Source: an optimization exercise on an open RTL-to-GDS flow (aim: small area and a short achievable clock period). Production flows keep margins and buffers that such runs may drop. RTL that was checked went through simulation tests only; none was proved equivalent to the original. Some runs may be left out. An edit can pass the tests and still lose a function that they never use. The RTL of run 3 was laid out without a check of its function.

Figure 1. A small window of the routed layout (run 1).
Window x 351 to 381, y 351 to 381 um. Cells in gray, sequential cells in the stronger gray; small squares are vias.
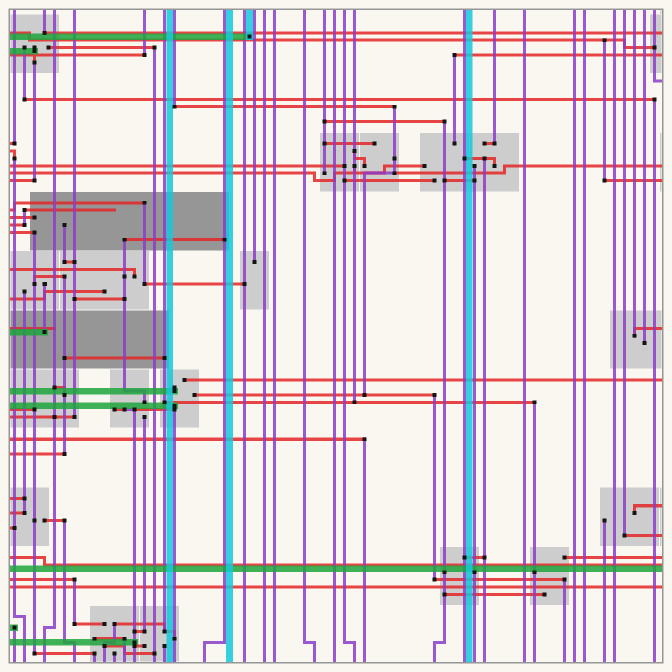
Figure 2. Flops by top-level scope (run 1).
(1 px per um) Other sequential cells in the stronger gray, the rest of the logic in the fainter gray.
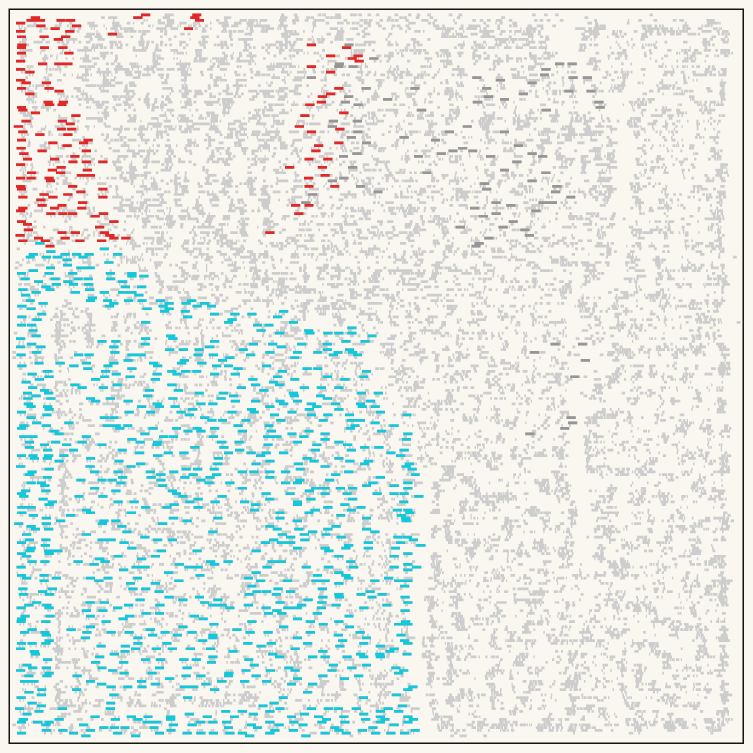
Figure 3. Clock tree after CTS (run 1).
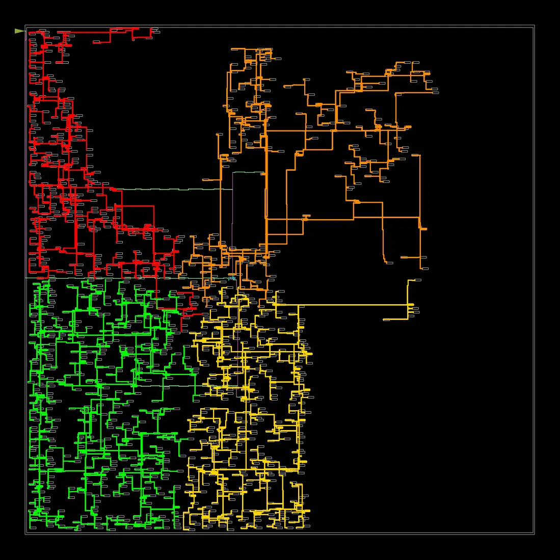
==> flow/design.v <==
module ALU(a, b, sh, s, r, sum, zero, overflow);
    input [31:0] a;
    input [31:0] b;
    input [4:0] sh;         
    input [3:0] s;
    output reg [31:0] r;
    output [31:0] sum;      
    output zero;
    output overflow;
    wire sub = s == 4'b0001 | s == 4'b0011 | s[3:1] == 3'b101;
    wire ext = s != 4'b1010;
    wire [32:0] r_ext = {ext & a[31], a} + ({ext & b[31], b} ^ {33{sub}}) + {32'd0, sub};
    assign sum = r_ext[31:0];
    assign zero = sum == 32'd0;
    assign overflow = (r_ext[32] ^ r_ext[31]) & (s == 4'b0010 | s == 4'b0011);
    wire left = s[1];
    reg [31:0] b_rev, sr_rev;
    integer i;
    always @* for (i = 0; i < 32; i = i + 1) b_rev[i] = b[31 - i];
    wire [31:0] sin = left ? b_rev : b;
    wire fill = s[1:0] == 2'b00 & b[31];
    wire [31:0] sr = $signed({fill, sin}) >>> sh;
    always @* for (i = 0; i < 32; i = i + 1) sr_rev[i] = sr[31 - i];
    wire [31:0] shr = left ? sr_rev : sr;
    always @*
        case (s)
            4'b0100: r = a & b;
            4'b0101: r = a | b;
            4'b0110: r = a ^ b;
            4'b0111: r = ~(a | b);
            4'b1000, 4'b1001: r = {b[15:0], 16'b0};
            4'b1010, 4'b1011: r = {31'd0, r_ext[32]};
            4'b1100, 4'b1101, 4'b1110, 4'b1111: r = shr;
            default: r = sum;
        endcase
endmodule
module MUL(a, b, r, sign);
    input [31:0] a;
    input [31:0] b;
    input sign;
    output [63:0] r;
    wire xs = sign & a[31];
    wire ys = sign & b[31];
    wire n1 = b[1];
    wire n2 = b[0] ^ 1'b0;
    wire n3 = (b[1] & ~b[0] & ~1'b0) | (~b[1] & b[0] & 1'b0);
    wire n4 = ((n2 & a[0]) | (n3 & 1'b0)) ^ n1;
    wire n5 = ((n2 & a[1]) | (n3 & a[0])) ^ n1;
    wire n6 = ((n2 & a[2]) | (n3 & a[1])) ^ n1;
    wire n7 = ((n2 & a[3]) | (n3 & a[2])) ^ n1;
    wire n8 = ((n2 & a[4]) | (n3 & a[3])) ^ n1;
    wire n9 = ((n2 & a[5]) | (n3 & a[4])) ^ n1;
    wire n10 = ((n2 & a[6]) | (n3 & a[5])) ^ n1;
    wire n11 = ((n2 & a[7]) | (n3 & a[6])) ^ n1;
    wire n12 = ((n2 & a[8]) | (n3 & a[7])) ^ n1;
    wire n13 = ((n2 & a[9]) | (n3 & a[8])) ^ n1;
    wire n14 = ((n2 & a[10]) | (n3 & a[9])) ^ n1;
    wire n15 = ((n2 & a[11]) | (n3 & a[10])) ^ n1;
    wire n16 = ((n2 & a[12]) | (n3 & a[11])) ^ n1;
    wire n17 = ((n2 & a[13]) | (n3 & a[12])) ^ n1;
    wire n18 = ((n2 & a[14]) | (n3 & a[13])) ^ n1;
    wire n19 = ((n2 & a[15]) | (n3 & a[14])) ^ n1;
    wire n20 = ((n2 & a[16]) | (n3 & a[15])) ^ n1;
    wire n21 = ((n2 & a[17]) | (n3 & a[16])) ^ n1;
    wire n22 = ((n2 & a[18]) | (n3 & a[17])) ^ n1;
    wire n23 = ((n2 & a[19]) | (n3 & a[18])) ^ n1;
    wire n24 = ((n2 & a[20]) | (n3 & a[19])) ^ n1;
    wire n25 = ((n2 & a[21]) | (n3 & a[20])) ^ n1;
    wire n26 = ((n2 & a[22]) | (n3 & a[21])) ^ n1;
    wire n27 = ((n2 & a[23]) | (n3 & a[22])) ^ n1;
    wire n28 = ((n2 & a[24]) | (n3 & a[23])) ^ n1;
    wire n29 = ((n2 & a[25]) | (n3 & a[24])) ^ n1;
    wire n30 = ((n2 & a[26]) | (n3 & a[25])) ^ n1;
    wire n31 = ((n2 & a[27]) | (n3 & a[26])) ^ n1;
    wire n32 = ((n2 & a[28]) | (n3 & a[27])) ^ n1;
    wire n33 = ((n2 & a[29]) | (n3 & a[28])) ^ n1;
    wire n34 = ((n2 & a[30]) | (n3 & a[29])) ^ n1;
    wire n35 = ((n2 & a[31]) | (n3 & a[30])) ^ n1;
    wire n36 = ((n2 & xs) | (n3 & a[31])) ^ n1;
    wire n37 = ~(((n2 & xs) | (n3 & xs)) ^ n1);
    wire n38 = b[3];
    wire n39 = b[2] ^ b[1];
    wire n40 = (b[3] & ~b[2] & ~b[1]) | (~b[3] & b[2] & b[1]);
    wire n41 = ((n39 & a[0]) | (n40 & 1'b0)) ^ n38;
    wire n42 = ((n39 & a[1]) | (n40 & a[0])) ^ n38;
    wire n43 = ((n39 & a[2]) | (n40 & a[1])) ^ n38;
    wire n44 = ((n39 & a[3]) | (n40 & a[2])) ^ n38;
    wire n45 = ((n39 & a[4]) | (n40 & a[3])) ^ n38;
    wire n46 = ((n39 & a[5]) | (n40 & a[4])) ^ n38;
    wire n47 = ((n39 & a[6]) | (n40 & a[5])) ^ n38;
    wire n48 = ((n39 & a[7]) | (n40 & a[6])) ^ n38;
    wire n49 = ((n39 & a[8]) | (n40 & a[7])) ^ n38;
    wire n50 = ((n39 & a[9]) | (n40 & a[8])) ^ n38;
    wire n51 = ((n39 & a[10]) | (n40 & a[9])) ^ n38;
    wire n52 = ((n39 & a[11]) | (n40 & a[10])) ^ n38;
    wire n53 = ((n39 & a[12]) | (n40 & a[11])) ^ n38;
    wire n54 = ((n39 & a[13]) | (n40 & a[12])) ^ n38;
    wire n55 = ((n39 & a[14]) | (n40 & a[13])) ^ n38;
    wire n56 = ((n39 & a[15]) | (n40 & a[14])) ^ n38;
    wire n57 = ((n39 & a[16]) | (n40 & a[15])) ^ n38;
    wire n58 = ((n39 & a[17]) | (n40 & a[16])) ^ n38;
    wire n59 = ((n39 & a[18]) | (n40 & a[17])) ^ n38;
    wire n60 = ((n39 & a[19]) | (n40 & a[18])) ^ n38;
    wire n61 = ((n39 & a[20]) | (n40 & a[19])) ^ n38;
    wire n62 = ((n39 & a[21]) | (n40 & a[20])) ^ n38;
    wire n63 = ((n39 & a[22]) | (n40 & a[21])) ^ n38;
    wire n64 = ((n39 & a[23]) | (n40 & a[22])) ^ n38;
    wire n65 = ((n39 & a[24]) | (n40 & a[23])) ^ n38;
    wire n66 = ((n39 & a[25]) | (n40 & a[24])) ^ n38;
    wire n67 = ((n39 & a[26]) | (n40 & a[25])) ^ n38;
    wire n68 = ((n39 & a[27]) | (n40 & a[26])) ^ n38;
    wire n69 = ((n39 & a[28]) | (n40 & a[27])) ^ n38;
    wire n70 = ((n39 & a[29]) | (n40 & a[28])) ^ n38;
    wire n71 = ((n39 & a[30]) | (n40 & a[29])) ^ n38;
    wire n72 = ((n39 & a[31]) | (n40 & a[30])) ^ n38;
    wire n73 = ((n39 & xs) | (n40 & a[31])) ^ n38;
    wire n74 = ~(((n39 & xs) | (n40 & xs)) ^ n38);
    wire n75 = b[5];
    wire n76 = b[4] ^ b[3];
    wire n77 = (b[5] & ~b[4] & ~b[3]) | (~b[5] & b[4] & b[3]);
    wire n78 = ((n76 & a[0]) | (n77 & 1'b0)) ^ n75;
    wire n79 = ((n76 & a[1]) | (n77 & a[0])) ^ n75;
    wire n80 = ((n76 & a[2]) | (n77 & a[1])) ^ n75;
    wire n81 = ((n76 & a[3]) | (n77 & a[2])) ^ n75;
    wire n82 = ((n76 & a[4]) | (n77 & a[3])) ^ n75;
    wire n83 = ((n76 & a[5]) | (n77 & a[4])) ^ n75;
    wire n84 = ((n76 & a[6]) | (n77 & a[5])) ^ n75;
    wire n85 = ((n76 & a[7]) | (n77 & a[6])) ^ n75;
    wire n86 = ((n76 & a[8]) | (n77 & a[7])) ^ n75;
    wire n87 = ((n76 & a[9]) | (n77 & a[8])) ^ n75;
    wire n88 = ((n76 & a[10]) | (n77 & a[9])) ^ n75;
    wire n89 = ((n76 & a[11]) | (n77 & a[10])) ^ n75;
    wire n90 = ((n76 & a[12]) | (n77 & a[11])) ^ n75;
    wire n91 = ((n76 & a[13]) | (n77 & a[12])) ^ n75;
    wire n92 = ((n76 & a[14]) | (n77 & a[13])) ^ n75;
    wire n93 = ((n76 & a[15]) | (n77 & a[14])) ^ n75;
    wire n94 = ((n76 & a[16]) | (n77 & a[15])) ^ n75;
    wire n95 = ((n76 & a[17]) | (n77 & a[16])) ^ n75;
    wire n96 = ((n76 & a[18]) | (n77 & a[17])) ^ n75;
    wire n97 = ((n76 & a[19]) | (n77 & a[18])) ^ n75;
    wire n98 = ((n76 & a[20]) | (n77 & a[19])) ^ n75;
    wire n99 = ((n76 & a[21]) | (n77 & a[20])) ^ n75;
    wire n100 = ((n76 & a[22]) | (n77 & a[21])) ^ n75;
    wire n101 = ((n76 & a[23]) | (n77 & a[22])) ^ n75;
    wire n102 = ((n76 & a[24]) | (n77 & a[23])) ^ n75;
    wire n103 = ((n76 & a[25]) | (n77 & a[24])) ^ n75;
    wire n104 = ((n76 & a[26]) | (n77 & a[25])) ^ n75;
    wire n105 = ((n76 & a[27]) | (n77 & a[26])) ^ n75;
    wire n106 = ((n76 & a[28]) | (n77 & a[27])) ^ n75;
    wire n107 = ((n76 & a[29]) | (n77 & a[28])) ^ n75;
    wire n108 = ((n76 & a[30]) | (n77 & a[29])) ^ n75;
    wire n109 = ((n76 & a[31]) | (n77 & a[30])) ^ n75;
    wire n110 = ((n76 & xs) | (n77 & a[31])) ^ n75;
    wire n111 = ~(((n76 & xs) | (n77 & xs)) ^ n75);
    wire n112 = b[7];
    wire n113 = b[6] ^ b[5];
    wire n114 = (b[7] & ~b[6] & ~b[5]) | (~b[7] & b[6] & b[5]);
    wire n115 = ((n113 & a[0]) | (n114 & 1'b0)) ^ n112;
    wire n116 = ((n113 & a[1]) | (n114 & a[0])) ^ n112;
    wire n117 = ((n113 & a[2]) | (n114 & a[1])) ^ n112;
    wire n118 = ((n113 & a[3]) | (n114 & a[2])) ^ n112;
    wire n119 = ((n113 & a[4]) | (n114 & a[3])) ^ n112;
    wire n120 = ((n113 & a[5]) | (n114 & a[4])) ^ n112;
    wire n121 = ((n113 & a[6]) | (n114 & a[5])) ^ n112;
    wire n122 = ((n113 & a[7]) | (n114 & a[6])) ^ n112;
    wire n123 = ((n113 & a[8]) | (n114 & a[7])) ^ n112;
    wire n124 = ((n113 & a[9]) | (n114 & a[8])) ^ n112;
    wire n125 = ((n113 & a[10]) | (n114 & a[9])) ^ n112;
    wire n126 = ((n113 & a[11]) | (n114 & a[10])) ^ n112;
    wire n127 = ((n113 & a[12]) | (n114 & a[11])) ^ n112;
    wire n128 = ((n113 & a[13]) | (n114 & a[12])) ^ n112;
    wire n129 = ((n113 & a[14]) | (n114 & a[13])) ^ n112;
    wire n130 = ((n113 & a[15]) | (n114 & a[14])) ^ n112;
    wire n131 = ((n113 & a[16]) | (n114 & a[15])) ^ n112;
    wire n132 = ((n113 & a[17]) | (n114 & a[16])) ^ n112;
    wire n133 = ((n113 & a[18]) | (n114 & a[17])) ^ n112;
    wire n134 = ((n113 & a[19]) | (n114 & a[18])) ^ n112;
    wire n135 = ((n113 & a[20]) | (n114 & a[19])) ^ n112;
    wire n136 = ((n113 & a[21]) | (n114 & a[20])) ^ n112;
    wire n137 = ((n113 & a[22]) | (n114 & a[21])) ^ n112;
    wire n138 = ((n113 & a[23]) | (n114 & a[22])) ^ n112;
    wire n139 = ((n113 & a[24]) | (n114 & a[23])) ^ n112;
    wire n140 = ((n113 & a[25]) | (n114 & a[24])) ^ n112;
    wire n141 = ((n113 & a[26]) | (n114 & a[25])) ^ n112;
    wire n142 = ((n113 & a[27]) | (n114 & a[26])) ^ n112;
    wire n143 = ((n113 & a[28]) | (n114 & a[27])) ^ n112;
    wire n144 = ((n113 & a[29]) | (n114 & a[28])) ^ n112;
    wire n145 = ((n113 & a[30]) | (n114 & a[29])) ^ n112;
    wire n146 = ((n113 & a[31]) | (n114 & a[30])) ^ n112;
    wire n147 = ((n113 & xs) | (n114 & a[31])) ^ n112;
    wire n148 = ~(((n113 & xs) | (n114 & xs)) ^ n112);
    wire n149 = b[9];
    wire n150 = b[8] ^ b[7];
    wire n151 = (b[9] & ~b[8] & ~b[7]) | (~b[9] & b[8] & b[7]);
    wire n152 = ((n150 & a[0]) | (n151 & 1'b0)) ^ n149;
    wire n153 = ((n150 & a[1]) | (n151 & a[0])) ^ n149;
    wire n154 = ((n150 & a[2]) | (n151 & a[1])) ^ n149;
    wire n155 = ((n150 & a[3]) | (n151 & a[2])) ^ n149;
    wire n156 = ((n150 & a[4]) | (n151 & a[3])) ^ n149;
    wire n157 = ((n150 & a[5]) | (n151 & a[4])) ^ n149;
    wire n158 = ((n150 & a[6]) | (n151 & a[5])) ^ n149;
    wire n159 = ((n150 & a[7]) | (n151 & a[6])) ^ n149;
    wire n160 = ((n150 & a[8]) | (n151 & a[7])) ^ n149;
    wire n161 = ((n150 & a[9]) | (n151 & a[8])) ^ n149;
    wire n162 = ((n150 & a[10]) | (n151 & a[9])) ^ n149;
    wire n163 = ((n150 & a[11]) | (n151 & a[10])) ^ n149;
    wire n164 = ((n150 & a[12]) | (n151 & a[11])) ^ n149;
    wire n165 = ((n150 & a[13]) | (n151 & a[12])) ^ n149;
    wire n166 = ((n150 & a[14]) | (n151 & a[13])) ^ n149;
    wire n167 = ((n150 & a[15]) | (n151 & a[14])) ^ n149;
    wire n168 = ((n150 & a[16]) | (n151 & a[15])) ^ n149;
    wire n169 = ((n150 & a[17]) | (n151 & a[16])) ^ n149;
    wire n170 = ((n150 & a[18]) | (n151 & a[17])) ^ n149;
    wire n171 = ((n150 & a[19]) | (n151 & a[18])) ^ n149;
    wire n172 = ((n150 & a[20]) | (n151 & a[19])) ^ n149;
    wire n173 = ((n150 & a[21]) | (n151 & a[20])) ^ n149;
    wire n174 = ((n150 & a[22]) | (n151 & a[21])) ^ n149;
    wire n175 = ((n150 & a[23]) | (n151 & a[22])) ^ n149;
    wire n176 = ((n150 & a[24]) | (n151 & a[23])) ^ n149;
    wire n177 = ((n150 & a[25]) | (n151 & a[24])) ^ n149;
    wire n178 = ((n150 & a[26]) | (n151 & a[25])) ^ n149;
    wire n179 = ((n150 & a[27]) | (n151 & a[26])) ^ n149;
    wire n180 = ((n150 & a[28]) | (n151 & a[27])) ^ n149;
    wire n181 = ((n150 & a[29]) | (n151 & a[28])) ^ n149;
    wire n182 = ((n150 & a[30]) | (n151 & a[29])) ^ n149;
    wire n183 = ((n150 & a[31]) | (n151 & a[30])) ^ n149;
    wire n184 = ((n150 & xs) | (n151 & a[31])) ^ n149;
    wire n185 = ~(((n150 & xs) | (n151 & xs)) ^ n149);
    wire n186 = b[11];
    wire n187 = b[10] ^ b[9];
    wire n188 = (b[11] & ~b[10] & ~b[9]) | (~b[11] & b[10] & b[9]);
    wire n189 = ((n187 & a[0]) | (n188 & 1'b0)) ^ n186;
    wire n190 = ((n187 & a[1]) | (n188 & a[0])) ^ n186;
    wire n191 = ((n187 & a[2]) | (n188 & a[1])) ^ n186;
    wire n192 = ((n187 & a[3]) | (n188 & a[2])) ^ n186;
    wire n193 = ((n187 & a[4]) | (n188 & a[3])) ^ n186;
    wire n194 = ((n187 & a[5]) | (n188 & a[4])) ^ n186;
    wire n195 = ((n187 & a[6]) | (n188 & a[5])) ^ n186;
    wire n196 = ((n187 & a[7]) | (n188 & a[6])) ^ n186;
    wire n197 = ((n187 & a[8]) | (n188 & a[7])) ^ n186;
    wire n198 = ((n187 & a[9]) | (n188 & a[8])) ^ n186;
    wire n199 = ((n187 & a[10]) | (n188 & a[9])) ^ n186;
    wire n200 = ((n187 & a[11]) | (n188 & a[10])) ^ n186;
    wire n201 = ((n187 & a[12]) | (n188 & a[11])) ^ n186;
    wire n202 = ((n187 & a[13]) | (n188 & a[12])) ^ n186;
    wire n203 = ((n187 & a[14]) | (n188 & a[13])) ^ n186;
    wire n204 = ((n187 & a[15]) | (n188 & a[14])) ^ n186;
    wire n205 = ((n187 & a[16]) | (n188 & a[15])) ^ n186;
    wire n206 = ((n187 & a[17]) | (n188 & a[16])) ^ n186;
    wire n207 = ((n187 & a[18]) | (n188 & a[17])) ^ n186;
    wire n208 = ((n187 & a[19]) | (n188 & a[18])) ^ n186;
    wire n209 = ((n187 & a[20]) | (n188 & a[19])) ^ n186;
    wire n210 = ((n187 & a[21]) | (n188 & a[20])) ^ n186;
    wire n211 = ((n187 & a[22]) | (n188 & a[21])) ^ n186;
    wire n212 = ((n187 & a[23]) | (n188 & a[22])) ^ n186;
    wire n213 = ((n187 & a[24]) | (n188 & a[23])) ^ n186;
    wire n214 = ((n187 & a[25]) | (n188 & a[24])) ^ n186;
    wire n215 = ((n187 & a[26]) | (n188 & a[25])) ^ n186;
    wire n216 = ((n187 & a[27]) | (n188 & a[26])) ^ n186;
    wire n217 = ((n187 & a[28]) | (n188 & a[27])) ^ n186;
    wire n218 = ((n187 & a[29]) | (n188 & a[28])) ^ n186;
    wire n219 = ((n187 & a[30]) | (n188 & a[29])) ^ n186;
    wire n220 = ((n187 & a[31]) | (n188 & a[30])) ^ n186;
    wire n221 = ((n187 & xs) | (n188 & a[31])) ^ n186;
    wire n222 = ~(((n187 & xs) | (n188 & xs)) ^ n186);
    wire n223 = b[13];
    wire n224 = b[12] ^ b[11];
    wire n225 = (b[13] & ~b[12] & ~b[11]) | (~b[13] & b[12] & b[11]);
    wire n226 = ((n224 & a[0]) | (n225 & 1'b0)) ^ n223;
    wire n227 = ((n224 & a[1]) | (n225 & a[0])) ^ n223;
    wire n228 = ((n224 & a[2]) | (n225 & a[1])) ^ n223;
    wire n229 = ((n224 & a[3]) | (n225 & a[2])) ^ n223;
    wire n230 = ((n224 & a[4]) | (n225 & a[3])) ^ n223;
    wire n231 = ((n224 & a[5]) | (n225 & a[4])) ^ n223;
    wire n232 = ((n224 & a[6]) | (n225 & a[5])) ^ n223;
    wire n233 = ((n224 & a[7]) | (n225 & a[6])) ^ n223;
    wire n234 = ((n224 & a[8]) | (n225 & a[7])) ^ n223;
    wire n235 = ((n224 & a[9]) | (n225 & a[8])) ^ n223;
    wire n236 = ((n224 & a[10]) | (n225 & a[9])) ^ n223;
    wire n237 = ((n224 & a[11]) | (n225 & a[10])) ^ n223;
    wire n238 = ((n224 & a[12]) | (n225 & a[11])) ^ n223;
    wire n239 = ((n224 & a[13]) | (n225 & a[12])) ^ n223;
    wire n240 = ((n224 & a[14]) | (n225 & a[13])) ^ n223;
    wire n241 = ((n224 & a[15]) | (n225 & a[14])) ^ n223;
    wire n242 = ((n224 & a[16]) | (n225 & a[15])) ^ n223;
    wire n243 = ((n224 & a[17]) | (n225 & a[16])) ^ n223;
    wire n244 = ((n224 & a[18]) | (n225 & a[17])) ^ n223;
    wire n245 = ((n224 & a[19]) | (n225 & a[18])) ^ n223;
    wire n246 = ((n224 & a[20]) | (n225 & a[19])) ^ n223;
    wire n247 = ((n224 & a[21]) | (n225 & a[20])) ^ n223;
    wire n248 = ((n224 & a[22]) | (n225 & a[21])) ^ n223;
    wire n249 = ((n224 & a[23]) | (n225 & a[22])) ^ n223;
    wire n250 = ((n224 & a[24]) | (n225 & a[23])) ^ n223;
    wire n251 = ((n224 & a[25]) | (n225 & a[24])) ^ n223;
    wire n252 = ((n224 & a[26]) | (n225 & a[25])) ^ n223;
    wire n253 = ((n224 & a[27]) | (n225 & a[26])) ^ n223;
    wire n254 = ((n224 & a[28]) | (n225 & a[27])) ^ n223;
    wire n255 = ((n224 & a[29]) | (n225 & a[28])) ^ n223;
    wire n256 = ((n224 & a[30]) | (n225 & a[29])) ^ n223;
    wire n257 = ((n224 & a[31]) | (n225 & a[30])) ^ n223;
    wire n258 = ((n224 & xs) | (n225 & a[31])) ^ n223;
    wire n259 = ~(((n224 & xs) | (n225 & xs)) ^ n223);
    wire n260 = b[15];
    wire n261 = b[14] ^ b[13];
    wire n262 = (b[15] & ~b[14] & ~b[13]) | (~b[15] & b[14] & b[13]);
    wire n263 = ((n261 & a[0]) | (n262 & 1'b0)) ^ n260;
    wire n264 = ((n261 & a[1]) | (n262 & a[0])) ^ n260;
    wire n265 = ((n261 & a[2]) | (n262 & a[1])) ^ n260;
    wire n266 = ((n261 & a[3]) | (n262 & a[2])) ^ n260;
    wire n267 = ((n261 & a[4]) | (n262 & a[3])) ^ n260;
    wire n268 = ((n261 & a[5]) | (n262 & a[4])) ^ n260;
    wire n269 = ((n261 & a[6]) | (n262 & a[5])) ^ n260;
    wire n270 = ((n261 & a[7]) | (n262 & a[6])) ^ n260;
    wire n271 = ((n261 & a[8]) | (n262 & a[7])) ^ n260;
    wire n272 = ((n261 & a[9]) | (n262 & a[8])) ^ n260;
    wire n273 = ((n261 & a[10]) | (n262 & a[9])) ^ n260;
    wire n274 = ((n261 & a[11]) | (n262 & a[10])) ^ n260;
    wire n275 = ((n261 & a[12]) | (n262 & a[11])) ^ n260;
    wire n276 = ((n261 & a[13]) | (n262 & a[12])) ^ n260;
    wire n277 = ((n261 & a[14]) | (n262 & a[13])) ^ n260;
    wire n278 = ((n261 & a[15]) | (n262 & a[14])) ^ n260;
    wire n279 = ((n261 & a[16]) | (n262 & a[15])) ^ n260;
    wire n280 = ((n261 & a[17]) | (n262 & a[16])) ^ n260;
    wire n281 = ((n261 & a[18]) | (n262 & a[17])) ^ n260;
    wire n282 = ((n261 & a[19]) | (n262 & a[18])) ^ n260;
    wire n283 = ((n261 & a[20]) | (n262 & a[19])) ^ n260;
    wire n284 = ((n261 & a[21]) | (n262 & a[20])) ^ n260;
    wire n285 = ((n261 & a[22]) | (n262 & a[21])) ^ n260;
    wire n286 = ((n261 & a[23]) | (n262 & a[22])) ^ n260;
    wire n287 = ((n261 & a[24]) | (n262 & a[23])) ^ n260;
    wire n288 = ((n261 & a[25]) | (n262 & a[24])) ^ n260;
    wire n289 = ((n261 & a[26]) | (n262 & a[25])) ^ n260;
    wire n290 = ((n261 & a[27]) | (n262 & a[26])) ^ n260;
    wire n291 = ((n261 & a[28]) | (n262 & a[27])) ^ n260;
    wire n292 = ((n261 & a[29]) | (n262 & a[28])) ^ n260;
    wire n293 = ((n261 & a[30]) | (n262 & a[29])) ^ n260;
    wire n294 = ((n261 & a[31]) | (n262 & a[30])) ^ n260;
    wire n295 = ((n261 & xs) | (n262 & a[31])) ^ n260;
    wire n296 = ~(((n261 & xs) | (n262 & xs)) ^ n260);
    wire n297 = b[17];
    wire n298 = b[16] ^ b[15];
    wire n299 = (b[17] & ~b[16] & ~b[15]) | (~b[17] & b[16] & b[15]);
    wire n300 = ((n298 & a[0]) | (n299 & 1'b0)) ^ n297;
    wire n301 = ((n298 & a[1]) | (n299 & a[0])) ^ n297;
    wire n302 = ((n298 & a[2]) | (n299 & a[1])) ^ n297;
    wire n303 = ((n298 & a[3]) | (n299 & a[2])) ^ n297;
    wire n304 = ((n298 & a[4]) | (n299 & a[3])) ^ n297;
    wire n305 = ((n298 & a[5]) | (n299 & a[4])) ^ n297;
    wire n306 = ((n298 & a[6]) | (n299 & a[5])) ^ n297;
    wire n307 = ((n298 & a[7]) | (n299 & a[6])) ^ n297;
    wire n308 = ((n298 & a[8]) | (n299 & a[7])) ^ n297;
    wire n309 = ((n298 & a[9]) | (n299 & a[8])) ^ n297;
    wire n310 = ((n298 & a[10]) | (n299 & a[9])) ^ n297;
    wire n311 = ((n298 & a[11]) | (n299 & a[10])) ^ n297;
    wire n312 = ((n298 & a[12]) | (n299 & a[11])) ^ n297;
    wire n313 = ((n298 & a[13]) | (n299 & a[12])) ^ n297;
    wire n314 = ((n298 & a[14]) | (n299 & a[13])) ^ n297;
    wire n315 = ((n298 & a[15]) | (n299 & a[14])) ^ n297;
    wire n316 = ((n298 & a[16]) | (n299 & a[15])) ^ n297;
    wire n317 = ((n298 & a[17]) | (n299 & a[16])) ^ n297;
    wire n318 = ((n298 & a[18]) | (n299 & a[17])) ^ n297;
    wire n319 = ((n298 & a[19]) | (n299 & a[18])) ^ n297;
    wire n320 = ((n298 & a[20]) | (n299 & a[19])) ^ n297;
    wire n321 = ((n298 & a[21]) | (n299 & a[20])) ^ n297;
    wire n322 = ((n298 & a[22]) | (n299 & a[21])) ^ n297;
    wire n323 = ((n298 & a[23]) | (n299 & a[22])) ^ n297;
    wire n324 = ((n298 & a[24]) | (n299 & a[23])) ^ n297;
    wire n325 = ((n298 & a[25]) | (n299 & a[24])) ^ n297;
    wire n326 = ((n298 & a[26]) | (n299 & a[25])) ^ n297;
    wire n327 = ((n298 & a[27]) | (n299 & a[26])) ^ n297;
    wire n328 = ((n298 & a[28]) | (n299 & a[27])) ^ n297;
    wire n329 = ((n298 & a[29]) | (n299 & a[28])) ^ n297;
    wire n330 = ((n298 & a[30]) | (n299 & a[29])) ^ n297;
    wire n331 = ((n298 & a[31]) | (n299 & a[30])) ^ n297;
    wire n332 = ((n298 & xs) | (n299 & a[31])) ^ n297;
    wire n333 = ~(((n298 & xs) | (n299 & xs)) ^ n297);
    wire n334 = b[19];
    wire n335 = b[18] ^ b[17];
    wire n336 = (b[19] & ~b[18] & ~b[17]) | (~b[19] & b[18] & b[17]);
    wire n337 = ((n335 & a[0]) | (n336 & 1'b0)) ^ n334;
    wire n338 = ((n335 & a[1]) | (n336 & a[0])) ^ n334;
    wire n339 = ((n335 & a[2]) | (n336 & a[1])) ^ n334;
    wire n340 = ((n335 & a[3]) | (n336 & a[2])) ^ n334;
    wire n341 = ((n335 & a[4]) | (n336 & a[3])) ^ n334;
    wire n342 = ((n335 & a[5]) | (n336 & a[4])) ^ n334;
    wire n343 = ((n335 & a[6]) | (n336 & a[5])) ^ n334;
    wire n344 = ((n335 & a[7]) | (n336 & a[6])) ^ n334;
    wire n345 = ((n335 & a[8]) | (n336 & a[7])) ^ n334;
    wire n346 = ((n335 & a[9]) | (n336 & a[8])) ^ n334;
    wire n347 = ((n335 & a[10]) | (n336 & a[9])) ^ n334;
    wire n348 = ((n335 & a[11]) | (n336 & a[10])) ^ n334;
    wire n349 = ((n335 & a[12]) | (n336 & a[11])) ^ n334;
    wire n350 = ((n335 & a[13]) | (n336 & a[12])) ^ n334;
    wire n351 = ((n335 & a[14]) | (n336 & a[13])) ^ n334;
    wire n352 = ((n335 & a[15]) | (n336 & a[14])) ^ n334;
    wire n353 = ((n335 & a[16]) | (n336 & a[15])) ^ n334;
    wire n354 = ((n335 & a[17]) | (n336 & a[16])) ^ n334;
    wire n355 = ((n335 & a[18]) | (n336 & a[17])) ^ n334;
    wire n356 = ((n335 & a[19]) | (n336 & a[18])) ^ n334;
    wire n357 = ((n335 & a[20]) | (n336 & a[19])) ^ n334;
    wire n358 = ((n335 & a[21]) | (n336 & a[20])) ^ n334;
    wire n359 = ((n335 & a[22]) | (n336 & a[21])) ^ n334;
    wire n360 = ((n335 & a[23]) | (n336 & a[22])) ^ n334;
    wire n361 = ((n335 & a[24]) | (n336 & a[23])) ^ n334;
    wire n362 = ((n335 & a[25]) | (n336 & a[24])) ^ n334;
    wire n363 = ((n335 & a[26]) | (n336 & a[25])) ^ n334;
    wire n364 = ((n335 & a[27]) | (n336 & a[26])) ^ n334;
    wire n365 = ((n335 & a[28]) | (n336 & a[27])) ^ n334;
    wire n366 = ((n335 & a[29]) | (n336 & a[28])) ^ n334;
    wire n367 = ((n335 & a[30]) | (n336 & a[29])) ^ n334;
    wire n368 = ((n335 & a[31]) | (n336 & a[30])) ^ n334;
    wire n369 = ((n335 & xs) | (n336 & a[31])) ^ n334;
    wire n370 = ~(((n335 & xs) | (n336 & xs)) ^ n334);
    wire n371 = b[21];
    wire n372 = b[20] ^ b[19];
    wire n373 = (b[21] & ~b[20] & ~b[19]) | (~b[21] & b[20] & b[19]);
    wire n374 = ((n372 & a[0]) | (n373 & 1'b0)) ^ n371;
    wire n375 = ((n372 & a[1]) | (n373 & a[0])) ^ n371;
    wire n376 = ((n372 & a[2]) | (n373 & a[1])) ^ n371;
    wire n377 = ((n372 & a[3]) | (n373 & a[2])) ^ n371;
    wire n378 = ((n372 & a[4]) | (n373 & a[3])) ^ n371;
    wire n379 = ((n372 & a[5]) | (n373 & a[4])) ^ n371;
    wire n380 = ((n372 & a[6]) | (n373 & a[5])) ^ n371;
    wire n381 = ((n372 & a[7]) | (n373 & a[6])) ^ n371;
    wire n382 = ((n372 & a[8]) | (n373 & a[7])) ^ n371;
    wire n383 = ((n372 & a[9]) | (n373 & a[8])) ^ n371;
    wire n384 = ((n372 & a[10]) | (n373 & a[9])) ^ n371;
    wire n385 = ((n372 & a[11]) | (n373 & a[10])) ^ n371;
    wire n386 = ((n372 & a[12]) | (n373 & a[11])) ^ n371;
    wire n387 = ((n372 & a[13]) | (n373 & a[12])) ^ n371;
    wire n388 = ((n372 & a[14]) | (n373 & a[13])) ^ n371;
    wire n389 = ((n372 & a[15]) | (n373 & a[14])) ^ n371;
    wire n390 = ((n372 & a[16]) | (n373 & a[15])) ^ n371;
    wire n391 = ((n372 & a[17]) | (n373 & a[16])) ^ n371;
    wire n392 = ((n372 & a[18]) | (n373 & a[17])) ^ n371;
    wire n393 = ((n372 & a[19]) | (n373 & a[18])) ^ n371;
    wire n394 = ((n372 & a[20]) | (n373 & a[19])) ^ n371;
    wire n395 = ((n372 & a[21]) | (n373 & a[20])) ^ n371;
    wire n396 = ((n372 & a[22]) | (n373 & a[21])) ^ n371;
    wire n397 = ((n372 & a[23]) | (n373 & a[22])) ^ n371;
    wire n398 = ((n372 & a[24]) | (n373 & a[23])) ^ n371;
    wire n399 = ((n372 & a[25]) | (n373 & a[24])) ^ n371;
    wire n400 = ((n372 & a[26]) | (n373 & a[25])) ^ n371;
    wire n401 = ((n372 & a[27]) | (n373 & a[26])) ^ n371;
    wire n402 = ((n372 & a[28]) | (n373 & a[27])) ^ n371;
    wire n403 = ((n372 & a[29]) | (n373 & a[28])) ^ n371;
    wire n404 = ((n372 & a[30]) | (n373 & a[29])) ^ n371;
    wire n405 = ((n372 & a[31]) | (n373 & a[30])) ^ n371;
    wire n406 = ((n372 & xs) | (n373 & a[31])) ^ n371;
    wire n407 = ~(((n372 & xs) | (n373 & xs)) ^ n371);
    wire n408 = b[23];
    wire n409 = b[22] ^ b[21];
    wire n410 = (b[23] & ~b[22] & ~b[21]) | (~b[23] & b[22] & b[21]);
    wire n411 = ((n409 & a[0]) | (n410 & 1'b0)) ^ n408;
    wire n412 = ((n409 & a[1]) | (n410 & a[0])) ^ n408;
    wire n413 = ((n409 & a[2]) | (n410 & a[1])) ^ n408;
    wire n414 = ((n409 & a[3]) | (n410 & a[2])) ^ n408;
    wire n415 = ((n409 & a[4]) | (n410 & a[3])) ^ n408;
    wire n416 = ((n409 & a[5]) | (n410 & a[4])) ^ n408;
    wire n417 = ((n409 & a[6]) | (n410 & a[5])) ^ n408;
    wire n418 = ((n409 & a[7]) | (n410 & a[6])) ^ n408;
    wire n419 = ((n409 & a[8]) | (n410 & a[7])) ^ n408;
    wire n420 = ((n409 & a[9]) | (n410 & a[8])) ^ n408;
    wire n421 = ((n409 & a[10]) | (n410 & a[9])) ^ n408;
    wire n422 = ((n409 & a[11]) | (n410 & a[10])) ^ n408;
    wire n423 = ((n409 & a[12]) | (n410 & a[11])) ^ n408;
    wire n424 = ((n409 & a[13]) | (n410 & a[12])) ^ n408;
    wire n425 = ((n409 & a[14]) | (n410 & a[13])) ^ n408;
    wire n426 = ((n409 & a[15]) | (n410 & a[14])) ^ n408;
    wire n427 = ((n409 & a[16]) | (n410 & a[15])) ^ n408;
    wire n428 = ((n409 & a[17]) | (n410 & a[16])) ^ n408;
    wire n429 = ((n409 & a[18]) | (n410 & a[17])) ^ n408;
    wire n430 = ((n409 & a[19]) | (n410 & a[18])) ^ n408;
    wire n431 = ((n409 & a[20]) | (n410 & a[19])) ^ n408;
    wire n432 = ((n409 & a[21]) | (n410 & a[20])) ^ n408;
    wire n433 = ((n409 & a[22]) | (n410 & a[21])) ^ n408;
    wire n434 = ((n409 & a[23]) | (n410 & a[22])) ^ n408;
    wire n435 = ((n409 & a[24]) | (n410 & a[23])) ^ n408;
    wire n436 = ((n409 & a[25]) | (n410 & a[24])) ^ n408;
    wire n437 = ((n409 & a[26]) | (n410 & a[25])) ^ n408;
    wire n438 = ((n409 & a[27]) | (n410 & a[26])) ^ n408;
    wire n439 = ((n409 & a[28]) | (n410 & a[27])) ^ n408;
    wire n440 = ((n409 & a[29]) | (n410 & a[28])) ^ n408;
    wire n441 = ((n409 & a[30]) | (n410 & a[29])) ^ n408;
    wire n442 = ((n409 & a[31]) | (n410 & a[30])) ^ n408;
    wire n443 = ((n409 & xs) | (n410 & a[31])) ^ n408;
    wire n444 = ~(((n409 & xs) | (n410 & xs)) ^ n408);
    wire n445 = b[25];
    wire n446 = b[24] ^ b[23];
    wire n447 = (b[25] & ~b[24] & ~b[23]) | (~b[25] & b[24] & b[23]);
    wire n448 = ((n446 & a[0]) | (n447 & 1'b0)) ^ n445;
    wire n449 = ((n446 & a[1]) | (n447 & a[0])) ^ n445;
    wire n450 = ((n446 & a[2]) | (n447 & a[1])) ^ n445;
    wire n451 = ((n446 & a[3]) | (n447 & a[2])) ^ n445;
    wire n452 = ((n446 & a[4]) | (n447 & a[3])) ^ n445;
    wire n453 = ((n446 & a[5]) | (n447 & a[4])) ^ n445;
    wire n454 = ((n446 & a[6]) | (n447 & a[5])) ^ n445;
    wire n455 = ((n446 & a[7]) | (n447 & a[6])) ^ n445;
    wire n456 = ((n446 & a[8]) | (n447 & a[7])) ^ n445;
    wire n457 = ((n446 & a[9]) | (n447 & a[8])) ^ n445;
    wire n458 = ((n446 & a[10]) | (n447 & a[9])) ^ n445;
    wire n459 = ((n446 & a[11]) | (n447 & a[10])) ^ n445;
    wire n460 = ((n446 & a[12]) | (n447 & a[11])) ^ n445;
    wire n461 = ((n446 & a[13]) | (n447 & a[12])) ^ n445;
    wire n462 = ((n446 & a[14]) | (n447 & a[13])) ^ n445;
    wire n463 = ((n446 & a[15]) | (n447 & a[14])) ^ n445;
    wire n464 = ((n446 & a[16]) | (n447 & a[15])) ^ n445;
    wire n465 = ((n446 & a[17]) | (n447 & a[16])) ^ n445;
    wire n466 = ((n446 & a[18]) | (n447 & a[17])) ^ n445;
    wire n467 = ((n446 & a[19]) | (n447 & a[18])) ^ n445;
    wire n468 = ((n446 & a[20]) | (n447 & a[19])) ^ n445;
    wire n469 = ((n446 & a[21]) | (n447 & a[20])) ^ n445;
    wire n470 = ((n446 & a[22]) | (n447 & a[21])) ^ n445;
    wire n471 = ((n446 & a[23]) | (n447 & a[22])) ^ n445;
    wire n472 = ((n446 & a[24]) | (n447 & a[23])) ^ n445;
    wire n473 = ((n446 & a[25]) | (n447 & a[24])) ^ n445;
    wire n474 = ((n446 & a[26]) | (n447 & a[25])) ^ n445;
    wire n475 = ((n446 & a[27]) | (n447 & a[26])) ^ n445;
    wire n476 = ((n446 & a[28]) | (n447 & a[27])) ^ n445;
    wire n477 = ((n446 & a[29]) | (n447 & a[28])) ^ n445;
    wire n478 = ((n446 & a[30]) | (n447 & a[29])) ^ n445;
    wire n479 = ((n446 & a[31]) | (n447 & a[30])) ^ n445;
    wire n480 = ((n446 & xs) | (n447 & a[31])) ^ n445;
    wire n481 = ~(((n446 & xs) | (n447 & xs)) ^ n445);
    wire n482 = b[27];
    wire n483 = b[26] ^ b[25];
    wire n484 = (b[27] & ~b[26] & ~b[25]) | (~b[27] & b[26] & b[25]);
    wire n485 = ((n483 & a[0]) | (n484 & 1'b0)) ^ n482;
    wire n486 = ((n483 & a[1]) | (n484 & a[0])) ^ n482;
    wire n487 = ((n483 & a[2]) | (n484 & a[1])) ^ n482;
    wire n488 = ((n483 & a[3]) | (n484 & a[2])) ^ n482;
    wire n489 = ((n483 & a[4]) | (n484 & a[3])) ^ n482;
    wire n490 = ((n483 & a[5]) | (n484 & a[4])) ^ n482;
    wire n491 = ((n483 & a[6]) | (n484 & a[5])) ^ n482;
    wire n492 = ((n483 & a[7]) | (n484 & a[6])) ^ n482;
    wire n493 = ((n483 & a[8]) | (n484 & a[7])) ^ n482;
    wire n494 = ((n483 & a[9]) | (n484 & a[8])) ^ n482;
    wire n495 = ((n483 & a[10]) | (n484 & a[9])) ^ n482;
    wire n496 = ((n483 & a[11]) | (n484 & a[10])) ^ n482;
    wire n497 = ((n483 & a[12]) | (n484 & a[11])) ^ n482;
    wire n498 = ((n483 & a[13]) | (n484 & a[12])) ^ n482;
    wire n499 = ((n483 & a[14]) | (n484 & a[13])) ^ n482;
    wire n500 = ((n483 & a[15]) | (n484 & a[14])) ^ n482;
    wire n501 = ((n483 & a[16]) | (n484 & a[15])) ^ n482;
    wire n502 = ((n483 & a[17]) | (n484 & a[16])) ^ n482;
    wire n503 = ((n483 & a[18]) | (n484 & a[17])) ^ n482;
    wire n504 = ((n483 & a[19]) | (n484 & a[18])) ^ n482;
    wire n505 = ((n483 & a[20]) | (n484 & a[19])) ^ n482;
    wire n506 = ((n483 & a[21]) | (n484 & a[20])) ^ n482;
    wire n507 = ((n483 & a[22]) | (n484 & a[21])) ^ n482;
    wire n508 = ((n483 & a[23]) | (n484 & a[22])) ^ n482;
    wire n509 = ((n483 & a[24]) | (n484 & a[23])) ^ n482;
    wire n510 = ((n483 & a[25]) | (n484 & a[24])) ^ n482;
    wire n511 = ((n483 & a[26]) | (n484 & a[25])) ^ n482;
    wire n512 = ((n483 & a[27]) | (n484 & a[26])) ^ n482;
    wire n513 = ((n483 & a[28]) | (n484 & a[27])) ^ n482;
    wire n514 = ((n483 & a[29]) | (n484 & a[28])) ^ n482;
    wire n515 = ((n483 & a[30]) | (n484 & a[29])) ^ n482;
    wire n516 = ((n483 & a[31]) | (n484 & a[30])) ^ n482;
    wire n517 = ((n483 & xs) | (n484 & a[31])) ^ n482;
    wire n518 = ~(((n483 & xs) | (n484 & xs)) ^ n482);
    wire n519 = b[29];
    wire n520 = b[28] ^ b[27];
    wire n521 = (b[29] & ~b[28] & ~b[27]) | (~b[29] & b[28] & b[27]);
    wire n522 = ((n520 & a[0]) | (n521 & 1'b0)) ^ n519;
    wire n523 = ((n520 & a[1]) | (n521 & a[0])) ^ n519;
    wire n524 = ((n520 & a[2]) | (n521 & a[1])) ^ n519;
    wire n525 = ((n520 & a[3]) | (n521 & a[2])) ^ n519;
    wire n526 = ((n520 & a[4]) | (n521 & a[3])) ^ n519;
    wire n527 = ((n520 & a[5]) | (n521 & a[4])) ^ n519;
    wire n528 = ((n520 & a[6]) | (n521 & a[5])) ^ n519;
    wire n529 = ((n520 & a[7]) | (n521 & a[6])) ^ n519;
    wire n530 = ((n520 & a[8]) | (n521 & a[7])) ^ n519;
    wire n531 = ((n520 & a[9]) | (n521 & a[8])) ^ n519;
    wire n532 = ((n520 & a[10]) | (n521 & a[9])) ^ n519;
    wire n533 = ((n520 & a[11]) | (n521 & a[10])) ^ n519;
    wire n534 = ((n520 & a[12]) | (n521 & a[11])) ^ n519;
    wire n535 = ((n520 & a[13]) | (n521 & a[12])) ^ n519;
    wire n536 = ((n520 & a[14]) | (n521 & a[13])) ^ n519;
    wire n537 = ((n520 & a[15]) | (n521 & a[14])) ^ n519;
    wire n538 = ((n520 & a[16]) | (n521 & a[15])) ^ n519;
    wire n539 = ((n520 & a[17]) | (n521 & a[16])) ^ n519;
    wire n540 = ((n520 & a[18]) | (n521 & a[17])) ^ n519;
    wire n541 = ((n520 & a[19]) | (n521 & a[18])) ^ n519;
    wire n542 = ((n520 & a[20]) | (n521 & a[19])) ^ n519;
    wire n543 = ((n520 & a[21]) | (n521 & a[20])) ^ n519;
    wire n544 = ((n520 & a[22]) | (n521 & a[21])) ^ n519;
    wire n545 = ((n520 & a[23]) | (n521 & a[22])) ^ n519;
    wire n546 = ((n520 & a[24]) | (n521 & a[23])) ^ n519;
    wire n547 = ((n520 & a[25]) | (n521 & a[24])) ^ n519;
    wire n548 = ((n520 & a[26]) | (n521 & a[25])) ^ n519;
    wire n549 = ((n520 & a[27]) | (n521 & a[26])) ^ n519;
    wire n550 = ((n520 & a[28]) | (n521 & a[27])) ^ n519;
    wire n551 = ((n520 & a[29]) | (n521 & a[28])) ^ n519;
    wire n552 = ((n520 & a[30]) | (n521 & a[29])) ^ n519;
    wire n553 = ((n520 & a[31]) | (n521 & a[30])) ^ n519;
    wire n554 = ((n520 & xs) | (n521 & a[31])) ^ n519;
    wire n555 = ~(((n520 & xs) | (n521 & xs)) ^ n519);
    wire n556 = b[31];
    wire n557 = b[30] ^ b[29];
    wire n558 = (b[31] & ~b[30] & ~b[29]) | (~b[31] & b[30] & b[29]);
    wire n559 = ((n557 & a[0]) | (n558 & 1'b0)) ^ n556;
    wire n560 = ((n557 & a[1]) | (n558 & a[0])) ^ n556;
    wire n561 = ((n557 & a[2]) | (n558 & a[1])) ^ n556;
    wire n562 = ((n557 & a[3]) | (n558 & a[2])) ^ n556;
    wire n563 = ((n557 & a[4]) | (n558 & a[3])) ^ n556;
    wire n564 = ((n557 & a[5]) | (n558 & a[4])) ^ n556;
    wire n565 = ((n557 & a[6]) | (n558 & a[5])) ^ n556;
    wire n566 = ((n557 & a[7]) | (n558 & a[6])) ^ n556;
    wire n567 = ((n557 & a[8]) | (n558 & a[7])) ^ n556;
    wire n568 = ((n557 & a[9]) | (n558 & a[8])) ^ n556;
    wire n569 = ((n557 & a[10]) | (n558 & a[9])) ^ n556;
    wire n570 = ((n557 & a[11]) | (n558 & a[10])) ^ n556;
    wire n571 = ((n557 & a[12]) | (n558 & a[11])) ^ n556;
    wire n572 = ((n557 & a[13]) | (n558 & a[12])) ^ n556;
    wire n573 = ((n557 & a[14]) | (n558 & a[13])) ^ n556;
    wire n574 = ((n557 & a[15]) | (n558 & a[14])) ^ n556;
    wire n575 = ((n557 & a[16]) | (n558 & a[15])) ^ n556;
    wire n576 = ((n557 & a[17]) | (n558 & a[16])) ^ n556;
    wire n577 = ((n557 & a[18]) | (n558 & a[17])) ^ n556;
    wire n578 = ((n557 & a[19]) | (n558 & a[18])) ^ n556;
    wire n579 = ((n557 & a[20]) | (n558 & a[19])) ^ n556;
    wire n580 = ((n557 & a[21]) | (n558 & a[20])) ^ n556;
    wire n581 = ((n557 & a[22]) | (n558 & a[21])) ^ n556;
    wire n582 = ((n557 & a[23]) | (n558 & a[22])) ^ n556;
    wire n583 = ((n557 & a[24]) | (n558 & a[23])) ^ n556;
    wire n584 = ((n557 & a[25]) | (n558 & a[24])) ^ n556;
    wire n585 = ((n557 & a[26]) | (n558 & a[25])) ^ n556;
    wire n586 = ((n557 & a[27]) | (n558 & a[26])) ^ n556;
    wire n587 = ((n557 & a[28]) | (n558 & a[27])) ^ n556;
    wire n588 = ((n557 & a[29]) | (n558 & a[28])) ^ n556;
    wire n589 = ((n557 & a[30]) | (n558 & a[29])) ^ n556;
    wire n590 = ((n557 & a[31]) | (n558 & a[30])) ^ n556;
    wire n591 = ((n557 & xs) | (n558 & a[31])) ^ n556;
    wire n592 = ~(((n557 & xs) | (n558 & xs)) ^ n556);
    wire n593 = ys;
    wire n594 = ys ^ b[31];
    wire n595 = (ys & ~ys & ~b[31]) | (~ys & ys & b[31]);
    wire n596 = ((n594 & a[0]) | (n595 & 1'b0)) ^ n593;
    wire n597 = ((n594 & a[1]) | (n595 & a[0])) ^ n593;
    wire n598 = ((n594 & a[2]) | (n595 & a[1])) ^ n593;
    wire n599 = ((n594 & a[3]) | (n595 & a[2])) ^ n593;
    wire n600 = ((n594 & a[4]) | (n595 & a[3])) ^ n593;
    wire n601 = ((n594 & a[5]) | (n595 & a[4])) ^ n593;
    wire n602 = ((n594 & a[6]) | (n595 & a[5])) ^ n593;
    wire n603 = ((n594 & a[7]) | (n595 & a[6])) ^ n593;
    wire n604 = ((n594 & a[8]) | (n595 & a[7])) ^ n593;
    wire n605 = ((n594 & a[9]) | (n595 & a[8])) ^ n593;
    wire n606 = ((n594 & a[10]) | (n595 & a[9])) ^ n593;
    wire n607 = ((n594 & a[11]) | (n595 & a[10])) ^ n593;
    wire n608 = ((n594 & a[12]) | (n595 & a[11])) ^ n593;
    wire n609 = ((n594 & a[13]) | (n595 & a[12])) ^ n593;
    wire n610 = ((n594 & a[14]) | (n595 & a[13])) ^ n593;
    wire n611 = ((n594 & a[15]) | (n595 & a[14])) ^ n593;
    wire n612 = ((n594 & a[16]) | (n595 & a[15])) ^ n593;
    wire n613 = ((n594 & a[17]) | (n595 & a[16])) ^ n593;
    wire n614 = ((n594 & a[18]) | (n595 & a[17])) ^ n593;
    wire n615 = ((n594 & a[19]) | (n595 & a[18])) ^ n593;
    wire n616 = ((n594 & a[20]) | (n595 & a[19])) ^ n593;
    wire n617 = ((n594 & a[21]) | (n595 & a[20])) ^ n593;
    wire n618 = ((n594 & a[22]) | (n595 & a[21])) ^ n593;
    wire n619 = ((n594 & a[23]) | (n595 & a[22])) ^ n593;
    wire n620 = ((n594 & a[24]) | (n595 & a[23])) ^ n593;
    wire n621 = ((n594 & a[25]) | (n595 & a[24])) ^ n593;
    wire n622 = ((n594 & a[26]) | (n595 & a[25])) ^ n593;
    wire n623 = ((n594 & a[27]) | (n595 & a[26])) ^ n593;
    wire n624 = ((n594 & a[28]) | (n595 & a[27])) ^ n593;
    wire n625 = ((n594 & a[29]) | (n595 & a[28])) ^ n593;
    wire n626 = ((n594 & a[30]) | (n595 & a[29])) ^ n593;
    wire n627 = ((n594 & a[31]) | (n595 & a[30])) ^ n593;
    wire n628 = n28 ^ n63;
    wire n629 = n28 & n63;
    wire n630 = n29 ^ n64;
    wire n631 = n29 & n64;
    wire n632 = n30 ^ n65 ^ n100;
    wire n633 = (n30 & n65) | (n30 & n100) | (n65 & n100);
    wire n634 = n135 ^ n170;
    wire n635 = n135 & n170;
    wire n636 = n31 ^ n66 ^ n101;
    wire n637 = (n31 & n66) | (n31 & n101) | (n66 & n101);
    wire n638 = n136 ^ n171;
    wire n639 = n136 & n171;
    wire n640 = n32 ^ n67 ^ n102;
    wire n641 = (n32 & n67) | (n32 & n102) | (n67 & n102);
    wire n642 = n137 ^ n172 ^ n207;
    wire n643 = (n137 & n172) | (n137 & n207) | (n172 & n207);
    wire n644 = n242 ^ n277;
    wire n645 = n242 & n277;
    wire n646 = n33 ^ n68 ^ n103;
    wire n647 = (n33 & n68) | (n33 & n103) | (n68 & n103);
    wire n648 = n138 ^ n173 ^ n208;
    wire n649 = (n138 & n173) | (n138 & n208) | (n173 & n208);
    wire n650 = n243 ^ n278;
    wire n651 = n243 & n278;
    wire n652 = n34 ^ n69 ^ n104;
    wire n653 = (n34 & n69) | (n34 & n104) | (n69 & n104);
    wire n654 = n139 ^ n174 ^ n209;
    wire n655 = (n139 & n174) | (n139 & n209) | (n174 & n209);
    wire n656 = n244 ^ n279 ^ n314;
    wire n657 = (n244 & n279) | (n244 & n314) | (n279 & n314);
    wire n658 = n349 ^ n384;
    wire n659 = n349 & n384;
    wire n660 = n35 ^ n70 ^ n105;
    wire n661 = (n35 & n70) | (n35 & n105) | (n70 & n105);
    wire n662 = n140 ^ n175 ^ n210;
    wire n663 = (n140 & n175) | (n140 & n210) | (n175 & n210);
    wire n664 = n245 ^ n280 ^ n315;
    wire n665 = (n245 & n280) | (n245 & n315) | (n280 & n315);
    wire n666 = n350 ^ n385;
    wire n667 = n350 & n385;
    wire n668 = n36 ^ n71 ^ n106;
    wire n669 = (n36 & n71) | (n36 & n106) | (n71 & n106);
    wire n670 = n141 ^ n176 ^ n211;
    wire n671 = (n141 & n176) | (n141 & n211) | (n176 & n211);
    wire n672 = n246 ^ n281 ^ n316;
    wire n673 = (n246 & n281) | (n246 & n316) | (n281 & n316);
    wire n674 = n351 ^ n386 ^ n421;
    wire n675 = (n351 & n386) | (n351 & n421) | (n386 & n421);
    wire n676 = n456 ^ n491;
    wire n677 = n456 & n491;
    wire n678 = n37 ^ n72 ^ n107;
    wire n679 = (n37 & n72) | (n37 & n107) | (n72 & n107);
    wire n680 = n142 ^ n177 ^ n212;
    wire n681 = (n142 & n177) | (n142 & n212) | (n177 & n212);
    wire n682 = n247 ^ n282 ^ n317;
    wire n683 = (n247 & n282) | (n247 & n317) | (n282 & n317);
    wire n684 = n352 ^ n387 ^ n422;
    wire n685 = (n352 & n387) | (n352 & n422) | (n387 & n422);
    wire n686 = n457 ^ n492 ^ n527;
    wire n687 = (n457 & n492) | (n457 & n527) | (n492 & n527);
    wire n688 = n73 ^ n108 ^ n143;
    wire n689 = (n73 & n108) | (n73 & n143) | (n108 & n143);
    wire n690 = n178 ^ n213 ^ n248;
    wire n691 = (n178 & n213) | (n178 & n248) | (n213 & n248);
    wire n692 = n283 ^ n318 ^ n353;
    wire n693 = (n283 & n318) | (n283 & n353) | (n318 & n353);
    wire n694 = n388 ^ n423 ^ n458;
    wire n695 = (n388 & n423) | (n388 & n458) | (n423 & n458);
    wire n696 = n493 ^ n528;
    wire n697 = n493 & n528;
    wire n698 = n74 ^ n109 ^ n144;
    wire n699 = (n74 & n109) | (n74 & n144) | (n109 & n144);
    wire n700 = n179 ^ n214 ^ n249;
    wire n701 = (n179 & n214) | (n179 & n249) | (n214 & n249);
    wire n702 = n284 ^ n319 ^ n354;
    wire n703 = (n284 & n319) | (n284 & n354) | (n319 & n354);
    wire n704 = n389 ^ n424 ^ n459;
    wire n705 = (n389 & n424) | (n389 & n459) | (n424 & n459);
    wire n706 = n110 ^ n145 ^ n180;
    wire n707 = (n110 & n145) | (n110 & n180) | (n145 & n180);
    wire n708 = n215 ^ n250 ^ n285;
    wire n709 = (n215 & n250) | (n215 & n285) | (n250 & n285);
    wire n710 = n320 ^ n355 ^ n390;
    wire n711 = (n320 & n355) | (n320 & n390) | (n355 & n390);
    wire n712 = n425 ^ n460;
    wire n713 = n425 & n460;
    wire n714 = n111 ^ n146 ^ n181;
    wire n715 = (n111 & n146) | (n111 & n181) | (n146 & n181);
    wire n716 = n216 ^ n251 ^ n286;
    wire n717 = (n216 & n251) | (n216 & n286) | (n251 & n286);
    wire n718 = n321 ^ n356 ^ n391;
    wire n719 = (n321 & n356) | (n321 & n391) | (n356 & n391);
    wire n720 = n147 ^ n182 ^ n217;
    wire n721 = (n147 & n182) | (n147 & n217) | (n182 & n217);
    wire n722 = n252 ^ n287 ^ n322;
    wire n723 = (n252 & n287) | (n252 & n322) | (n287 & n322);
    wire n724 = n357 ^ n392;
    wire n725 = n357 & n392;
    wire n726 = n148 ^ n183 ^ n218;
    wire n727 = (n148 & n183) | (n148 & n218) | (n183 & n218);
    wire n728 = n253 ^ n288 ^ n323;
    wire n729 = (n253 & n288) | (n253 & n323) | (n288 & n323);
    wire n730 = n184 ^ n219 ^ n254;
    wire n731 = (n184 & n219) | (n184 & n254) | (n219 & n254);
    wire n732 = n289 ^ n324;
    wire n733 = n289 & n324;
    wire n734 = n185 ^ n220 ^ n255;
    wire n735 = (n185 & n220) | (n185 & n255) | (n220 & n255);
    wire n736 = n221 ^ n256;
    wire n737 = n221 & n256;
    wire n738 = n20 ^ n55;
    wire n739 = n20 & n55;
    wire n740 = n21 ^ n56;
    wire n741 = n21 & n56;
    wire n742 = n22 ^ n57 ^ n92;
    wire n743 = (n22 & n57) | (n22 & n92) | (n57 & n92);
    wire n744 = n127 ^ n162;
    wire n745 = n127 & n162;
    wire n746 = n23 ^ n58 ^ n93;
    wire n747 = (n23 & n58) | (n23 & n93) | (n58 & n93);
    wire n748 = n128 ^ n163;
    wire n749 = n128 & n163;
    wire n750 = n24 ^ n59 ^ n94;
    wire n751 = (n24 & n59) | (n24 & n94) | (n59 & n94);
    wire n752 = n129 ^ n164 ^ n199;
    wire n753 = (n129 & n164) | (n129 & n199) | (n164 & n199);
    wire n754 = n234 ^ n269;
    wire n755 = n234 & n269;
    wire n756 = n25 ^ n60 ^ n95;
    wire n757 = (n25 & n60) | (n25 & n95) | (n60 & n95);
    wire n758 = n130 ^ n165 ^ n200;
    wire n759 = (n130 & n165) | (n130 & n200) | (n165 & n200);
    wire n760 = n235 ^ n270;
    wire n761 = n235 & n270;
    wire n762 = n26 ^ n61 ^ n96;
    wire n763 = (n26 & n61) | (n26 & n96) | (n61 & n96);
    wire n764 = n131 ^ n166 ^ n201;
    wire n765 = (n131 & n166) | (n131 & n201) | (n166 & n201);
    wire n766 = n236 ^ n271 ^ n306;
    wire n767 = (n236 & n271) | (n236 & n306) | (n271 & n306);
    wire n768 = n341 ^ n376;
    wire n769 = n341 & n376;
    wire n770 = n27 ^ n62 ^ n97;
    wire n771 = (n27 & n62) | (n27 & n97) | (n62 & n97);
    wire n772 = n132 ^ n167 ^ n202;
    wire n773 = (n132 & n167) | (n132 & n202) | (n167 & n202);
    wire n774 = n237 ^ n272 ^ n307;
    wire n775 = (n237 & n272) | (n237 & n307) | (n272 & n307);
    wire n776 = n342 ^ n377;
    wire n777 = n342 & n377;
    wire n778 = n628 ^ n98 ^ n133;
    wire n779 = (n628 & n98) | (n628 & n133) | (n98 & n133);
    wire n780 = n168 ^ n203 ^ n238;
    wire n781 = (n168 & n203) | (n168 & n238) | (n203 & n238);
    wire n782 = n273 ^ n308 ^ n343;
    wire n783 = (n273 & n308) | (n273 & n343) | (n308 & n343);
    wire n784 = n378 ^ n413 ^ n448;
    wire n785 = (n378 & n413) | (n378 & n448) | (n413 & n448);
    wire n786 = n629 ^ n630 ^ n99;
    wire n787 = (n629 & n630) | (n629 & n99) | (n630 & n99);
    wire n788 = n134 ^ n169 ^ n204;
    wire n789 = (n134 & n169) | (n134 & n204) | (n169 & n204);
    wire n790 = n239 ^ n274 ^ n309;
    wire n791 = (n239 & n274) | (n239 & n309) | (n274 & n309);
    wire n792 = n344 ^ n379 ^ n414;
    wire n793 = (n344 & n379) | (n344 & n414) | (n379 & n414);
    wire n794 = n631 ^ n632 ^ n634;
    wire n795 = (n631 & n632) | (n631 & n634) | (n632 & n634);
    wire n796 = n205 ^ n240 ^ n275;
    wire n797 = (n205 & n240) | (n205 & n275) | (n240 & n275);
    wire n798 = n310 ^ n345 ^ n380;
    wire n799 = (n310 & n345) | (n310 & n380) | (n345 & n380);
    wire n800 = n415 ^ n450 ^ n485;
    wire n801 = (n415 & n450) | (n415 & n485) | (n450 & n485);
    wire n802 = n633 ^ n635 ^ n636;
    wire n803 = (n633 & n635) | (n633 & n636) | (n635 & n636);
    wire n804 = n638 ^ n206 ^ n241;
    wire n805 = (n638 & n206) | (n638 & n241) | (n206 & n241);
    wire n806 = n276 ^ n311 ^ n346;
    wire n807 = (n276 & n311) | (n276 & n346) | (n311 & n346);
    wire n808 = n381 ^ n416 ^ n451;
    wire n809 = (n381 & n416) | (n381 & n451) | (n416 & n451);
    wire n810 = n637 ^ n639 ^ n640;
    wire n811 = (n637 & n639) | (n637 & n640) | (n639 & n640);
    wire n812 = n642 ^ n644 ^ n312;
    wire n813 = (n642 & n644) | (n642 & n312) | (n644 & n312);
    wire n814 = n347 ^ n382 ^ n417;
    wire n815 = (n347 & n382) | (n347 & n417) | (n382 & n417);
    wire n816 = n452 ^ n487 ^ n522;
    wire n817 = (n452 & n487) | (n452 & n522) | (n487 & n522);
    wire n818 = n641 ^ n643 ^ n645;
    wire n819 = (n641 & n643) | (n641 & n645) | (n643 & n645);
    wire n820 = n646 ^ n648 ^ n650;
    wire n821 = (n646 & n648) | (n646 & n650) | (n648 & n650);
    wire n822 = n313 ^ n348 ^ n383;
    wire n823 = (n313 & n348) | (n313 & n383) | (n348 & n383);
    wire n824 = n418 ^ n453 ^ n488;
    wire n825 = (n418 & n453) | (n418 & n488) | (n453 & n488);
    wire n826 = n647 ^ n649 ^ n651;
    wire n827 = (n647 & n649) | (n647 & n651) | (n649 & n651);
    wire n828 = n652 ^ n654 ^ n656;
    wire n829 = (n652 & n654) | (n652 & n656) | (n654 & n656);
    wire n830 = n658 ^ n419 ^ n454;
    wire n831 = (n658 & n419) | (n658 & n454) | (n419 & n454);
    wire n832 = n489 ^ n524 ^ n559;
    wire n833 = (n489 & n524) | (n489 & n559) | (n524 & n559);
    wire n834 = n653 ^ n655 ^ n657;
    wire n835 = (n653 & n655) | (n653 & n657) | (n655 & n657);
    wire n836 = n659 ^ n660 ^ n662;
    wire n837 = (n659 & n660) | (n659 & n662) | (n660 & n662);
    wire n838 = n664 ^ n666 ^ n420;
    wire n839 = (n664 & n666) | (n664 & n420) | (n666 & n420);
    wire n840 = n455 ^ n490 ^ n525;
    wire n841 = (n455 & n490) | (n455 & n525) | (n490 & n525);
    wire n842 = n661 ^ n663 ^ n665;
    wire n843 = (n661 & n663) | (n661 & n665) | (n663 & n665);
    wire n844 = n667 ^ n668 ^ n670;
    wire n845 = (n667 & n668) | (n667 & n670) | (n668 & n670);
    wire n846 = n672 ^ n674 ^ n676;
    wire n847 = (n672 & n674) | (n672 & n676) | (n674 & n676);
    wire n848 = n526 ^ n561 ^ n596;
    wire n849 = (n526 & n561) | (n526 & n596) | (n561 & n596);
    wire n850 = n669 ^ n671 ^ n673;
    wire n851 = (n669 & n671) | (n669 & n673) | (n671 & n673);
    wire n852 = n675 ^ n677 ^ n678;
    wire n853 = (n675 & n677) | (n675 & n678) | (n677 & n678);
    wire n854 = n680 ^ n682 ^ n684;
    wire n855 = (n680 & n682) | (n680 & n684) | (n682 & n684);
    wire n856 = n686 ^ n562 ^ n597;
    wire n857 = (n686 & n562) | (n686 & n597) | (n562 & n597);
    wire n858 = n679 ^ n681 ^ n683;
    wire n859 = (n679 & n681) | (n679 & n683) | (n681 & n683);
    wire n860 = n685 ^ n687 ^ n688;
    wire n861 = (n685 & n687) | (n685 & n688) | (n687 & n688);
    wire n862 = n690 ^ n692 ^ n694;
    wire n863 = (n690 & n692) | (n690 & n694) | (n692 & n694);
    wire n864 = n696 ^ n563 ^ n598;
    wire n865 = (n696 & n563) | (n696 & n598) | (n563 & n598);
    wire n866 = n689 ^ n691 ^ n693;
    wire n867 = (n689 & n691) | (n689 & n693) | (n691 & n693);
    wire n868 = n695 ^ n697 ^ n698;
    wire n869 = (n695 & n697) | (n695 & n698) | (n697 & n698);
    wire n870 = n700 ^ n702 ^ n704;
    wire n871 = (n700 & n702) | (n700 & n704) | (n702 & n704);
    wire n872 = n494 ^ n529 ^ n564;
    wire n873 = (n494 & n529) | (n494 & n564) | (n529 & n564);
    wire n874 = n699 ^ n701 ^ n703;
    wire n875 = (n699 & n701) | (n699 & n703) | (n701 & n703);
    wire n876 = n705 ^ n706 ^ n708;
    wire n877 = (n705 & n706) | (n705 & n708) | (n706 & n708);
    wire n878 = n710 ^ n712 ^ n495;
    wire n879 = (n710 & n712) | (n710 & n495) | (n712 & n495);
    wire n880 = n530 ^ n565 ^ n600;
    wire n881 = (n530 & n565) | (n530 & n600) | (n565 & n600);
    wire n882 = n707 ^ n709 ^ n711;
    wire n883 = (n707 & n709) | (n707 & n711) | (n709 & n711);
    wire n884 = n713 ^ n714 ^ n716;
    wire n885 = (n713 & n714) | (n713 & n716) | (n714 & n716);
    wire n886 = n718 ^ n426 ^ n461;
    wire n887 = (n718 & n426) | (n718 & n461) | (n426 & n461);
    wire n888 = n496 ^ n531 ^ n566;
    wire n889 = (n496 & n531) | (n496 & n566) | (n531 & n566);
    wire n890 = n715 ^ n717 ^ n719;
    wire n891 = (n715 & n717) | (n715 & n719) | (n717 & n719);
    wire n892 = n720 ^ n722 ^ n724;
    wire n893 = (n720 & n722) | (n720 & n724) | (n722 & n724);
    wire n894 = n427 ^ n462 ^ n497;
    wire n895 = (n427 & n462) | (n427 & n497) | (n462 & n497);
    wire n896 = n532 ^ n567 ^ n602;
    wire n897 = (n532 & n567) | (n532 & n602) | (n567 & n602);
    wire n898 = n721 ^ n723 ^ n725;
    wire n899 = (n721 & n723) | (n721 & n725) | (n723 & n725);
    wire n900 = n726 ^ n728 ^ n358;
    wire n901 = (n726 & n728) | (n726 & n358) | (n728 & n358);
    wire n902 = n393 ^ n428 ^ n463;
    wire n903 = (n393 & n428) | (n393 & n463) | (n428 & n463);
    wire n904 = n498 ^ n533 ^ n568;
    wire n905 = (n498 & n533) | (n498 & n568) | (n533 & n568);
    wire n906 = n727 ^ n729 ^ n730;
    wire n907 = (n727 & n729) | (n727 & n730) | (n729 & n730);
    wire n908 = n732 ^ n359 ^ n394;
    wire n909 = (n732 & n359) | (n732 & n394) | (n359 & n394);
    wire n910 = n429 ^ n464 ^ n499;
    wire n911 = (n429 & n464) | (n429 & n499) | (n464 & n499);
    wire n912 = n534 ^ n569 ^ n604;
    wire n913 = (n534 & n569) | (n534 & n604) | (n569 & n604);
    wire n914 = n731 ^ n733 ^ n734;
    wire n915 = (n731 & n733) | (n731 & n734) | (n733 & n734);
    wire n916 = n290 ^ n325 ^ n360;
    wire n917 = (n290 & n325) | (n290 & n360) | (n325 & n360);
    wire n918 = n395 ^ n430 ^ n465;
    wire n919 = (n395 & n430) | (n395 & n465) | (n430 & n465);
    wire n920 = n500 ^ n535 ^ n570;
    wire n921 = (n500 & n535) | (n500 & n570) | (n535 & n570);
    wire n922 = n735 ^ n736 ^ n291;
    wire n923 = (n735 & n736) | (n735 & n291) | (n736 & n291);
    wire n924 = n326 ^ n361 ^ n396;
    wire n925 = (n326 & n361) | (n326 & n396) | (n361 & n396);
    wire n926 = n431 ^ n466 ^ n501;
    wire n927 = (n431 & n466) | (n431 & n501) | (n466 & n501);
    wire n928 = n536 ^ n571 ^ n606;
    wire n929 = (n536 & n571) | (n536 & n606) | (n571 & n606);
    wire n930 = n737 ^ n222 ^ n257;
    wire n931 = (n737 & n222) | (n737 & n257) | (n222 & n257);
    wire n932 = n292 ^ n327 ^ n362;
    wire n933 = (n292 & n327) | (n292 & n362) | (n327 & n362);
    wire n934 = n397 ^ n432 ^ n467;
    wire n935 = (n397 & n432) | (n397 & n467) | (n432 & n467);
    wire n936 = n502 ^ n537 ^ n572;
    wire n937 = (n502 & n537) | (n502 & n572) | (n537 & n572);
    wire n938 = n258 ^ n293 ^ n328;
    wire n939 = (n258 & n293) | (n258 & n328) | (n293 & n328);
    wire n940 = n363 ^ n398 ^ n433;
    wire n941 = (n363 & n398) | (n363 & n433) | (n398 & n433);
    wire n942 = n468 ^ n503 ^ n538;
    wire n943 = (n468 & n503) | (n468 & n538) | (n503 & n538);
    wire n944 = n573 ^ n608;
    wire n945 = n573 & n608;
    wire n946 = n259 ^ n294 ^ n329;
    wire n947 = (n259 & n294) | (n259 & n329) | (n294 & n329);
    wire n948 = n364 ^ n399 ^ n434;
    wire n949 = (n364 & n399) | (n364 & n434) | (n399 & n434);
    wire n950 = n469 ^ n504 ^ n539;
    wire n951 = (n469 & n504) | (n469 & n539) | (n504 & n539);
    wire n952 = n295 ^ n330 ^ n365;
    wire n953 = (n295 & n330) | (n295 & n365) | (n330 & n365);
    wire n954 = n400 ^ n435 ^ n470;
    wire n955 = (n400 & n435) | (n400 & n470) | (n435 & n470);
    wire n956 = n505 ^ n540;
    wire n957 = n505 & n540;
    wire n958 = n296 ^ n331 ^ n366;
    wire n959 = (n296 & n331) | (n296 & n366) | (n331 & n366);
    wire n960 = n401 ^ n436 ^ n471;
    wire n961 = (n401 & n436) | (n401 & n471) | (n436 & n471);
    wire n962 = n332 ^ n367 ^ n402;
    wire n963 = (n332 & n367) | (n332 & n402) | (n367 & n402);
    wire n964 = n437 ^ n472;
    wire n965 = n437 & n472;
    wire n966 = n333 ^ n368 ^ n403;
    wire n967 = (n333 & n368) | (n333 & n403) | (n368 & n403);
    wire n968 = n369 ^ n404;
    wire n969 = n369 & n404;
    wire n970 = n14 ^ n49;
    wire n971 = n14 & n49;
    wire n972 = n15 ^ n50;
    wire n973 = n15 & n50;
    wire n974 = n16 ^ n51 ^ n86;
    wire n975 = (n16 & n51) | (n16 & n86) | (n51 & n86);
    wire n976 = n121 ^ n156;
    wire n977 = n121 & n156;
    wire n978 = n17 ^ n52 ^ n87;
    wire n979 = (n17 & n52) | (n17 & n87) | (n52 & n87);
    wire n980 = n122 ^ n157;
    wire n981 = n122 & n157;
    wire n982 = n18 ^ n53 ^ n88;
    wire n983 = (n18 & n53) | (n18 & n88) | (n53 & n88);
    wire n984 = n123 ^ n158 ^ n193;
    wire n985 = (n123 & n158) | (n123 & n193) | (n158 & n193);
    wire n986 = n228 ^ n263;
    wire n987 = n228 & n263;
    wire n988 = n19 ^ n54 ^ n89;
    wire n989 = (n19 & n54) | (n19 & n89) | (n54 & n89);
    wire n990 = n124 ^ n159 ^ n194;
    wire n991 = (n124 & n159) | (n124 & n194) | (n159 & n194);
    wire n992 = n229 ^ n264;
    wire n993 = n229 & n264;
    wire n994 = n738 ^ n90 ^ n125;
    wire n995 = (n738 & n90) | (n738 & n125) | (n90 & n125);
    wire n996 = n160 ^ n195 ^ n230;
    wire n997 = (n160 & n195) | (n160 & n230) | (n195 & n230);
    wire n998 = n265 ^ n300 ^ n297;
    wire n999 = (n265 & n300) | (n265 & n297) | (n300 & n297);
    wire n1000 = n739 ^ n740 ^ n91;
    wire n1001 = (n739 & n740) | (n739 & n91) | (n740 & n91);
    wire n1002 = n126 ^ n161 ^ n196;
    wire n1003 = (n126 & n161) | (n126 & n196) | (n161 & n196);
    wire n1004 = n231 ^ n266 ^ n301;
    wire n1005 = (n231 & n266) | (n231 & n301) | (n266 & n301);
    wire n1006 = n741 ^ n742 ^ n744;
    wire n1007 = (n741 & n742) | (n741 & n744) | (n742 & n744);
    wire n1008 = n197 ^ n232 ^ n267;
    wire n1009 = (n197 & n232) | (n197 & n267) | (n232 & n267);
    wire n1010 = n302 ^ n337 ^ n334;
    wire n1011 = (n302 & n337) | (n302 & n334) | (n337 & n334);
    wire n1012 = n743 ^ n745 ^ n746;
    wire n1013 = (n743 & n745) | (n743 & n746) | (n745 & n746);
    wire n1014 = n748 ^ n198 ^ n233;
    wire n1015 = (n748 & n198) | (n748 & n233) | (n198 & n233);
    wire n1016 = n268 ^ n303 ^ n338;
    wire n1017 = (n268 & n303) | (n268 & n338) | (n303 & n338);
    wire n1018 = n747 ^ n749 ^ n750;
    wire n1019 = (n747 & n749) | (n747 & n750) | (n749 & n750);
    wire n1020 = n752 ^ n754 ^ n304;
    wire n1021 = (n752 & n754) | (n752 & n304) | (n754 & n304);
    wire n1022 = n339 ^ n374 ^ n371;
    wire n1023 = (n339 & n374) | (n339 & n371) | (n374 & n371);
    wire n1024 = n751 ^ n753 ^ n755;
    wire n1025 = (n751 & n753) | (n751 & n755) | (n753 & n755);
    wire n1026 = n756 ^ n758 ^ n760;
    wire n1027 = (n756 & n758) | (n756 & n760) | (n758 & n760);
    wire n1028 = n305 ^ n340 ^ n375;
    wire n1029 = (n305 & n340) | (n305 & n375) | (n340 & n375);
    wire n1030 = n757 ^ n759 ^ n761;
    wire n1031 = (n757 & n759) | (n757 & n761) | (n759 & n761);
    wire n1032 = n762 ^ n764 ^ n766;
    wire n1033 = (n762 & n764) | (n762 & n766) | (n764 & n766);
    wire n1034 = n768 ^ n411 ^ n408;
    wire n1035 = (n768 & n411) | (n768 & n408) | (n411 & n408);
    wire n1036 = n763 ^ n765 ^ n767;
    wire n1037 = (n763 & n765) | (n763 & n767) | (n765 & n767);
    wire n1038 = n769 ^ n770 ^ n772;
    wire n1039 = (n769 & n770) | (n769 & n772) | (n770 & n772);
    wire n1040 = n774 ^ n776 ^ n412;
    wire n1041 = (n774 & n776) | (n774 & n412) | (n776 & n412);
    wire n1042 = n771 ^ n773 ^ n775;
    wire n1043 = (n771 & n773) | (n771 & n775) | (n773 & n775);
    wire n1044 = n777 ^ n778 ^ n780;
    wire n1045 = (n777 & n778) | (n777 & n780) | (n778 & n780);
    wire n1046 = n782 ^ n784 ^ n445;
    wire n1047 = (n782 & n784) | (n782 & n445) | (n784 & n445);
    wire n1048 = n779 ^ n781 ^ n783;
    wire n1049 = (n779 & n781) | (n779 & n783) | (n781 & n783);
    wire n1050 = n785 ^ n786 ^ n788;
    wire n1051 = (n785 & n786) | (n785 & n788) | (n786 & n788);
    wire n1052 = n790 ^ n792 ^ n449;
    wire n1053 = (n790 & n792) | (n790 & n449) | (n792 & n449);
    wire n1054 = n787 ^ n789 ^ n791;
    wire n1055 = (n787 & n789) | (n787 & n791) | (n789 & n791);
    wire n1056 = n793 ^ n794 ^ n796;
    wire n1057 = (n793 & n794) | (n793 & n796) | (n794 & n796);
    wire n1058 = n798 ^ n800 ^ n482;
    wire n1059 = (n798 & n800) | (n798 & n482) | (n800 & n482);
    wire n1060 = n795 ^ n797 ^ n799;
    wire n1061 = (n795 & n797) | (n795 & n799) | (n797 & n799);
    wire n1062 = n801 ^ n802 ^ n804;
    wire n1063 = (n801 & n802) | (n801 & n804) | (n802 & n804);
    wire n1064 = n806 ^ n808 ^ n486;
    wire n1065 = (n806 & n808) | (n806 & n486) | (n808 & n486);
    wire n1066 = n803 ^ n805 ^ n807;
    wire n1067 = (n803 & n805) | (n803 & n807) | (n805 & n807);
    wire n1068 = n809 ^ n810 ^ n812;
    wire n1069 = (n809 & n810) | (n809 & n812) | (n810 & n812);
    wire n1070 = n814 ^ n816 ^ n519;
    wire n1071 = (n814 & n816) | (n814 & n519) | (n816 & n519);
    wire n1072 = n811 ^ n813 ^ n815;
    wire n1073 = (n811 & n813) | (n811 & n815) | (n813 & n815);
    wire n1074 = n817 ^ n818 ^ n820;
    wire n1075 = (n817 & n818) | (n817 & n820) | (n818 & n820);
    wire n1076 = n822 ^ n824 ^ n523;
    wire n1077 = (n822 & n824) | (n822 & n523) | (n824 & n523);
    wire n1078 = n819 ^ n821 ^ n823;
    wire n1079 = (n819 & n821) | (n819 & n823) | (n821 & n823);
    wire n1080 = n825 ^ n826 ^ n828;
    wire n1081 = (n825 & n826) | (n825 & n828) | (n826 & n828);
    wire n1082 = n830 ^ n832 ^ n556;
    wire n1083 = (n830 & n832) | (n830 & n556) | (n832 & n556);
    wire n1084 = n827 ^ n829 ^ n831;
    wire n1085 = (n827 & n829) | (n827 & n831) | (n829 & n831);
    wire n1086 = n833 ^ n834 ^ n836;
    wire n1087 = (n833 & n834) | (n833 & n836) | (n834 & n836);
    wire n1088 = n838 ^ n840 ^ n560;
    wire n1089 = (n838 & n840) | (n838 & n560) | (n840 & n560);
    wire n1090 = n835 ^ n837 ^ n839;
    wire n1091 = (n835 & n837) | (n835 & n839) | (n837 & n839);
    wire n1092 = n841 ^ n842 ^ n844;
    wire n1093 = (n841 & n842) | (n841 & n844) | (n842 & n844);
    wire n1094 = n846 ^ n848 ^ n593;
    wire n1095 = (n846 & n848) | (n846 & n593) | (n848 & n593);
    wire n1096 = n843 ^ n845 ^ n847;
    wire n1097 = (n843 & n845) | (n843 & n847) | (n845 & n847);
    wire n1098 = n849 ^ n850 ^ n852;
    wire n1099 = (n849 & n850) | (n849 & n852) | (n850 & n852);
    wire n1100 = n854 ^ n856 ^ 1'b1;
    wire n1101 = (n854 & n856) | (n854 & 1'b1) | (n856 & 1'b1);
    wire n1102 = n851 ^ n853 ^ n855;
    wire n1103 = (n851 & n853) | (n851 & n855) | (n853 & n855);
    wire n1104 = n857 ^ n858 ^ n860;
    wire n1105 = (n857 & n858) | (n857 & n860) | (n858 & n860);
    wire n1106 = n862 ^ n864 ^ 1'b1;
    wire n1107 = (n862 & n864) | (n862 & 1'b1) | (n864 & 1'b1);
    wire n1108 = n859 ^ n861 ^ n863;
    wire n1109 = (n859 & n861) | (n859 & n863) | (n861 & n863);
    wire n1110 = n865 ^ n866 ^ n868;
    wire n1111 = (n865 & n866) | (n865 & n868) | (n866 & n868);
    wire n1112 = n870 ^ n872 ^ n599;
    wire n1113 = (n870 & n872) | (n870 & n599) | (n872 & n599);
    wire n1114 = n867 ^ n869 ^ n871;
    wire n1115 = (n867 & n869) | (n867 & n871) | (n869 & n871);
    wire n1116 = n873 ^ n874 ^ n876;
    wire n1117 = (n873 & n874) | (n873 & n876) | (n874 & n876);
    wire n1118 = n878 ^ n880 ^ 1'b1;
    wire n1119 = (n878 & n880) | (n878 & 1'b1) | (n880 & 1'b1);
    wire n1120 = n875 ^ n877 ^ n879;
    wire n1121 = (n875 & n877) | (n875 & n879) | (n877 & n879);
    wire n1122 = n881 ^ n882 ^ n884;
    wire n1123 = (n881 & n882) | (n881 & n884) | (n882 & n884);
    wire n1124 = n886 ^ n888 ^ n601;
    wire n1125 = (n886 & n888) | (n886 & n601) | (n888 & n601);
    wire n1126 = n883 ^ n885 ^ n887;
    wire n1127 = (n883 & n885) | (n883 & n887) | (n885 & n887);
    wire n1128 = n889 ^ n890 ^ n892;
    wire n1129 = (n889 & n890) | (n889 & n892) | (n890 & n892);
    wire n1130 = n894 ^ n896 ^ 1'b1;
    wire n1131 = (n894 & n896) | (n894 & 1'b1) | (n896 & 1'b1);
    wire n1132 = n891 ^ n893 ^ n895;
    wire n1133 = (n891 & n893) | (n891 & n895) | (n893 & n895);
    wire n1134 = n897 ^ n898 ^ n900;
    wire n1135 = (n897 & n898) | (n897 & n900) | (n898 & n900);
    wire n1136 = n902 ^ n904 ^ n603;
    wire n1137 = (n902 & n904) | (n902 & n603) | (n904 & n603);
    wire n1138 = n899 ^ n901 ^ n903;
    wire n1139 = (n899 & n901) | (n899 & n903) | (n901 & n903);
    wire n1140 = n905 ^ n906 ^ n908;
    wire n1141 = (n905 & n906) | (n905 & n908) | (n906 & n908);
    wire n1142 = n910 ^ n912 ^ 1'b1;
    wire n1143 = (n910 & n912) | (n910 & 1'b1) | (n912 & 1'b1);
    wire n1144 = n907 ^ n909 ^ n911;
    wire n1145 = (n907 & n909) | (n907 & n911) | (n909 & n911);
    wire n1146 = n913 ^ n914 ^ n916;
    wire n1147 = (n913 & n914) | (n913 & n916) | (n914 & n916);
    wire n1148 = n918 ^ n920 ^ n605;
    wire n1149 = (n918 & n920) | (n918 & n605) | (n920 & n605);
    wire n1150 = n915 ^ n917 ^ n919;
    wire n1151 = (n915 & n917) | (n915 & n919) | (n917 & n919);
    wire n1152 = n921 ^ n922 ^ n924;
    wire n1153 = (n921 & n922) | (n921 & n924) | (n922 & n924);
    wire n1154 = n926 ^ n928 ^ 1'b1;
    wire n1155 = (n926 & n928) | (n926 & 1'b1) | (n928 & 1'b1);
    wire n1156 = n923 ^ n925 ^ n927;
    wire n1157 = (n923 & n925) | (n923 & n927) | (n925 & n927);
    wire n1158 = n929 ^ n930 ^ n932;
    wire n1159 = (n929 & n930) | (n929 & n932) | (n930 & n932);
    wire n1160 = n934 ^ n936 ^ n607;
    wire n1161 = (n934 & n936) | (n934 & n607) | (n936 & n607);
    wire n1162 = n931 ^ n933 ^ n935;
    wire n1163 = (n931 & n933) | (n931 & n935) | (n933 & n935);
    wire n1164 = n937 ^ n938 ^ n940;
    wire n1165 = (n937 & n938) | (n937 & n940) | (n938 & n940);
    wire n1166 = n942 ^ n944 ^ 1'b1;
    wire n1167 = (n942 & n944) | (n942 & 1'b1) | (n944 & 1'b1);
    wire n1168 = n939 ^ n941 ^ n943;
    wire n1169 = (n939 & n941) | (n939 & n943) | (n941 & n943);
    wire n1170 = n945 ^ n946 ^ n948;
    wire n1171 = (n945 & n946) | (n945 & n948) | (n946 & n948);
    wire n1172 = n950 ^ n574 ^ n609;
    wire n1173 = (n950 & n574) | (n950 & n609) | (n574 & n609);
    wire n1174 = n947 ^ n949 ^ n951;
    wire n1175 = (n947 & n949) | (n947 & n951) | (n949 & n951);
    wire n1176 = n952 ^ n954 ^ n956;
    wire n1177 = (n952 & n954) | (n952 & n956) | (n954 & n956);
    wire n1178 = n575 ^ n610 ^ 1'b1;
    wire n1179 = (n575 & n610) | (n575 & 1'b1) | (n610 & 1'b1);
    wire n1180 = n953 ^ n955 ^ n957;
    wire n1181 = (n953 & n955) | (n953 & n957) | (n955 & n957);
    wire n1182 = n958 ^ n960 ^ n506;
    wire n1183 = (n958 & n960) | (n958 & n506) | (n960 & n506);
    wire n1184 = n541 ^ n576 ^ n611;
    wire n1185 = (n541 & n576) | (n541 & n611) | (n576 & n611);
    wire n1186 = n959 ^ n961 ^ n962;
    wire n1187 = (n959 & n961) | (n959 & n962) | (n961 & n962);
    wire n1188 = n964 ^ n507 ^ n542;
    wire n1189 = (n964 & n507) | (n964 & n542) | (n507 & n542);
    wire n1190 = n577 ^ n612 ^ 1'b1;
    wire n1191 = (n577 & n612) | (n577 & 1'b1) | (n612 & 1'b1);
    wire n1192 = n963 ^ n965 ^ n966;
    wire n1193 = (n963 & n965) | (n963 & n966) | (n965 & n966);
    wire n1194 = n438 ^ n473 ^ n508;
    wire n1195 = (n438 & n473) | (n438 & n508) | (n473 & n508);
    wire n1196 = n543 ^ n578 ^ n613;
    wire n1197 = (n543 & n578) | (n543 & n613) | (n578 & n613);
    wire n1198 = n967 ^ n968 ^ n439;
    wire n1199 = (n967 & n968) | (n967 & n439) | (n968 & n439);
    wire n1200 = n474 ^ n509 ^ n544;
    wire n1201 = (n474 & n509) | (n474 & n544) | (n509 & n544);
    wire n1202 = n579 ^ n614 ^ 1'b1;
    wire n1203 = (n579 & n614) | (n579 & 1'b1) | (n614 & 1'b1);
    wire n1204 = n969 ^ n370 ^ n405;
    wire n1205 = (n969 & n370) | (n969 & n405) | (n370 & n405);
    wire n1206 = n440 ^ n475 ^ n510;
    wire n1207 = (n440 & n475) | (n440 & n510) | (n475 & n510);
    wire n1208 = n545 ^ n580 ^ n615;
    wire n1209 = (n545 & n580) | (n545 & n615) | (n580 & n615);
    wire n1210 = n406 ^ n441 ^ n476;
    wire n1211 = (n406 & n441) | (n406 & n476) | (n441 & n476);
    wire n1212 = n511 ^ n546 ^ n581;
    wire n1213 = (n511 & n546) | (n511 & n581) | (n546 & n581);
    wire n1214 = n616 ^ 1'b1;
    wire n1215 = n616 & 1'b1;
    wire n1216 = n407 ^ n442 ^ n477;
    wire n1217 = (n407 & n442) | (n407 & n477) | (n442 & n477);
    wire n1218 = n512 ^ n547 ^ n582;
    wire n1219 = (n512 & n547) | (n512 & n582) | (n547 & n582);
    wire n1220 = n443 ^ n478 ^ n513;
    wire n1221 = (n443 & n478) | (n443 & n513) | (n478 & n513);
    wire n1222 = n548 ^ n583;
    wire n1223 = n548 & n583;
    wire n1224 = n444 ^ n479 ^ n514;
    wire n1225 = (n444 & n479) | (n444 & n514) | (n479 & n514);
    wire n1226 = n480 ^ n515;
    wire n1227 = n480 & n515;
    wire n1228 = n10 ^ n45;
    wire n1229 = n10 & n45;
    wire n1230 = n11 ^ n46;
    wire n1231 = n11 & n46;
    wire n1232 = n12 ^ n47 ^ n82;
    wire n1233 = (n12 & n47) | (n12 & n82) | (n47 & n82);
    wire n1234 = n117 ^ n152;
    wire n1235 = n117 & n152;
    wire n1236 = n13 ^ n48 ^ n83;
    wire n1237 = (n13 & n48) | (n13 & n83) | (n48 & n83);
    wire n1238 = n118 ^ n153;
    wire n1239 = n118 & n153;
    wire n1240 = n970 ^ n84 ^ n119;
    wire n1241 = (n970 & n84) | (n970 & n119) | (n84 & n119);
    wire n1242 = n154 ^ n189 ^ n186;
    wire n1243 = (n154 & n189) | (n154 & n186) | (n189 & n186);
    wire n1244 = n971 ^ n972 ^ n85;
    wire n1245 = (n971 & n972) | (n971 & n85) | (n972 & n85);
    wire n1246 = n120 ^ n155 ^ n190;
    wire n1247 = (n120 & n155) | (n120 & n190) | (n155 & n190);
    wire n1248 = n973 ^ n974 ^ n976;
    wire n1249 = (n973 & n974) | (n973 & n976) | (n974 & n976);
    wire n1250 = n191 ^ n226 ^ n223;
    wire n1251 = (n191 & n226) | (n191 & n223) | (n226 & n223);
    wire n1252 = n975 ^ n977 ^ n978;
    wire n1253 = (n975 & n977) | (n975 & n978) | (n977 & n978);
    wire n1254 = n980 ^ n192 ^ n227;
    wire n1255 = (n980 & n192) | (n980 & n227) | (n192 & n227);
    wire n1256 = n979 ^ n981 ^ n982;
    wire n1257 = (n979 & n981) | (n979 & n982) | (n981 & n982);
    wire n1258 = n984 ^ n986 ^ n260;
    wire n1259 = (n984 & n986) | (n984 & n260) | (n986 & n260);
    wire n1260 = n983 ^ n985 ^ n987;
    wire n1261 = (n983 & n985) | (n983 & n987) | (n985 & n987);
    wire n1262 = n988 ^ n990 ^ n992;
    wire n1263 = (n988 & n990) | (n988 & n992) | (n990 & n992);
    wire n1264 = n989 ^ n991 ^ n993;
    wire n1265 = (n989 & n991) | (n989 & n993) | (n991 & n993);
    wire n1266 = n994 ^ n996 ^ n998;
    wire n1267 = (n994 & n996) | (n994 & n998) | (n996 & n998);
    wire n1268 = n995 ^ n997 ^ n999;
    wire n1269 = (n995 & n997) | (n995 & n999) | (n997 & n999);
    wire n1270 = n1000 ^ n1002 ^ n1004;
    wire n1271 = (n1000 & n1002) | (n1000 & n1004) | (n1002 & n1004);
    wire n1272 = n1001 ^ n1003 ^ n1005;
    wire n1273 = (n1001 & n1003) | (n1001 & n1005) | (n1003 & n1005);
    wire n1274 = n1006 ^ n1008 ^ n1010;
    wire n1275 = (n1006 & n1008) | (n1006 & n1010) | (n1008 & n1010);
    wire n1276 = n1007 ^ n1009 ^ n1011;
    wire n1277 = (n1007 & n1009) | (n1007 & n1011) | (n1009 & n1011);
    wire n1278 = n1012 ^ n1014 ^ n1016;
    wire n1279 = (n1012 & n1014) | (n1012 & n1016) | (n1014 & n1016);
    wire n1280 = n1013 ^ n1015 ^ n1017;
    wire n1281 = (n1013 & n1015) | (n1013 & n1017) | (n1015 & n1017);
    wire n1282 = n1018 ^ n1020 ^ n1022;
    wire n1283 = (n1018 & n1020) | (n1018 & n1022) | (n1020 & n1022);
    wire n1284 = n1019 ^ n1021 ^ n1023;
    wire n1285 = (n1019 & n1021) | (n1019 & n1023) | (n1021 & n1023);
    wire n1286 = n1024 ^ n1026 ^ n1028;
    wire n1287 = (n1024 & n1026) | (n1024 & n1028) | (n1026 & n1028);
    wire n1288 = n1025 ^ n1027 ^ n1029;
    wire n1289 = (n1025 & n1027) | (n1025 & n1029) | (n1027 & n1029);
    wire n1290 = n1030 ^ n1032 ^ n1034;
    wire n1291 = (n1030 & n1032) | (n1030 & n1034) | (n1032 & n1034);
    wire n1292 = n1031 ^ n1033 ^ n1035;
    wire n1293 = (n1031 & n1033) | (n1031 & n1035) | (n1033 & n1035);
    wire n1294 = n1036 ^ n1038 ^ n1040;
    wire n1295 = (n1036 & n1038) | (n1036 & n1040) | (n1038 & n1040);
    wire n1296 = n1037 ^ n1039 ^ n1041;
    wire n1297 = (n1037 & n1039) | (n1037 & n1041) | (n1039 & n1041);
    wire n1298 = n1042 ^ n1044 ^ n1046;
    wire n1299 = (n1042 & n1044) | (n1042 & n1046) | (n1044 & n1046);
    wire n1300 = n1043 ^ n1045 ^ n1047;
    wire n1301 = (n1043 & n1045) | (n1043 & n1047) | (n1045 & n1047);
    wire n1302 = n1048 ^ n1050 ^ n1052;
    wire n1303 = (n1048 & n1050) | (n1048 & n1052) | (n1050 & n1052);
    wire n1304 = n1049 ^ n1051 ^ n1053;
    wire n1305 = (n1049 & n1051) | (n1049 & n1053) | (n1051 & n1053);
    wire n1306 = n1054 ^ n1056 ^ n1058;
    wire n1307 = (n1054 & n1056) | (n1054 & n1058) | (n1056 & n1058);
    wire n1308 = n1055 ^ n1057 ^ n1059;
    wire n1309 = (n1055 & n1057) | (n1055 & n1059) | (n1057 & n1059);
    wire n1310 = n1060 ^ n1062 ^ n1064;
    wire n1311 = (n1060 & n1062) | (n1060 & n1064) | (n1062 & n1064);
    wire n1312 = n1061 ^ n1063 ^ n1065;
    wire n1313 = (n1061 & n1063) | (n1061 & n1065) | (n1063 & n1065);
    wire n1314 = n1066 ^ n1068 ^ n1070;
    wire n1315 = (n1066 & n1068) | (n1066 & n1070) | (n1068 & n1070);
    wire n1316 = n1067 ^ n1069 ^ n1071;
    wire n1317 = (n1067 & n1069) | (n1067 & n1071) | (n1069 & n1071);
    wire n1318 = n1072 ^ n1074 ^ n1076;
    wire n1319 = (n1072 & n1074) | (n1072 & n1076) | (n1074 & n1076);
    wire n1320 = n1073 ^ n1075 ^ n1077;
    wire n1321 = (n1073 & n1075) | (n1073 & n1077) | (n1075 & n1077);
    wire n1322 = n1078 ^ n1080 ^ n1082;
    wire n1323 = (n1078 & n1080) | (n1078 & n1082) | (n1080 & n1082);
    wire n1324 = n1079 ^ n1081 ^ n1083;
    wire n1325 = (n1079 & n1081) | (n1079 & n1083) | (n1081 & n1083);
    wire n1326 = n1084 ^ n1086 ^ n1088;
    wire n1327 = (n1084 & n1086) | (n1084 & n1088) | (n1086 & n1088);
    wire n1328 = n1085 ^ n1087 ^ n1089;
    wire n1329 = (n1085 & n1087) | (n1085 & n1089) | (n1087 & n1089);
    wire n1330 = n1090 ^ n1092 ^ n1094;
    wire n1331 = (n1090 & n1092) | (n1090 & n1094) | (n1092 & n1094);
    wire n1332 = n1091 ^ n1093 ^ n1095;
    wire n1333 = (n1091 & n1093) | (n1091 & n1095) | (n1093 & n1095);
    wire n1334 = n1096 ^ n1098 ^ n1100;
    wire n1335 = (n1096 & n1098) | (n1096 & n1100) | (n1098 & n1100);
    wire n1336 = n1097 ^ n1099 ^ n1101;
    wire n1337 = (n1097 & n1099) | (n1097 & n1101) | (n1099 & n1101);
    wire n1338 = n1102 ^ n1104 ^ n1106;
    wire n1339 = (n1102 & n1104) | (n1102 & n1106) | (n1104 & n1106);
    wire n1340 = n1103 ^ n1105 ^ n1107;
    wire n1341 = (n1103 & n1105) | (n1103 & n1107) | (n1105 & n1107);
    wire n1342 = n1108 ^ n1110 ^ n1112;
    wire n1343 = (n1108 & n1110) | (n1108 & n1112) | (n1110 & n1112);
    wire n1344 = n1109 ^ n1111 ^ n1113;
    wire n1345 = (n1109 & n1111) | (n1109 & n1113) | (n1111 & n1113);
    wire n1346 = n1114 ^ n1116 ^ n1118;
    wire n1347 = (n1114 & n1116) | (n1114 & n1118) | (n1116 & n1118);
    wire n1348 = n1115 ^ n1117 ^ n1119;
    wire n1349 = (n1115 & n1117) | (n1115 & n1119) | (n1117 & n1119);
    wire n1350 = n1120 ^ n1122 ^ n1124;
    wire n1351 = (n1120 & n1122) | (n1120 & n1124) | (n1122 & n1124);
    wire n1352 = n1121 ^ n1123 ^ n1125;
    wire n1353 = (n1121 & n1123) | (n1121 & n1125) | (n1123 & n1125);
    wire n1354 = n1126 ^ n1128 ^ n1130;
    wire n1355 = (n1126 & n1128) | (n1126 & n1130) | (n1128 & n1130);
    wire n1356 = n1127 ^ n1129 ^ n1131;
    wire n1357 = (n1127 & n1129) | (n1127 & n1131) | (n1129 & n1131);
    wire n1358 = n1132 ^ n1134 ^ n1136;
    wire n1359 = (n1132 & n1134) | (n1132 & n1136) | (n1134 & n1136);
    wire n1360 = n1133 ^ n1135 ^ n1137;
    wire n1361 = (n1133 & n1135) | (n1133 & n1137) | (n1135 & n1137);
    wire n1362 = n1138 ^ n1140 ^ n1142;
    wire n1363 = (n1138 & n1140) | (n1138 & n1142) | (n1140 & n1142);
    wire n1364 = n1139 ^ n1141 ^ n1143;
    wire n1365 = (n1139 & n1141) | (n1139 & n1143) | (n1141 & n1143);
    wire n1366 = n1144 ^ n1146 ^ n1148;
    wire n1367 = (n1144 & n1146) | (n1144 & n1148) | (n1146 & n1148);
    wire n1368 = n1145 ^ n1147 ^ n1149;
    wire n1369 = (n1145 & n1147) | (n1145 & n1149) | (n1147 & n1149);
    wire n1370 = n1150 ^ n1152 ^ n1154;
    wire n1371 = (n1150 & n1152) | (n1150 & n1154) | (n1152 & n1154);
    wire n1372 = n1151 ^ n1153 ^ n1155;
    wire n1373 = (n1151 & n1153) | (n1151 & n1155) | (n1153 & n1155);
    wire n1374 = n1156 ^ n1158 ^ n1160;
    wire n1375 = (n1156 & n1158) | (n1156 & n1160) | (n1158 & n1160);
    wire n1376 = n1157 ^ n1159 ^ n1161;
    wire n1377 = (n1157 & n1159) | (n1157 & n1161) | (n1159 & n1161);
    wire n1378 = n1162 ^ n1164 ^ n1166;
    wire n1379 = (n1162 & n1164) | (n1162 & n1166) | (n1164 & n1166);
    wire n1380 = n1163 ^ n1165 ^ n1167;
    wire n1381 = (n1163 & n1165) | (n1163 & n1167) | (n1165 & n1167);
    wire n1382 = n1168 ^ n1170 ^ n1172;
    wire n1383 = (n1168 & n1170) | (n1168 & n1172) | (n1170 & n1172);
    wire n1384 = n1169 ^ n1171 ^ n1173;
    wire n1385 = (n1169 & n1171) | (n1169 & n1173) | (n1171 & n1173);
    wire n1386 = n1174 ^ n1176 ^ n1178;
    wire n1387 = (n1174 & n1176) | (n1174 & n1178) | (n1176 & n1178);
    wire n1388 = n1175 ^ n1177 ^ n1179;
    wire n1389 = (n1175 & n1177) | (n1175 & n1179) | (n1177 & n1179);
    wire n1390 = n1180 ^ n1182 ^ n1184;
    wire n1391 = (n1180 & n1182) | (n1180 & n1184) | (n1182 & n1184);
    wire n1392 = n1181 ^ n1183 ^ n1185;
    wire n1393 = (n1181 & n1183) | (n1181 & n1185) | (n1183 & n1185);
    wire n1394 = n1186 ^ n1188 ^ n1190;
    wire n1395 = (n1186 & n1188) | (n1186 & n1190) | (n1188 & n1190);
    wire n1396 = n1187 ^ n1189 ^ n1191;
    wire n1397 = (n1187 & n1189) | (n1187 & n1191) | (n1189 & n1191);
    wire n1398 = n1192 ^ n1194 ^ n1196;
    wire n1399 = (n1192 & n1194) | (n1192 & n1196) | (n1194 & n1196);
    wire n1400 = n1193 ^ n1195 ^ n1197;
    wire n1401 = (n1193 & n1195) | (n1193 & n1197) | (n1195 & n1197);
    wire n1402 = n1198 ^ n1200 ^ n1202;
    wire n1403 = (n1198 & n1200) | (n1198 & n1202) | (n1200 & n1202);
    wire n1404 = n1199 ^ n1201 ^ n1203;
    wire n1405 = (n1199 & n1201) | (n1199 & n1203) | (n1201 & n1203);
    wire n1406 = n1204 ^ n1206 ^ n1208;
    wire n1407 = (n1204 & n1206) | (n1204 & n1208) | (n1206 & n1208);
    wire n1408 = n1205 ^ n1207 ^ n1209;
    wire n1409 = (n1205 & n1207) | (n1205 & n1209) | (n1207 & n1209);
    wire n1410 = n1210 ^ n1212 ^ n1214;
    wire n1411 = (n1210 & n1212) | (n1210 & n1214) | (n1212 & n1214);
    wire n1412 = n1211 ^ n1213 ^ n1215;
    wire n1413 = (n1211 & n1213) | (n1211 & n1215) | (n1213 & n1215);
    wire n1414 = n1216 ^ n1218 ^ n617;
    wire n1415 = (n1216 & n1218) | (n1216 & n617) | (n1218 & n617);
    wire n1416 = n1217 ^ n1219 ^ n1220;
    wire n1417 = (n1217 & n1219) | (n1217 & n1220) | (n1219 & n1220);
    wire n1418 = n1222 ^ n618 ^ 1'b1;
    wire n1419 = (n1222 & n618) | (n1222 & 1'b1) | (n618 & 1'b1);
    wire n1420 = n1221 ^ n1223 ^ n1224;
    wire n1421 = (n1221 & n1223) | (n1221 & n1224) | (n1223 & n1224);
    wire n1422 = n549 ^ n584 ^ n619;
    wire n1423 = (n549 & n584) | (n549 & n619) | (n584 & n619);
    wire n1424 = n1225 ^ n1226 ^ n550;
    wire n1425 = (n1225 & n1226) | (n1225 & n550) | (n1226 & n550);
    wire n1426 = n585 ^ n620 ^ 1'b1;
    wire n1427 = (n585 & n620) | (n585 & 1'b1) | (n620 & 1'b1);
    wire n1428 = n1227 ^ n481 ^ n516;
    wire n1429 = (n1227 & n481) | (n1227 & n516) | (n481 & n516);
    wire n1430 = n551 ^ n586 ^ n621;
    wire n1431 = (n551 & n586) | (n551 & n621) | (n586 & n621);
    wire n1432 = n517 ^ n552 ^ n587;
    wire n1433 = (n517 & n552) | (n517 & n587) | (n552 & n587);
    wire n1434 = n622 ^ 1'b1;
    wire n1435 = n622 & 1'b1;
    wire n1436 = n518 ^ n553 ^ n588;
    wire n1437 = (n518 & n553) | (n518 & n588) | (n553 & n588);
    wire n1438 = n554 ^ n589;
    wire n1439 = n554 & n589;
    wire n1440 = n8 ^ n43;
    wire n1441 = n8 & n43;
    wire n1442 = n9 ^ n44;
    wire n1443 = n9 & n44;
    wire n1444 = n1228 ^ n80 ^ n115;
    wire n1445 = (n1228 & n80) | (n1228 & n115) | (n80 & n115);
    wire n1446 = n1229 ^ n1230 ^ n81;
    wire n1447 = (n1229 & n1230) | (n1229 & n81) | (n1230 & n81);
    wire n1448 = n1231 ^ n1232 ^ n1234;
    wire n1449 = (n1231 & n1232) | (n1231 & n1234) | (n1232 & n1234);
    wire n1450 = n1233 ^ n1235 ^ n1236;
    wire n1451 = (n1233 & n1235) | (n1233 & n1236) | (n1235 & n1236);
    wire n1452 = n1237 ^ n1239 ^ n1240;
    wire n1453 = (n1237 & n1239) | (n1237 & n1240) | (n1239 & n1240);
    wire n1454 = n1241 ^ n1243 ^ n1244;
    wire n1455 = (n1241 & n1243) | (n1241 & n1244) | (n1243 & n1244);
    wire n1456 = n1245 ^ n1247 ^ n1248;
    wire n1457 = (n1245 & n1247) | (n1245 & n1248) | (n1247 & n1248);
    wire n1458 = n1249 ^ n1251 ^ n1252;
    wire n1459 = (n1249 & n1251) | (n1249 & n1252) | (n1251 & n1252);
    wire n1460 = n1253 ^ n1255 ^ n1256;
    wire n1461 = (n1253 & n1255) | (n1253 & n1256) | (n1255 & n1256);
    wire n1462 = n1257 ^ n1259 ^ n1260;
    wire n1463 = (n1257 & n1259) | (n1257 & n1260) | (n1259 & n1260);
    wire n1464 = n1261 ^ n1263 ^ n1264;
    wire n1465 = (n1261 & n1263) | (n1261 & n1264) | (n1263 & n1264);
    wire n1466 = n1265 ^ n1267 ^ n1268;
    wire n1467 = (n1265 & n1267) | (n1265 & n1268) | (n1267 & n1268);
    wire n1468 = n1269 ^ n1271 ^ n1272;
    wire n1469 = (n1269 & n1271) | (n1269 & n1272) | (n1271 & n1272);
    wire n1470 = n1273 ^ n1275 ^ n1276;
    wire n1471 = (n1273 & n1275) | (n1273 & n1276) | (n1275 & n1276);
    wire n1472 = n1277 ^ n1279 ^ n1280;
    wire n1473 = (n1277 & n1279) | (n1277 & n1280) | (n1279 & n1280);
    wire n1474 = n1281 ^ n1283 ^ n1284;
    wire n1475 = (n1281 & n1283) | (n1281 & n1284) | (n1283 & n1284);
    wire n1476 = n1285 ^ n1287 ^ n1288;
    wire n1477 = (n1285 & n1287) | (n1285 & n1288) | (n1287 & n1288);
    wire n1478 = n1289 ^ n1291 ^ n1292;
    wire n1479 = (n1289 & n1291) | (n1289 & n1292) | (n1291 & n1292);
    wire n1480 = n1293 ^ n1295 ^ n1296;
    wire n1481 = (n1293 & n1295) | (n1293 & n1296) | (n1295 & n1296);
    wire n1482 = n1297 ^ n1299 ^ n1300;
    wire n1483 = (n1297 & n1299) | (n1297 & n1300) | (n1299 & n1300);
    wire n1484 = n1301 ^ n1303 ^ n1304;
    wire n1485 = (n1301 & n1303) | (n1301 & n1304) | (n1303 & n1304);
    wire n1486 = n1305 ^ n1307 ^ n1308;
    wire n1487 = (n1305 & n1307) | (n1305 & n1308) | (n1307 & n1308);
    wire n1488 = n1309 ^ n1311 ^ n1312;
    wire n1489 = (n1309 & n1311) | (n1309 & n1312) | (n1311 & n1312);
    wire n1490 = n1313 ^ n1315 ^ n1316;
    wire n1491 = (n1313 & n1315) | (n1313 & n1316) | (n1315 & n1316);
    wire n1492 = n1317 ^ n1319 ^ n1320;
    wire n1493 = (n1317 & n1319) | (n1317 & n1320) | (n1319 & n1320);
    wire n1494 = n1321 ^ n1323 ^ n1324;
    wire n1495 = (n1321 & n1323) | (n1321 & n1324) | (n1323 & n1324);
    wire n1496 = n1325 ^ n1327 ^ n1328;
    wire n1497 = (n1325 & n1327) | (n1325 & n1328) | (n1327 & n1328);
    wire n1498 = n1329 ^ n1331 ^ n1332;
    wire n1499 = (n1329 & n1331) | (n1329 & n1332) | (n1331 & n1332);
    wire n1500 = n1333 ^ n1335 ^ n1336;
    wire n1501 = (n1333 & n1335) | (n1333 & n1336) | (n1335 & n1336);
    wire n1502 = n1337 ^ n1339 ^ n1340;
    wire n1503 = (n1337 & n1339) | (n1337 & n1340) | (n1339 & n1340);
    wire n1504 = n1341 ^ n1343 ^ n1344;
    wire n1505 = (n1341 & n1343) | (n1341 & n1344) | (n1343 & n1344);
    wire n1506 = n1345 ^ n1347 ^ n1348;
    wire n1507 = (n1345 & n1347) | (n1345 & n1348) | (n1347 & n1348);
    wire n1508 = n1349 ^ n1351 ^ n1352;
    wire n1509 = (n1349 & n1351) | (n1349 & n1352) | (n1351 & n1352);
    wire n1510 = n1353 ^ n1355 ^ n1356;
    wire n1511 = (n1353 & n1355) | (n1353 & n1356) | (n1355 & n1356);
    wire n1512 = n1357 ^ n1359 ^ n1360;
    wire n1513 = (n1357 & n1359) | (n1357 & n1360) | (n1359 & n1360);
    wire n1514 = n1361 ^ n1363 ^ n1364;
    wire n1515 = (n1361 & n1363) | (n1361 & n1364) | (n1363 & n1364);
    wire n1516 = n1365 ^ n1367 ^ n1368;
    wire n1517 = (n1365 & n1367) | (n1365 & n1368) | (n1367 & n1368);
    wire n1518 = n1369 ^ n1371 ^ n1372;
    wire n1519 = (n1369 & n1371) | (n1369 & n1372) | (n1371 & n1372);
    wire n1520 = n1373 ^ n1375 ^ n1376;
    wire n1521 = (n1373 & n1375) | (n1373 & n1376) | (n1375 & n1376);
    wire n1522 = n1377 ^ n1379 ^ n1380;
    wire n1523 = (n1377 & n1379) | (n1377 & n1380) | (n1379 & n1380);
    wire n1524 = n1381 ^ n1383 ^ n1384;
    wire n1525 = (n1381 & n1383) | (n1381 & n1384) | (n1383 & n1384);
    wire n1526 = n1385 ^ n1387 ^ n1388;
    wire n1527 = (n1385 & n1387) | (n1385 & n1388) | (n1387 & n1388);
    wire n1528 = n1389 ^ n1391 ^ n1392;
    wire n1529 = (n1389 & n1391) | (n1389 & n1392) | (n1391 & n1392);
    wire n1530 = n1393 ^ n1395 ^ n1396;
    wire n1531 = (n1393 & n1395) | (n1393 & n1396) | (n1395 & n1396);
    wire n1532 = n1397 ^ n1399 ^ n1400;
    wire n1533 = (n1397 & n1399) | (n1397 & n1400) | (n1399 & n1400);
    wire n1534 = n1401 ^ n1403 ^ n1404;
    wire n1535 = (n1401 & n1403) | (n1401 & n1404) | (n1403 & n1404);
    wire n1536 = n1405 ^ n1407 ^ n1408;
    wire n1537 = (n1405 & n1407) | (n1405 & n1408) | (n1407 & n1408);
    wire n1538 = n1409 ^ n1411 ^ n1412;
    wire n1539 = (n1409 & n1411) | (n1409 & n1412) | (n1411 & n1412);
    wire n1540 = n1413 ^ n1415 ^ n1416;
    wire n1541 = (n1413 & n1415) | (n1413 & n1416) | (n1415 & n1416);
    wire n1542 = n1417 ^ n1419 ^ n1420;
    wire n1543 = (n1417 & n1419) | (n1417 & n1420) | (n1419 & n1420);
    wire n1544 = n1421 ^ n1423 ^ n1424;
    wire n1545 = (n1421 & n1423) | (n1421 & n1424) | (n1423 & n1424);
    wire n1546 = n1425 ^ n1427 ^ n1428;
    wire n1547 = (n1425 & n1427) | (n1425 & n1428) | (n1427 & n1428);
    wire n1548 = n1429 ^ n1431 ^ n1432;
    wire n1549 = (n1429 & n1431) | (n1429 & n1432) | (n1431 & n1432);
    wire n1550 = n1433 ^ n1435 ^ n1436;
    wire n1551 = (n1433 & n1435) | (n1433 & n1436) | (n1435 & n1436);
    wire n1552 = n1437 ^ n1438 ^ n624;
    wire n1553 = (n1437 & n1438) | (n1437 & n624) | (n1438 & n624);
    wire n1554 = n1439 ^ n555 ^ n590;
    wire n1555 = (n1439 & n555) | (n1439 & n590) | (n555 & n590);
    wire n1556 = n591 ^ n626;
    wire n1557 = n591 & n626;
    wire n1558 = n6 ^ n41;
    wire n1559 = n6 & n41;
    wire n1560 = n7 ^ n42;
    wire n1561 = n7 & n42;
    wire n1562 = n1440 ^ n78 ^ n75;
    wire n1563 = (n1440 & n78) | (n1440 & n75) | (n78 & n75);
    wire n1564 = n1441 ^ n1442 ^ n79;
    wire n1565 = (n1441 & n1442) | (n1441 & n79) | (n1442 & n79);
    wire n1566 = n1443 ^ n1444 ^ n112;
    wire n1567 = (n1443 & n1444) | (n1443 & n112) | (n1444 & n112);
    wire n1568 = n1445 ^ n1446 ^ n116;
    wire n1569 = (n1445 & n1446) | (n1445 & n116) | (n1446 & n116);
    wire n1570 = n1447 ^ n1448 ^ n149;
    wire n1571 = (n1447 & n1448) | (n1447 & n149) | (n1448 & n149);
    wire n1572 = n1449 ^ n1450 ^ n1238;
    wire n1573 = (n1449 & n1450) | (n1449 & n1238) | (n1450 & n1238);
    wire n1574 = n1451 ^ n1452 ^ n1242;
    wire n1575 = (n1451 & n1452) | (n1451 & n1242) | (n1452 & n1242);
    wire n1576 = n1453 ^ n1454 ^ n1246;
    wire n1577 = (n1453 & n1454) | (n1453 & n1246) | (n1454 & n1246);
    wire n1578 = n1455 ^ n1456 ^ n1250;
    wire n1579 = (n1455 & n1456) | (n1455 & n1250) | (n1456 & n1250);
    wire n1580 = n1457 ^ n1458 ^ n1254;
    wire n1581 = (n1457 & n1458) | (n1457 & n1254) | (n1458 & n1254);
    wire n1582 = n1459 ^ n1460 ^ n1258;
    wire n1583 = (n1459 & n1460) | (n1459 & n1258) | (n1460 & n1258);
    wire n1584 = n1461 ^ n1462 ^ n1262;
    wire n1585 = (n1461 & n1462) | (n1461 & n1262) | (n1462 & n1262);
    wire n1586 = n1463 ^ n1464 ^ n1266;
    wire n1587 = (n1463 & n1464) | (n1463 & n1266) | (n1464 & n1266);
    wire n1588 = n1465 ^ n1466 ^ n1270;
    wire n1589 = (n1465 & n1466) | (n1465 & n1270) | (n1466 & n1270);
    wire n1590 = n1467 ^ n1468 ^ n1274;
    wire n1591 = (n1467 & n1468) | (n1467 & n1274) | (n1468 & n1274);
    wire n1592 = n1469 ^ n1470 ^ n1278;
    wire n1593 = (n1469 & n1470) | (n1469 & n1278) | (n1470 & n1278);
    wire n1594 = n1471 ^ n1472 ^ n1282;
    wire n1595 = (n1471 & n1472) | (n1471 & n1282) | (n1472 & n1282);
    wire n1596 = n1473 ^ n1474 ^ n1286;
    wire n1597 = (n1473 & n1474) | (n1473 & n1286) | (n1474 & n1286);
    wire n1598 = n1475 ^ n1476 ^ n1290;
    wire n1599 = (n1475 & n1476) | (n1475 & n1290) | (n1476 & n1290);
    wire n1600 = n1477 ^ n1478 ^ n1294;
    wire n1601 = (n1477 & n1478) | (n1477 & n1294) | (n1478 & n1294);
    wire n1602 = n1479 ^ n1480 ^ n1298;
    wire n1603 = (n1479 & n1480) | (n1479 & n1298) | (n1480 & n1298);
    wire n1604 = n1481 ^ n1482 ^ n1302;
    wire n1605 = (n1481 & n1482) | (n1481 & n1302) | (n1482 & n1302);
    wire n1606 = n1483 ^ n1484 ^ n1306;
    wire n1607 = (n1483 & n1484) | (n1483 & n1306) | (n1484 & n1306);
    wire n1608 = n1485 ^ n1486 ^ n1310;
    wire n1609 = (n1485 & n1486) | (n1485 & n1310) | (n1486 & n1310);
    wire n1610 = n1487 ^ n1488 ^ n1314;
    wire n1611 = (n1487 & n1488) | (n1487 & n1314) | (n1488 & n1314);
    wire n1612 = n1489 ^ n1490 ^ n1318;
    wire n1613 = (n1489 & n1490) | (n1489 & n1318) | (n1490 & n1318);
    wire n1614 = n1491 ^ n1492 ^ n1322;
    wire n1615 = (n1491 & n1492) | (n1491 & n1322) | (n1492 & n1322);
    wire n1616 = n1493 ^ n1494 ^ n1326;
    wire n1617 = (n1493 & n1494) | (n1493 & n1326) | (n1494 & n1326);
    wire n1618 = n1495 ^ n1496 ^ n1330;
    wire n1619 = (n1495 & n1496) | (n1495 & n1330) | (n1496 & n1330);
    wire n1620 = n1497 ^ n1498 ^ n1334;
    wire n1621 = (n1497 & n1498) | (n1497 & n1334) | (n1498 & n1334);
    wire n1622 = n1499 ^ n1500 ^ n1338;
    wire n1623 = (n1499 & n1500) | (n1499 & n1338) | (n1500 & n1338);
    wire n1624 = n1501 ^ n1502 ^ n1342;
    wire n1625 = (n1501 & n1502) | (n1501 & n1342) | (n1502 & n1342);
    wire n1626 = n1503 ^ n1504 ^ n1346;
    wire n1627 = (n1503 & n1504) | (n1503 & n1346) | (n1504 & n1346);
    wire n1628 = n1505 ^ n1506 ^ n1350;
    wire n1629 = (n1505 & n1506) | (n1505 & n1350) | (n1506 & n1350);
    wire n1630 = n1507 ^ n1508 ^ n1354;
    wire n1631 = (n1507 & n1508) | (n1507 & n1354) | (n1508 & n1354);
    wire n1632 = n1509 ^ n1510 ^ n1358;
    wire n1633 = (n1509 & n1510) | (n1509 & n1358) | (n1510 & n1358);
    wire n1634 = n1511 ^ n1512 ^ n1362;
    wire n1635 = (n1511 & n1512) | (n1511 & n1362) | (n1512 & n1362);
    wire n1636 = n1513 ^ n1514 ^ n1366;
    wire n1637 = (n1513 & n1514) | (n1513 & n1366) | (n1514 & n1366);
    wire n1638 = n1515 ^ n1516 ^ n1370;
    wire n1639 = (n1515 & n1516) | (n1515 & n1370) | (n1516 & n1370);
    wire n1640 = n1517 ^ n1518 ^ n1374;
    wire n1641 = (n1517 & n1518) | (n1517 & n1374) | (n1518 & n1374);
    wire n1642 = n1519 ^ n1520 ^ n1378;
    wire n1643 = (n1519 & n1520) | (n1519 & n1378) | (n1520 & n1378);
    wire n1644 = n1521 ^ n1522 ^ n1382;
    wire n1645 = (n1521 & n1522) | (n1521 & n1382) | (n1522 & n1382);
    wire n1646 = n1523 ^ n1524 ^ n1386;
    wire n1647 = (n1523 & n1524) | (n1523 & n1386) | (n1524 & n1386);
    wire n1648 = n1525 ^ n1526 ^ n1390;
    wire n1649 = (n1525 & n1526) | (n1525 & n1390) | (n1526 & n1390);
    wire n1650 = n1527 ^ n1528 ^ n1394;
    wire n1651 = (n1527 & n1528) | (n1527 & n1394) | (n1528 & n1394);
    wire n1652 = n1529 ^ n1530 ^ n1398;
    wire n1653 = (n1529 & n1530) | (n1529 & n1398) | (n1530 & n1398);
    wire n1654 = n1531 ^ n1532 ^ n1402;
    wire n1655 = (n1531 & n1532) | (n1531 & n1402) | (n1532 & n1402);
    wire n1656 = n1533 ^ n1534 ^ n1406;
    wire n1657 = (n1533 & n1534) | (n1533 & n1406) | (n1534 & n1406);
    wire n1658 = n1535 ^ n1536 ^ n1410;
    wire n1659 = (n1535 & n1536) | (n1535 & n1410) | (n1536 & n1410);
    wire n1660 = n1537 ^ n1538 ^ n1414;
    wire n1661 = (n1537 & n1538) | (n1537 & n1414) | (n1538 & n1414);
    wire n1662 = n1539 ^ n1540 ^ n1418;
    wire n1663 = (n1539 & n1540) | (n1539 & n1418) | (n1540 & n1418);
    wire n1664 = n1541 ^ n1542 ^ n1422;
    wire n1665 = (n1541 & n1542) | (n1541 & n1422) | (n1542 & n1422);
    wire n1666 = n1543 ^ n1544 ^ n1426;
    wire n1667 = (n1543 & n1544) | (n1543 & n1426) | (n1544 & n1426);
    wire n1668 = n1545 ^ n1546 ^ n1430;
    wire n1669 = (n1545 & n1546) | (n1545 & n1430) | (n1546 & n1430);
    wire n1670 = n1547 ^ n1548 ^ n1434;
    wire n1671 = (n1547 & n1548) | (n1547 & n1434) | (n1548 & n1434);
    wire n1672 = n1549 ^ n1550 ^ n623;
    wire n1673 = (n1549 & n1550) | (n1549 & n623) | (n1550 & n623);
    wire n1674 = n1551 ^ n1552 ^ 1'b1;
    wire n1675 = (n1551 & n1552) | (n1551 & 1'b1) | (n1552 & 1'b1);
    wire n1676 = n1553 ^ n1554 ^ n625;
    wire n1677 = (n1553 & n1554) | (n1553 & n625) | (n1554 & n625);
    wire n1678 = n1555 ^ n1556 ^ 1'b1;
    wire n1679 = (n1555 & n1556) | (n1555 & 1'b1) | (n1556 & 1'b1);
    wire n1680 = n1557 ^ n592 ^ n627;
    wire n1681 = (n1557 & n592) | (n1557 & n627) | (n592 & n627);
    wire n1682 = n4 ^ n1;
    wire n1683 = n4 & n1;
    wire n1684 = n5 ^ n1683;
    wire n1685 = n5 & n1683;
    wire n1686 = n1558 ^ n38 ^ n1685;
    wire n1687 = (n1558 & n38) | (n1558 & n1685) | (n38 & n1685);
    wire n1688 = n1559 ^ n1560 ^ n1687;
    wire n1689 = (n1559 & n1560) | (n1559 & n1687) | (n1560 & n1687);
    wire n1690 = n1561 ^ n1562 ^ n1689;
    wire n1691 = (n1561 & n1562) | (n1561 & n1689) | (n1562 & n1689);
    wire n1692 = n1563 ^ n1564 ^ n1691;
    wire n1693 = (n1563 & n1564) | (n1563 & n1691) | (n1564 & n1691);
    wire n1694 = n1565 ^ n1566 ^ n1693;
    wire n1695 = (n1565 & n1566) | (n1565 & n1693) | (n1566 & n1693);
    wire n1696 = n1567 ^ n1568 ^ n1695;
    wire n1697 = (n1567 & n1568) | (n1567 & n1695) | (n1568 & n1695);
    wire n1698 = n1569 ^ n1570 ^ n1697;
    wire n1699 = (n1569 & n1570) | (n1569 & n1697) | (n1570 & n1697);
    wire n1700 = n1571 ^ n1572 ^ n1699;
    wire n1701 = (n1571 & n1572) | (n1571 & n1699) | (n1572 & n1699);
    wire n1702 = n1573 ^ n1574 ^ n1701;
    wire n1703 = (n1573 & n1574) | (n1573 & n1701) | (n1574 & n1701);
    wire n1704 = n1575 ^ n1576 ^ n1703;
    wire n1705 = (n1575 & n1576) | (n1575 & n1703) | (n1576 & n1703);
    wire n1706 = n1577 ^ n1578 ^ n1705;
    wire n1707 = (n1577 & n1578) | (n1577 & n1705) | (n1578 & n1705);
    wire n1708 = n1579 ^ n1580 ^ n1707;
    wire n1709 = (n1579 & n1580) | (n1579 & n1707) | (n1580 & n1707);
    wire n1710 = n1581 ^ n1582 ^ n1709;
    wire n1711 = (n1581 & n1582) | (n1581 & n1709) | (n1582 & n1709);
    wire n1712 = n1583 ^ n1584 ^ n1711;
    wire n1713 = (n1583 & n1584) | (n1583 & n1711) | (n1584 & n1711);
    wire n1714 = n1585 ^ n1586 ^ n1713;
    wire n1715 = (n1585 & n1586) | (n1585 & n1713) | (n1586 & n1713);
    wire n1716 = n1587 ^ n1588 ^ n1715;
    wire n1717 = (n1587 & n1588) | (n1587 & n1715) | (n1588 & n1715);
    wire n1718 = n1589 ^ n1590 ^ n1717;
    wire n1719 = (n1589 & n1590) | (n1589 & n1717) | (n1590 & n1717);
    wire n1720 = n1591 ^ n1592 ^ n1719;
    wire n1721 = (n1591 & n1592) | (n1591 & n1719) | (n1592 & n1719);
    wire n1722 = n1593 ^ n1594 ^ n1721;
    wire n1723 = (n1593 & n1594) | (n1593 & n1721) | (n1594 & n1721);
    wire n1724 = n1595 ^ n1596 ^ n1723;
    wire n1725 = (n1595 & n1596) | (n1595 & n1723) | (n1596 & n1723);
    wire n1726 = n1597 ^ n1598 ^ n1725;
    wire n1727 = (n1597 & n1598) | (n1597 & n1725) | (n1598 & n1725);
    wire n1728 = n1599 ^ n1600 ^ n1727;
    wire n1729 = (n1599 & n1600) | (n1599 & n1727) | (n1600 & n1727);
    wire n1730 = n1601 ^ n1602 ^ n1729;
    wire n1731 = (n1601 & n1602) | (n1601 & n1729) | (n1602 & n1729);
    wire n1732 = n1603 ^ n1604 ^ n1731;
    wire n1733 = (n1603 & n1604) | (n1603 & n1731) | (n1604 & n1731);
    wire n1734 = n1605 ^ n1606 ^ n1733;
    wire n1735 = (n1605 & n1606) | (n1605 & n1733) | (n1606 & n1733);
    wire n1736 = n1607 ^ n1608 ^ n1735;
    wire n1737 = (n1607 & n1608) | (n1607 & n1735) | (n1608 & n1735);
    wire n1738 = n1609 ^ n1610 ^ n1737;
    wire n1739 = (n1609 & n1610) | (n1609 & n1737) | (n1610 & n1737);
    wire n1740 = n1611 ^ n1612 ^ n1739;
    wire n1741 = (n1611 & n1612) | (n1611 & n1739) | (n1612 & n1739);
    wire n1742 = n1613 ^ n1614 ^ n1741;
    wire n1743 = (n1613 & n1614) | (n1613 & n1741) | (n1614 & n1741);
    wire n1744 = n1615 ^ n1616 ^ n1743;
    wire n1745 = (n1615 & n1616) | (n1615 & n1743) | (n1616 & n1743);
    wire n1746 = n1617 ^ n1618 ^ n1745;
    wire n1747 = (n1617 & n1618) | (n1617 & n1745) | (n1618 & n1745);
    wire n1748 = n1619 ^ n1620 ^ n1747;
    wire n1749 = (n1619 & n1620) | (n1619 & n1747) | (n1620 & n1747);
    wire n1750 = n1621 ^ n1622 ^ n1749;
    wire n1751 = (n1621 & n1622) | (n1621 & n1749) | (n1622 & n1749);
    wire n1752 = n1623 ^ n1624 ^ n1751;
    wire n1753 = (n1623 & n1624) | (n1623 & n1751) | (n1624 & n1751);
    wire n1754 = n1625 ^ n1626 ^ n1753;
    wire n1755 = (n1625 & n1626) | (n1625 & n1753) | (n1626 & n1753);
    wire n1756 = n1627 ^ n1628 ^ n1755;
    wire n1757 = (n1627 & n1628) | (n1627 & n1755) | (n1628 & n1755);
    wire n1758 = n1629 ^ n1630 ^ n1757;
    wire n1759 = (n1629 & n1630) | (n1629 & n1757) | (n1630 & n1757);
    wire n1760 = n1631 ^ n1632 ^ n1759;
    wire n1761 = (n1631 & n1632) | (n1631 & n1759) | (n1632 & n1759);
    wire n1762 = n1633 ^ n1634 ^ n1761;
    wire n1763 = (n1633 & n1634) | (n1633 & n1761) | (n1634 & n1761);
    wire n1764 = n1635 ^ n1636 ^ n1763;
    wire n1765 = (n1635 & n1636) | (n1635 & n1763) | (n1636 & n1763);
    wire n1766 = n1637 ^ n1638 ^ n1765;
    wire n1767 = (n1637 & n1638) | (n1637 & n1765) | (n1638 & n1765);
    wire n1768 = n1639 ^ n1640 ^ n1767;
    wire n1769 = (n1639 & n1640) | (n1639 & n1767) | (n1640 & n1767);
    wire n1770 = n1641 ^ n1642 ^ n1769;
    wire n1771 = (n1641 & n1642) | (n1641 & n1769) | (n1642 & n1769);
    wire n1772 = n1643 ^ n1644 ^ n1771;
    wire n1773 = (n1643 & n1644) | (n1643 & n1771) | (n1644 & n1771);
    wire n1774 = n1645 ^ n1646 ^ n1773;
    wire n1775 = (n1645 & n1646) | (n1645 & n1773) | (n1646 & n1773);
    wire n1776 = n1647 ^ n1648 ^ n1775;
    wire n1777 = (n1647 & n1648) | (n1647 & n1775) | (n1648 & n1775);
    wire n1778 = n1649 ^ n1650 ^ n1777;
    wire n1779 = (n1649 & n1650) | (n1649 & n1777) | (n1650 & n1777);
    wire n1780 = n1651 ^ n1652 ^ n1779;
    wire n1781 = (n1651 & n1652) | (n1651 & n1779) | (n1652 & n1779);
    wire n1782 = n1653 ^ n1654 ^ n1781;
    wire n1783 = (n1653 & n1654) | (n1653 & n1781) | (n1654 & n1781);
    wire n1784 = n1655 ^ n1656 ^ n1783;
    wire n1785 = (n1655 & n1656) | (n1655 & n1783) | (n1656 & n1783);
    wire n1786 = n1657 ^ n1658 ^ n1785;
    wire n1787 = (n1657 & n1658) | (n1657 & n1785) | (n1658 & n1785);
    wire n1788 = n1659 ^ n1660 ^ n1787;
    wire n1789 = (n1659 & n1660) | (n1659 & n1787) | (n1660 & n1787);
    wire n1790 = n1661 ^ n1662 ^ n1789;
    wire n1791 = (n1661 & n1662) | (n1661 & n1789) | (n1662 & n1789);
    wire n1792 = n1663 ^ n1664 ^ n1791;
    wire n1793 = (n1663 & n1664) | (n1663 & n1791) | (n1664 & n1791);
    wire n1794 = n1665 ^ n1666 ^ n1793;
    wire n1795 = (n1665 & n1666) | (n1665 & n1793) | (n1666 & n1793);
    wire n1796 = n1667 ^ n1668 ^ n1795;
    wire n1797 = (n1667 & n1668) | (n1667 & n1795) | (n1668 & n1795);
    wire n1798 = n1669 ^ n1670 ^ n1797;
    wire n1799 = (n1669 & n1670) | (n1669 & n1797) | (n1670 & n1797);
    wire n1800 = n1671 ^ n1672 ^ n1799;
    wire n1801 = (n1671 & n1672) | (n1671 & n1799) | (n1672 & n1799);
    wire n1802 = n1673 ^ n1674 ^ n1801;
    wire n1803 = (n1673 & n1674) | (n1673 & n1801) | (n1674 & n1801);
    wire n1804 = n1675 ^ n1676 ^ n1803;
    wire n1805 = (n1675 & n1676) | (n1675 & n1803) | (n1676 & n1803);
    wire n1806 = n1677 ^ n1678 ^ n1805;
    wire n1807 = (n1677 & n1678) | (n1677 & n1805) | (n1678 & n1805);
    wire n1808 = n1679 ^ n1680 ^ n1807;
    wire n1809 = (n1679 & n1680) | (n1679 & n1807) | (n1680 & n1807);
    assign r = {n1808, n1806, n1804, n1802, n1800, n1798, n1796, n1794, n1792, n1790, n1788, n1786, n1784, n1782, n1780, n1778, n1776, n1774, n1772, n1770, n1768, n1766, n1764, n1762, n1760, n1758, n1756, n1754, n1752, n1750, n1748, n1746, n1744, n1742, n1740, n1738, n1736, n1734, n1732, n1730, n1728, n1726, n1724, n1722, n1720, n1718, n1716, n1714, n1712, n1710, n1708, n1706, n1704, n1702, n1700, n1698, n1696, n1694, n1692, n1690, n1688, n1686, n1684, n1682};
endmodule
module DIV(a, b, q, r, sign, dbz);
    input [31:0] a, b;
    input sign;
    output [31:0] q, r;
    output dbz;
    wire [31:0] aa = sign & a[31] ? -a : a;
    wire [31:0] ba = sign & b[31] ? -b : b;
    wire [31:0] qa;
    wire [0:0] d1 = aa[31];
    wire [1:0] s1 = {1'b0, d1} - {1'b0, ba[0:0]};
    assign qa[31] = ~|ba[31:1] & ~s1[1];
    wire [0:0] r1 = qa[31] ? s1[0:0] : d1;
    wire [1:0] d2 = {r1, aa[30]};
    wire [2:0] s2 = {1'b0, d2} - {1'b0, ba[1:0]};
    assign qa[30] = ~|ba[31:2] & ~s2[2];
    wire [1:0] r2 = qa[30] ? s2[1:0] : d2;
    wire [2:0] d3 = {r2, aa[29]};
    wire [3:0] s3 = {1'b0, d3} - {1'b0, ba[2:0]};
    assign qa[29] = ~|ba[31:3] & ~s3[3];
    wire [2:0] r3 = qa[29] ? s3[2:0] : d3;
    wire [3:0] d4 = {r3, aa[28]};
    wire [4:0] s4 = {1'b0, d4} - {1'b0, ba[3:0]};
    assign qa[28] = ~|ba[31:4] & ~s4[4];
    wire [3:0] r4 = qa[28] ? s4[3:0] : d4;
    wire [4:0] d5 = {r4, aa[27]};
    wire [5:0] s5 = {1'b0, d5} - {1'b0, ba[4:0]};
    assign qa[27] = ~|ba[31:5] & ~s5[5];
    wire [4:0] r5 = qa[27] ? s5[4:0] : d5;
    wire [5:0] d6 = {r5, aa[26]};
    wire [6:0] s6 = {1'b0, d6} - {1'b0, ba[5:0]};
    assign qa[26] = ~|ba[31:6] & ~s6[6];
    wire [5:0] r6 = qa[26] ? s6[5:0] : d6;
    wire [6:0] d7 = {r6, aa[25]};
    wire [7:0] s7 = {1'b0, d7} - {1'b0, ba[6:0]};
    assign qa[25] = ~|ba[31:7] & ~s7[7];
    wire [6:0] r7 = qa[25] ? s7[6:0] : d7;
    wire [7:0] d8 = {r7, aa[24]};
    wire [8:0] s8 = {1'b0, d8} - {1'b0, ba[7:0]};
    assign qa[24] = ~|ba[31:8] & ~s8[8];
    wire [7:0] r8 = qa[24] ? s8[7:0] : d8;
    wire [8:0] d9 = {r8, aa[23]};
    wire [9:0] s9 = {1'b0, d9} - {1'b0, ba[8:0]};
    assign qa[23] = ~|ba[31:9] & ~s9[9];
    wire [8:0] r9 = qa[23] ? s9[8:0] : d9;
    wire [9:0] d10 = {r9, aa[22]};
    wire [10:0] s10 = {1'b0, d10} - {1'b0, ba[9:0]};
    assign qa[22] = ~|ba[31:10] & ~s10[10];
    wire [9:0] r10 = qa[22] ? s10[9:0] : d10;
    wire [10:0] d11 = {r10, aa[21]};
    wire [11:0] s11 = {1'b0, d11} - {1'b0, ba[10:0]};
    assign qa[21] = ~|ba[31:11] & ~s11[11];
    wire [10:0] r11 = qa[21] ? s11[10:0] : d11;
    wire [11:0] d12 = {r11, aa[20]};
    wire [12:0] s12 = {1'b0, d12} - {1'b0, ba[11:0]};
    assign qa[20] = ~|ba[31:12] & ~s12[12];
    wire [11:0] r12 = qa[20] ? s12[11:0] : d12;
    wire [12:0] d13 = {r12, aa[19]};
    wire [13:0] s13 = {1'b0, d13} - {1'b0, ba[12:0]};
    assign qa[19] = ~|ba[31:13] & ~s13[13];
    wire [12:0] r13 = qa[19] ? s13[12:0] : d13;
    wire [13:0] d14 = {r13, aa[18]};
    wire [14:0] s14 = {1'b0, d14} - {1'b0, ba[13:0]};
    assign qa[18] = ~|ba[31:14] & ~s14[14];
    wire [13:0] r14 = qa[18] ? s14[13:0] : d14;
    wire [14:0] d15 = {r14, aa[17]};
    wire [15:0] s15 = {1'b0, d15} - {1'b0, ba[14:0]};
    assign qa[17] = ~|ba[31:15] & ~s15[15];
    wire [14:0] r15 = qa[17] ? s15[14:0] : d15;
    wire [15:0] d16 = {r15, aa[16]};
    wire [16:0] s16 = {1'b0, d16} - {1'b0, ba[15:0]};
    assign qa[16] = ~|ba[31:16] & ~s16[16];
    wire [15:0] r16 = qa[16] ? s16[15:0] : d16;
    wire [16:0] d17 = {r16, aa[15]};
    wire [17:0] s17 = {1'b0, d17} - {1'b0, ba[16:0]};
    assign qa[15] = ~|ba[31:17] & ~s17[17];
    wire [16:0] r17 = qa[15] ? s17[16:0] : d17;
    wire [17:0] d18 = {r17, aa[14]};
    wire [18:0] s18 = {1'b0, d18} - {1'b0, ba[17:0]};
    assign qa[14] = ~|ba[31:18] & ~s18[18];
    wire [17:0] r18 = qa[14] ? s18[17:0] : d18;
    wire [18:0] d19 = {r18, aa[13]};
    wire [19:0] s19 = {1'b0, d19} - {1'b0, ba[18:0]};
    assign qa[13] = ~|ba[31:19] & ~s19[19];
    wire [18:0] r19 = qa[13] ? s19[18:0] : d19;
    wire [19:0] d20 = {r19, aa[12]};
    wire [20:0] s20 = {1'b0, d20} - {1'b0, ba[19:0]};
    assign qa[12] = ~|ba[31:20] & ~s20[20];
    wire [19:0] r20 = qa[12] ? s20[19:0] : d20;
    wire [20:0] d21 = {r20, aa[11]};
    wire [21:0] s21 = {1'b0, d21} - {1'b0, ba[20:0]};
    assign qa[11] = ~|ba[31:21] & ~s21[21];
    wire [20:0] r21 = qa[11] ? s21[20:0] : d21;
    wire [21:0] d22 = {r21, aa[10]};
    wire [22:0] s22 = {1'b0, d22} - {1'b0, ba[21:0]};
    assign qa[10] = ~|ba[31:22] & ~s22[22];
    wire [21:0] r22 = qa[10] ? s22[21:0] : d22;
    wire [22:0] d23 = {r22, aa[9]};
    wire [23:0] s23 = {1'b0, d23} - {1'b0, ba[22:0]};
    assign qa[9] = ~|ba[31:23] & ~s23[23];
    wire [22:0] r23 = qa[9] ? s23[22:0] : d23;
    wire [23:0] d24 = {r23, aa[8]};
    wire [24:0] s24 = {1'b0, d24} - {1'b0, ba[23:0]};
    assign qa[8] = ~|ba[31:24] & ~s24[24];
    wire [23:0] r24 = qa[8] ? s24[23:0] : d24;
    wire [24:0] d25 = {r24, aa[7]};
    wire [25:0] s25 = {1'b0, d25} - {1'b0, ba[24:0]};
    assign qa[7] = ~|ba[31:25] & ~s25[25];
    wire [24:0] r25 = qa[7] ? s25[24:0] : d25;
    wire [25:0] d26 = {r25, aa[6]};
    wire [26:0] s26 = {1'b0, d26} - {1'b0, ba[25:0]};
    assign qa[6] = ~|ba[31:26] & ~s26[26];
    wire [25:0] r26 = qa[6] ? s26[25:0] : d26;
    wire [26:0] d27 = {r26, aa[5]};
    wire [27:0] s27 = {1'b0, d27} - {1'b0, ba[26:0]};
    assign qa[5] = ~|ba[31:27] & ~s27[27];
    wire [26:0] r27 = qa[5] ? s27[26:0] : d27;
    wire [27:0] d28 = {r27, aa[4]};
    wire [28:0] s28 = {1'b0, d28} - {1'b0, ba[27:0]};
    assign qa[4] = ~|ba[31:28] & ~s28[28];
    wire [27:0] r28 = qa[4] ? s28[27:0] : d28;
    wire [28:0] d29 = {r28, aa[3]};
    wire [29:0] s29 = {1'b0, d29} - {1'b0, ba[28:0]};
    assign qa[3] = ~|ba[31:29] & ~s29[29];
    wire [28:0] r29 = qa[3] ? s29[28:0] : d29;
    wire [29:0] d30 = {r29, aa[2]};
    wire [30:0] s30 = {1'b0, d30} - {1'b0, ba[29:0]};
    assign qa[2] = ~|ba[31:30] & ~s30[30];
    wire [29:0] r30 = qa[2] ? s30[29:0] : d30;
    wire [30:0] d31 = {r30, aa[1]};
    wire [31:0] s31 = {1'b0, d31} - {1'b0, ba[30:0]};
    assign qa[1] = ~|ba[31:31] & ~s31[31];
    wire [30:0] r31 = qa[1] ? s31[30:0] : d31;
    wire [31:0] d32 = {r31, aa[0]};
    wire [32:0] s32 = {1'b0, d32} - {1'b0, ba[31:0]};
    assign qa[0] = 1'b1 & ~s32[32];
    wire [31:0] r32 = qa[0] ? s32[31:0] : d32;
    assign q = sign & (a[31] ^ b[31]) ? -qa : qa;
    assign r = sign & a[31] ? -r32 : r32;
    assign dbz = b == 32'd0;
endmodule
module RegFile(clk, rst, rsc, rtc, wa, we, wd, rs, rt);
    input clk, rst;
    input [4:0] rsc, rtc, wa;
    input we;
    input [31:0] wd;
    output reg [31:0] rs, rt;
    wire [31:0] q [0:31];
    assign q[0] = 32'd0;
    genvar g;
    generate for (g = 1; g < 32; g = g + 1) begin : r
        reg [31:0] data;
        always @(posedge clk or posedge rst)
            if (rst) data <= 32'd0;
            else if (we && wa == g) data <= wd;
        assign q[g] = data;
    end endgenerate
    wire [31:0] hs = 32'd1 << rsc;
    wire [31:0] ht = 32'd1 << rtc;
    integer i;
    always @* begin
        rs = 32'd0;
        rt = 32'd0;
        for (i = 1; i < 32; i = i + 1) begin
            rs = rs | ({32{hs[i]}} & q[i]);
            rt = rt | ({32{ht[i]}} & q[i]);
        end
    end
endmodule
module CP0(clk, rst, addr, wea, data_in, data_out, pc, exc, eret, code);
    input clk, rst;
    input [4:0] addr;       
    input wea;              
    input [31:0] data_in;
    output [31:0] data_out;
    input [31:0] pc;
    input exc;              
    input eret;             
    input [4:0] code;       
    reg [31:0] count, compare, status, cause, epc;
    wire w9  = wea & (addr == 5'd9);
    wire w11 = wea & (addr == 5'd11);
    wire w12 = wea & (addr == 5'd12);
    wire w13 = wea & (addr == 5'd13);
    wire w14 = wea & (addr == 5'd14);
    always @(posedge clk or posedge rst)
        if (rst) count <= 32'd0;
        else count <= w9 ? data_in : count + 32'd1;
    always @(posedge clk or posedge rst)
        if (rst) compare <= 32'd0;
        else if (w11) compare <= data_in;
    always @(posedge clk or posedge rst)
        if (rst) status <= 32'd0;
        else if (w12) status <= data_in;
        else if (eret) status[1] <= 1'b0;
        else if (exc) status[1] <= 1'b1;
    always @(posedge clk or posedge rst)
        if (rst) cause <= 32'd0;
        else if (w13) cause <= data_in;
        else if (exc) cause[9:2] <= {2'b00, cause[7], code};
    always @(posedge clk or posedge rst)
        if (rst) epc <= 32'd0;
        else if (w14) epc <= data_in;
        else if (exc) epc <= pc;
    assign data_out = eret ? epc :
                      ({32{addr == 5'd9}}  & count) |
                      ({32{addr == 5'd11}} & compare) |
                      ({32{addr == 5'd12}} & status) |
                      ({32{addr == 5'd13}} & cause) |
                      ({32{addr == 5'd14}} & epc);
endmodule
module CPU(clk, rst, addr_imem, data_imem,
           addr_dmem, data_dmem_in, data_dmem_out, wea_dmem, rea_dmem);
    input clk, rst;
    output [31:0] addr_imem;  
    input [31:0] data_imem;
    output [31:0] addr_dmem;  
    output [31:0] data_dmem_in;  
    input [31:0] data_dmem_out;  
    output [3:0] wea_dmem;       
    output rea_dmem;             
    parameter exc_handler_address = 32'h00400004;
    wire [5:0] op = data_imem[31:26];
    wire [4:0] rsc = data_imem[25:21];
    wire [4:0] rtc = data_imem[20:16];
    wire [4:0] rdc = data_imem[15:11];
    wire [4:0] sa = data_imem[10:6];
    wire [5:0] func = data_imem[5:0];
    wire [25:0] imm26 = data_imem[25:0];
    wire [15:0] imm16 = data_imem[15:0];
    wire R = op == 6'b000000;
    wire ADD     = R & func == 6'b100000;
    wire ADDU    = R & func == 6'b100001;
    wire SUB     = R & func == 6'b100010;
    wire SUBU    = R & func == 6'b100011;
    wire AND     = R & func == 6'b100100;
    wire OR      = R & func == 6'b100101;
    wire XOR     = R & func == 6'b100110;
    wire NOR     = R & func == 6'b100111;
    wire SLT     = R & func == 6'b101010;
    wire SLTU    = R & func == 6'b101011;
    wire SLL     = R & func == 6'b000000;
    wire SRL     = R & func == 6'b000010;
    wire SRA     = R & func == 6'b000011;
    wire SLLV    = R & func == 6'b000100;
    wire SRLV    = R & func == 6'b000110;
    wire SRAV    = R & func == 6'b000111;
    wire JR      = R & func == 6'b001000;
    wire DIV     = R & func == 6'b011010;
    wire DIVU    = R & func == 6'b011011;
    wire MULT    = R & func == 6'b011000;
    wire MULTU   = R & func == 6'b011001;
    wire JALR    = R & rtc == 5'b00000 & func == 6'b001001;
    wire BREAK   = R & func == 6'b001101;
    wire SYSCALL = R & func == 6'b001100;
    wire MFHI    = R & rsc == 5'b00000 & rtc == 5'b00000 & sa == 5'b00000 & func == 6'b010000;
    wire MFLO    = R & rsc == 5'b00000 & rtc == 5'b00000 & sa == 5'b00000 & func == 6'b010010;
    wire MTHI    = R & rtc == 5'b00000 & rdc == 5'b00000 & sa == 5'b00000 & func == 6'b010001;
    wire MTLO    = R & rtc == 5'b00000 & rdc == 5'b00000 & sa == 5'b00000 & func == 6'b010011;
    wire TEQ     = R & func == 6'b110100;
    wire ADDI    = op == 6'b001000;
    wire ADDIU   = op == 6'b001001;
    wire ANDI    = op == 6'b001100;
    wire ORI     = op == 6'b001101;
    wire XORI    = op == 6'b001110;
    wire SLTI    = op == 6'b001010;
    wire SLTIU   = op == 6'b001011;
    wire LUI     = op == 6'b001111;
    wire LW      = op == 6'b100011;
    wire SW      = op == 6'b101011;
    wire BEQ     = op == 6'b000100;
    wire BNE     = op == 6'b000101;
    wire J       = op == 6'b000010;
    wire JAL     = op == 6'b000011;
    wire LBU     = op == 6'b100100;
    wire LHU     = op == 6'b100101;
    wire LB      = op == 6'b100000;
    wire LH      = op == 6'b100001;
    wire SB      = op == 6'b101000;
    wire SH      = op == 6'b101001;
    wire BGEZ    = op == 6'b000001 & rtc == 5'b00001;
    wire MUL     = op == 6'b011100 & sa == 5'b00000 & func == 6'b000010;
    wire CLZ     = op == 6'b011100 & sa == 5'b00000 & func == 6'b100000;
    wire MFC0    = op == 6'b010000 & rsc == 5'b00000 & sa == 5'b00000 & func == 6'b000000;
    wire MTC0    = op == 6'b010000 & rsc == 5'b00100 & sa == 5'b00000 & func == 6'b000000;
    wire ERET    = data_imem == 32'b010000_10000_00000_00000_00000_011000;
    wire [3:0] aluc = {SLT | SLTU | SLL | SRL | SRA | SLLV | SRLV | SRAV | LUI | SLTI | SLTIU,
                       AND | OR | XOR | NOR | SLL | SRL | SRA | SLLV | SRLV | SRAV | ANDI | ORI | XORI,
                       ADD | SUB | XOR | NOR | SLT | SLTU | SLL | SLLV | ADDI | XORI | SLTI | SLTIU,
                       SUB | SUBU | OR | NOR | SLT | SRL | SRLV | ORI | SLTI | BEQ | BNE | BGEZ | TEQ};
    wire load = LW | LBU | LHU | LB | LH;
    wire store = SW | SB | SH;
    wire rt_in = ADDI | ADDIU | ANDI | ORI | XORI | LUI | SLTI | SLTIU | load | MFC0;
    wire rd_alu = ADD | ADDU | SUB | SUBU | AND | OR | XOR | NOR | SLT | SLTU |
                  SLL | SRL | SRA | SLLV | SRLV | SRAV;
    wire rd_in = rd_alu | MUL | MFHI | MFLO | CLZ;
    wire link = JAL | JALR;
    wire imm_zext = ANDI | ORI | XORI | LUI;
    wire imm_sext = ADDI | ADDIU | SLTI | SLTIU | load | store;
    reg [31:0] pc, hi, lo;
    wire [31:0] rs, rt;
    wire [31:0] b = imm_zext ? {16'd0, imm16} : (imm_sext ? {{16{imm16[15]}}, imm16} : (BGEZ ? 32'd0 : rt));
    wire [4:0] sh = (SLL | SRL | SRA) ? sa : rs[4:0];
    wire [31:0] r, sum;
    wire zero, overflow;
    ALU alu(rs, b, sh, aluc, r, sum, zero, overflow);
    wire [1:0] am = sum[1:0];
    wire err_dmem = (LW | SW) & (am != 2'd0) | (LH | LHU | SH) & am[0];
    assign addr_dmem = sum;
    assign rea_dmem = load;
    assign wea_dmem = {4{~err_dmem}} & ({4{SW}} | {4{SH}} & {am[1], am[1], ~am[1], ~am[1]} |
                      {4{SB}} & {am == 2'd3, am == 2'd2, am == 2'd1, am == 2'd0});
    assign data_dmem_in = rt;
    wire [7:0] ld_b = data_dmem_out[7:0];
    wire [15:0] ld_h = data_dmem_out[15:0];
    wire [31:0] ld = LW ? data_dmem_out :
                     ((LH | LHU) ? {{16{LH & ld_h[15]}}, ld_h} : {{24{LB & ld_b[7]}}, ld_b});
    wire trap = TEQ & zero;
    wire exc_any = BREAK | SYSCALL | ERET | overflow | trap | err_dmem;
    wire exc = exc_any & ~ERET;
    wire [4:0] code = SYSCALL ? 5'h08 : (BREAK ? 5'h09 : (overflow ? 5'h0c : (trap ? 5'h0d : (store ? 5'h05 : 5'h04))));
    wire [31:0] c0_out;
    CP0 cp0(clk, rst, rdc, MTC0, rt, c0_out, pc, exc, ERET, code);
    wire [63:0] p;
    MUL mul(rs, rt, p, MULT | MUL);
    wire [31:0] q_div, r_div;
    wire dbz;
    DIV div(rs, rt, q_div, r_div, DIV, dbz);
    reg [5:0] clz;
    integer i;
    always @* begin
        clz = 6'd32;
        for (i = 0; i < 32; i = i + 1)
            if (rs[i]) clz = 6'd31 - i;
    end
    wire [31:0] pc4 = pc + 32'd4;
    wire [31:0] wd = load ? ld :
                     MFC0 ? c0_out :
                     link ? pc4 :
                     CLZ ? {26'd0, clz} :
                     MUL ? p[31:0] :
                     MFHI ? hi :
                     MFLO ? lo : r;
    wire [4:0] wa = rt_in ? rtc : (rd_in ? rdc : 5'd31);
    wire we = ~exc_any & (rt_in | rd_in | link);
    RegFile regfile(clk, rst, rsc, rtc, wa, we, wd, rs, rt);
    wire taken = BGEZ ? ~rs[31] : (zero ^ BNE);
    wire [31:0] npc = exc_any ? (ERET ? c0_out : exc_handler_address) :
                      ((J | JAL) ? {pc[31:28], imm26, 2'b00} :
                      ((JR | JALR) ? rs :
                      ((BEQ | BNE | BGEZ) & taken ? pc4 + {{14{imm16[15]}}, imm16, 2'b00} : pc4)));
    assign addr_imem = pc;
    wire mult = MULT | MULTU | MUL;
    wire divide = (DIV | DIVU) & ~dbz;
    always @(posedge clk or posedge rst)
        if (rst) pc <= 32'h00400000;
        else pc <= npc;
    always @(posedge clk or posedge rst)
        if (rst) hi <= 32'h00000000;
        else if (mult) hi <= p[63:32];
        else if (divide) hi <= r_div;
        else if (MTHI) hi <= rs;
    always @(posedge clk or posedge rst)
        if (rst) lo <= 32'h00000000;
        else if (mult) lo <= p[31:0];
        else if (divide) lo <= q_div;
        else if (MTLO) lo <= rs;
endmodule
==> flow/run.sh <==
#!/bin/bash
# synth_recipe.tcl (not shown) runs the flow's synth.tcl, then flattens the netlist and writes it again
# the make line also repeats each setting of config.mk as NAME=value (left out here)
make -C /OpenROAD-flow-scripts/flow DESIGN_CONFIG=/design/flow/config.mk WORK_HOME=/design/flow/orfs CLKGATE_MAP_FILE= SYNTH_SCRIPT=/design/flow/synth_recipe.tcl finish
==> flow/config.mk <==
export PLATFORM = sky130hd
export DESIGN_NAME = CPU
export DESIGN_NICKNAME = CPU
export VERILOG_FILES = /design/flow/design.v
export SDC_FILE = /design/flow/constraint.sdc
export NUM_CORES = 4
export LEC_CHECK = 0
export CAP_MARGIN = 20
export CELL_PAD_IN_SITES_GLOBAL_PLACEMENT = 2
export CORE_MARGIN = 2
export CORE_UTILIZATION = 25
export PLACE_DENSITY = 0.35
export SLEW_MARGIN = 20
==> flow/constraint.sdc <==
create_clock -name core_clock -period 240.0 [get_ports {clk}]
set_input_delay 48.0000 -clock core_clock [delete_from_list [all_inputs] [get_ports {clk}]]
set_output_delay 48.0000 -clock core_clock [all_outputs]
set_load 0.01 [all_outputs]
==> results.json, run 1 <==
{
  "status": "finished with violations",
  "violations": "slew limit",
  "grt_pass1_vias": 140000,
  "grt_use_met2_pct": 59.8,
  "final_antenna_net_count": 0,
  "cts_resized": 0,
  "hold_buffers": 0,
  "io_pins": 167,
  "die_width_um": 733,
  "die_h_um": 733,
  "initialDrtViolationCount": 19500,
  "crit_slowest_cell": "or4_2",
  "arrival_ps": 167890,
  "slew_violations": 33,
  "n_fill_cell": 57100,
  "crit_top_cell": "a21oi_1",
  "period_share_pct": 69.6,
  "post_drt_wl_per_cell_um": 46.1,
  "start_util_pct": 25.1,
  "syn_avg_cell_area_sq_um": 7.98,
  "fp-row-count": 267,
  "worstPathMaxFanout": 110,
  "cts_tree": "built",
  "use_met1_pct": 48.7,
  "clock_skew_ps": 118,
  "clock_latency_ps": 980,
  "slowest_delay_ps": 960,
  "netlist_area_sq_um": 133000,
  "yosys_warnings": 4,
  "worst_pin_slew_ps": 1560,
  "end_kind": "register",
  "place_hpwl_um": 804000,
  "grtUsageTotal_pct": 39.2,
  "grt_max_degree": 110,
  "drt_first_pass_iters": 9,
  "slew_headroom_pct": -3.97,
  "antenna_found_initial": 140,
  "rsz0062_at_grt": "no",
  "postCtsSetupRepairBufs": 0,
  "fin_nets": 17900,
  "ys_seq_area_share_pct": 23.5,
  "core_area_sq_um": 529000,
  "synth_largest_area_cell": "dfrtp_1",
  "setup_viol": 0,
  "cap_violations": 0,
  "area_growth_pct": 14.7,
  "route.detailed.drc": 0,
  "synthTopCellsByArea": "dfrtp_1, fa_1, ha_1, xnor2_1, a22oi_1",
  "synth_seq_cells": 1248,
  "setup_tns_ps": 0,
  "ys_dominant_reg_cell": "dfrtp_1",
  "viasPerCell": 6.20,
  "clk_pin_slew_worst_paths_ps": 50,
  "synth_top_area_share_pct": 23.5,
  "synth_edf_count": 0,
  "io_buffers": 166,
  "crit_required_ps": 240830,
  "synthesis.nets": 18000,
  "min_period_ps": 167060,
  "netlist_instances": 16600,
  "grt_most_used_layer": "met2",
  "gr-total-overflow": 0,
  "dr_total_vias": 147000,
  "timing.final.ws_setup_ps": 72940,
  "hold_class": "register to register",
  "drt-total-wl_um": 1090000,
  "grt_pass1_wl_um": 1420000,
  "startpoint_type": "input port",
  "async_flop_share_pct": 100,
  "pre_cts_ws_ps": 74100,
  "hold_viol": 0,
  "met3_usage_pct": 10.4,
  "drive_above_1_share_pct": 11.1,
  "worstSetupPathType": "input port to register",
  "ys_types": 114,
  "fmax_mhz": 5.99,
  "place.gp.congestion": 0.993,
  "clockBufferDepth": 4
}
## Picture notes: Figure 1
metal 1: drawn in red. metal 4: drawn in cyan. metal 2: drawn in purple. metal 3: drawn in green.
Netlist names of flops here include regfile.r.data (2). Most frequent: o21ai_1 (3), nand3_1 (3). 20 logic cells have their middle in the window. Sequential cells in the window: 2.

## Picture notes: Figure 2
regfile: drawn in cyan, placed flops 992. cp0: drawn in red, placed flops 160.
Another 96 sequential cells are not colored.
fin util: 28.8%
die area: 537,000 sq um
non-filler cells in the finished layout: 23,700

## Picture notes: Figure 3
H-tree levels: 4
# clock sinks: 1,248
Root Buffer: clkbuf_16
flip-flop and latch count: 1,248
Num CTS Buffers: 166

[run 1: final cells by class]
cell class	count	area, sq um	area share [%]
inverters	842	3170	2.09
clock buffers	227	4670	3.07
clock inverters	63	726	0.477
diodes	87	218	0.143
repair buffers	999	8000	5.26
well taps	6994	8750	5.75
flip-flops and latches	1248	31200	20.5
multi-input cells	13200	95400	62.7
[run 1: path summary, 6_finish.rpt]
kind	start	endpoint	slack, ps	depth (start not counted)
min	lo[18]	lo[18]	490	2
max in group asynchronous	rst	cp0.status[29]	188360	6
max reg2reg	regfile.r[11].data[1]	lo[31]	122030	414
max	data_imem[19]	lo[31]	72940	418
min in group asynchronous	rst	regfile.r[17].data[3]	47440	2
min reg2reg	lo[18]	lo[18]	490	2
[run 1: sequential cells by signal, indices dropped and copies added, names as in the netlist]
| register | count |
|---|---|
| cp0.cause | 32 |
| cp0.compare | 32 |
| cp0.count | 32 |
| cp0.epc | 32 |
| cp0.status | 32 |
| hi | 32 |
| lo | 32 |
| pc | 32 |
| regfile.r.data | 992 |
[run 1: logic make-up after synthesis]
group,count (synthesis),synth area share [%]
buffers and inverters,2133,6.27
multiplexers,348,2.90
XOR/XNOR,1199,7.92
AO/OA/AOI/OAI,5199,25.6
flip-flops,1248,23.5
adder cells (fa/ha/maj),1290,15.3
AND/OR/NAND/NOR,5207,18.5
[run 1: cells in the final DEF, fill, tap and decap left out, types with 736 or more instances in the layout]
cell / count
buf_4: 823
a22oi_1: 1062
inv_1: 806
ha_1: 736
a21oi_1: 1293
dfrtp_1: 1247
nand2_1: 1451
xnor2_1: 919
o21ai_0: 1051
nor2_1: 1494
[run 1: layer usage]
layer,wire (um),vias up
met5,739,-
met4,84600,74
met3,97800,2416
met2,473000,9141
met1,437000,75600
li1,-,59700
[run 1: synth_stat cells (93+ instances only)]
| library cell | number |
|---|---|
| nor3_1 | 219 |
| ha_1 | 737 |
| a31oi_1 | 129 |
| and3_1 | 380 |
| buf_2 | 93 |
| o21ai_0 | 1063 |
| nor2b_1 | 102 |
| mux2i_1 | 123 |
| nand2b_1 | 113 |
| xnor2_1 | 948 |
| nand2_1 | 1476 |
| nand4_1 | 199 |
| a21o_1 | 228 |
| nand3_1 | 638 |
| a221oi_1 | 102 |
| o21a_1 | 148 |
| a21oi_1 | 1302 |
| a22oi_1 | 1065 |
| o31ai_1 | 98 |
| a211oi_1 | 141 |
| xor2_1 | 250 |
| nor2_1 | 1558 |
| mux2_2 | 217 |
| nor4_1 | 105 |
| inv_1 | 819 |
| buf_1 | 209 |
| dfrtp_1 | 1247 |
| fa_1 | 553 |
| clkbuf_1 | 954 |
[run 1: through the flow]
step | cells | cell area, sq um | util (%) | hold WS (ps)
finish | 23700 | 152000 | 28.8 | 490
global route | 23600 | 152000 | 28.7 | 514
CTS | 23600 | 152000 | 28.7 | 489
detailed placement | 23300 | 146000 | 27.7 | 472
global placement | 23300 | 146000 | 27.7 | 465
floorplan | 16600 | 133000 | - | 445
[run 1: worst max-delay path, delay by kind of cell]
family                     cells  cell delay (ps)
xor gates and xnor gates       1              150
and+or+nand+nor              122            33100
AOI/OAI and AO/OA            209            59340
adders and majority gates     32            11290
muxes                         11             4080
buffers and inverters         43            10870
==> run 1 -> run 2 <==
==> flow/config.mk (replaced) <==
export PLATFORM = sky130hd
export DESIGN_NAME = CPU
export DESIGN_NICKNAME = CPU
export VERILOG_FILES = /design/flow/design.v
export SDC_FILE = /design/flow/constraint.sdc
export NUM_CORES = 4
export LEC_CHECK = 0
export ABC_AREA = 1
export CAP_MARGIN = 20
export CELL_PAD_IN_SITES_GLOBAL_PLACEMENT = 1
export CORE_MARGIN = 2
export CORE_UTILIZATION = 50
export PLACE_DENSITY = 0.6
export SLEW_MARGIN = 20
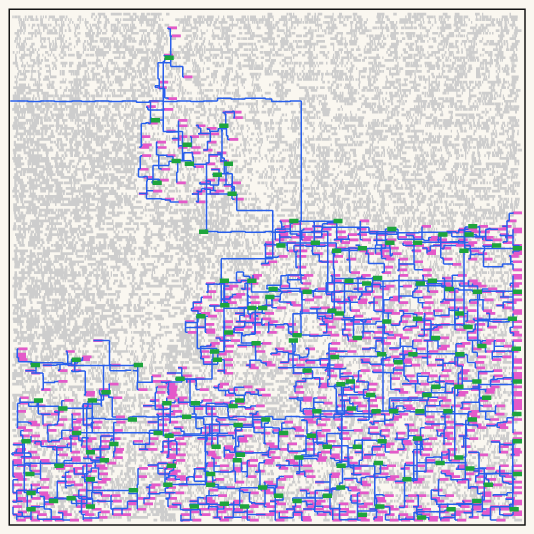
Figure 4: run 2, routed clock nets over the placement.
(1 px per um)
flip-flops: drawn in magenta, count 1,248. clock wires: drawn in blue, length 19,300 um. clock drivers: drawn in green, count 152.
There are 153 routed clock nets.
Clk Latency, worst-skew pair: 940 ps
Setup Skew: 128 ps

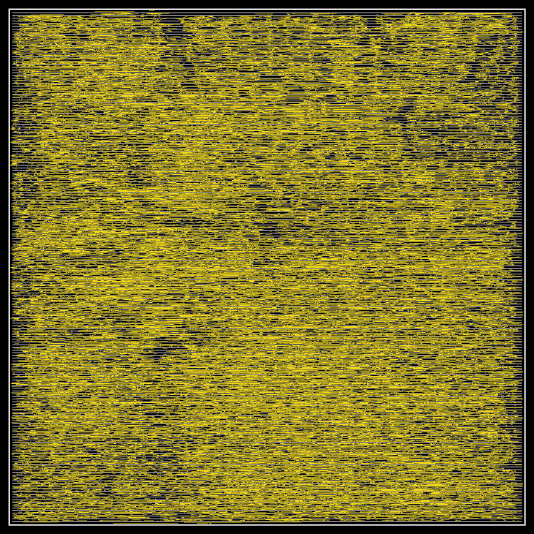
Figure 5: run 2, signal wires on met1.
(1 px per um) Supply wires on this layer in gray.
The layer holds 36% of the routed length. The longest straight run is 129 um. The layer carries 262 mm of wire.
DR vias: 147,000
met1 Use GR: 65.8%
Total Wirelength: 729,000 um

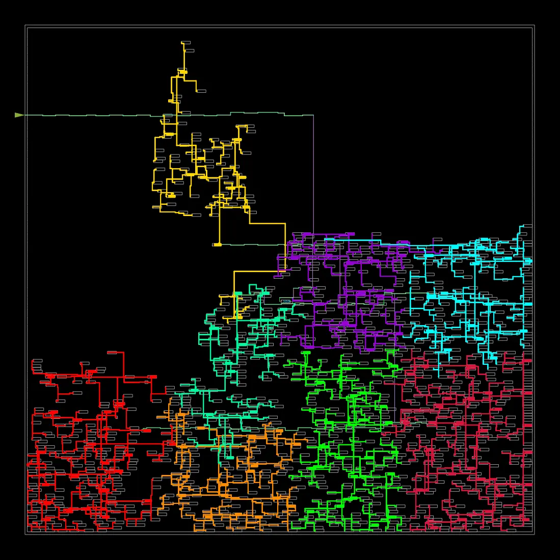
Figure 6: run 2, clock tree after CTS.
Num CTS Buffers: 152

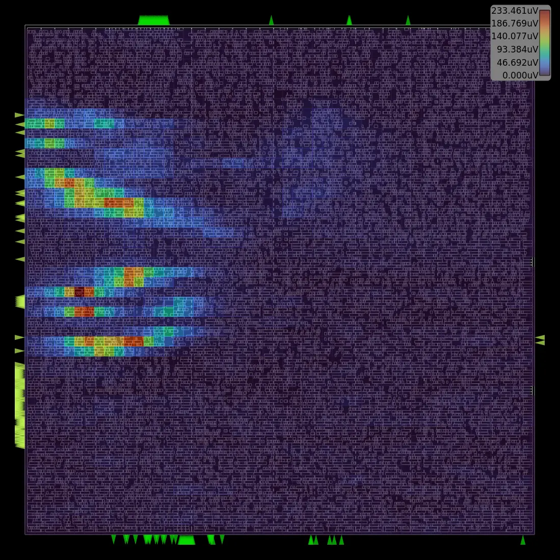
Figure 7: run 2, IR drop over the die.

==> run 2 against run 1 <==
Now clean on timing, DRC and antenna. Die area decreased by 51%. Area after synthesis decreased by 1.9%. Clock skew increased by 9.6 ps. Largest cell class unchanged. Via count decreased by 0.12%. Cell count decreased by 6.9%. First-iteration DRC count increased by 35%. Fmax increased by 11%. Synthesized cell count increased by 12%. Worst setup slack improved by 17000 ps. Critical endpoint is now lo[30].
==> results.json, run 2 <==
{
  "slowest_delay_ps": 1000,
  "synthTopCellsByArea": "dfrtp_1, nand2_1, fa_1, ha_1, xor2_1",
  "cts.sinks": 1248,
  "r2r-start": "regfile.r[17].data[15]",
  "wl_met3_um": 126000,
  "grt_max_degree": 115,
  "io_pins": 167,
  "netlist_area_sq_um": 130000,
  "drt-met1-wl_um": 262000,
  "startpoint_type": "input port",
  "drt_first_pass_iters": 12,
  "final_cell_mix": "nand2_1, inv_1, o21ai_0, nor2_1, dfrtp_1",
  "die_width_um": 514,
  "topRoutingLayerUsed": "met5",
  "antenna_found_initial": 93,
  "area_growth_pct": 9.14,
  "hold_class": "register to register",
  "min_path_cells": 2,
  "min_to": "lo[17]",
  "grt_pass1_wl_um": 1010000,
  "ys_seq_area_share_pct": 24.0,
  "gr-total-overflow": 0,
  "path_buf_inv": 79,
  "fmax_mhz": 6.67,
  "top_register": "regfile.r.data",
  "synth_seq_cells": 1248,
  "synth_edf_count": 0,
  "cts_resized": 0,
  "synth_common_cells": "nand2_1, inv_1, o21ai_0",
  "die_h_um": 514,
  "worstSetupPathType": "input port to register",
  "route.detailed.drc": 0,
  "setup_tns_ps": 0,
  "status": "no timing/DRC/antenna violations",
  "synth_largest_area_cell": "dfrtp_1",
  "min_from": "lo[17]",
  "min_period_ps": 149840,
  "async_flop_share_pct": 100,
  "ctsRootBufferMaster": "clkbuf_16",
  "grtUsageTotal_pct": 53.5,
  "hold_buffers": 0,
  "clockBufferDepth": 4,
  "drive_above_1_share_pct": 6.90,
  "grt_pass1_vias": 132000,
  "endpoint": "lo[30]",
  "synthesis.nets": 20000,
  "final_common_cell": "nand2_1",
  "io_buffers": 166,
  "ys_types": 79,
  "place.gp.congestion": 1.15,
  "crit_slowest_cell": "clkdlybuf4s50_1",
  "rsz0062_at_grt": "no",
  "final_antenna_net_count": 0,
  "met2_length_um": 269000,
  "fin_nets": 19800,
  "crit_cells": 584,
  "synth_most_common_cell": "nand2_1",
  "end_kind": "register",
  "slew_headroom_pct": 7.22,
  "crit_top_cell": "nand2_1",
  "crit_required_ps": 240770,
  "worst_pin_slew_ps": 1390,
  "yosys_warnings": 4,
  "largest_reg_flops": 992,
  "synth_top_area_share_pct": 24.0,
  "h-tree-depth": 4,
  "viasPerCell": 6.65,
  "ys_dominant_reg_cell": "dfrtp_1",
  "postCtsSetupRepairBufs": 0,
  "ff2ff_path_depth": 578,
  "fp-row-count": 187,
  "arrival_ps": 150610,
  "netlist_instances": 18600,
  "place_hpwl_um": 499000,
  "cp-startpoint": "data_imem[17]",
  "core_area_sq_um": 259000,
  "syn_avg_cell_area_sq_um": 6.99,
  "cap_violations": 0,
  "cts_tree": "built",
  "slew_violations": 0,
  "clk_pin_slew_worst_paths_ps": 70,
  "post_drt_wl_per_cell_um": 33.0,
  "r2r_setup_slack_ps": 140120,
  "path_delay_family": "compound AO/OA/AOI/OAI gates",
  "worstPathMaxFanout": 56,
  "initialDrtViolationCount": 26400,
  "r2r-end": "lo[30]",
  "hold_viol": 0,
  "die_area_sq_um": 264000,
  "setup_viol": 0,
  "start_util_pct": 50.2,
  "period_share_pct": 62.4
}
run 2: final cells by class:
type | count | area (sq um)
Fill cell | 25800 | 117000
Multi-Input combinational cell | 14100 | 87100
Sequential cell | 1248 | 31200
Inverter | 2278 | 8570
Timing Repair Buffer | 700 | 5750
Clock buffer | 213 | 4350
Tap cell | 3402 | 4260
Clock inverter | 41 | 499
Antenna cell | 123 | 308
run 2: stage by stage:
stage / setup slack, ps / hold WS, ps / std cells / area, sq um / util, %
after global placement: 92970 / 464 / 21700 / 136000 / 52.7
after global routing: 78980 / 497 / 22000 / 142000 / 54.7
after CTS: 92050 / 481 / 21900 / 141000 / 54.5
after detailed placement: 91490 / 468 / 21700 / 137000 / 52.7
after floorplan: 117060 / 448 / 18600 / 130000 / -
final: 90160 / 484 / 22100 / 142000 / 54.8
run 2: logic make-up (layout without fill, tap and decap cells):
family | Yosys count | in the layout | share of synthesized area [%]
AO/OA/AOI/OAI | 4280 | 4280 | 18.9
XOR/XNOR | 1108 | 1108 | 7.46
adder cells (fa/ha/maj) | 1290 | 1290 | 15.6
buffers and inverters | 3313 | 3232 | 10.1
flip-flops | 1248 | 1248 | 24.0
multiplexers | 20 | 20 | 0.154
other | 0 | 123 | 0
AND/OR/NAND/NOR | 7365 | 7365 | 23.9
run 2: metal layers:
layer	vias up	track usage (%)
met2	13200	68.9
met1	68500	65.8
met5	-	2.45
met4	66	40.4
li1	61400	-
met3	3676	28.6
--- run 3 (changed files replaced; the others as in run 2) ---
==> flow/design.v <==
module ALU(a, b, s, r, zero, overflow, negative);
    input [31:0] a;
    input [31:0] b;
    input [3:0] s;
    output [31:0] r;
    output zero;
    output overflow;
    output negative;
    wire [32:0] r_ext;
    assign r_ext = s == 4'b0010 ? {a[31], a} + {b[31], b} : {a[31], a} - {b[31], b};
    assign zero = r == 0;
    assign overflow = (r_ext[32] ^ r_ext[31]) & (s == 4'b0010 | s == 4'b0011);
    assign negative = r[31];
    assign r = s == 4'b0000 ? a + b :
              (s == 4'b0010 ? a + b :
              (s == 4'b0001 ? a - b :
              (s == 4'b0011 ? a - b :
              (s == 4'b0100 ? a & b :
              (s == 4'b0101 ? a | b :
              (s == 4'b0110 ? a ^ b :
              (s == 4'b0111 ? ~(a | b) :
              (s == 4'b1000 ? {b[15:0], 16'b0} :
              (s == 4'b1001 ? {b[15:0], 16'b0} :
              (s == 4'b1011 ? $signed(a) < $signed(b) :
              (s == 4'b1010 ? a < b :
              (s == 4'b1100 ? $signed($signed(b) >>> a[4:0]):
              (s == 4'b1110 ? b << a[4:0] :
              (s == 4'b1111 ? b << a[4:0] :
              (s == 4'b1101 ? b >> a[4:0] :
               32'b0)))))))))))))));
endmodule
module MUL(a, b, r, sign);
    input [31:0] a;
    input [31:0] b;
    input sign;
    output [63:0] r;
    wire [31:0] a_abs;
    wire [31:0] b_abs;
    wire [63:0] r_abs;
    assign a_abs = sign & a[31] ? -a : a;
    assign b_abs = sign & b[31] ? -b : b;
    assign r_abs =
        ((b_abs[00] ? {32'b0, a_abs}        : 64'b0) + (b_abs[01] ? {31'b0, a_abs, 01'b0} : 64'b0) +
         (b_abs[02] ? {30'b0, a_abs, 02'b0} : 64'b0) + (b_abs[03] ? {29'b0, a_abs, 03'b0} : 64'b0) +
         (b_abs[04] ? {28'b0, a_abs, 04'b0} : 64'b0) + (b_abs[05] ? {27'b0, a_abs, 05'b0} : 64'b0) +
         (b_abs[06] ? {26'b0, a_abs, 06'b0} : 64'b0) + (b_abs[07] ? {25'b0, a_abs, 07'b0} : 64'b0) +
         (b_abs[08] ? {24'b0, a_abs, 08'b0} : 64'b0) + (b_abs[09] ? {23'b0, a_abs, 09'b0} : 64'b0) +
         (b_abs[10] ? {22'b0, a_abs, 10'b0} : 64'b0) + (b_abs[11] ? {21'b0, a_abs, 11'b0} : 64'b0) +
         (b_abs[12] ? {20'b0, a_abs, 12'b0} : 64'b0) + (b_abs[13] ? {19'b0, a_abs, 13'b0} : 64'b0) +
         (b_abs[14] ? {18'b0, a_abs, 14'b0} : 64'b0) + (b_abs[15] ? {17'b0, a_abs, 15'b0} : 64'b0) +
         (b_abs[16] ? {16'b0, a_abs, 16'b0} : 64'b0) + (b_abs[17] ? {15'b0, a_abs, 17'b0} : 64'b0) +
         (b_abs[18] ? {14'b0, a_abs, 18'b0} : 64'b0) + (b_abs[19] ? {13'b0, a_abs, 19'b0} : 64'b0) +
         (b_abs[20] ? {12'b0, a_abs, 20'b0} : 64'b0) + (b_abs[21] ? {11'b0, a_abs, 21'b0} : 64'b0) +
         (b_abs[22] ? {10'b0, a_abs, 22'b0} : 64'b0) + (b_abs[23] ? {09'b0, a_abs, 23'b0} : 64'b0) +
         (b_abs[24] ? {08'b0, a_abs, 24'b0} : 64'b0) + (b_abs[25] ? {07'b0, a_abs, 25'b0} : 64'b0) +
         (b_abs[26] ? {06'b0, a_abs, 26'b0} : 64'b0) + (b_abs[27] ? {05'b0, a_abs, 27'b0} : 64'b0) +
         (b_abs[28] ? {04'b0, a_abs, 28'b0} : 64'b0) + (b_abs[29] ? {03'b0, a_abs, 29'b0} : 64'b0) +
         (b_abs[30] ? {02'b0, a_abs, 30'b0} : 64'b0) + (b_abs[31] ? {01'b0, a_abs, 31'b0} : 64'b0));
    assign r = sign & (a[31] ^ b[31]) ? -r_abs : r_abs;
endmodule
module DIV(a, b, q, r, sign, dbz);
    input [31:0] a, b;
    input sign;
    output [31:0] q, r;
    output dbz;
    wire [31:0] a_abs, b_abs, q_abs, r_abs;
    assign a_abs = sign & a[31] ? -a : a;
    assign b_abs = sign & b[31] ? -b : b;
    wire [31:0] r00, r01, r02, r03, r04, r05, r06, r07,
                r08, r09, r10, r11, r12, r13, r14, r15,
                r16, r17, r18, r19, r20, r21, r22, r23,
                r24, r25, r26, r27, r28, r29, r30, r31, r32;
    wire [31:0] d00, d01, d02, d03, d04, d05, d06, d07,
                d08, d09, d10, d11, d12, d13, d14, d15,
                d16, d17, d18, d19, d20, d21, d22, d23,
                d24, d25, d26, d27, d28, d29, d30, d31;
    assign r32 = 32'd0;
    assign d31 = {r32[30:0], a_abs[31]}; assign r31 = d31 - (d31 < b_abs ? 32'd0 : b_abs);
    assign d30 = {r31[30:0], a_abs[30]}; assign r30 = d30 - (d30 < b_abs ? 32'd0 : b_abs);
    assign d29 = {r30[30:0], a_abs[29]}; assign r29 = d29 - (d29 < b_abs ? 32'd0 : b_abs);
    assign d28 = {r29[30:0], a_abs[28]}; assign r28 = d28 - (d28 < b_abs ? 32'd0 : b_abs);
    assign d27 = {r28[30:0], a_abs[27]}; assign r27 = d27 - (d27 < b_abs ? 32'd0 : b_abs);
    assign d26 = {r27[30:0], a_abs[26]}; assign r26 = d26 - (d26 < b_abs ? 32'd0 : b_abs);
    assign d25 = {r26[30:0], a_abs[25]}; assign r25 = d25 - (d25 < b_abs ? 32'd0 : b_abs);
    assign d24 = {r25[30:0], a_abs[24]}; assign r24 = d24 - (d24 < b_abs ? 32'd0 : b_abs);
    assign d23 = {r24[30:0], a_abs[23]}; assign r23 = d23 - (d23 < b_abs ? 32'd0 : b_abs);
    assign d22 = {r23[30:0], a_abs[22]}; assign r22 = d22 - (d22 < b_abs ? 32'd0 : b_abs);
    assign d21 = {r22[30:0], a_abs[21]}; assign r21 = d21 - (d21 < b_abs ? 32'd0 : b_abs);
    assign d20 = {r21[30:0], a_abs[20]}; assign r20 = d20 - (d20 < b_abs ? 32'd0 : b_abs);
    assign d19 = {r20[30:0], a_abs[19]}; assign r19 = d19 - (d19 < b_abs ? 32'd0 : b_abs);
    assign d18 = {r19[30:0], a_abs[18]}; assign r18 = d18 - (d18 < b_abs ? 32'd0 : b_abs);
    assign d17 = {r18[30:0], a_abs[17]}; assign r17 = d17 - (d17 < b_abs ? 32'd0 : b_abs);
    assign d16 = {r17[30:0], a_abs[16]}; assign r16 = d16 - (d16 < b_abs ? 32'd0 : b_abs);
    assign d15 = {r16[30:0], a_abs[15]}; assign r15 = d15 - (d15 < b_abs ? 32'd0 : b_abs);
    assign d14 = {r15[30:0], a_abs[14]}; assign r14 = d14 - (d14 < b_abs ? 32'd0 : b_abs);
    assign d13 = {r14[30:0], a_abs[13]}; assign r13 = d13 - (d13 < b_abs ? 32'd0 : b_abs);
    assign d12 = {r13[30:0], a_abs[12]}; assign r12 = d12 - (d12 < b_abs ? 32'd0 : b_abs);
    assign d11 = {r12[30:0], a_abs[11]}; assign r11 = d11 - (d11 < b_abs ? 32'd0 : b_abs);
    assign d10 = {r11[30:0], a_abs[10]}; assign r10 = d10 - (d10 < b_abs ? 32'd0 : b_abs);
    assign d09 = {r10[30:0], a_abs[09]}; assign r09 = d09 - (d09 < b_abs ? 32'd0 : b_abs);
    assign d08 = {r09[30:0], a_abs[08]}; assign r08 = d08 - (d08 < b_abs ? 32'd0 : b_abs);
    assign d07 = {r08[30:0], a_abs[07]}; assign r07 = d07 - (d07 < b_abs ? 32'd0 : b_abs);
    assign d06 = {r07[30:0], a_abs[06]}; assign r06 = d06 - (d06 < b_abs ? 32'd0 : b_abs);
    assign d05 = {r06[30:0], a_abs[05]}; assign r05 = d05 - (d05 < b_abs ? 32'd0 : b_abs);
    assign d04 = {r05[30:0], a_abs[04]}; assign r04 = d04 - (d04 < b_abs ? 32'd0 : b_abs);
    assign d03 = {r04[30:0], a_abs[03]}; assign r03 = d03 - (d03 < b_abs ? 32'd0 : b_abs);
    assign d02 = {r03[30:0], a_abs[02]}; assign r02 = d02 - (d02 < b_abs ? 32'd0 : b_abs);
    assign d01 = {r02[30:0], a_abs[01]}; assign r01 = d01 - (d01 < b_abs ? 32'd0 : b_abs);
    assign d00 = {r01[30:0], a_abs[00]}; assign r00 = d00 - (d00 < b_abs ? 32'd0 : b_abs);
    assign q_abs = ((!(d00 < b_abs)) << 5'd00) + ((!(d01 < b_abs)) << 5'd01) +
                   ((!(d02 < b_abs)) << 5'd02) + ((!(d03 < b_abs)) << 5'd03) +
                   ((!(d04 < b_abs)) << 5'd04) + ((!(d05 < b_abs)) << 5'd05) +
                   ((!(d06 < b_abs)) << 5'd06) + ((!(d07 < b_abs)) << 5'd07) +
                   ((!(d08 < b_abs)) << 5'd08) + ((!(d09 < b_abs)) << 5'd09) +
                   ((!(d10 < b_abs)) << 5'd10) + ((!(d11 < b_abs)) << 5'd11) +
                   ((!(d12 < b_abs)) << 5'd12) + ((!(d13 < b_abs)) << 5'd13) +
                   ((!(d14 < b_abs)) << 5'd14) + ((!(d15 < b_abs)) << 5'd15) +
                   ((!(d16 < b_abs)) << 5'd16) + ((!(d17 < b_abs)) << 5'd17) +
                   ((!(d18 < b_abs)) << 5'd18) + ((!(d19 < b_abs)) << 5'd19) +
                   ((!(d20 < b_abs)) << 5'd20) + ((!(d21 < b_abs)) << 5'd21) +
                   ((!(d22 < b_abs)) << 5'd22) + ((!(d23 < b_abs)) << 5'd23) +
                   ((!(d24 < b_abs)) << 5'd24) + ((!(d25 < b_abs)) << 5'd25) +
                   ((!(d26 < b_abs)) << 5'd26) + ((!(d27 < b_abs)) << 5'd27) +
                   ((!(d28 < b_abs)) << 5'd28) + ((!(d29 < b_abs)) << 5'd29) +
                   ((!(d30 < b_abs)) << 5'd30) + ((!(d31 < b_abs)) << 5'd31);
    assign r_abs = r00;
    assign q = sign & (a[31] ^ b[31]) ? -q_abs : q_abs;
    assign r = sign & a[31] ? -r_abs : r_abs;
    assign dbz = b == 32'd0;
endmodule
module RegFile(clk, rst, rsc, rtc, rdc, rs, rti, rto, rd, rtin);
    input clk, rst;
    input [4:0] rsc, rtc, rdc;
    output [31:0] rs;
    input [31:0] rti;
    output [31:0] rto;
    input [31:0] rd;
    input rtin;
    wire [31:0] ena;
    assign ena = ({31'b0, rtin} << rtc) | (32'b1 << rdc);
    wire [31:0] din[0:31];
    wire [31:0] array_reg[0:31];
    assign din[0]  = rtc == 5'd0  && rtin ? rti : rd;
    assign din[1]  = rtc == 5'd1  && rtin ? rti : rd;
    assign din[2]  = rtc == 5'd2  && rtin ? rti : rd;
    assign din[3]  = rtc == 5'd3  && rtin ? rti : rd;
    assign din[4]  = rtc == 5'd4  && rtin ? rti : rd;
    assign din[5]  = rtc == 5'd5  && rtin ? rti : rd;
    assign din[6]  = rtc == 5'd6  && rtin ? rti : rd;
    assign din[7]  = rtc == 5'd7  && rtin ? rti : rd;
    assign din[8]  = rtc == 5'd8  && rtin ? rti : rd;
    assign din[9]  = rtc == 5'd9  && rtin ? rti : rd;
    assign din[10] = rtc == 5'd10 && rtin ? rti : rd;
    assign din[11] = rtc == 5'd11 && rtin ? rti : rd;
    assign din[12] = rtc == 5'd12 && rtin ? rti : rd;
    assign din[13] = rtc == 5'd13 && rtin ? rti : rd;
    assign din[14] = rtc == 5'd14 && rtin ? rti : rd;
    assign din[15] = rtc == 5'd15 && rtin ? rti : rd;
    assign din[16] = rtc == 5'd16 && rtin ? rti : rd;
    assign din[17] = rtc == 5'd17 && rtin ? rti : rd;
    assign din[18] = rtc == 5'd18 && rtin ? rti : rd;
    assign din[19] = rtc == 5'd19 && rtin ? rti : rd;
    assign din[20] = rtc == 5'd20 && rtin ? rti : rd;
    assign din[21] = rtc == 5'd21 && rtin ? rti : rd;
    assign din[22] = rtc == 5'd22 && rtin ? rti : rd;
    assign din[23] = rtc == 5'd23 && rtin ? rti : rd;
    assign din[24] = rtc == 5'd24 && rtin ? rti : rd;
    assign din[25] = rtc == 5'd25 && rtin ? rti : rd;
    assign din[26] = rtc == 5'd26 && rtin ? rti : rd;
    assign din[27] = rtc == 5'd27 && rtin ? rti : rd;
    assign din[28] = rtc == 5'd28 && rtin ? rti : rd;
    assign din[29] = rtc == 5'd29 && rtin ? rti : rd;
    assign din[30] = rtc == 5'd30 && rtin ? rti : rd;
    assign din[31] = rtc == 5'd31 && rtin ? rti : rd;
    assign array_reg[0] = 32'd0;
    Reg32 r1 (clk, rst,  ena[5'd1],  din[1],  array_reg[1]);
    Reg32 r2 (clk, rst,  ena[5'd2],  din[2],  array_reg[2]);
    Reg32 r3 (clk, rst,  ena[5'd3],  din[3],  array_reg[3]);
    Reg32 r4 (clk, rst,  ena[5'd4],  din[4],  array_reg[4]);
    Reg32 r5 (clk, rst,  ena[5'd5],  din[5],  array_reg[5]);
    Reg32 r6 (clk, rst,  ena[5'd6],  din[6],  array_reg[6]);
    Reg32 r7 (clk, rst,  ena[5'd7],  din[7],  array_reg[7]);
    Reg32 r8 (clk, rst,  ena[5'd8],  din[8],  array_reg[8]);
    Reg32 r9 (clk, rst,  ena[5'd9],  din[9],  array_reg[9]);
    Reg32 r10(clk, rst,  ena[5'd10], din[10], array_reg[10]);
    Reg32 r11(clk, rst,  ena[5'd11], din[11], array_reg[11]);
    Reg32 r12(clk, rst,  ena[5'd12], din[12], array_reg[12]);
    Reg32 r13(clk, rst,  ena[5'd13], din[13], array_reg[13]);
    Reg32 r14(clk, rst,  ena[5'd14], din[14], array_reg[14]);
    Reg32 r15(clk, rst,  ena[5'd15], din[15], array_reg[15]);
    Reg32 r16(clk, rst,  ena[5'd16], din[16], array_reg[16]);
    Reg32 r17(clk, rst,  ena[5'd17], din[17], array_reg[17]);
    Reg32 r18(clk, rst,  ena[5'd18], din[18], array_reg[18]);
    Reg32 r19(clk, rst,  ena[5'd19], din[19], array_reg[19]);
    Reg32 r20(clk, rst,  ena[5'd20], din[20], array_reg[20]);
    Reg32 r21(clk, rst,  ena[5'd21], din[21], array_reg[21]);
    Reg32 r22(clk, rst,  ena[5'd22], din[22], array_reg[22]);
    Reg32 r23(clk, rst,  ena[5'd23], din[23], array_reg[23]);
    Reg32 r24(clk, rst,  ena[5'd24], din[24], array_reg[24]);
    Reg32 r25(clk, rst,  ena[5'd25], din[25], array_reg[25]);
    Reg32 r26(clk, rst,  ena[5'd26], din[26], array_reg[26]);
    Reg32 r27(clk, rst,  ena[5'd27], din[27], array_reg[27]);
    Reg32 r28(clk, rst,  ena[5'd28], din[28], array_reg[28]);
    Reg32 r29(clk, rst,  ena[5'd29], din[29], array_reg[29]);
    Reg32 r30(clk, rst,  ena[5'd30], din[30], array_reg[30]);
    Reg32 r31(clk, rst,  ena[5'd31], din[31], array_reg[31]);
    assign rs = array_reg[rsc];
    assign rto = array_reg[rtc];
endmodule
module Reg32(clk, rst, ena, din, dout);
    input clk, rst, ena;
    input [31:0] din;
    output [31:0] dout;
    reg [31:0] data;
    assign dout = data;
    always @(posedge clk or posedge rst)
        if (rst) data <= 32'd0;
        else if (ena) data <= din;
endmodule
module CP0(clk, rst, addr, wea, data_in, data_out, pc, exc, exc_type);
    input clk;           
    input rst;           
    input [4:0] addr;    
    input wea;           
    input [31:0] data_in;    
    output [31:0] data_out;  
    input [31:0] pc;        
    output exc;             
    input [7:0] exc_type;   
    wire [31:0] din[0:31];   
    wire [31:0] dout[0:31];  
    wire [31:0] ena;         
    genvar g;
    for (g = 0; g < 32; g = g + 1) begin : unimpl  
        if (g < 9 || g == 10 || g > 14) assign dout[g] = 32'd0;
        if (g < 9 || g == 10 || g > 14) assign din[g] = 32'd0;
    end
    Reg32 count(clk, rst, 1'd1, din[9], dout[9]);
    Reg32 compare(clk, rst, ena[11], din[11], dout[11]);
    Reg32 status(clk, rst, ena[12] | exc, din[12], dout[12]);
    Reg32 cause(clk, rst, ena[13] | (exc_type < 8'h20), din[13], dout[13]);
    Reg32 epc(clk, rst, ena[14] | exc & exc_type != 8'h20, din[14], dout[14]);
    assign ena = {31'd0, wea} << addr;
    assign din[9]  = ena[9]  ? data_in : dout[9] + 32'd1;  
    assign din[11] = data_in;                              
    assign din[12] = ena[12] ? data_in :                   
                    (exc_type == 8'h20 ? {dout[12][31:2], 1'b0, dout[12][0]} :
                    (exc ? {dout[12][31:2], 1'b1, dout[12][0]} : dout[12]));
    assign din[13] = ena[13] ? data_in :  
                    (exc_type < 8'h20 ?
                        {dout[13][31:10], 2'b00, dout[13][7], exc_type[4:0], dout[13][1:0]} : dout[13]);
    assign din[14] = wea & addr == 5'd14 ? data_in :  
                    (exc & exc_type != 8'h20 ? pc : dout[14]);
    assign data_out = exc_type == 8'h20 ? dout[14] : dout[addr];
    assign exc = exc_type != 8'hff;
endmodule
module CPU(clk, rst, addr_imem, data_imem,
           addr_dmem, data_dmem_in, data_dmem_out, wea_dmem, rea_dmem);
    input clk, rst;
    output [31:0] addr_imem;  
    input [31:0] data_imem;
    output [31:0] addr_dmem;  
    output [31:0] data_dmem_in;  
    input [31:0] data_dmem_out;  
    output [3:0] wea_dmem;       
    output rea_dmem;             
    wire rt_in, dm_wea;  
    wire [3:0] aluc;
    wire [1:0] m0, m1, m3, m4, m5, m6, m7, m8, m9;
    wire m2, me;
    wire m_sign, d_sign;
    wire [1:0] width;
    wire sign;
    wire c0_wea, trap, division;
    wire [7:0] exc_t;
    wire ADD,   ADDU,  SUB,   SUBU,  AND,     OR,    XOR,   NOR,
         SLT,   SLTU,  SLL,   SRL,   SRA,     SLLV,  SRLV,  SRAV,
         JR,    ADDI,  ADDIU, ANDI,  ORI,     XORI,  LUI,   SLTI,
         SLTIU, LW,    SW,    BEQ,   BNE,     J,     JAL,   DIV,
         DIVU,  MULT,  MULTU, BGEZ,  JALR,    LBU,   LHU,   LB,
         LH,    SB,    SH,    BREAK, SYSCALL, ERET,  MFHI,  MFLO,
         MTHI,  MTLO,  MFC0,  MTC0,  CLZ,     TEQ,   MUL;
    reg [31:0] pc;  
    wire [31:0] npc;
    reg [31:0] hi, lo;  
    wire [31:0] nhi, nlo;
    wire [5:0] op, func;  
    wire [4:0] rsc_imem, rtc_imem, rdc_imem, sa;
    wire [25:0] imm26;
    wire [15:0] imm16;
    wire [4:0] rsc_rf, rtc_rf, rdc_rf;  
    wire [31:0] rs, rti, rto, rd;
    wire [31:0] a, b, r, a_mul, b_mul, a_div, b_div, q_div, r_div;  
    wire [63:0] r_mul;
    wire zero, overflow, negative, sign_mul, sign_div, divided_by_zero;
    wire [31:0] zero_num;  
    wire [4:0] addr_c0;  
    wire wea_c0;
    wire [31:0] data_c0_in, data_c0_out;
    wire exc;
    wire [7:0] exc_type;
    parameter exc_handler_address = 32'h00400004;
    assign {rt_in, dm_wea, aluc, m0, m1, m2, m3, m4, m5, m6, m7, m8, m9, me, m_sign, d_sign, division, width, sign, c0_wea, trap, exc_t} =
           {ADDI | ADDIU | ANDI | ORI | XORI | LUI | SLTI | SLTIU | LW | LBU | LHU | LB | LH | MFC0,
            SW | SB | SH,
            SLT | SLTU | SLL | SRL | SRA | SLLV | SRLV | SRAV | LUI | SLTI | SLTIU,
            AND | OR | XOR | NOR | SLL | SRL | SRA | SLLV | SRLV | SRAV | ANDI | ORI | XORI,
            ADD | SUB | XOR | NOR | SLT | SLTU | SLL | SLLV | ADDI | XORI | SLTI | SLTIU,
            SUB | SUBU | OR | NOR | SLT | SRL | SRLV | ORI | SLTI | BEQ | BNE | BGEZ | TEQ,
            JR | J | JAL | JALR | ERET,
            JR | BEQ | BNE | BGEZ | JALR,
            ADD | ADDU | SUB | SUBU | AND | OR | XOR | NOR | SLT | SLTU | SLL | SRL | SRA | SLLV | SRLV | SRAV | MUL | MFHI | MFLO | CLZ,
            JAL | JALR,
            SLL | SRL | SRA,
            ADDI | ADDIU | ANDI | ORI | XORI | LUI | SLTI | SLTIU | LW | SW | LBU | LHU | LB | LH | SB | SH,
            ADDI | ADDIU | SLTI | SLTIU | LW | SW | BGEZ | LBU | LHU | LB | LH | SB | SH,
            MFC0,
            LW | LBU | LHU | LB | LH,
            BGEZ,
            BNE,
            MUL | MFHI | MFLO | CLZ,
            JAL | JALR | CLZ,
            DIV | DIVU | MULT | MULTU | MUL,
            DIV | DIVU | MTHI,
            DIV | DIVU | MULT | MULTU | MUL,
            DIV | DIVU | MTLO,
            MUL,
            MFLO,
            BREAK | SYSCALL | ERET,
            MULT | MUL,
            DIV,
            DIV | DIVU,
            LW | SW,
            LW | SW | LHU | LH | SH,
            LB | LH,
            MTC0,
            TEQ,
            2'b00, ERET, 1'b0, BREAK | SYSCALL, 2'b00, BREAK};
    assign ADD     = op == 6'b000000 & func == 6'b100000;
    assign ADDU    = op == 6'b000000 & func == 6'b100001;
    assign SUB     = op == 6'b000000 & func == 6'b100010;
    assign SUBU    = op == 6'b000000 & func == 6'b100011; assign ADDI    = op == 6'b001000;
    assign AND     = op == 6'b000000 & func == 6'b100100; assign ADDIU   = op == 6'b001001;
    assign OR      = op == 6'b000000 & func == 6'b100101; assign ANDI    = op == 6'b001100;
    assign XOR     = op == 6'b000000 & func == 6'b100110; assign ORI     = op == 6'b001101;
    assign NOR     = op == 6'b000000 & func == 6'b100111; assign XORI    = op == 6'b001110;
    assign SLT     = op == 6'b000000 & func == 6'b101010; assign SLTI    = op == 6'b001010;
    assign SLTU    = op == 6'b000000 & func == 6'b101011; assign SLTIU   = op == 6'b001011;
    assign SLL     = op == 6'b000000 & func == 6'b000000; assign LUI     = op == 6'b001111;
    assign SRL     = op == 6'b000000 & func == 6'b000010; assign LW      = op == 6'b100011;
    assign SRA     = op == 6'b000000 & func == 6'b000011; assign SW      = op == 6'b101011;
    assign SLLV    = op == 6'b000000 & func == 6'b000100; assign BEQ     = op == 6'b000100;
    assign SRLV    = op == 6'b000000 & func == 6'b000110; assign BNE     = op == 6'b000101;
    assign SRAV    = op == 6'b000000 & func == 6'b000111; assign J       = op == 6'b000010;
    assign JR      = op == 6'b000000 & func == 6'b001000; assign JAL     = op == 6'b000011;
    assign DIV     = op == 6'b000000 & func == 6'b011010;
    assign DIVU    = op == 6'b000000 & func == 6'b011011;
    assign MULT    = op == 6'b000000 & func == 6'b011000;
    assign MULTU   = op == 6'b000000 & func == 6'b011001;
    assign MUL     = op == 6'b011100 & sa == 5'b00000 & func == 6'b000010;
    assign BGEZ    = op == 6'b000001 & rtc_imem == 5'b00001;
    assign JALR    = op == 6'b000000 & rtc_imem == 5'b00000 & func == 6'b001001;
    assign LBU     = op == 6'b100100;
    assign LHU     = op == 6'b100101;
    assign LB      = op == 6'b100000;
    assign LH      = op == 6'b100001;
    assign SB      = op == 6'b101000;
    assign SH      = op == 6'b101001;
    assign BREAK   = op == 6'b000000 & func == 6'b001101;
    assign SYSCALL = op == 6'b000000 & func == 6'b001100;
    assign ERET    = data_imem == 32'b010000_10000_00000_00000_00000_011000;
    assign MFHI    = op == 6'b000000 & rsc_imem == 5'b00000 & rtc_imem == 5'b00000 & sa == 5'b00000 & func == 6'b010000;
    assign MFLO    = op == 6'b000000 & rsc_imem == 5'b00000 & rtc_imem == 5'b00000 & sa == 5'b00000 & func == 6'b010010;
    assign MTHI    = op == 6'b000000 & rtc_imem == 5'b00000 & rdc_imem == 5'b00000 & sa == 5'b00000 & func == 6'b010001;
    assign MTLO    = op == 6'b000000 & rtc_imem == 5'b00000 & rdc_imem == 5'b00000 & sa == 5'b00000 & func == 6'b010011;
    assign MFC0    = op == 6'b010000 & rsc_imem == 5'b00000 & sa == 5'b00000 & func == 6'b000000;
    assign MTC0    = op == 6'b010000 & rsc_imem == 5'b00100 & sa == 5'b00000 & func == 6'b000000;
    assign CLZ     = op == 6'b011100 & sa == 5'b00000 & func == 6'b100000;
    assign TEQ     = op == 6'b000000 & func == 6'b110100;
    assign addr_imem = pc;
    assign op = data_imem[31:26];
    assign rsc_imem = data_imem[25:21];
    assign rtc_imem = data_imem[20:16];
    assign rdc_imem = data_imem[15:11];
    assign sa = data_imem[10:6];
    assign func = data_imem[5:0];
    assign imm26 = data_imem[25:0];
    assign imm16 = data_imem[15:0];
    wire [1:0] addr_mod;    
    wire [31:0] dout_shift;  
    wire [31:0] hi_pos;      
    wire err_dmem;           
    wire [31:0] data_dmem_load;  
    assign addr_dmem = r;
    assign rea_dmem = LW | LBU | LHU | LB | LH;
    assign addr_mod = addr_dmem[1:0];
    assign err_dmem = width == 2'd2 | (width & addr_mod) != 2'd0;
    assign wea_dmem = {4{dm_wea & ~exc & ~err_dmem}} & (4'hf << addr_mod) & ~(4'hf << (addr_mod + width + 32'd1));
    assign data_dmem_in = rto << (addr_mod << 32'd3);
    assign dout_shift = data_dmem_out >> (addr_mod << 32'd3);
    assign hi_pos = (width + 5'd1) << 32'd3;
    assign data_dmem_load = dout_shift & ~(32'hffffffff << hi_pos) | {32{sign & dout_shift[hi_pos - 1]}} << hi_pos;
    RegFile regfile(clk, rst, rsc_rf, rtc_rf, rdc_rf, rs, rti, rto, rd, rt_in & ~exc);
    assign rsc_rf = rsc_imem;
    assign rtc_rf = rtc_imem;
    assign rdc_rf = (m1 & {2{~exc}}) == 2'b00 ? 5'd0 : ((m1 & {2{~exc}}) == 2'b01 ? 5'd31 : rdc_imem);
    assign rd = m6[1] ? (m6[0] ? zero_num : (m9[1] ? r_mul[31:0] : (m9[0] ? lo : hi))) : (m6[0] ? pc +  4 : r);
    assign rti = m4[1] ? data_c0_out : (m4[0] ? data_dmem_load : r);
    ALU alu(a, b, aluc, r, zero, overflow, negative);
    MUL mul(a_mul, b_mul, r_mul, sign_mul);
    DIV div(a_div, b_div, q_div, r_div, sign_div, divided_by_zero);
    assign a = m2 ? {27'd0, sa} : rs;
    assign b = m3 == 2'b10 ? {16'd0, imm16} :
              (m3 == 2'b11 ? {{16{imm16[15]}}, imm16} :
              (m3 == 2'b01 ? 32'd0 : rto));
    assign a_mul = rs;
    assign b_mul = rto;
    assign a_div = rs;
    assign b_div = rto;
    assign sign_mul = m_sign;
    assign sign_div = d_sign;
    assign zero_num = rs[31] ? 32'd00 : (rs[30] ? 32'd01 : (rs[29] ? 32'd02 : (rs[28] ? 32'd03 :
                      rs[27] ? 32'd04 : (rs[26] ? 32'd05 : (rs[25] ? 32'd06 : (rs[24] ? 32'd07 :
                      rs[23] ? 32'd08 : (rs[22] ? 32'd09 : (rs[21] ? 32'd10 : (rs[20] ? 32'd11 :
                      rs[19] ? 32'd12 : (rs[18] ? 32'd13 : (rs[17] ? 32'd14 : (rs[16] ? 32'd15 :
                      rs[15] ? 32'd16 : (rs[14] ? 32'd17 : (rs[13] ? 32'd18 : (rs[12] ? 32'd19 :
                      rs[11] ? 32'd20 : (rs[10] ? 32'd21 : (rs[09] ? 32'd22 : (rs[08] ? 32'd23 :
                      rs[07] ? 32'd24 : (rs[06] ? 32'd25 : (rs[05] ? 32'd26 : (rs[04] ? 32'd27 :
                      rs[03] ? 32'd28 : (rs[02] ? 32'd29 : (rs[01] ? 32'd30 : (rs[00] ? 32'd31 :
                      32'd32))))))))))))))))))))))));
    CP0 cp0(clk, rst, addr_c0, wea_c0, data_c0_in, data_c0_out, pc, exc, exc_type);
    assign data_c0_in = rto;
    assign addr_c0 = rdc_imem;
    assign wea_c0 = c0_wea;
    assign exc_type = me ? exc_t : (overflow ? 8'hc : (trap & zero ? 8'hd :
                          (err_dmem ? (dm_wea ? 8'h5 : 8'h4) : 8'hff)));
    assign npc = {exc, m0} == 3'b000 ? pc + 4 :
                ({exc, m0} == 3'b001 ? ((m5[1] ? ~negative : zero ^ m5[0]) ? pc + 4 + {{14{imm16[15]}}, imm16, 2'b00} : pc + 4) :
                ({exc, m0} == 3'b010 ? {pc[31:28], imm26, 2'b00} :
                ({exc, m0} == 3'b011 ? rs :
                ({exc, m0[1]} == 2'b10 ? exc_handler_address :
                ({exc, m0[1]} == 2'b11 ? data_c0_out : 32'd0)))));
    assign nhi = (m7 & {2{~(divided_by_zero & division)}}) == 2'b00 ? hi :
                ((m7 & {2{~(divided_by_zero & division)}}) == 2'b01 ? rs :
                ((m7 & {2{~(divided_by_zero & division)}}) == 2'b10 ? r_mul[63:32] : r_div));
    assign nlo = (m8 & {2{~(divided_by_zero & division)}}) == 2'b00 ? lo :
                ((m8 & {2{~(divided_by_zero & division)}}) == 2'b01 ? rs :
                ((m8 & {2{~(divided_by_zero & division)}}) == 2'b10 ? r_mul[31:0] : q_div));
    always @(posedge clk or posedge rst)
        if (rst) pc <= 32'h00400000;
        else pc <= npc;
    always @(posedge clk or posedge rst)
        if (rst) hi <= 32'h00000000;
        else hi <= nhi;
    always @(posedge clk or posedge rst)
        if (rst) lo <= 32'h00000000;
        else lo <= nlo;
endmodule
==> flow/config.mk <==
export PLATFORM = sky130hd
export DESIGN_NAME = CPU
export DESIGN_NICKNAME = CPU
export VERILOG_FILES = /design/flow/design.v
export SDC_FILE = /design/flow/constraint.sdc
export NUM_CORES = 4
export LEC_CHECK = 0
export CAP_MARGIN = 20
export CELL_PAD_IN_SITES_GLOBAL_PLACEMENT = 2
export CORE_MARGIN = 2
export CORE_UTILIZATION = 25
export PLACE_DENSITY = 0.35
export SLEW_MARGIN = 20
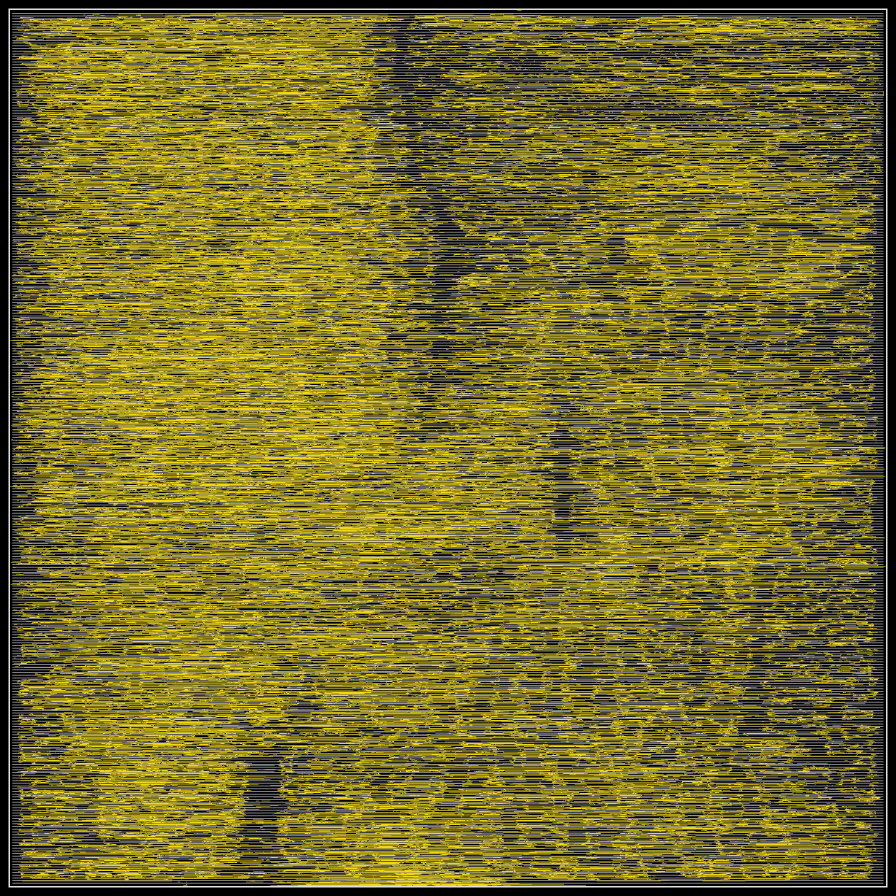
Figure 8: run 3, signal wires on met1.
Supply wires on this layer in gray.
The layer holds 42% of the routed length. The layer carries 648 mm of wire. 26,074 nets have wire on it. The longest straight run is 176 um. The wires run mostly horizontal.
DR vias: 207,000
met1 Use GR: 49.2%
Total Wirelength: 1,530,000 um

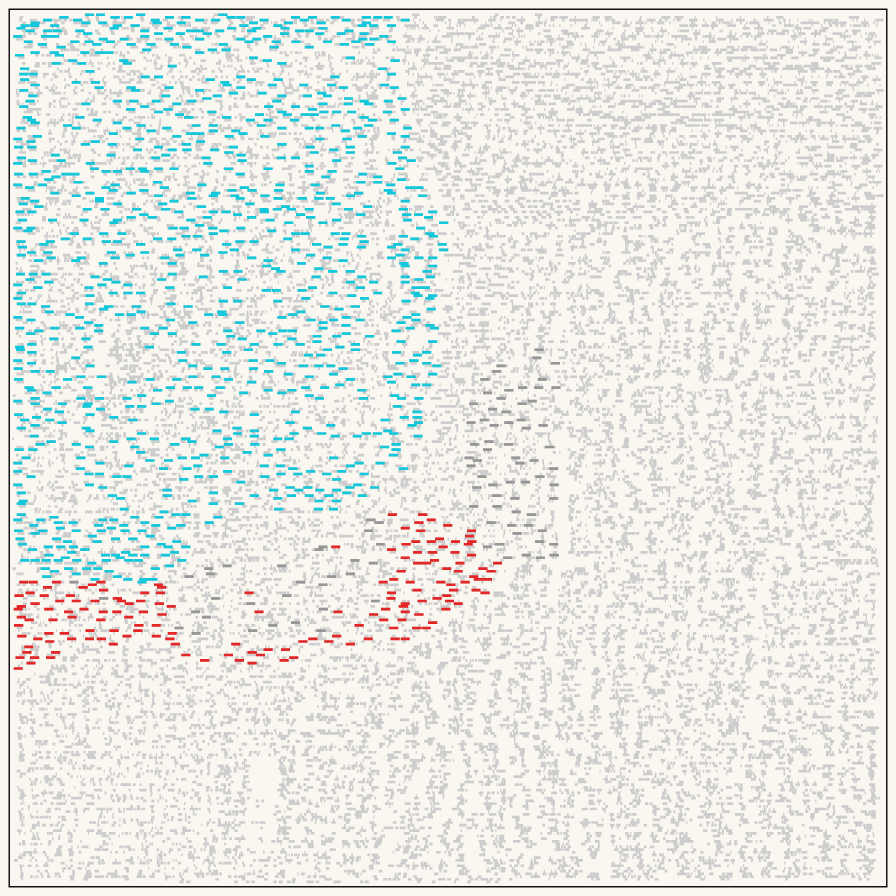
Figure 9: run 3, flops by top-level scope.
Other sequential cells in the stronger gray, the rest of the logic in the fainter gray.
regfile: drawn in cyan, placed flops 992. cp0: drawn in red, placed flops 160.
fin util: 29.1%
non-filler cells in the finished layout: 34,800
die area: 778,000 sq um

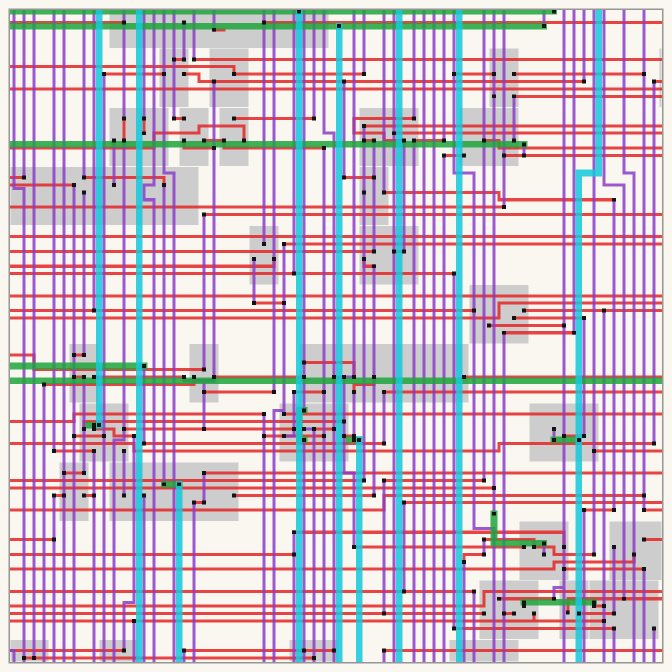
Figure 10: run 3, a small window of the routed layout.
Window x 426 to 456, y 426 to 456 um. Cells in gray, sequential cells in the stronger gray; small squares are vias.
metal 4: drawn in cyan. metal 1: drawn in red. metal 2: drawn in purple. metal 3: drawn in green.
28 logic cells have their middle in the window. Most frequent: nor2_1 (6), buf_4 (4), nand2_1 (3). Sequential cells in the window: 0.

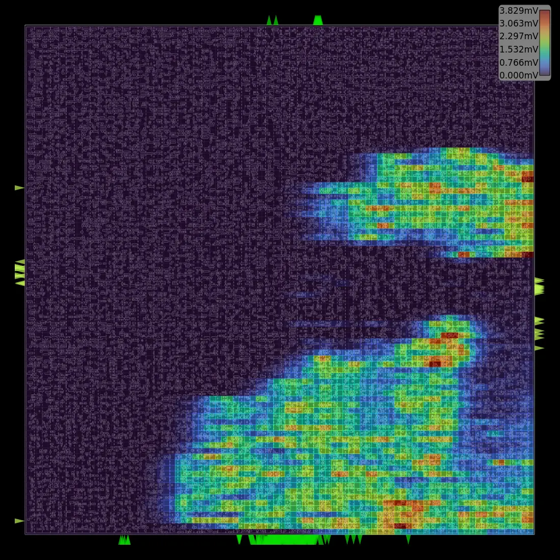
Figure 11: run 3, IR drop over the die.

==> run 3 against run 2 <==
Cell count up 58%. Count of clock-buffer cells in the layout increased by 34. Utilization down 26 points. Non-clock buffer count up 873. Hold slack got worse by 7.9 ps. Area after synthesis is 48% higher. Flip-flop and latch count unchanged.
==> results.json, run 3 <==
{
  "ys_seq_area_share_pct": 16.2,
  "synth_most_common_cell": "nand2_1",
  "core_area_sq_um": 768000,
  "ff2ff_path_depth": 918,
  "crit_slowest_cell": "nand4_1",
  "syn_avg_cell_area_sq_um": 7.97,
  "antenna_found_initial": 217,
  "die_h_um": 882,
  "worstSetupPathType": "input port to register",
  "crit_cells": 859,
  "hold_viol": 0,
  "r2r-start": "regfile.r5.data[15]",
  "netlist_instances": 24200,
  "final_common_cell": "nand2_1",
  "clockBufferDepth": 4,
  "worstPathMaxFanout": 25,
  "fin_area_sq_um": 223000,
  "synth_common_cells": "nand2_1, ha_1, nor2_1",
  "status": "no timing/DRC/antenna violations",
  "initialDrtViolationCount": 23600,
  "yosys_warnings": 4,
  "fin_nets": 27700,
  "start_util_pct": 25.1,
  "gr-total-overflow": 0,
  "grt_pass1_vias": 199000,
  "r2r-end": "hi[29]",
  "min_path_cells": 2,
  "min_from": "cp0.cause.data[21]",
  "place.gp.congestion": 1.06,
  "ctsRootBufferMaster": "clkbuf_16",
  "async_flop_share_pct": 100,
  "period_share_pct": 94.8,
  "grt_max_degree": 136,
  "clock_skew_ps": 110,
  "route.detailed.drc": 0,
  "synth_largest_area_cell": "dfrtp_1",
  "final_antenna_net_count": 0,
  "cts_tree": "built",
  "synth_edf_count": 0,
  "path_delay_family": "compound AO/OA/AOI/OAI gates",
  "hold_buffers": 0,
  "min_to": "cp0.cause.data[21]",
  "synth_seq_cells": 1248,
  "h-tree-depth": 4,
  "ys_types": 120,
  "end_kind": "register",
  "setup_tns_ps": 0,
  "post_dp_cell_area_sq_um": 215000,
  "arrival_ps": 228390,
  "crit_required_ps": 240770,
  "crit_top_cell": "a21oi_1",
  "synthTopCellsByArea": "dfrtp_1, ha_1, fa_1, mux2i_1, nand2_1",
  "cap_violations": 0,
  "fmax_mhz": 4.39,
  "clock_latency_ps": 970,
  "setup_viol": 0,
  "viasPerCell": 5.95,
  "slew_headroom_pct": 8.70,
  "final_cell_mix": "nand2_1, ha_1, nor2_1, inv_1, buf_4",
  "r2r_setup_slack_ps": 59850,
  "cts.sinks": 1248,
  "path_buf_inv": 59
}
run 3: logic make-up after synthesis:
logic type	count (synthesis)	synth area share (%)
XOR/XNOR	1168	5.31
other	1	0.00195
multiplexers	1296	6.86
AND/OR/NAND/NOR	8774	21.6
adder cells (fa/ha/maj)	3261	24.8
buffers and inverters	2976	6.11
flip-flops	1248	16.2
AO/OA/AOI/OAI	5444	19.1
run 3: metrics by stage:
stage	cells	setup WS, ps
global route	34700	-425
floorplan	24200	13020
global placement	34300	-3230
detailed placement	34300	-490
finish	34800	12390
CTS	34700	84.4
run 3: cell type report:
cell class              count  area [sq um]  area share [%]
clock inverters            56           714           0.320
diodes                     95           238           0.106
repair buffers           1573         12900            5.78
clock buffers             247          4970            2.22
flip-flops and latches   1248         31200            14.0
well taps               10200         12800            5.71
inverters                1438          5440            2.43
multi-input cells       19900        155000            69.4
run 3: routing by layer:
layer / global-route usage, % / up-vias / share of wire, %
li1: - / 86900 / -
met1: 49.2 / 107000 / 42
met2: 58.8 / 10000 / 44
met3: 7.68 / 2984 / 7.1
met4: 21.5 / 66 / 7.0
met5: 0 / - / 0.042
run 3: repair_timing:
action	4_1_cts	5_1_grt
gates resized for setup	15	461
pin swaps	1	109
cloned	0	4
endpoints found under the setup margin	15	64
setup buffers	2	55

## port drivers added, routing unchanged
The results above use ideal ports. As a check the final layouts listed here were re-extracted and re-timed, cells and wires unchanged.
Step 1: set_driving_cell puts a clkbuf_16 on clk and a buf_2 on each other input, an assumption about the parent block.
Step 2 times the ports against the registers' clock, not the clock port: input delays grow and output delays shrink by t, the midpoint of the rising clock arrivals with the driver on.
a / b / c = ideal ports / drivers / drivers and shift; a / b = the first two.
run | t (ns) | slack for setup (ns) | hold WS [ns] | cell pins on the clock port's net
run 1 | 1.039 | 72.942 / 72.969 / 71.929 | 0.490 / 0.490 / 0.490 | 1
run 2 | 0.999 | 90.159 / 90.132 / 89.133 | 0.484 / 0.484 / 0.484 | 1
run 3 | 1.008 | 12.388 / 12.407 / 11.399 | 0.476 / 0.476 / 0.476 | 1
The setup slack of run 2, which loses most, moves by -0.027 ns with the drivers and by -1.026 ns with both steps.
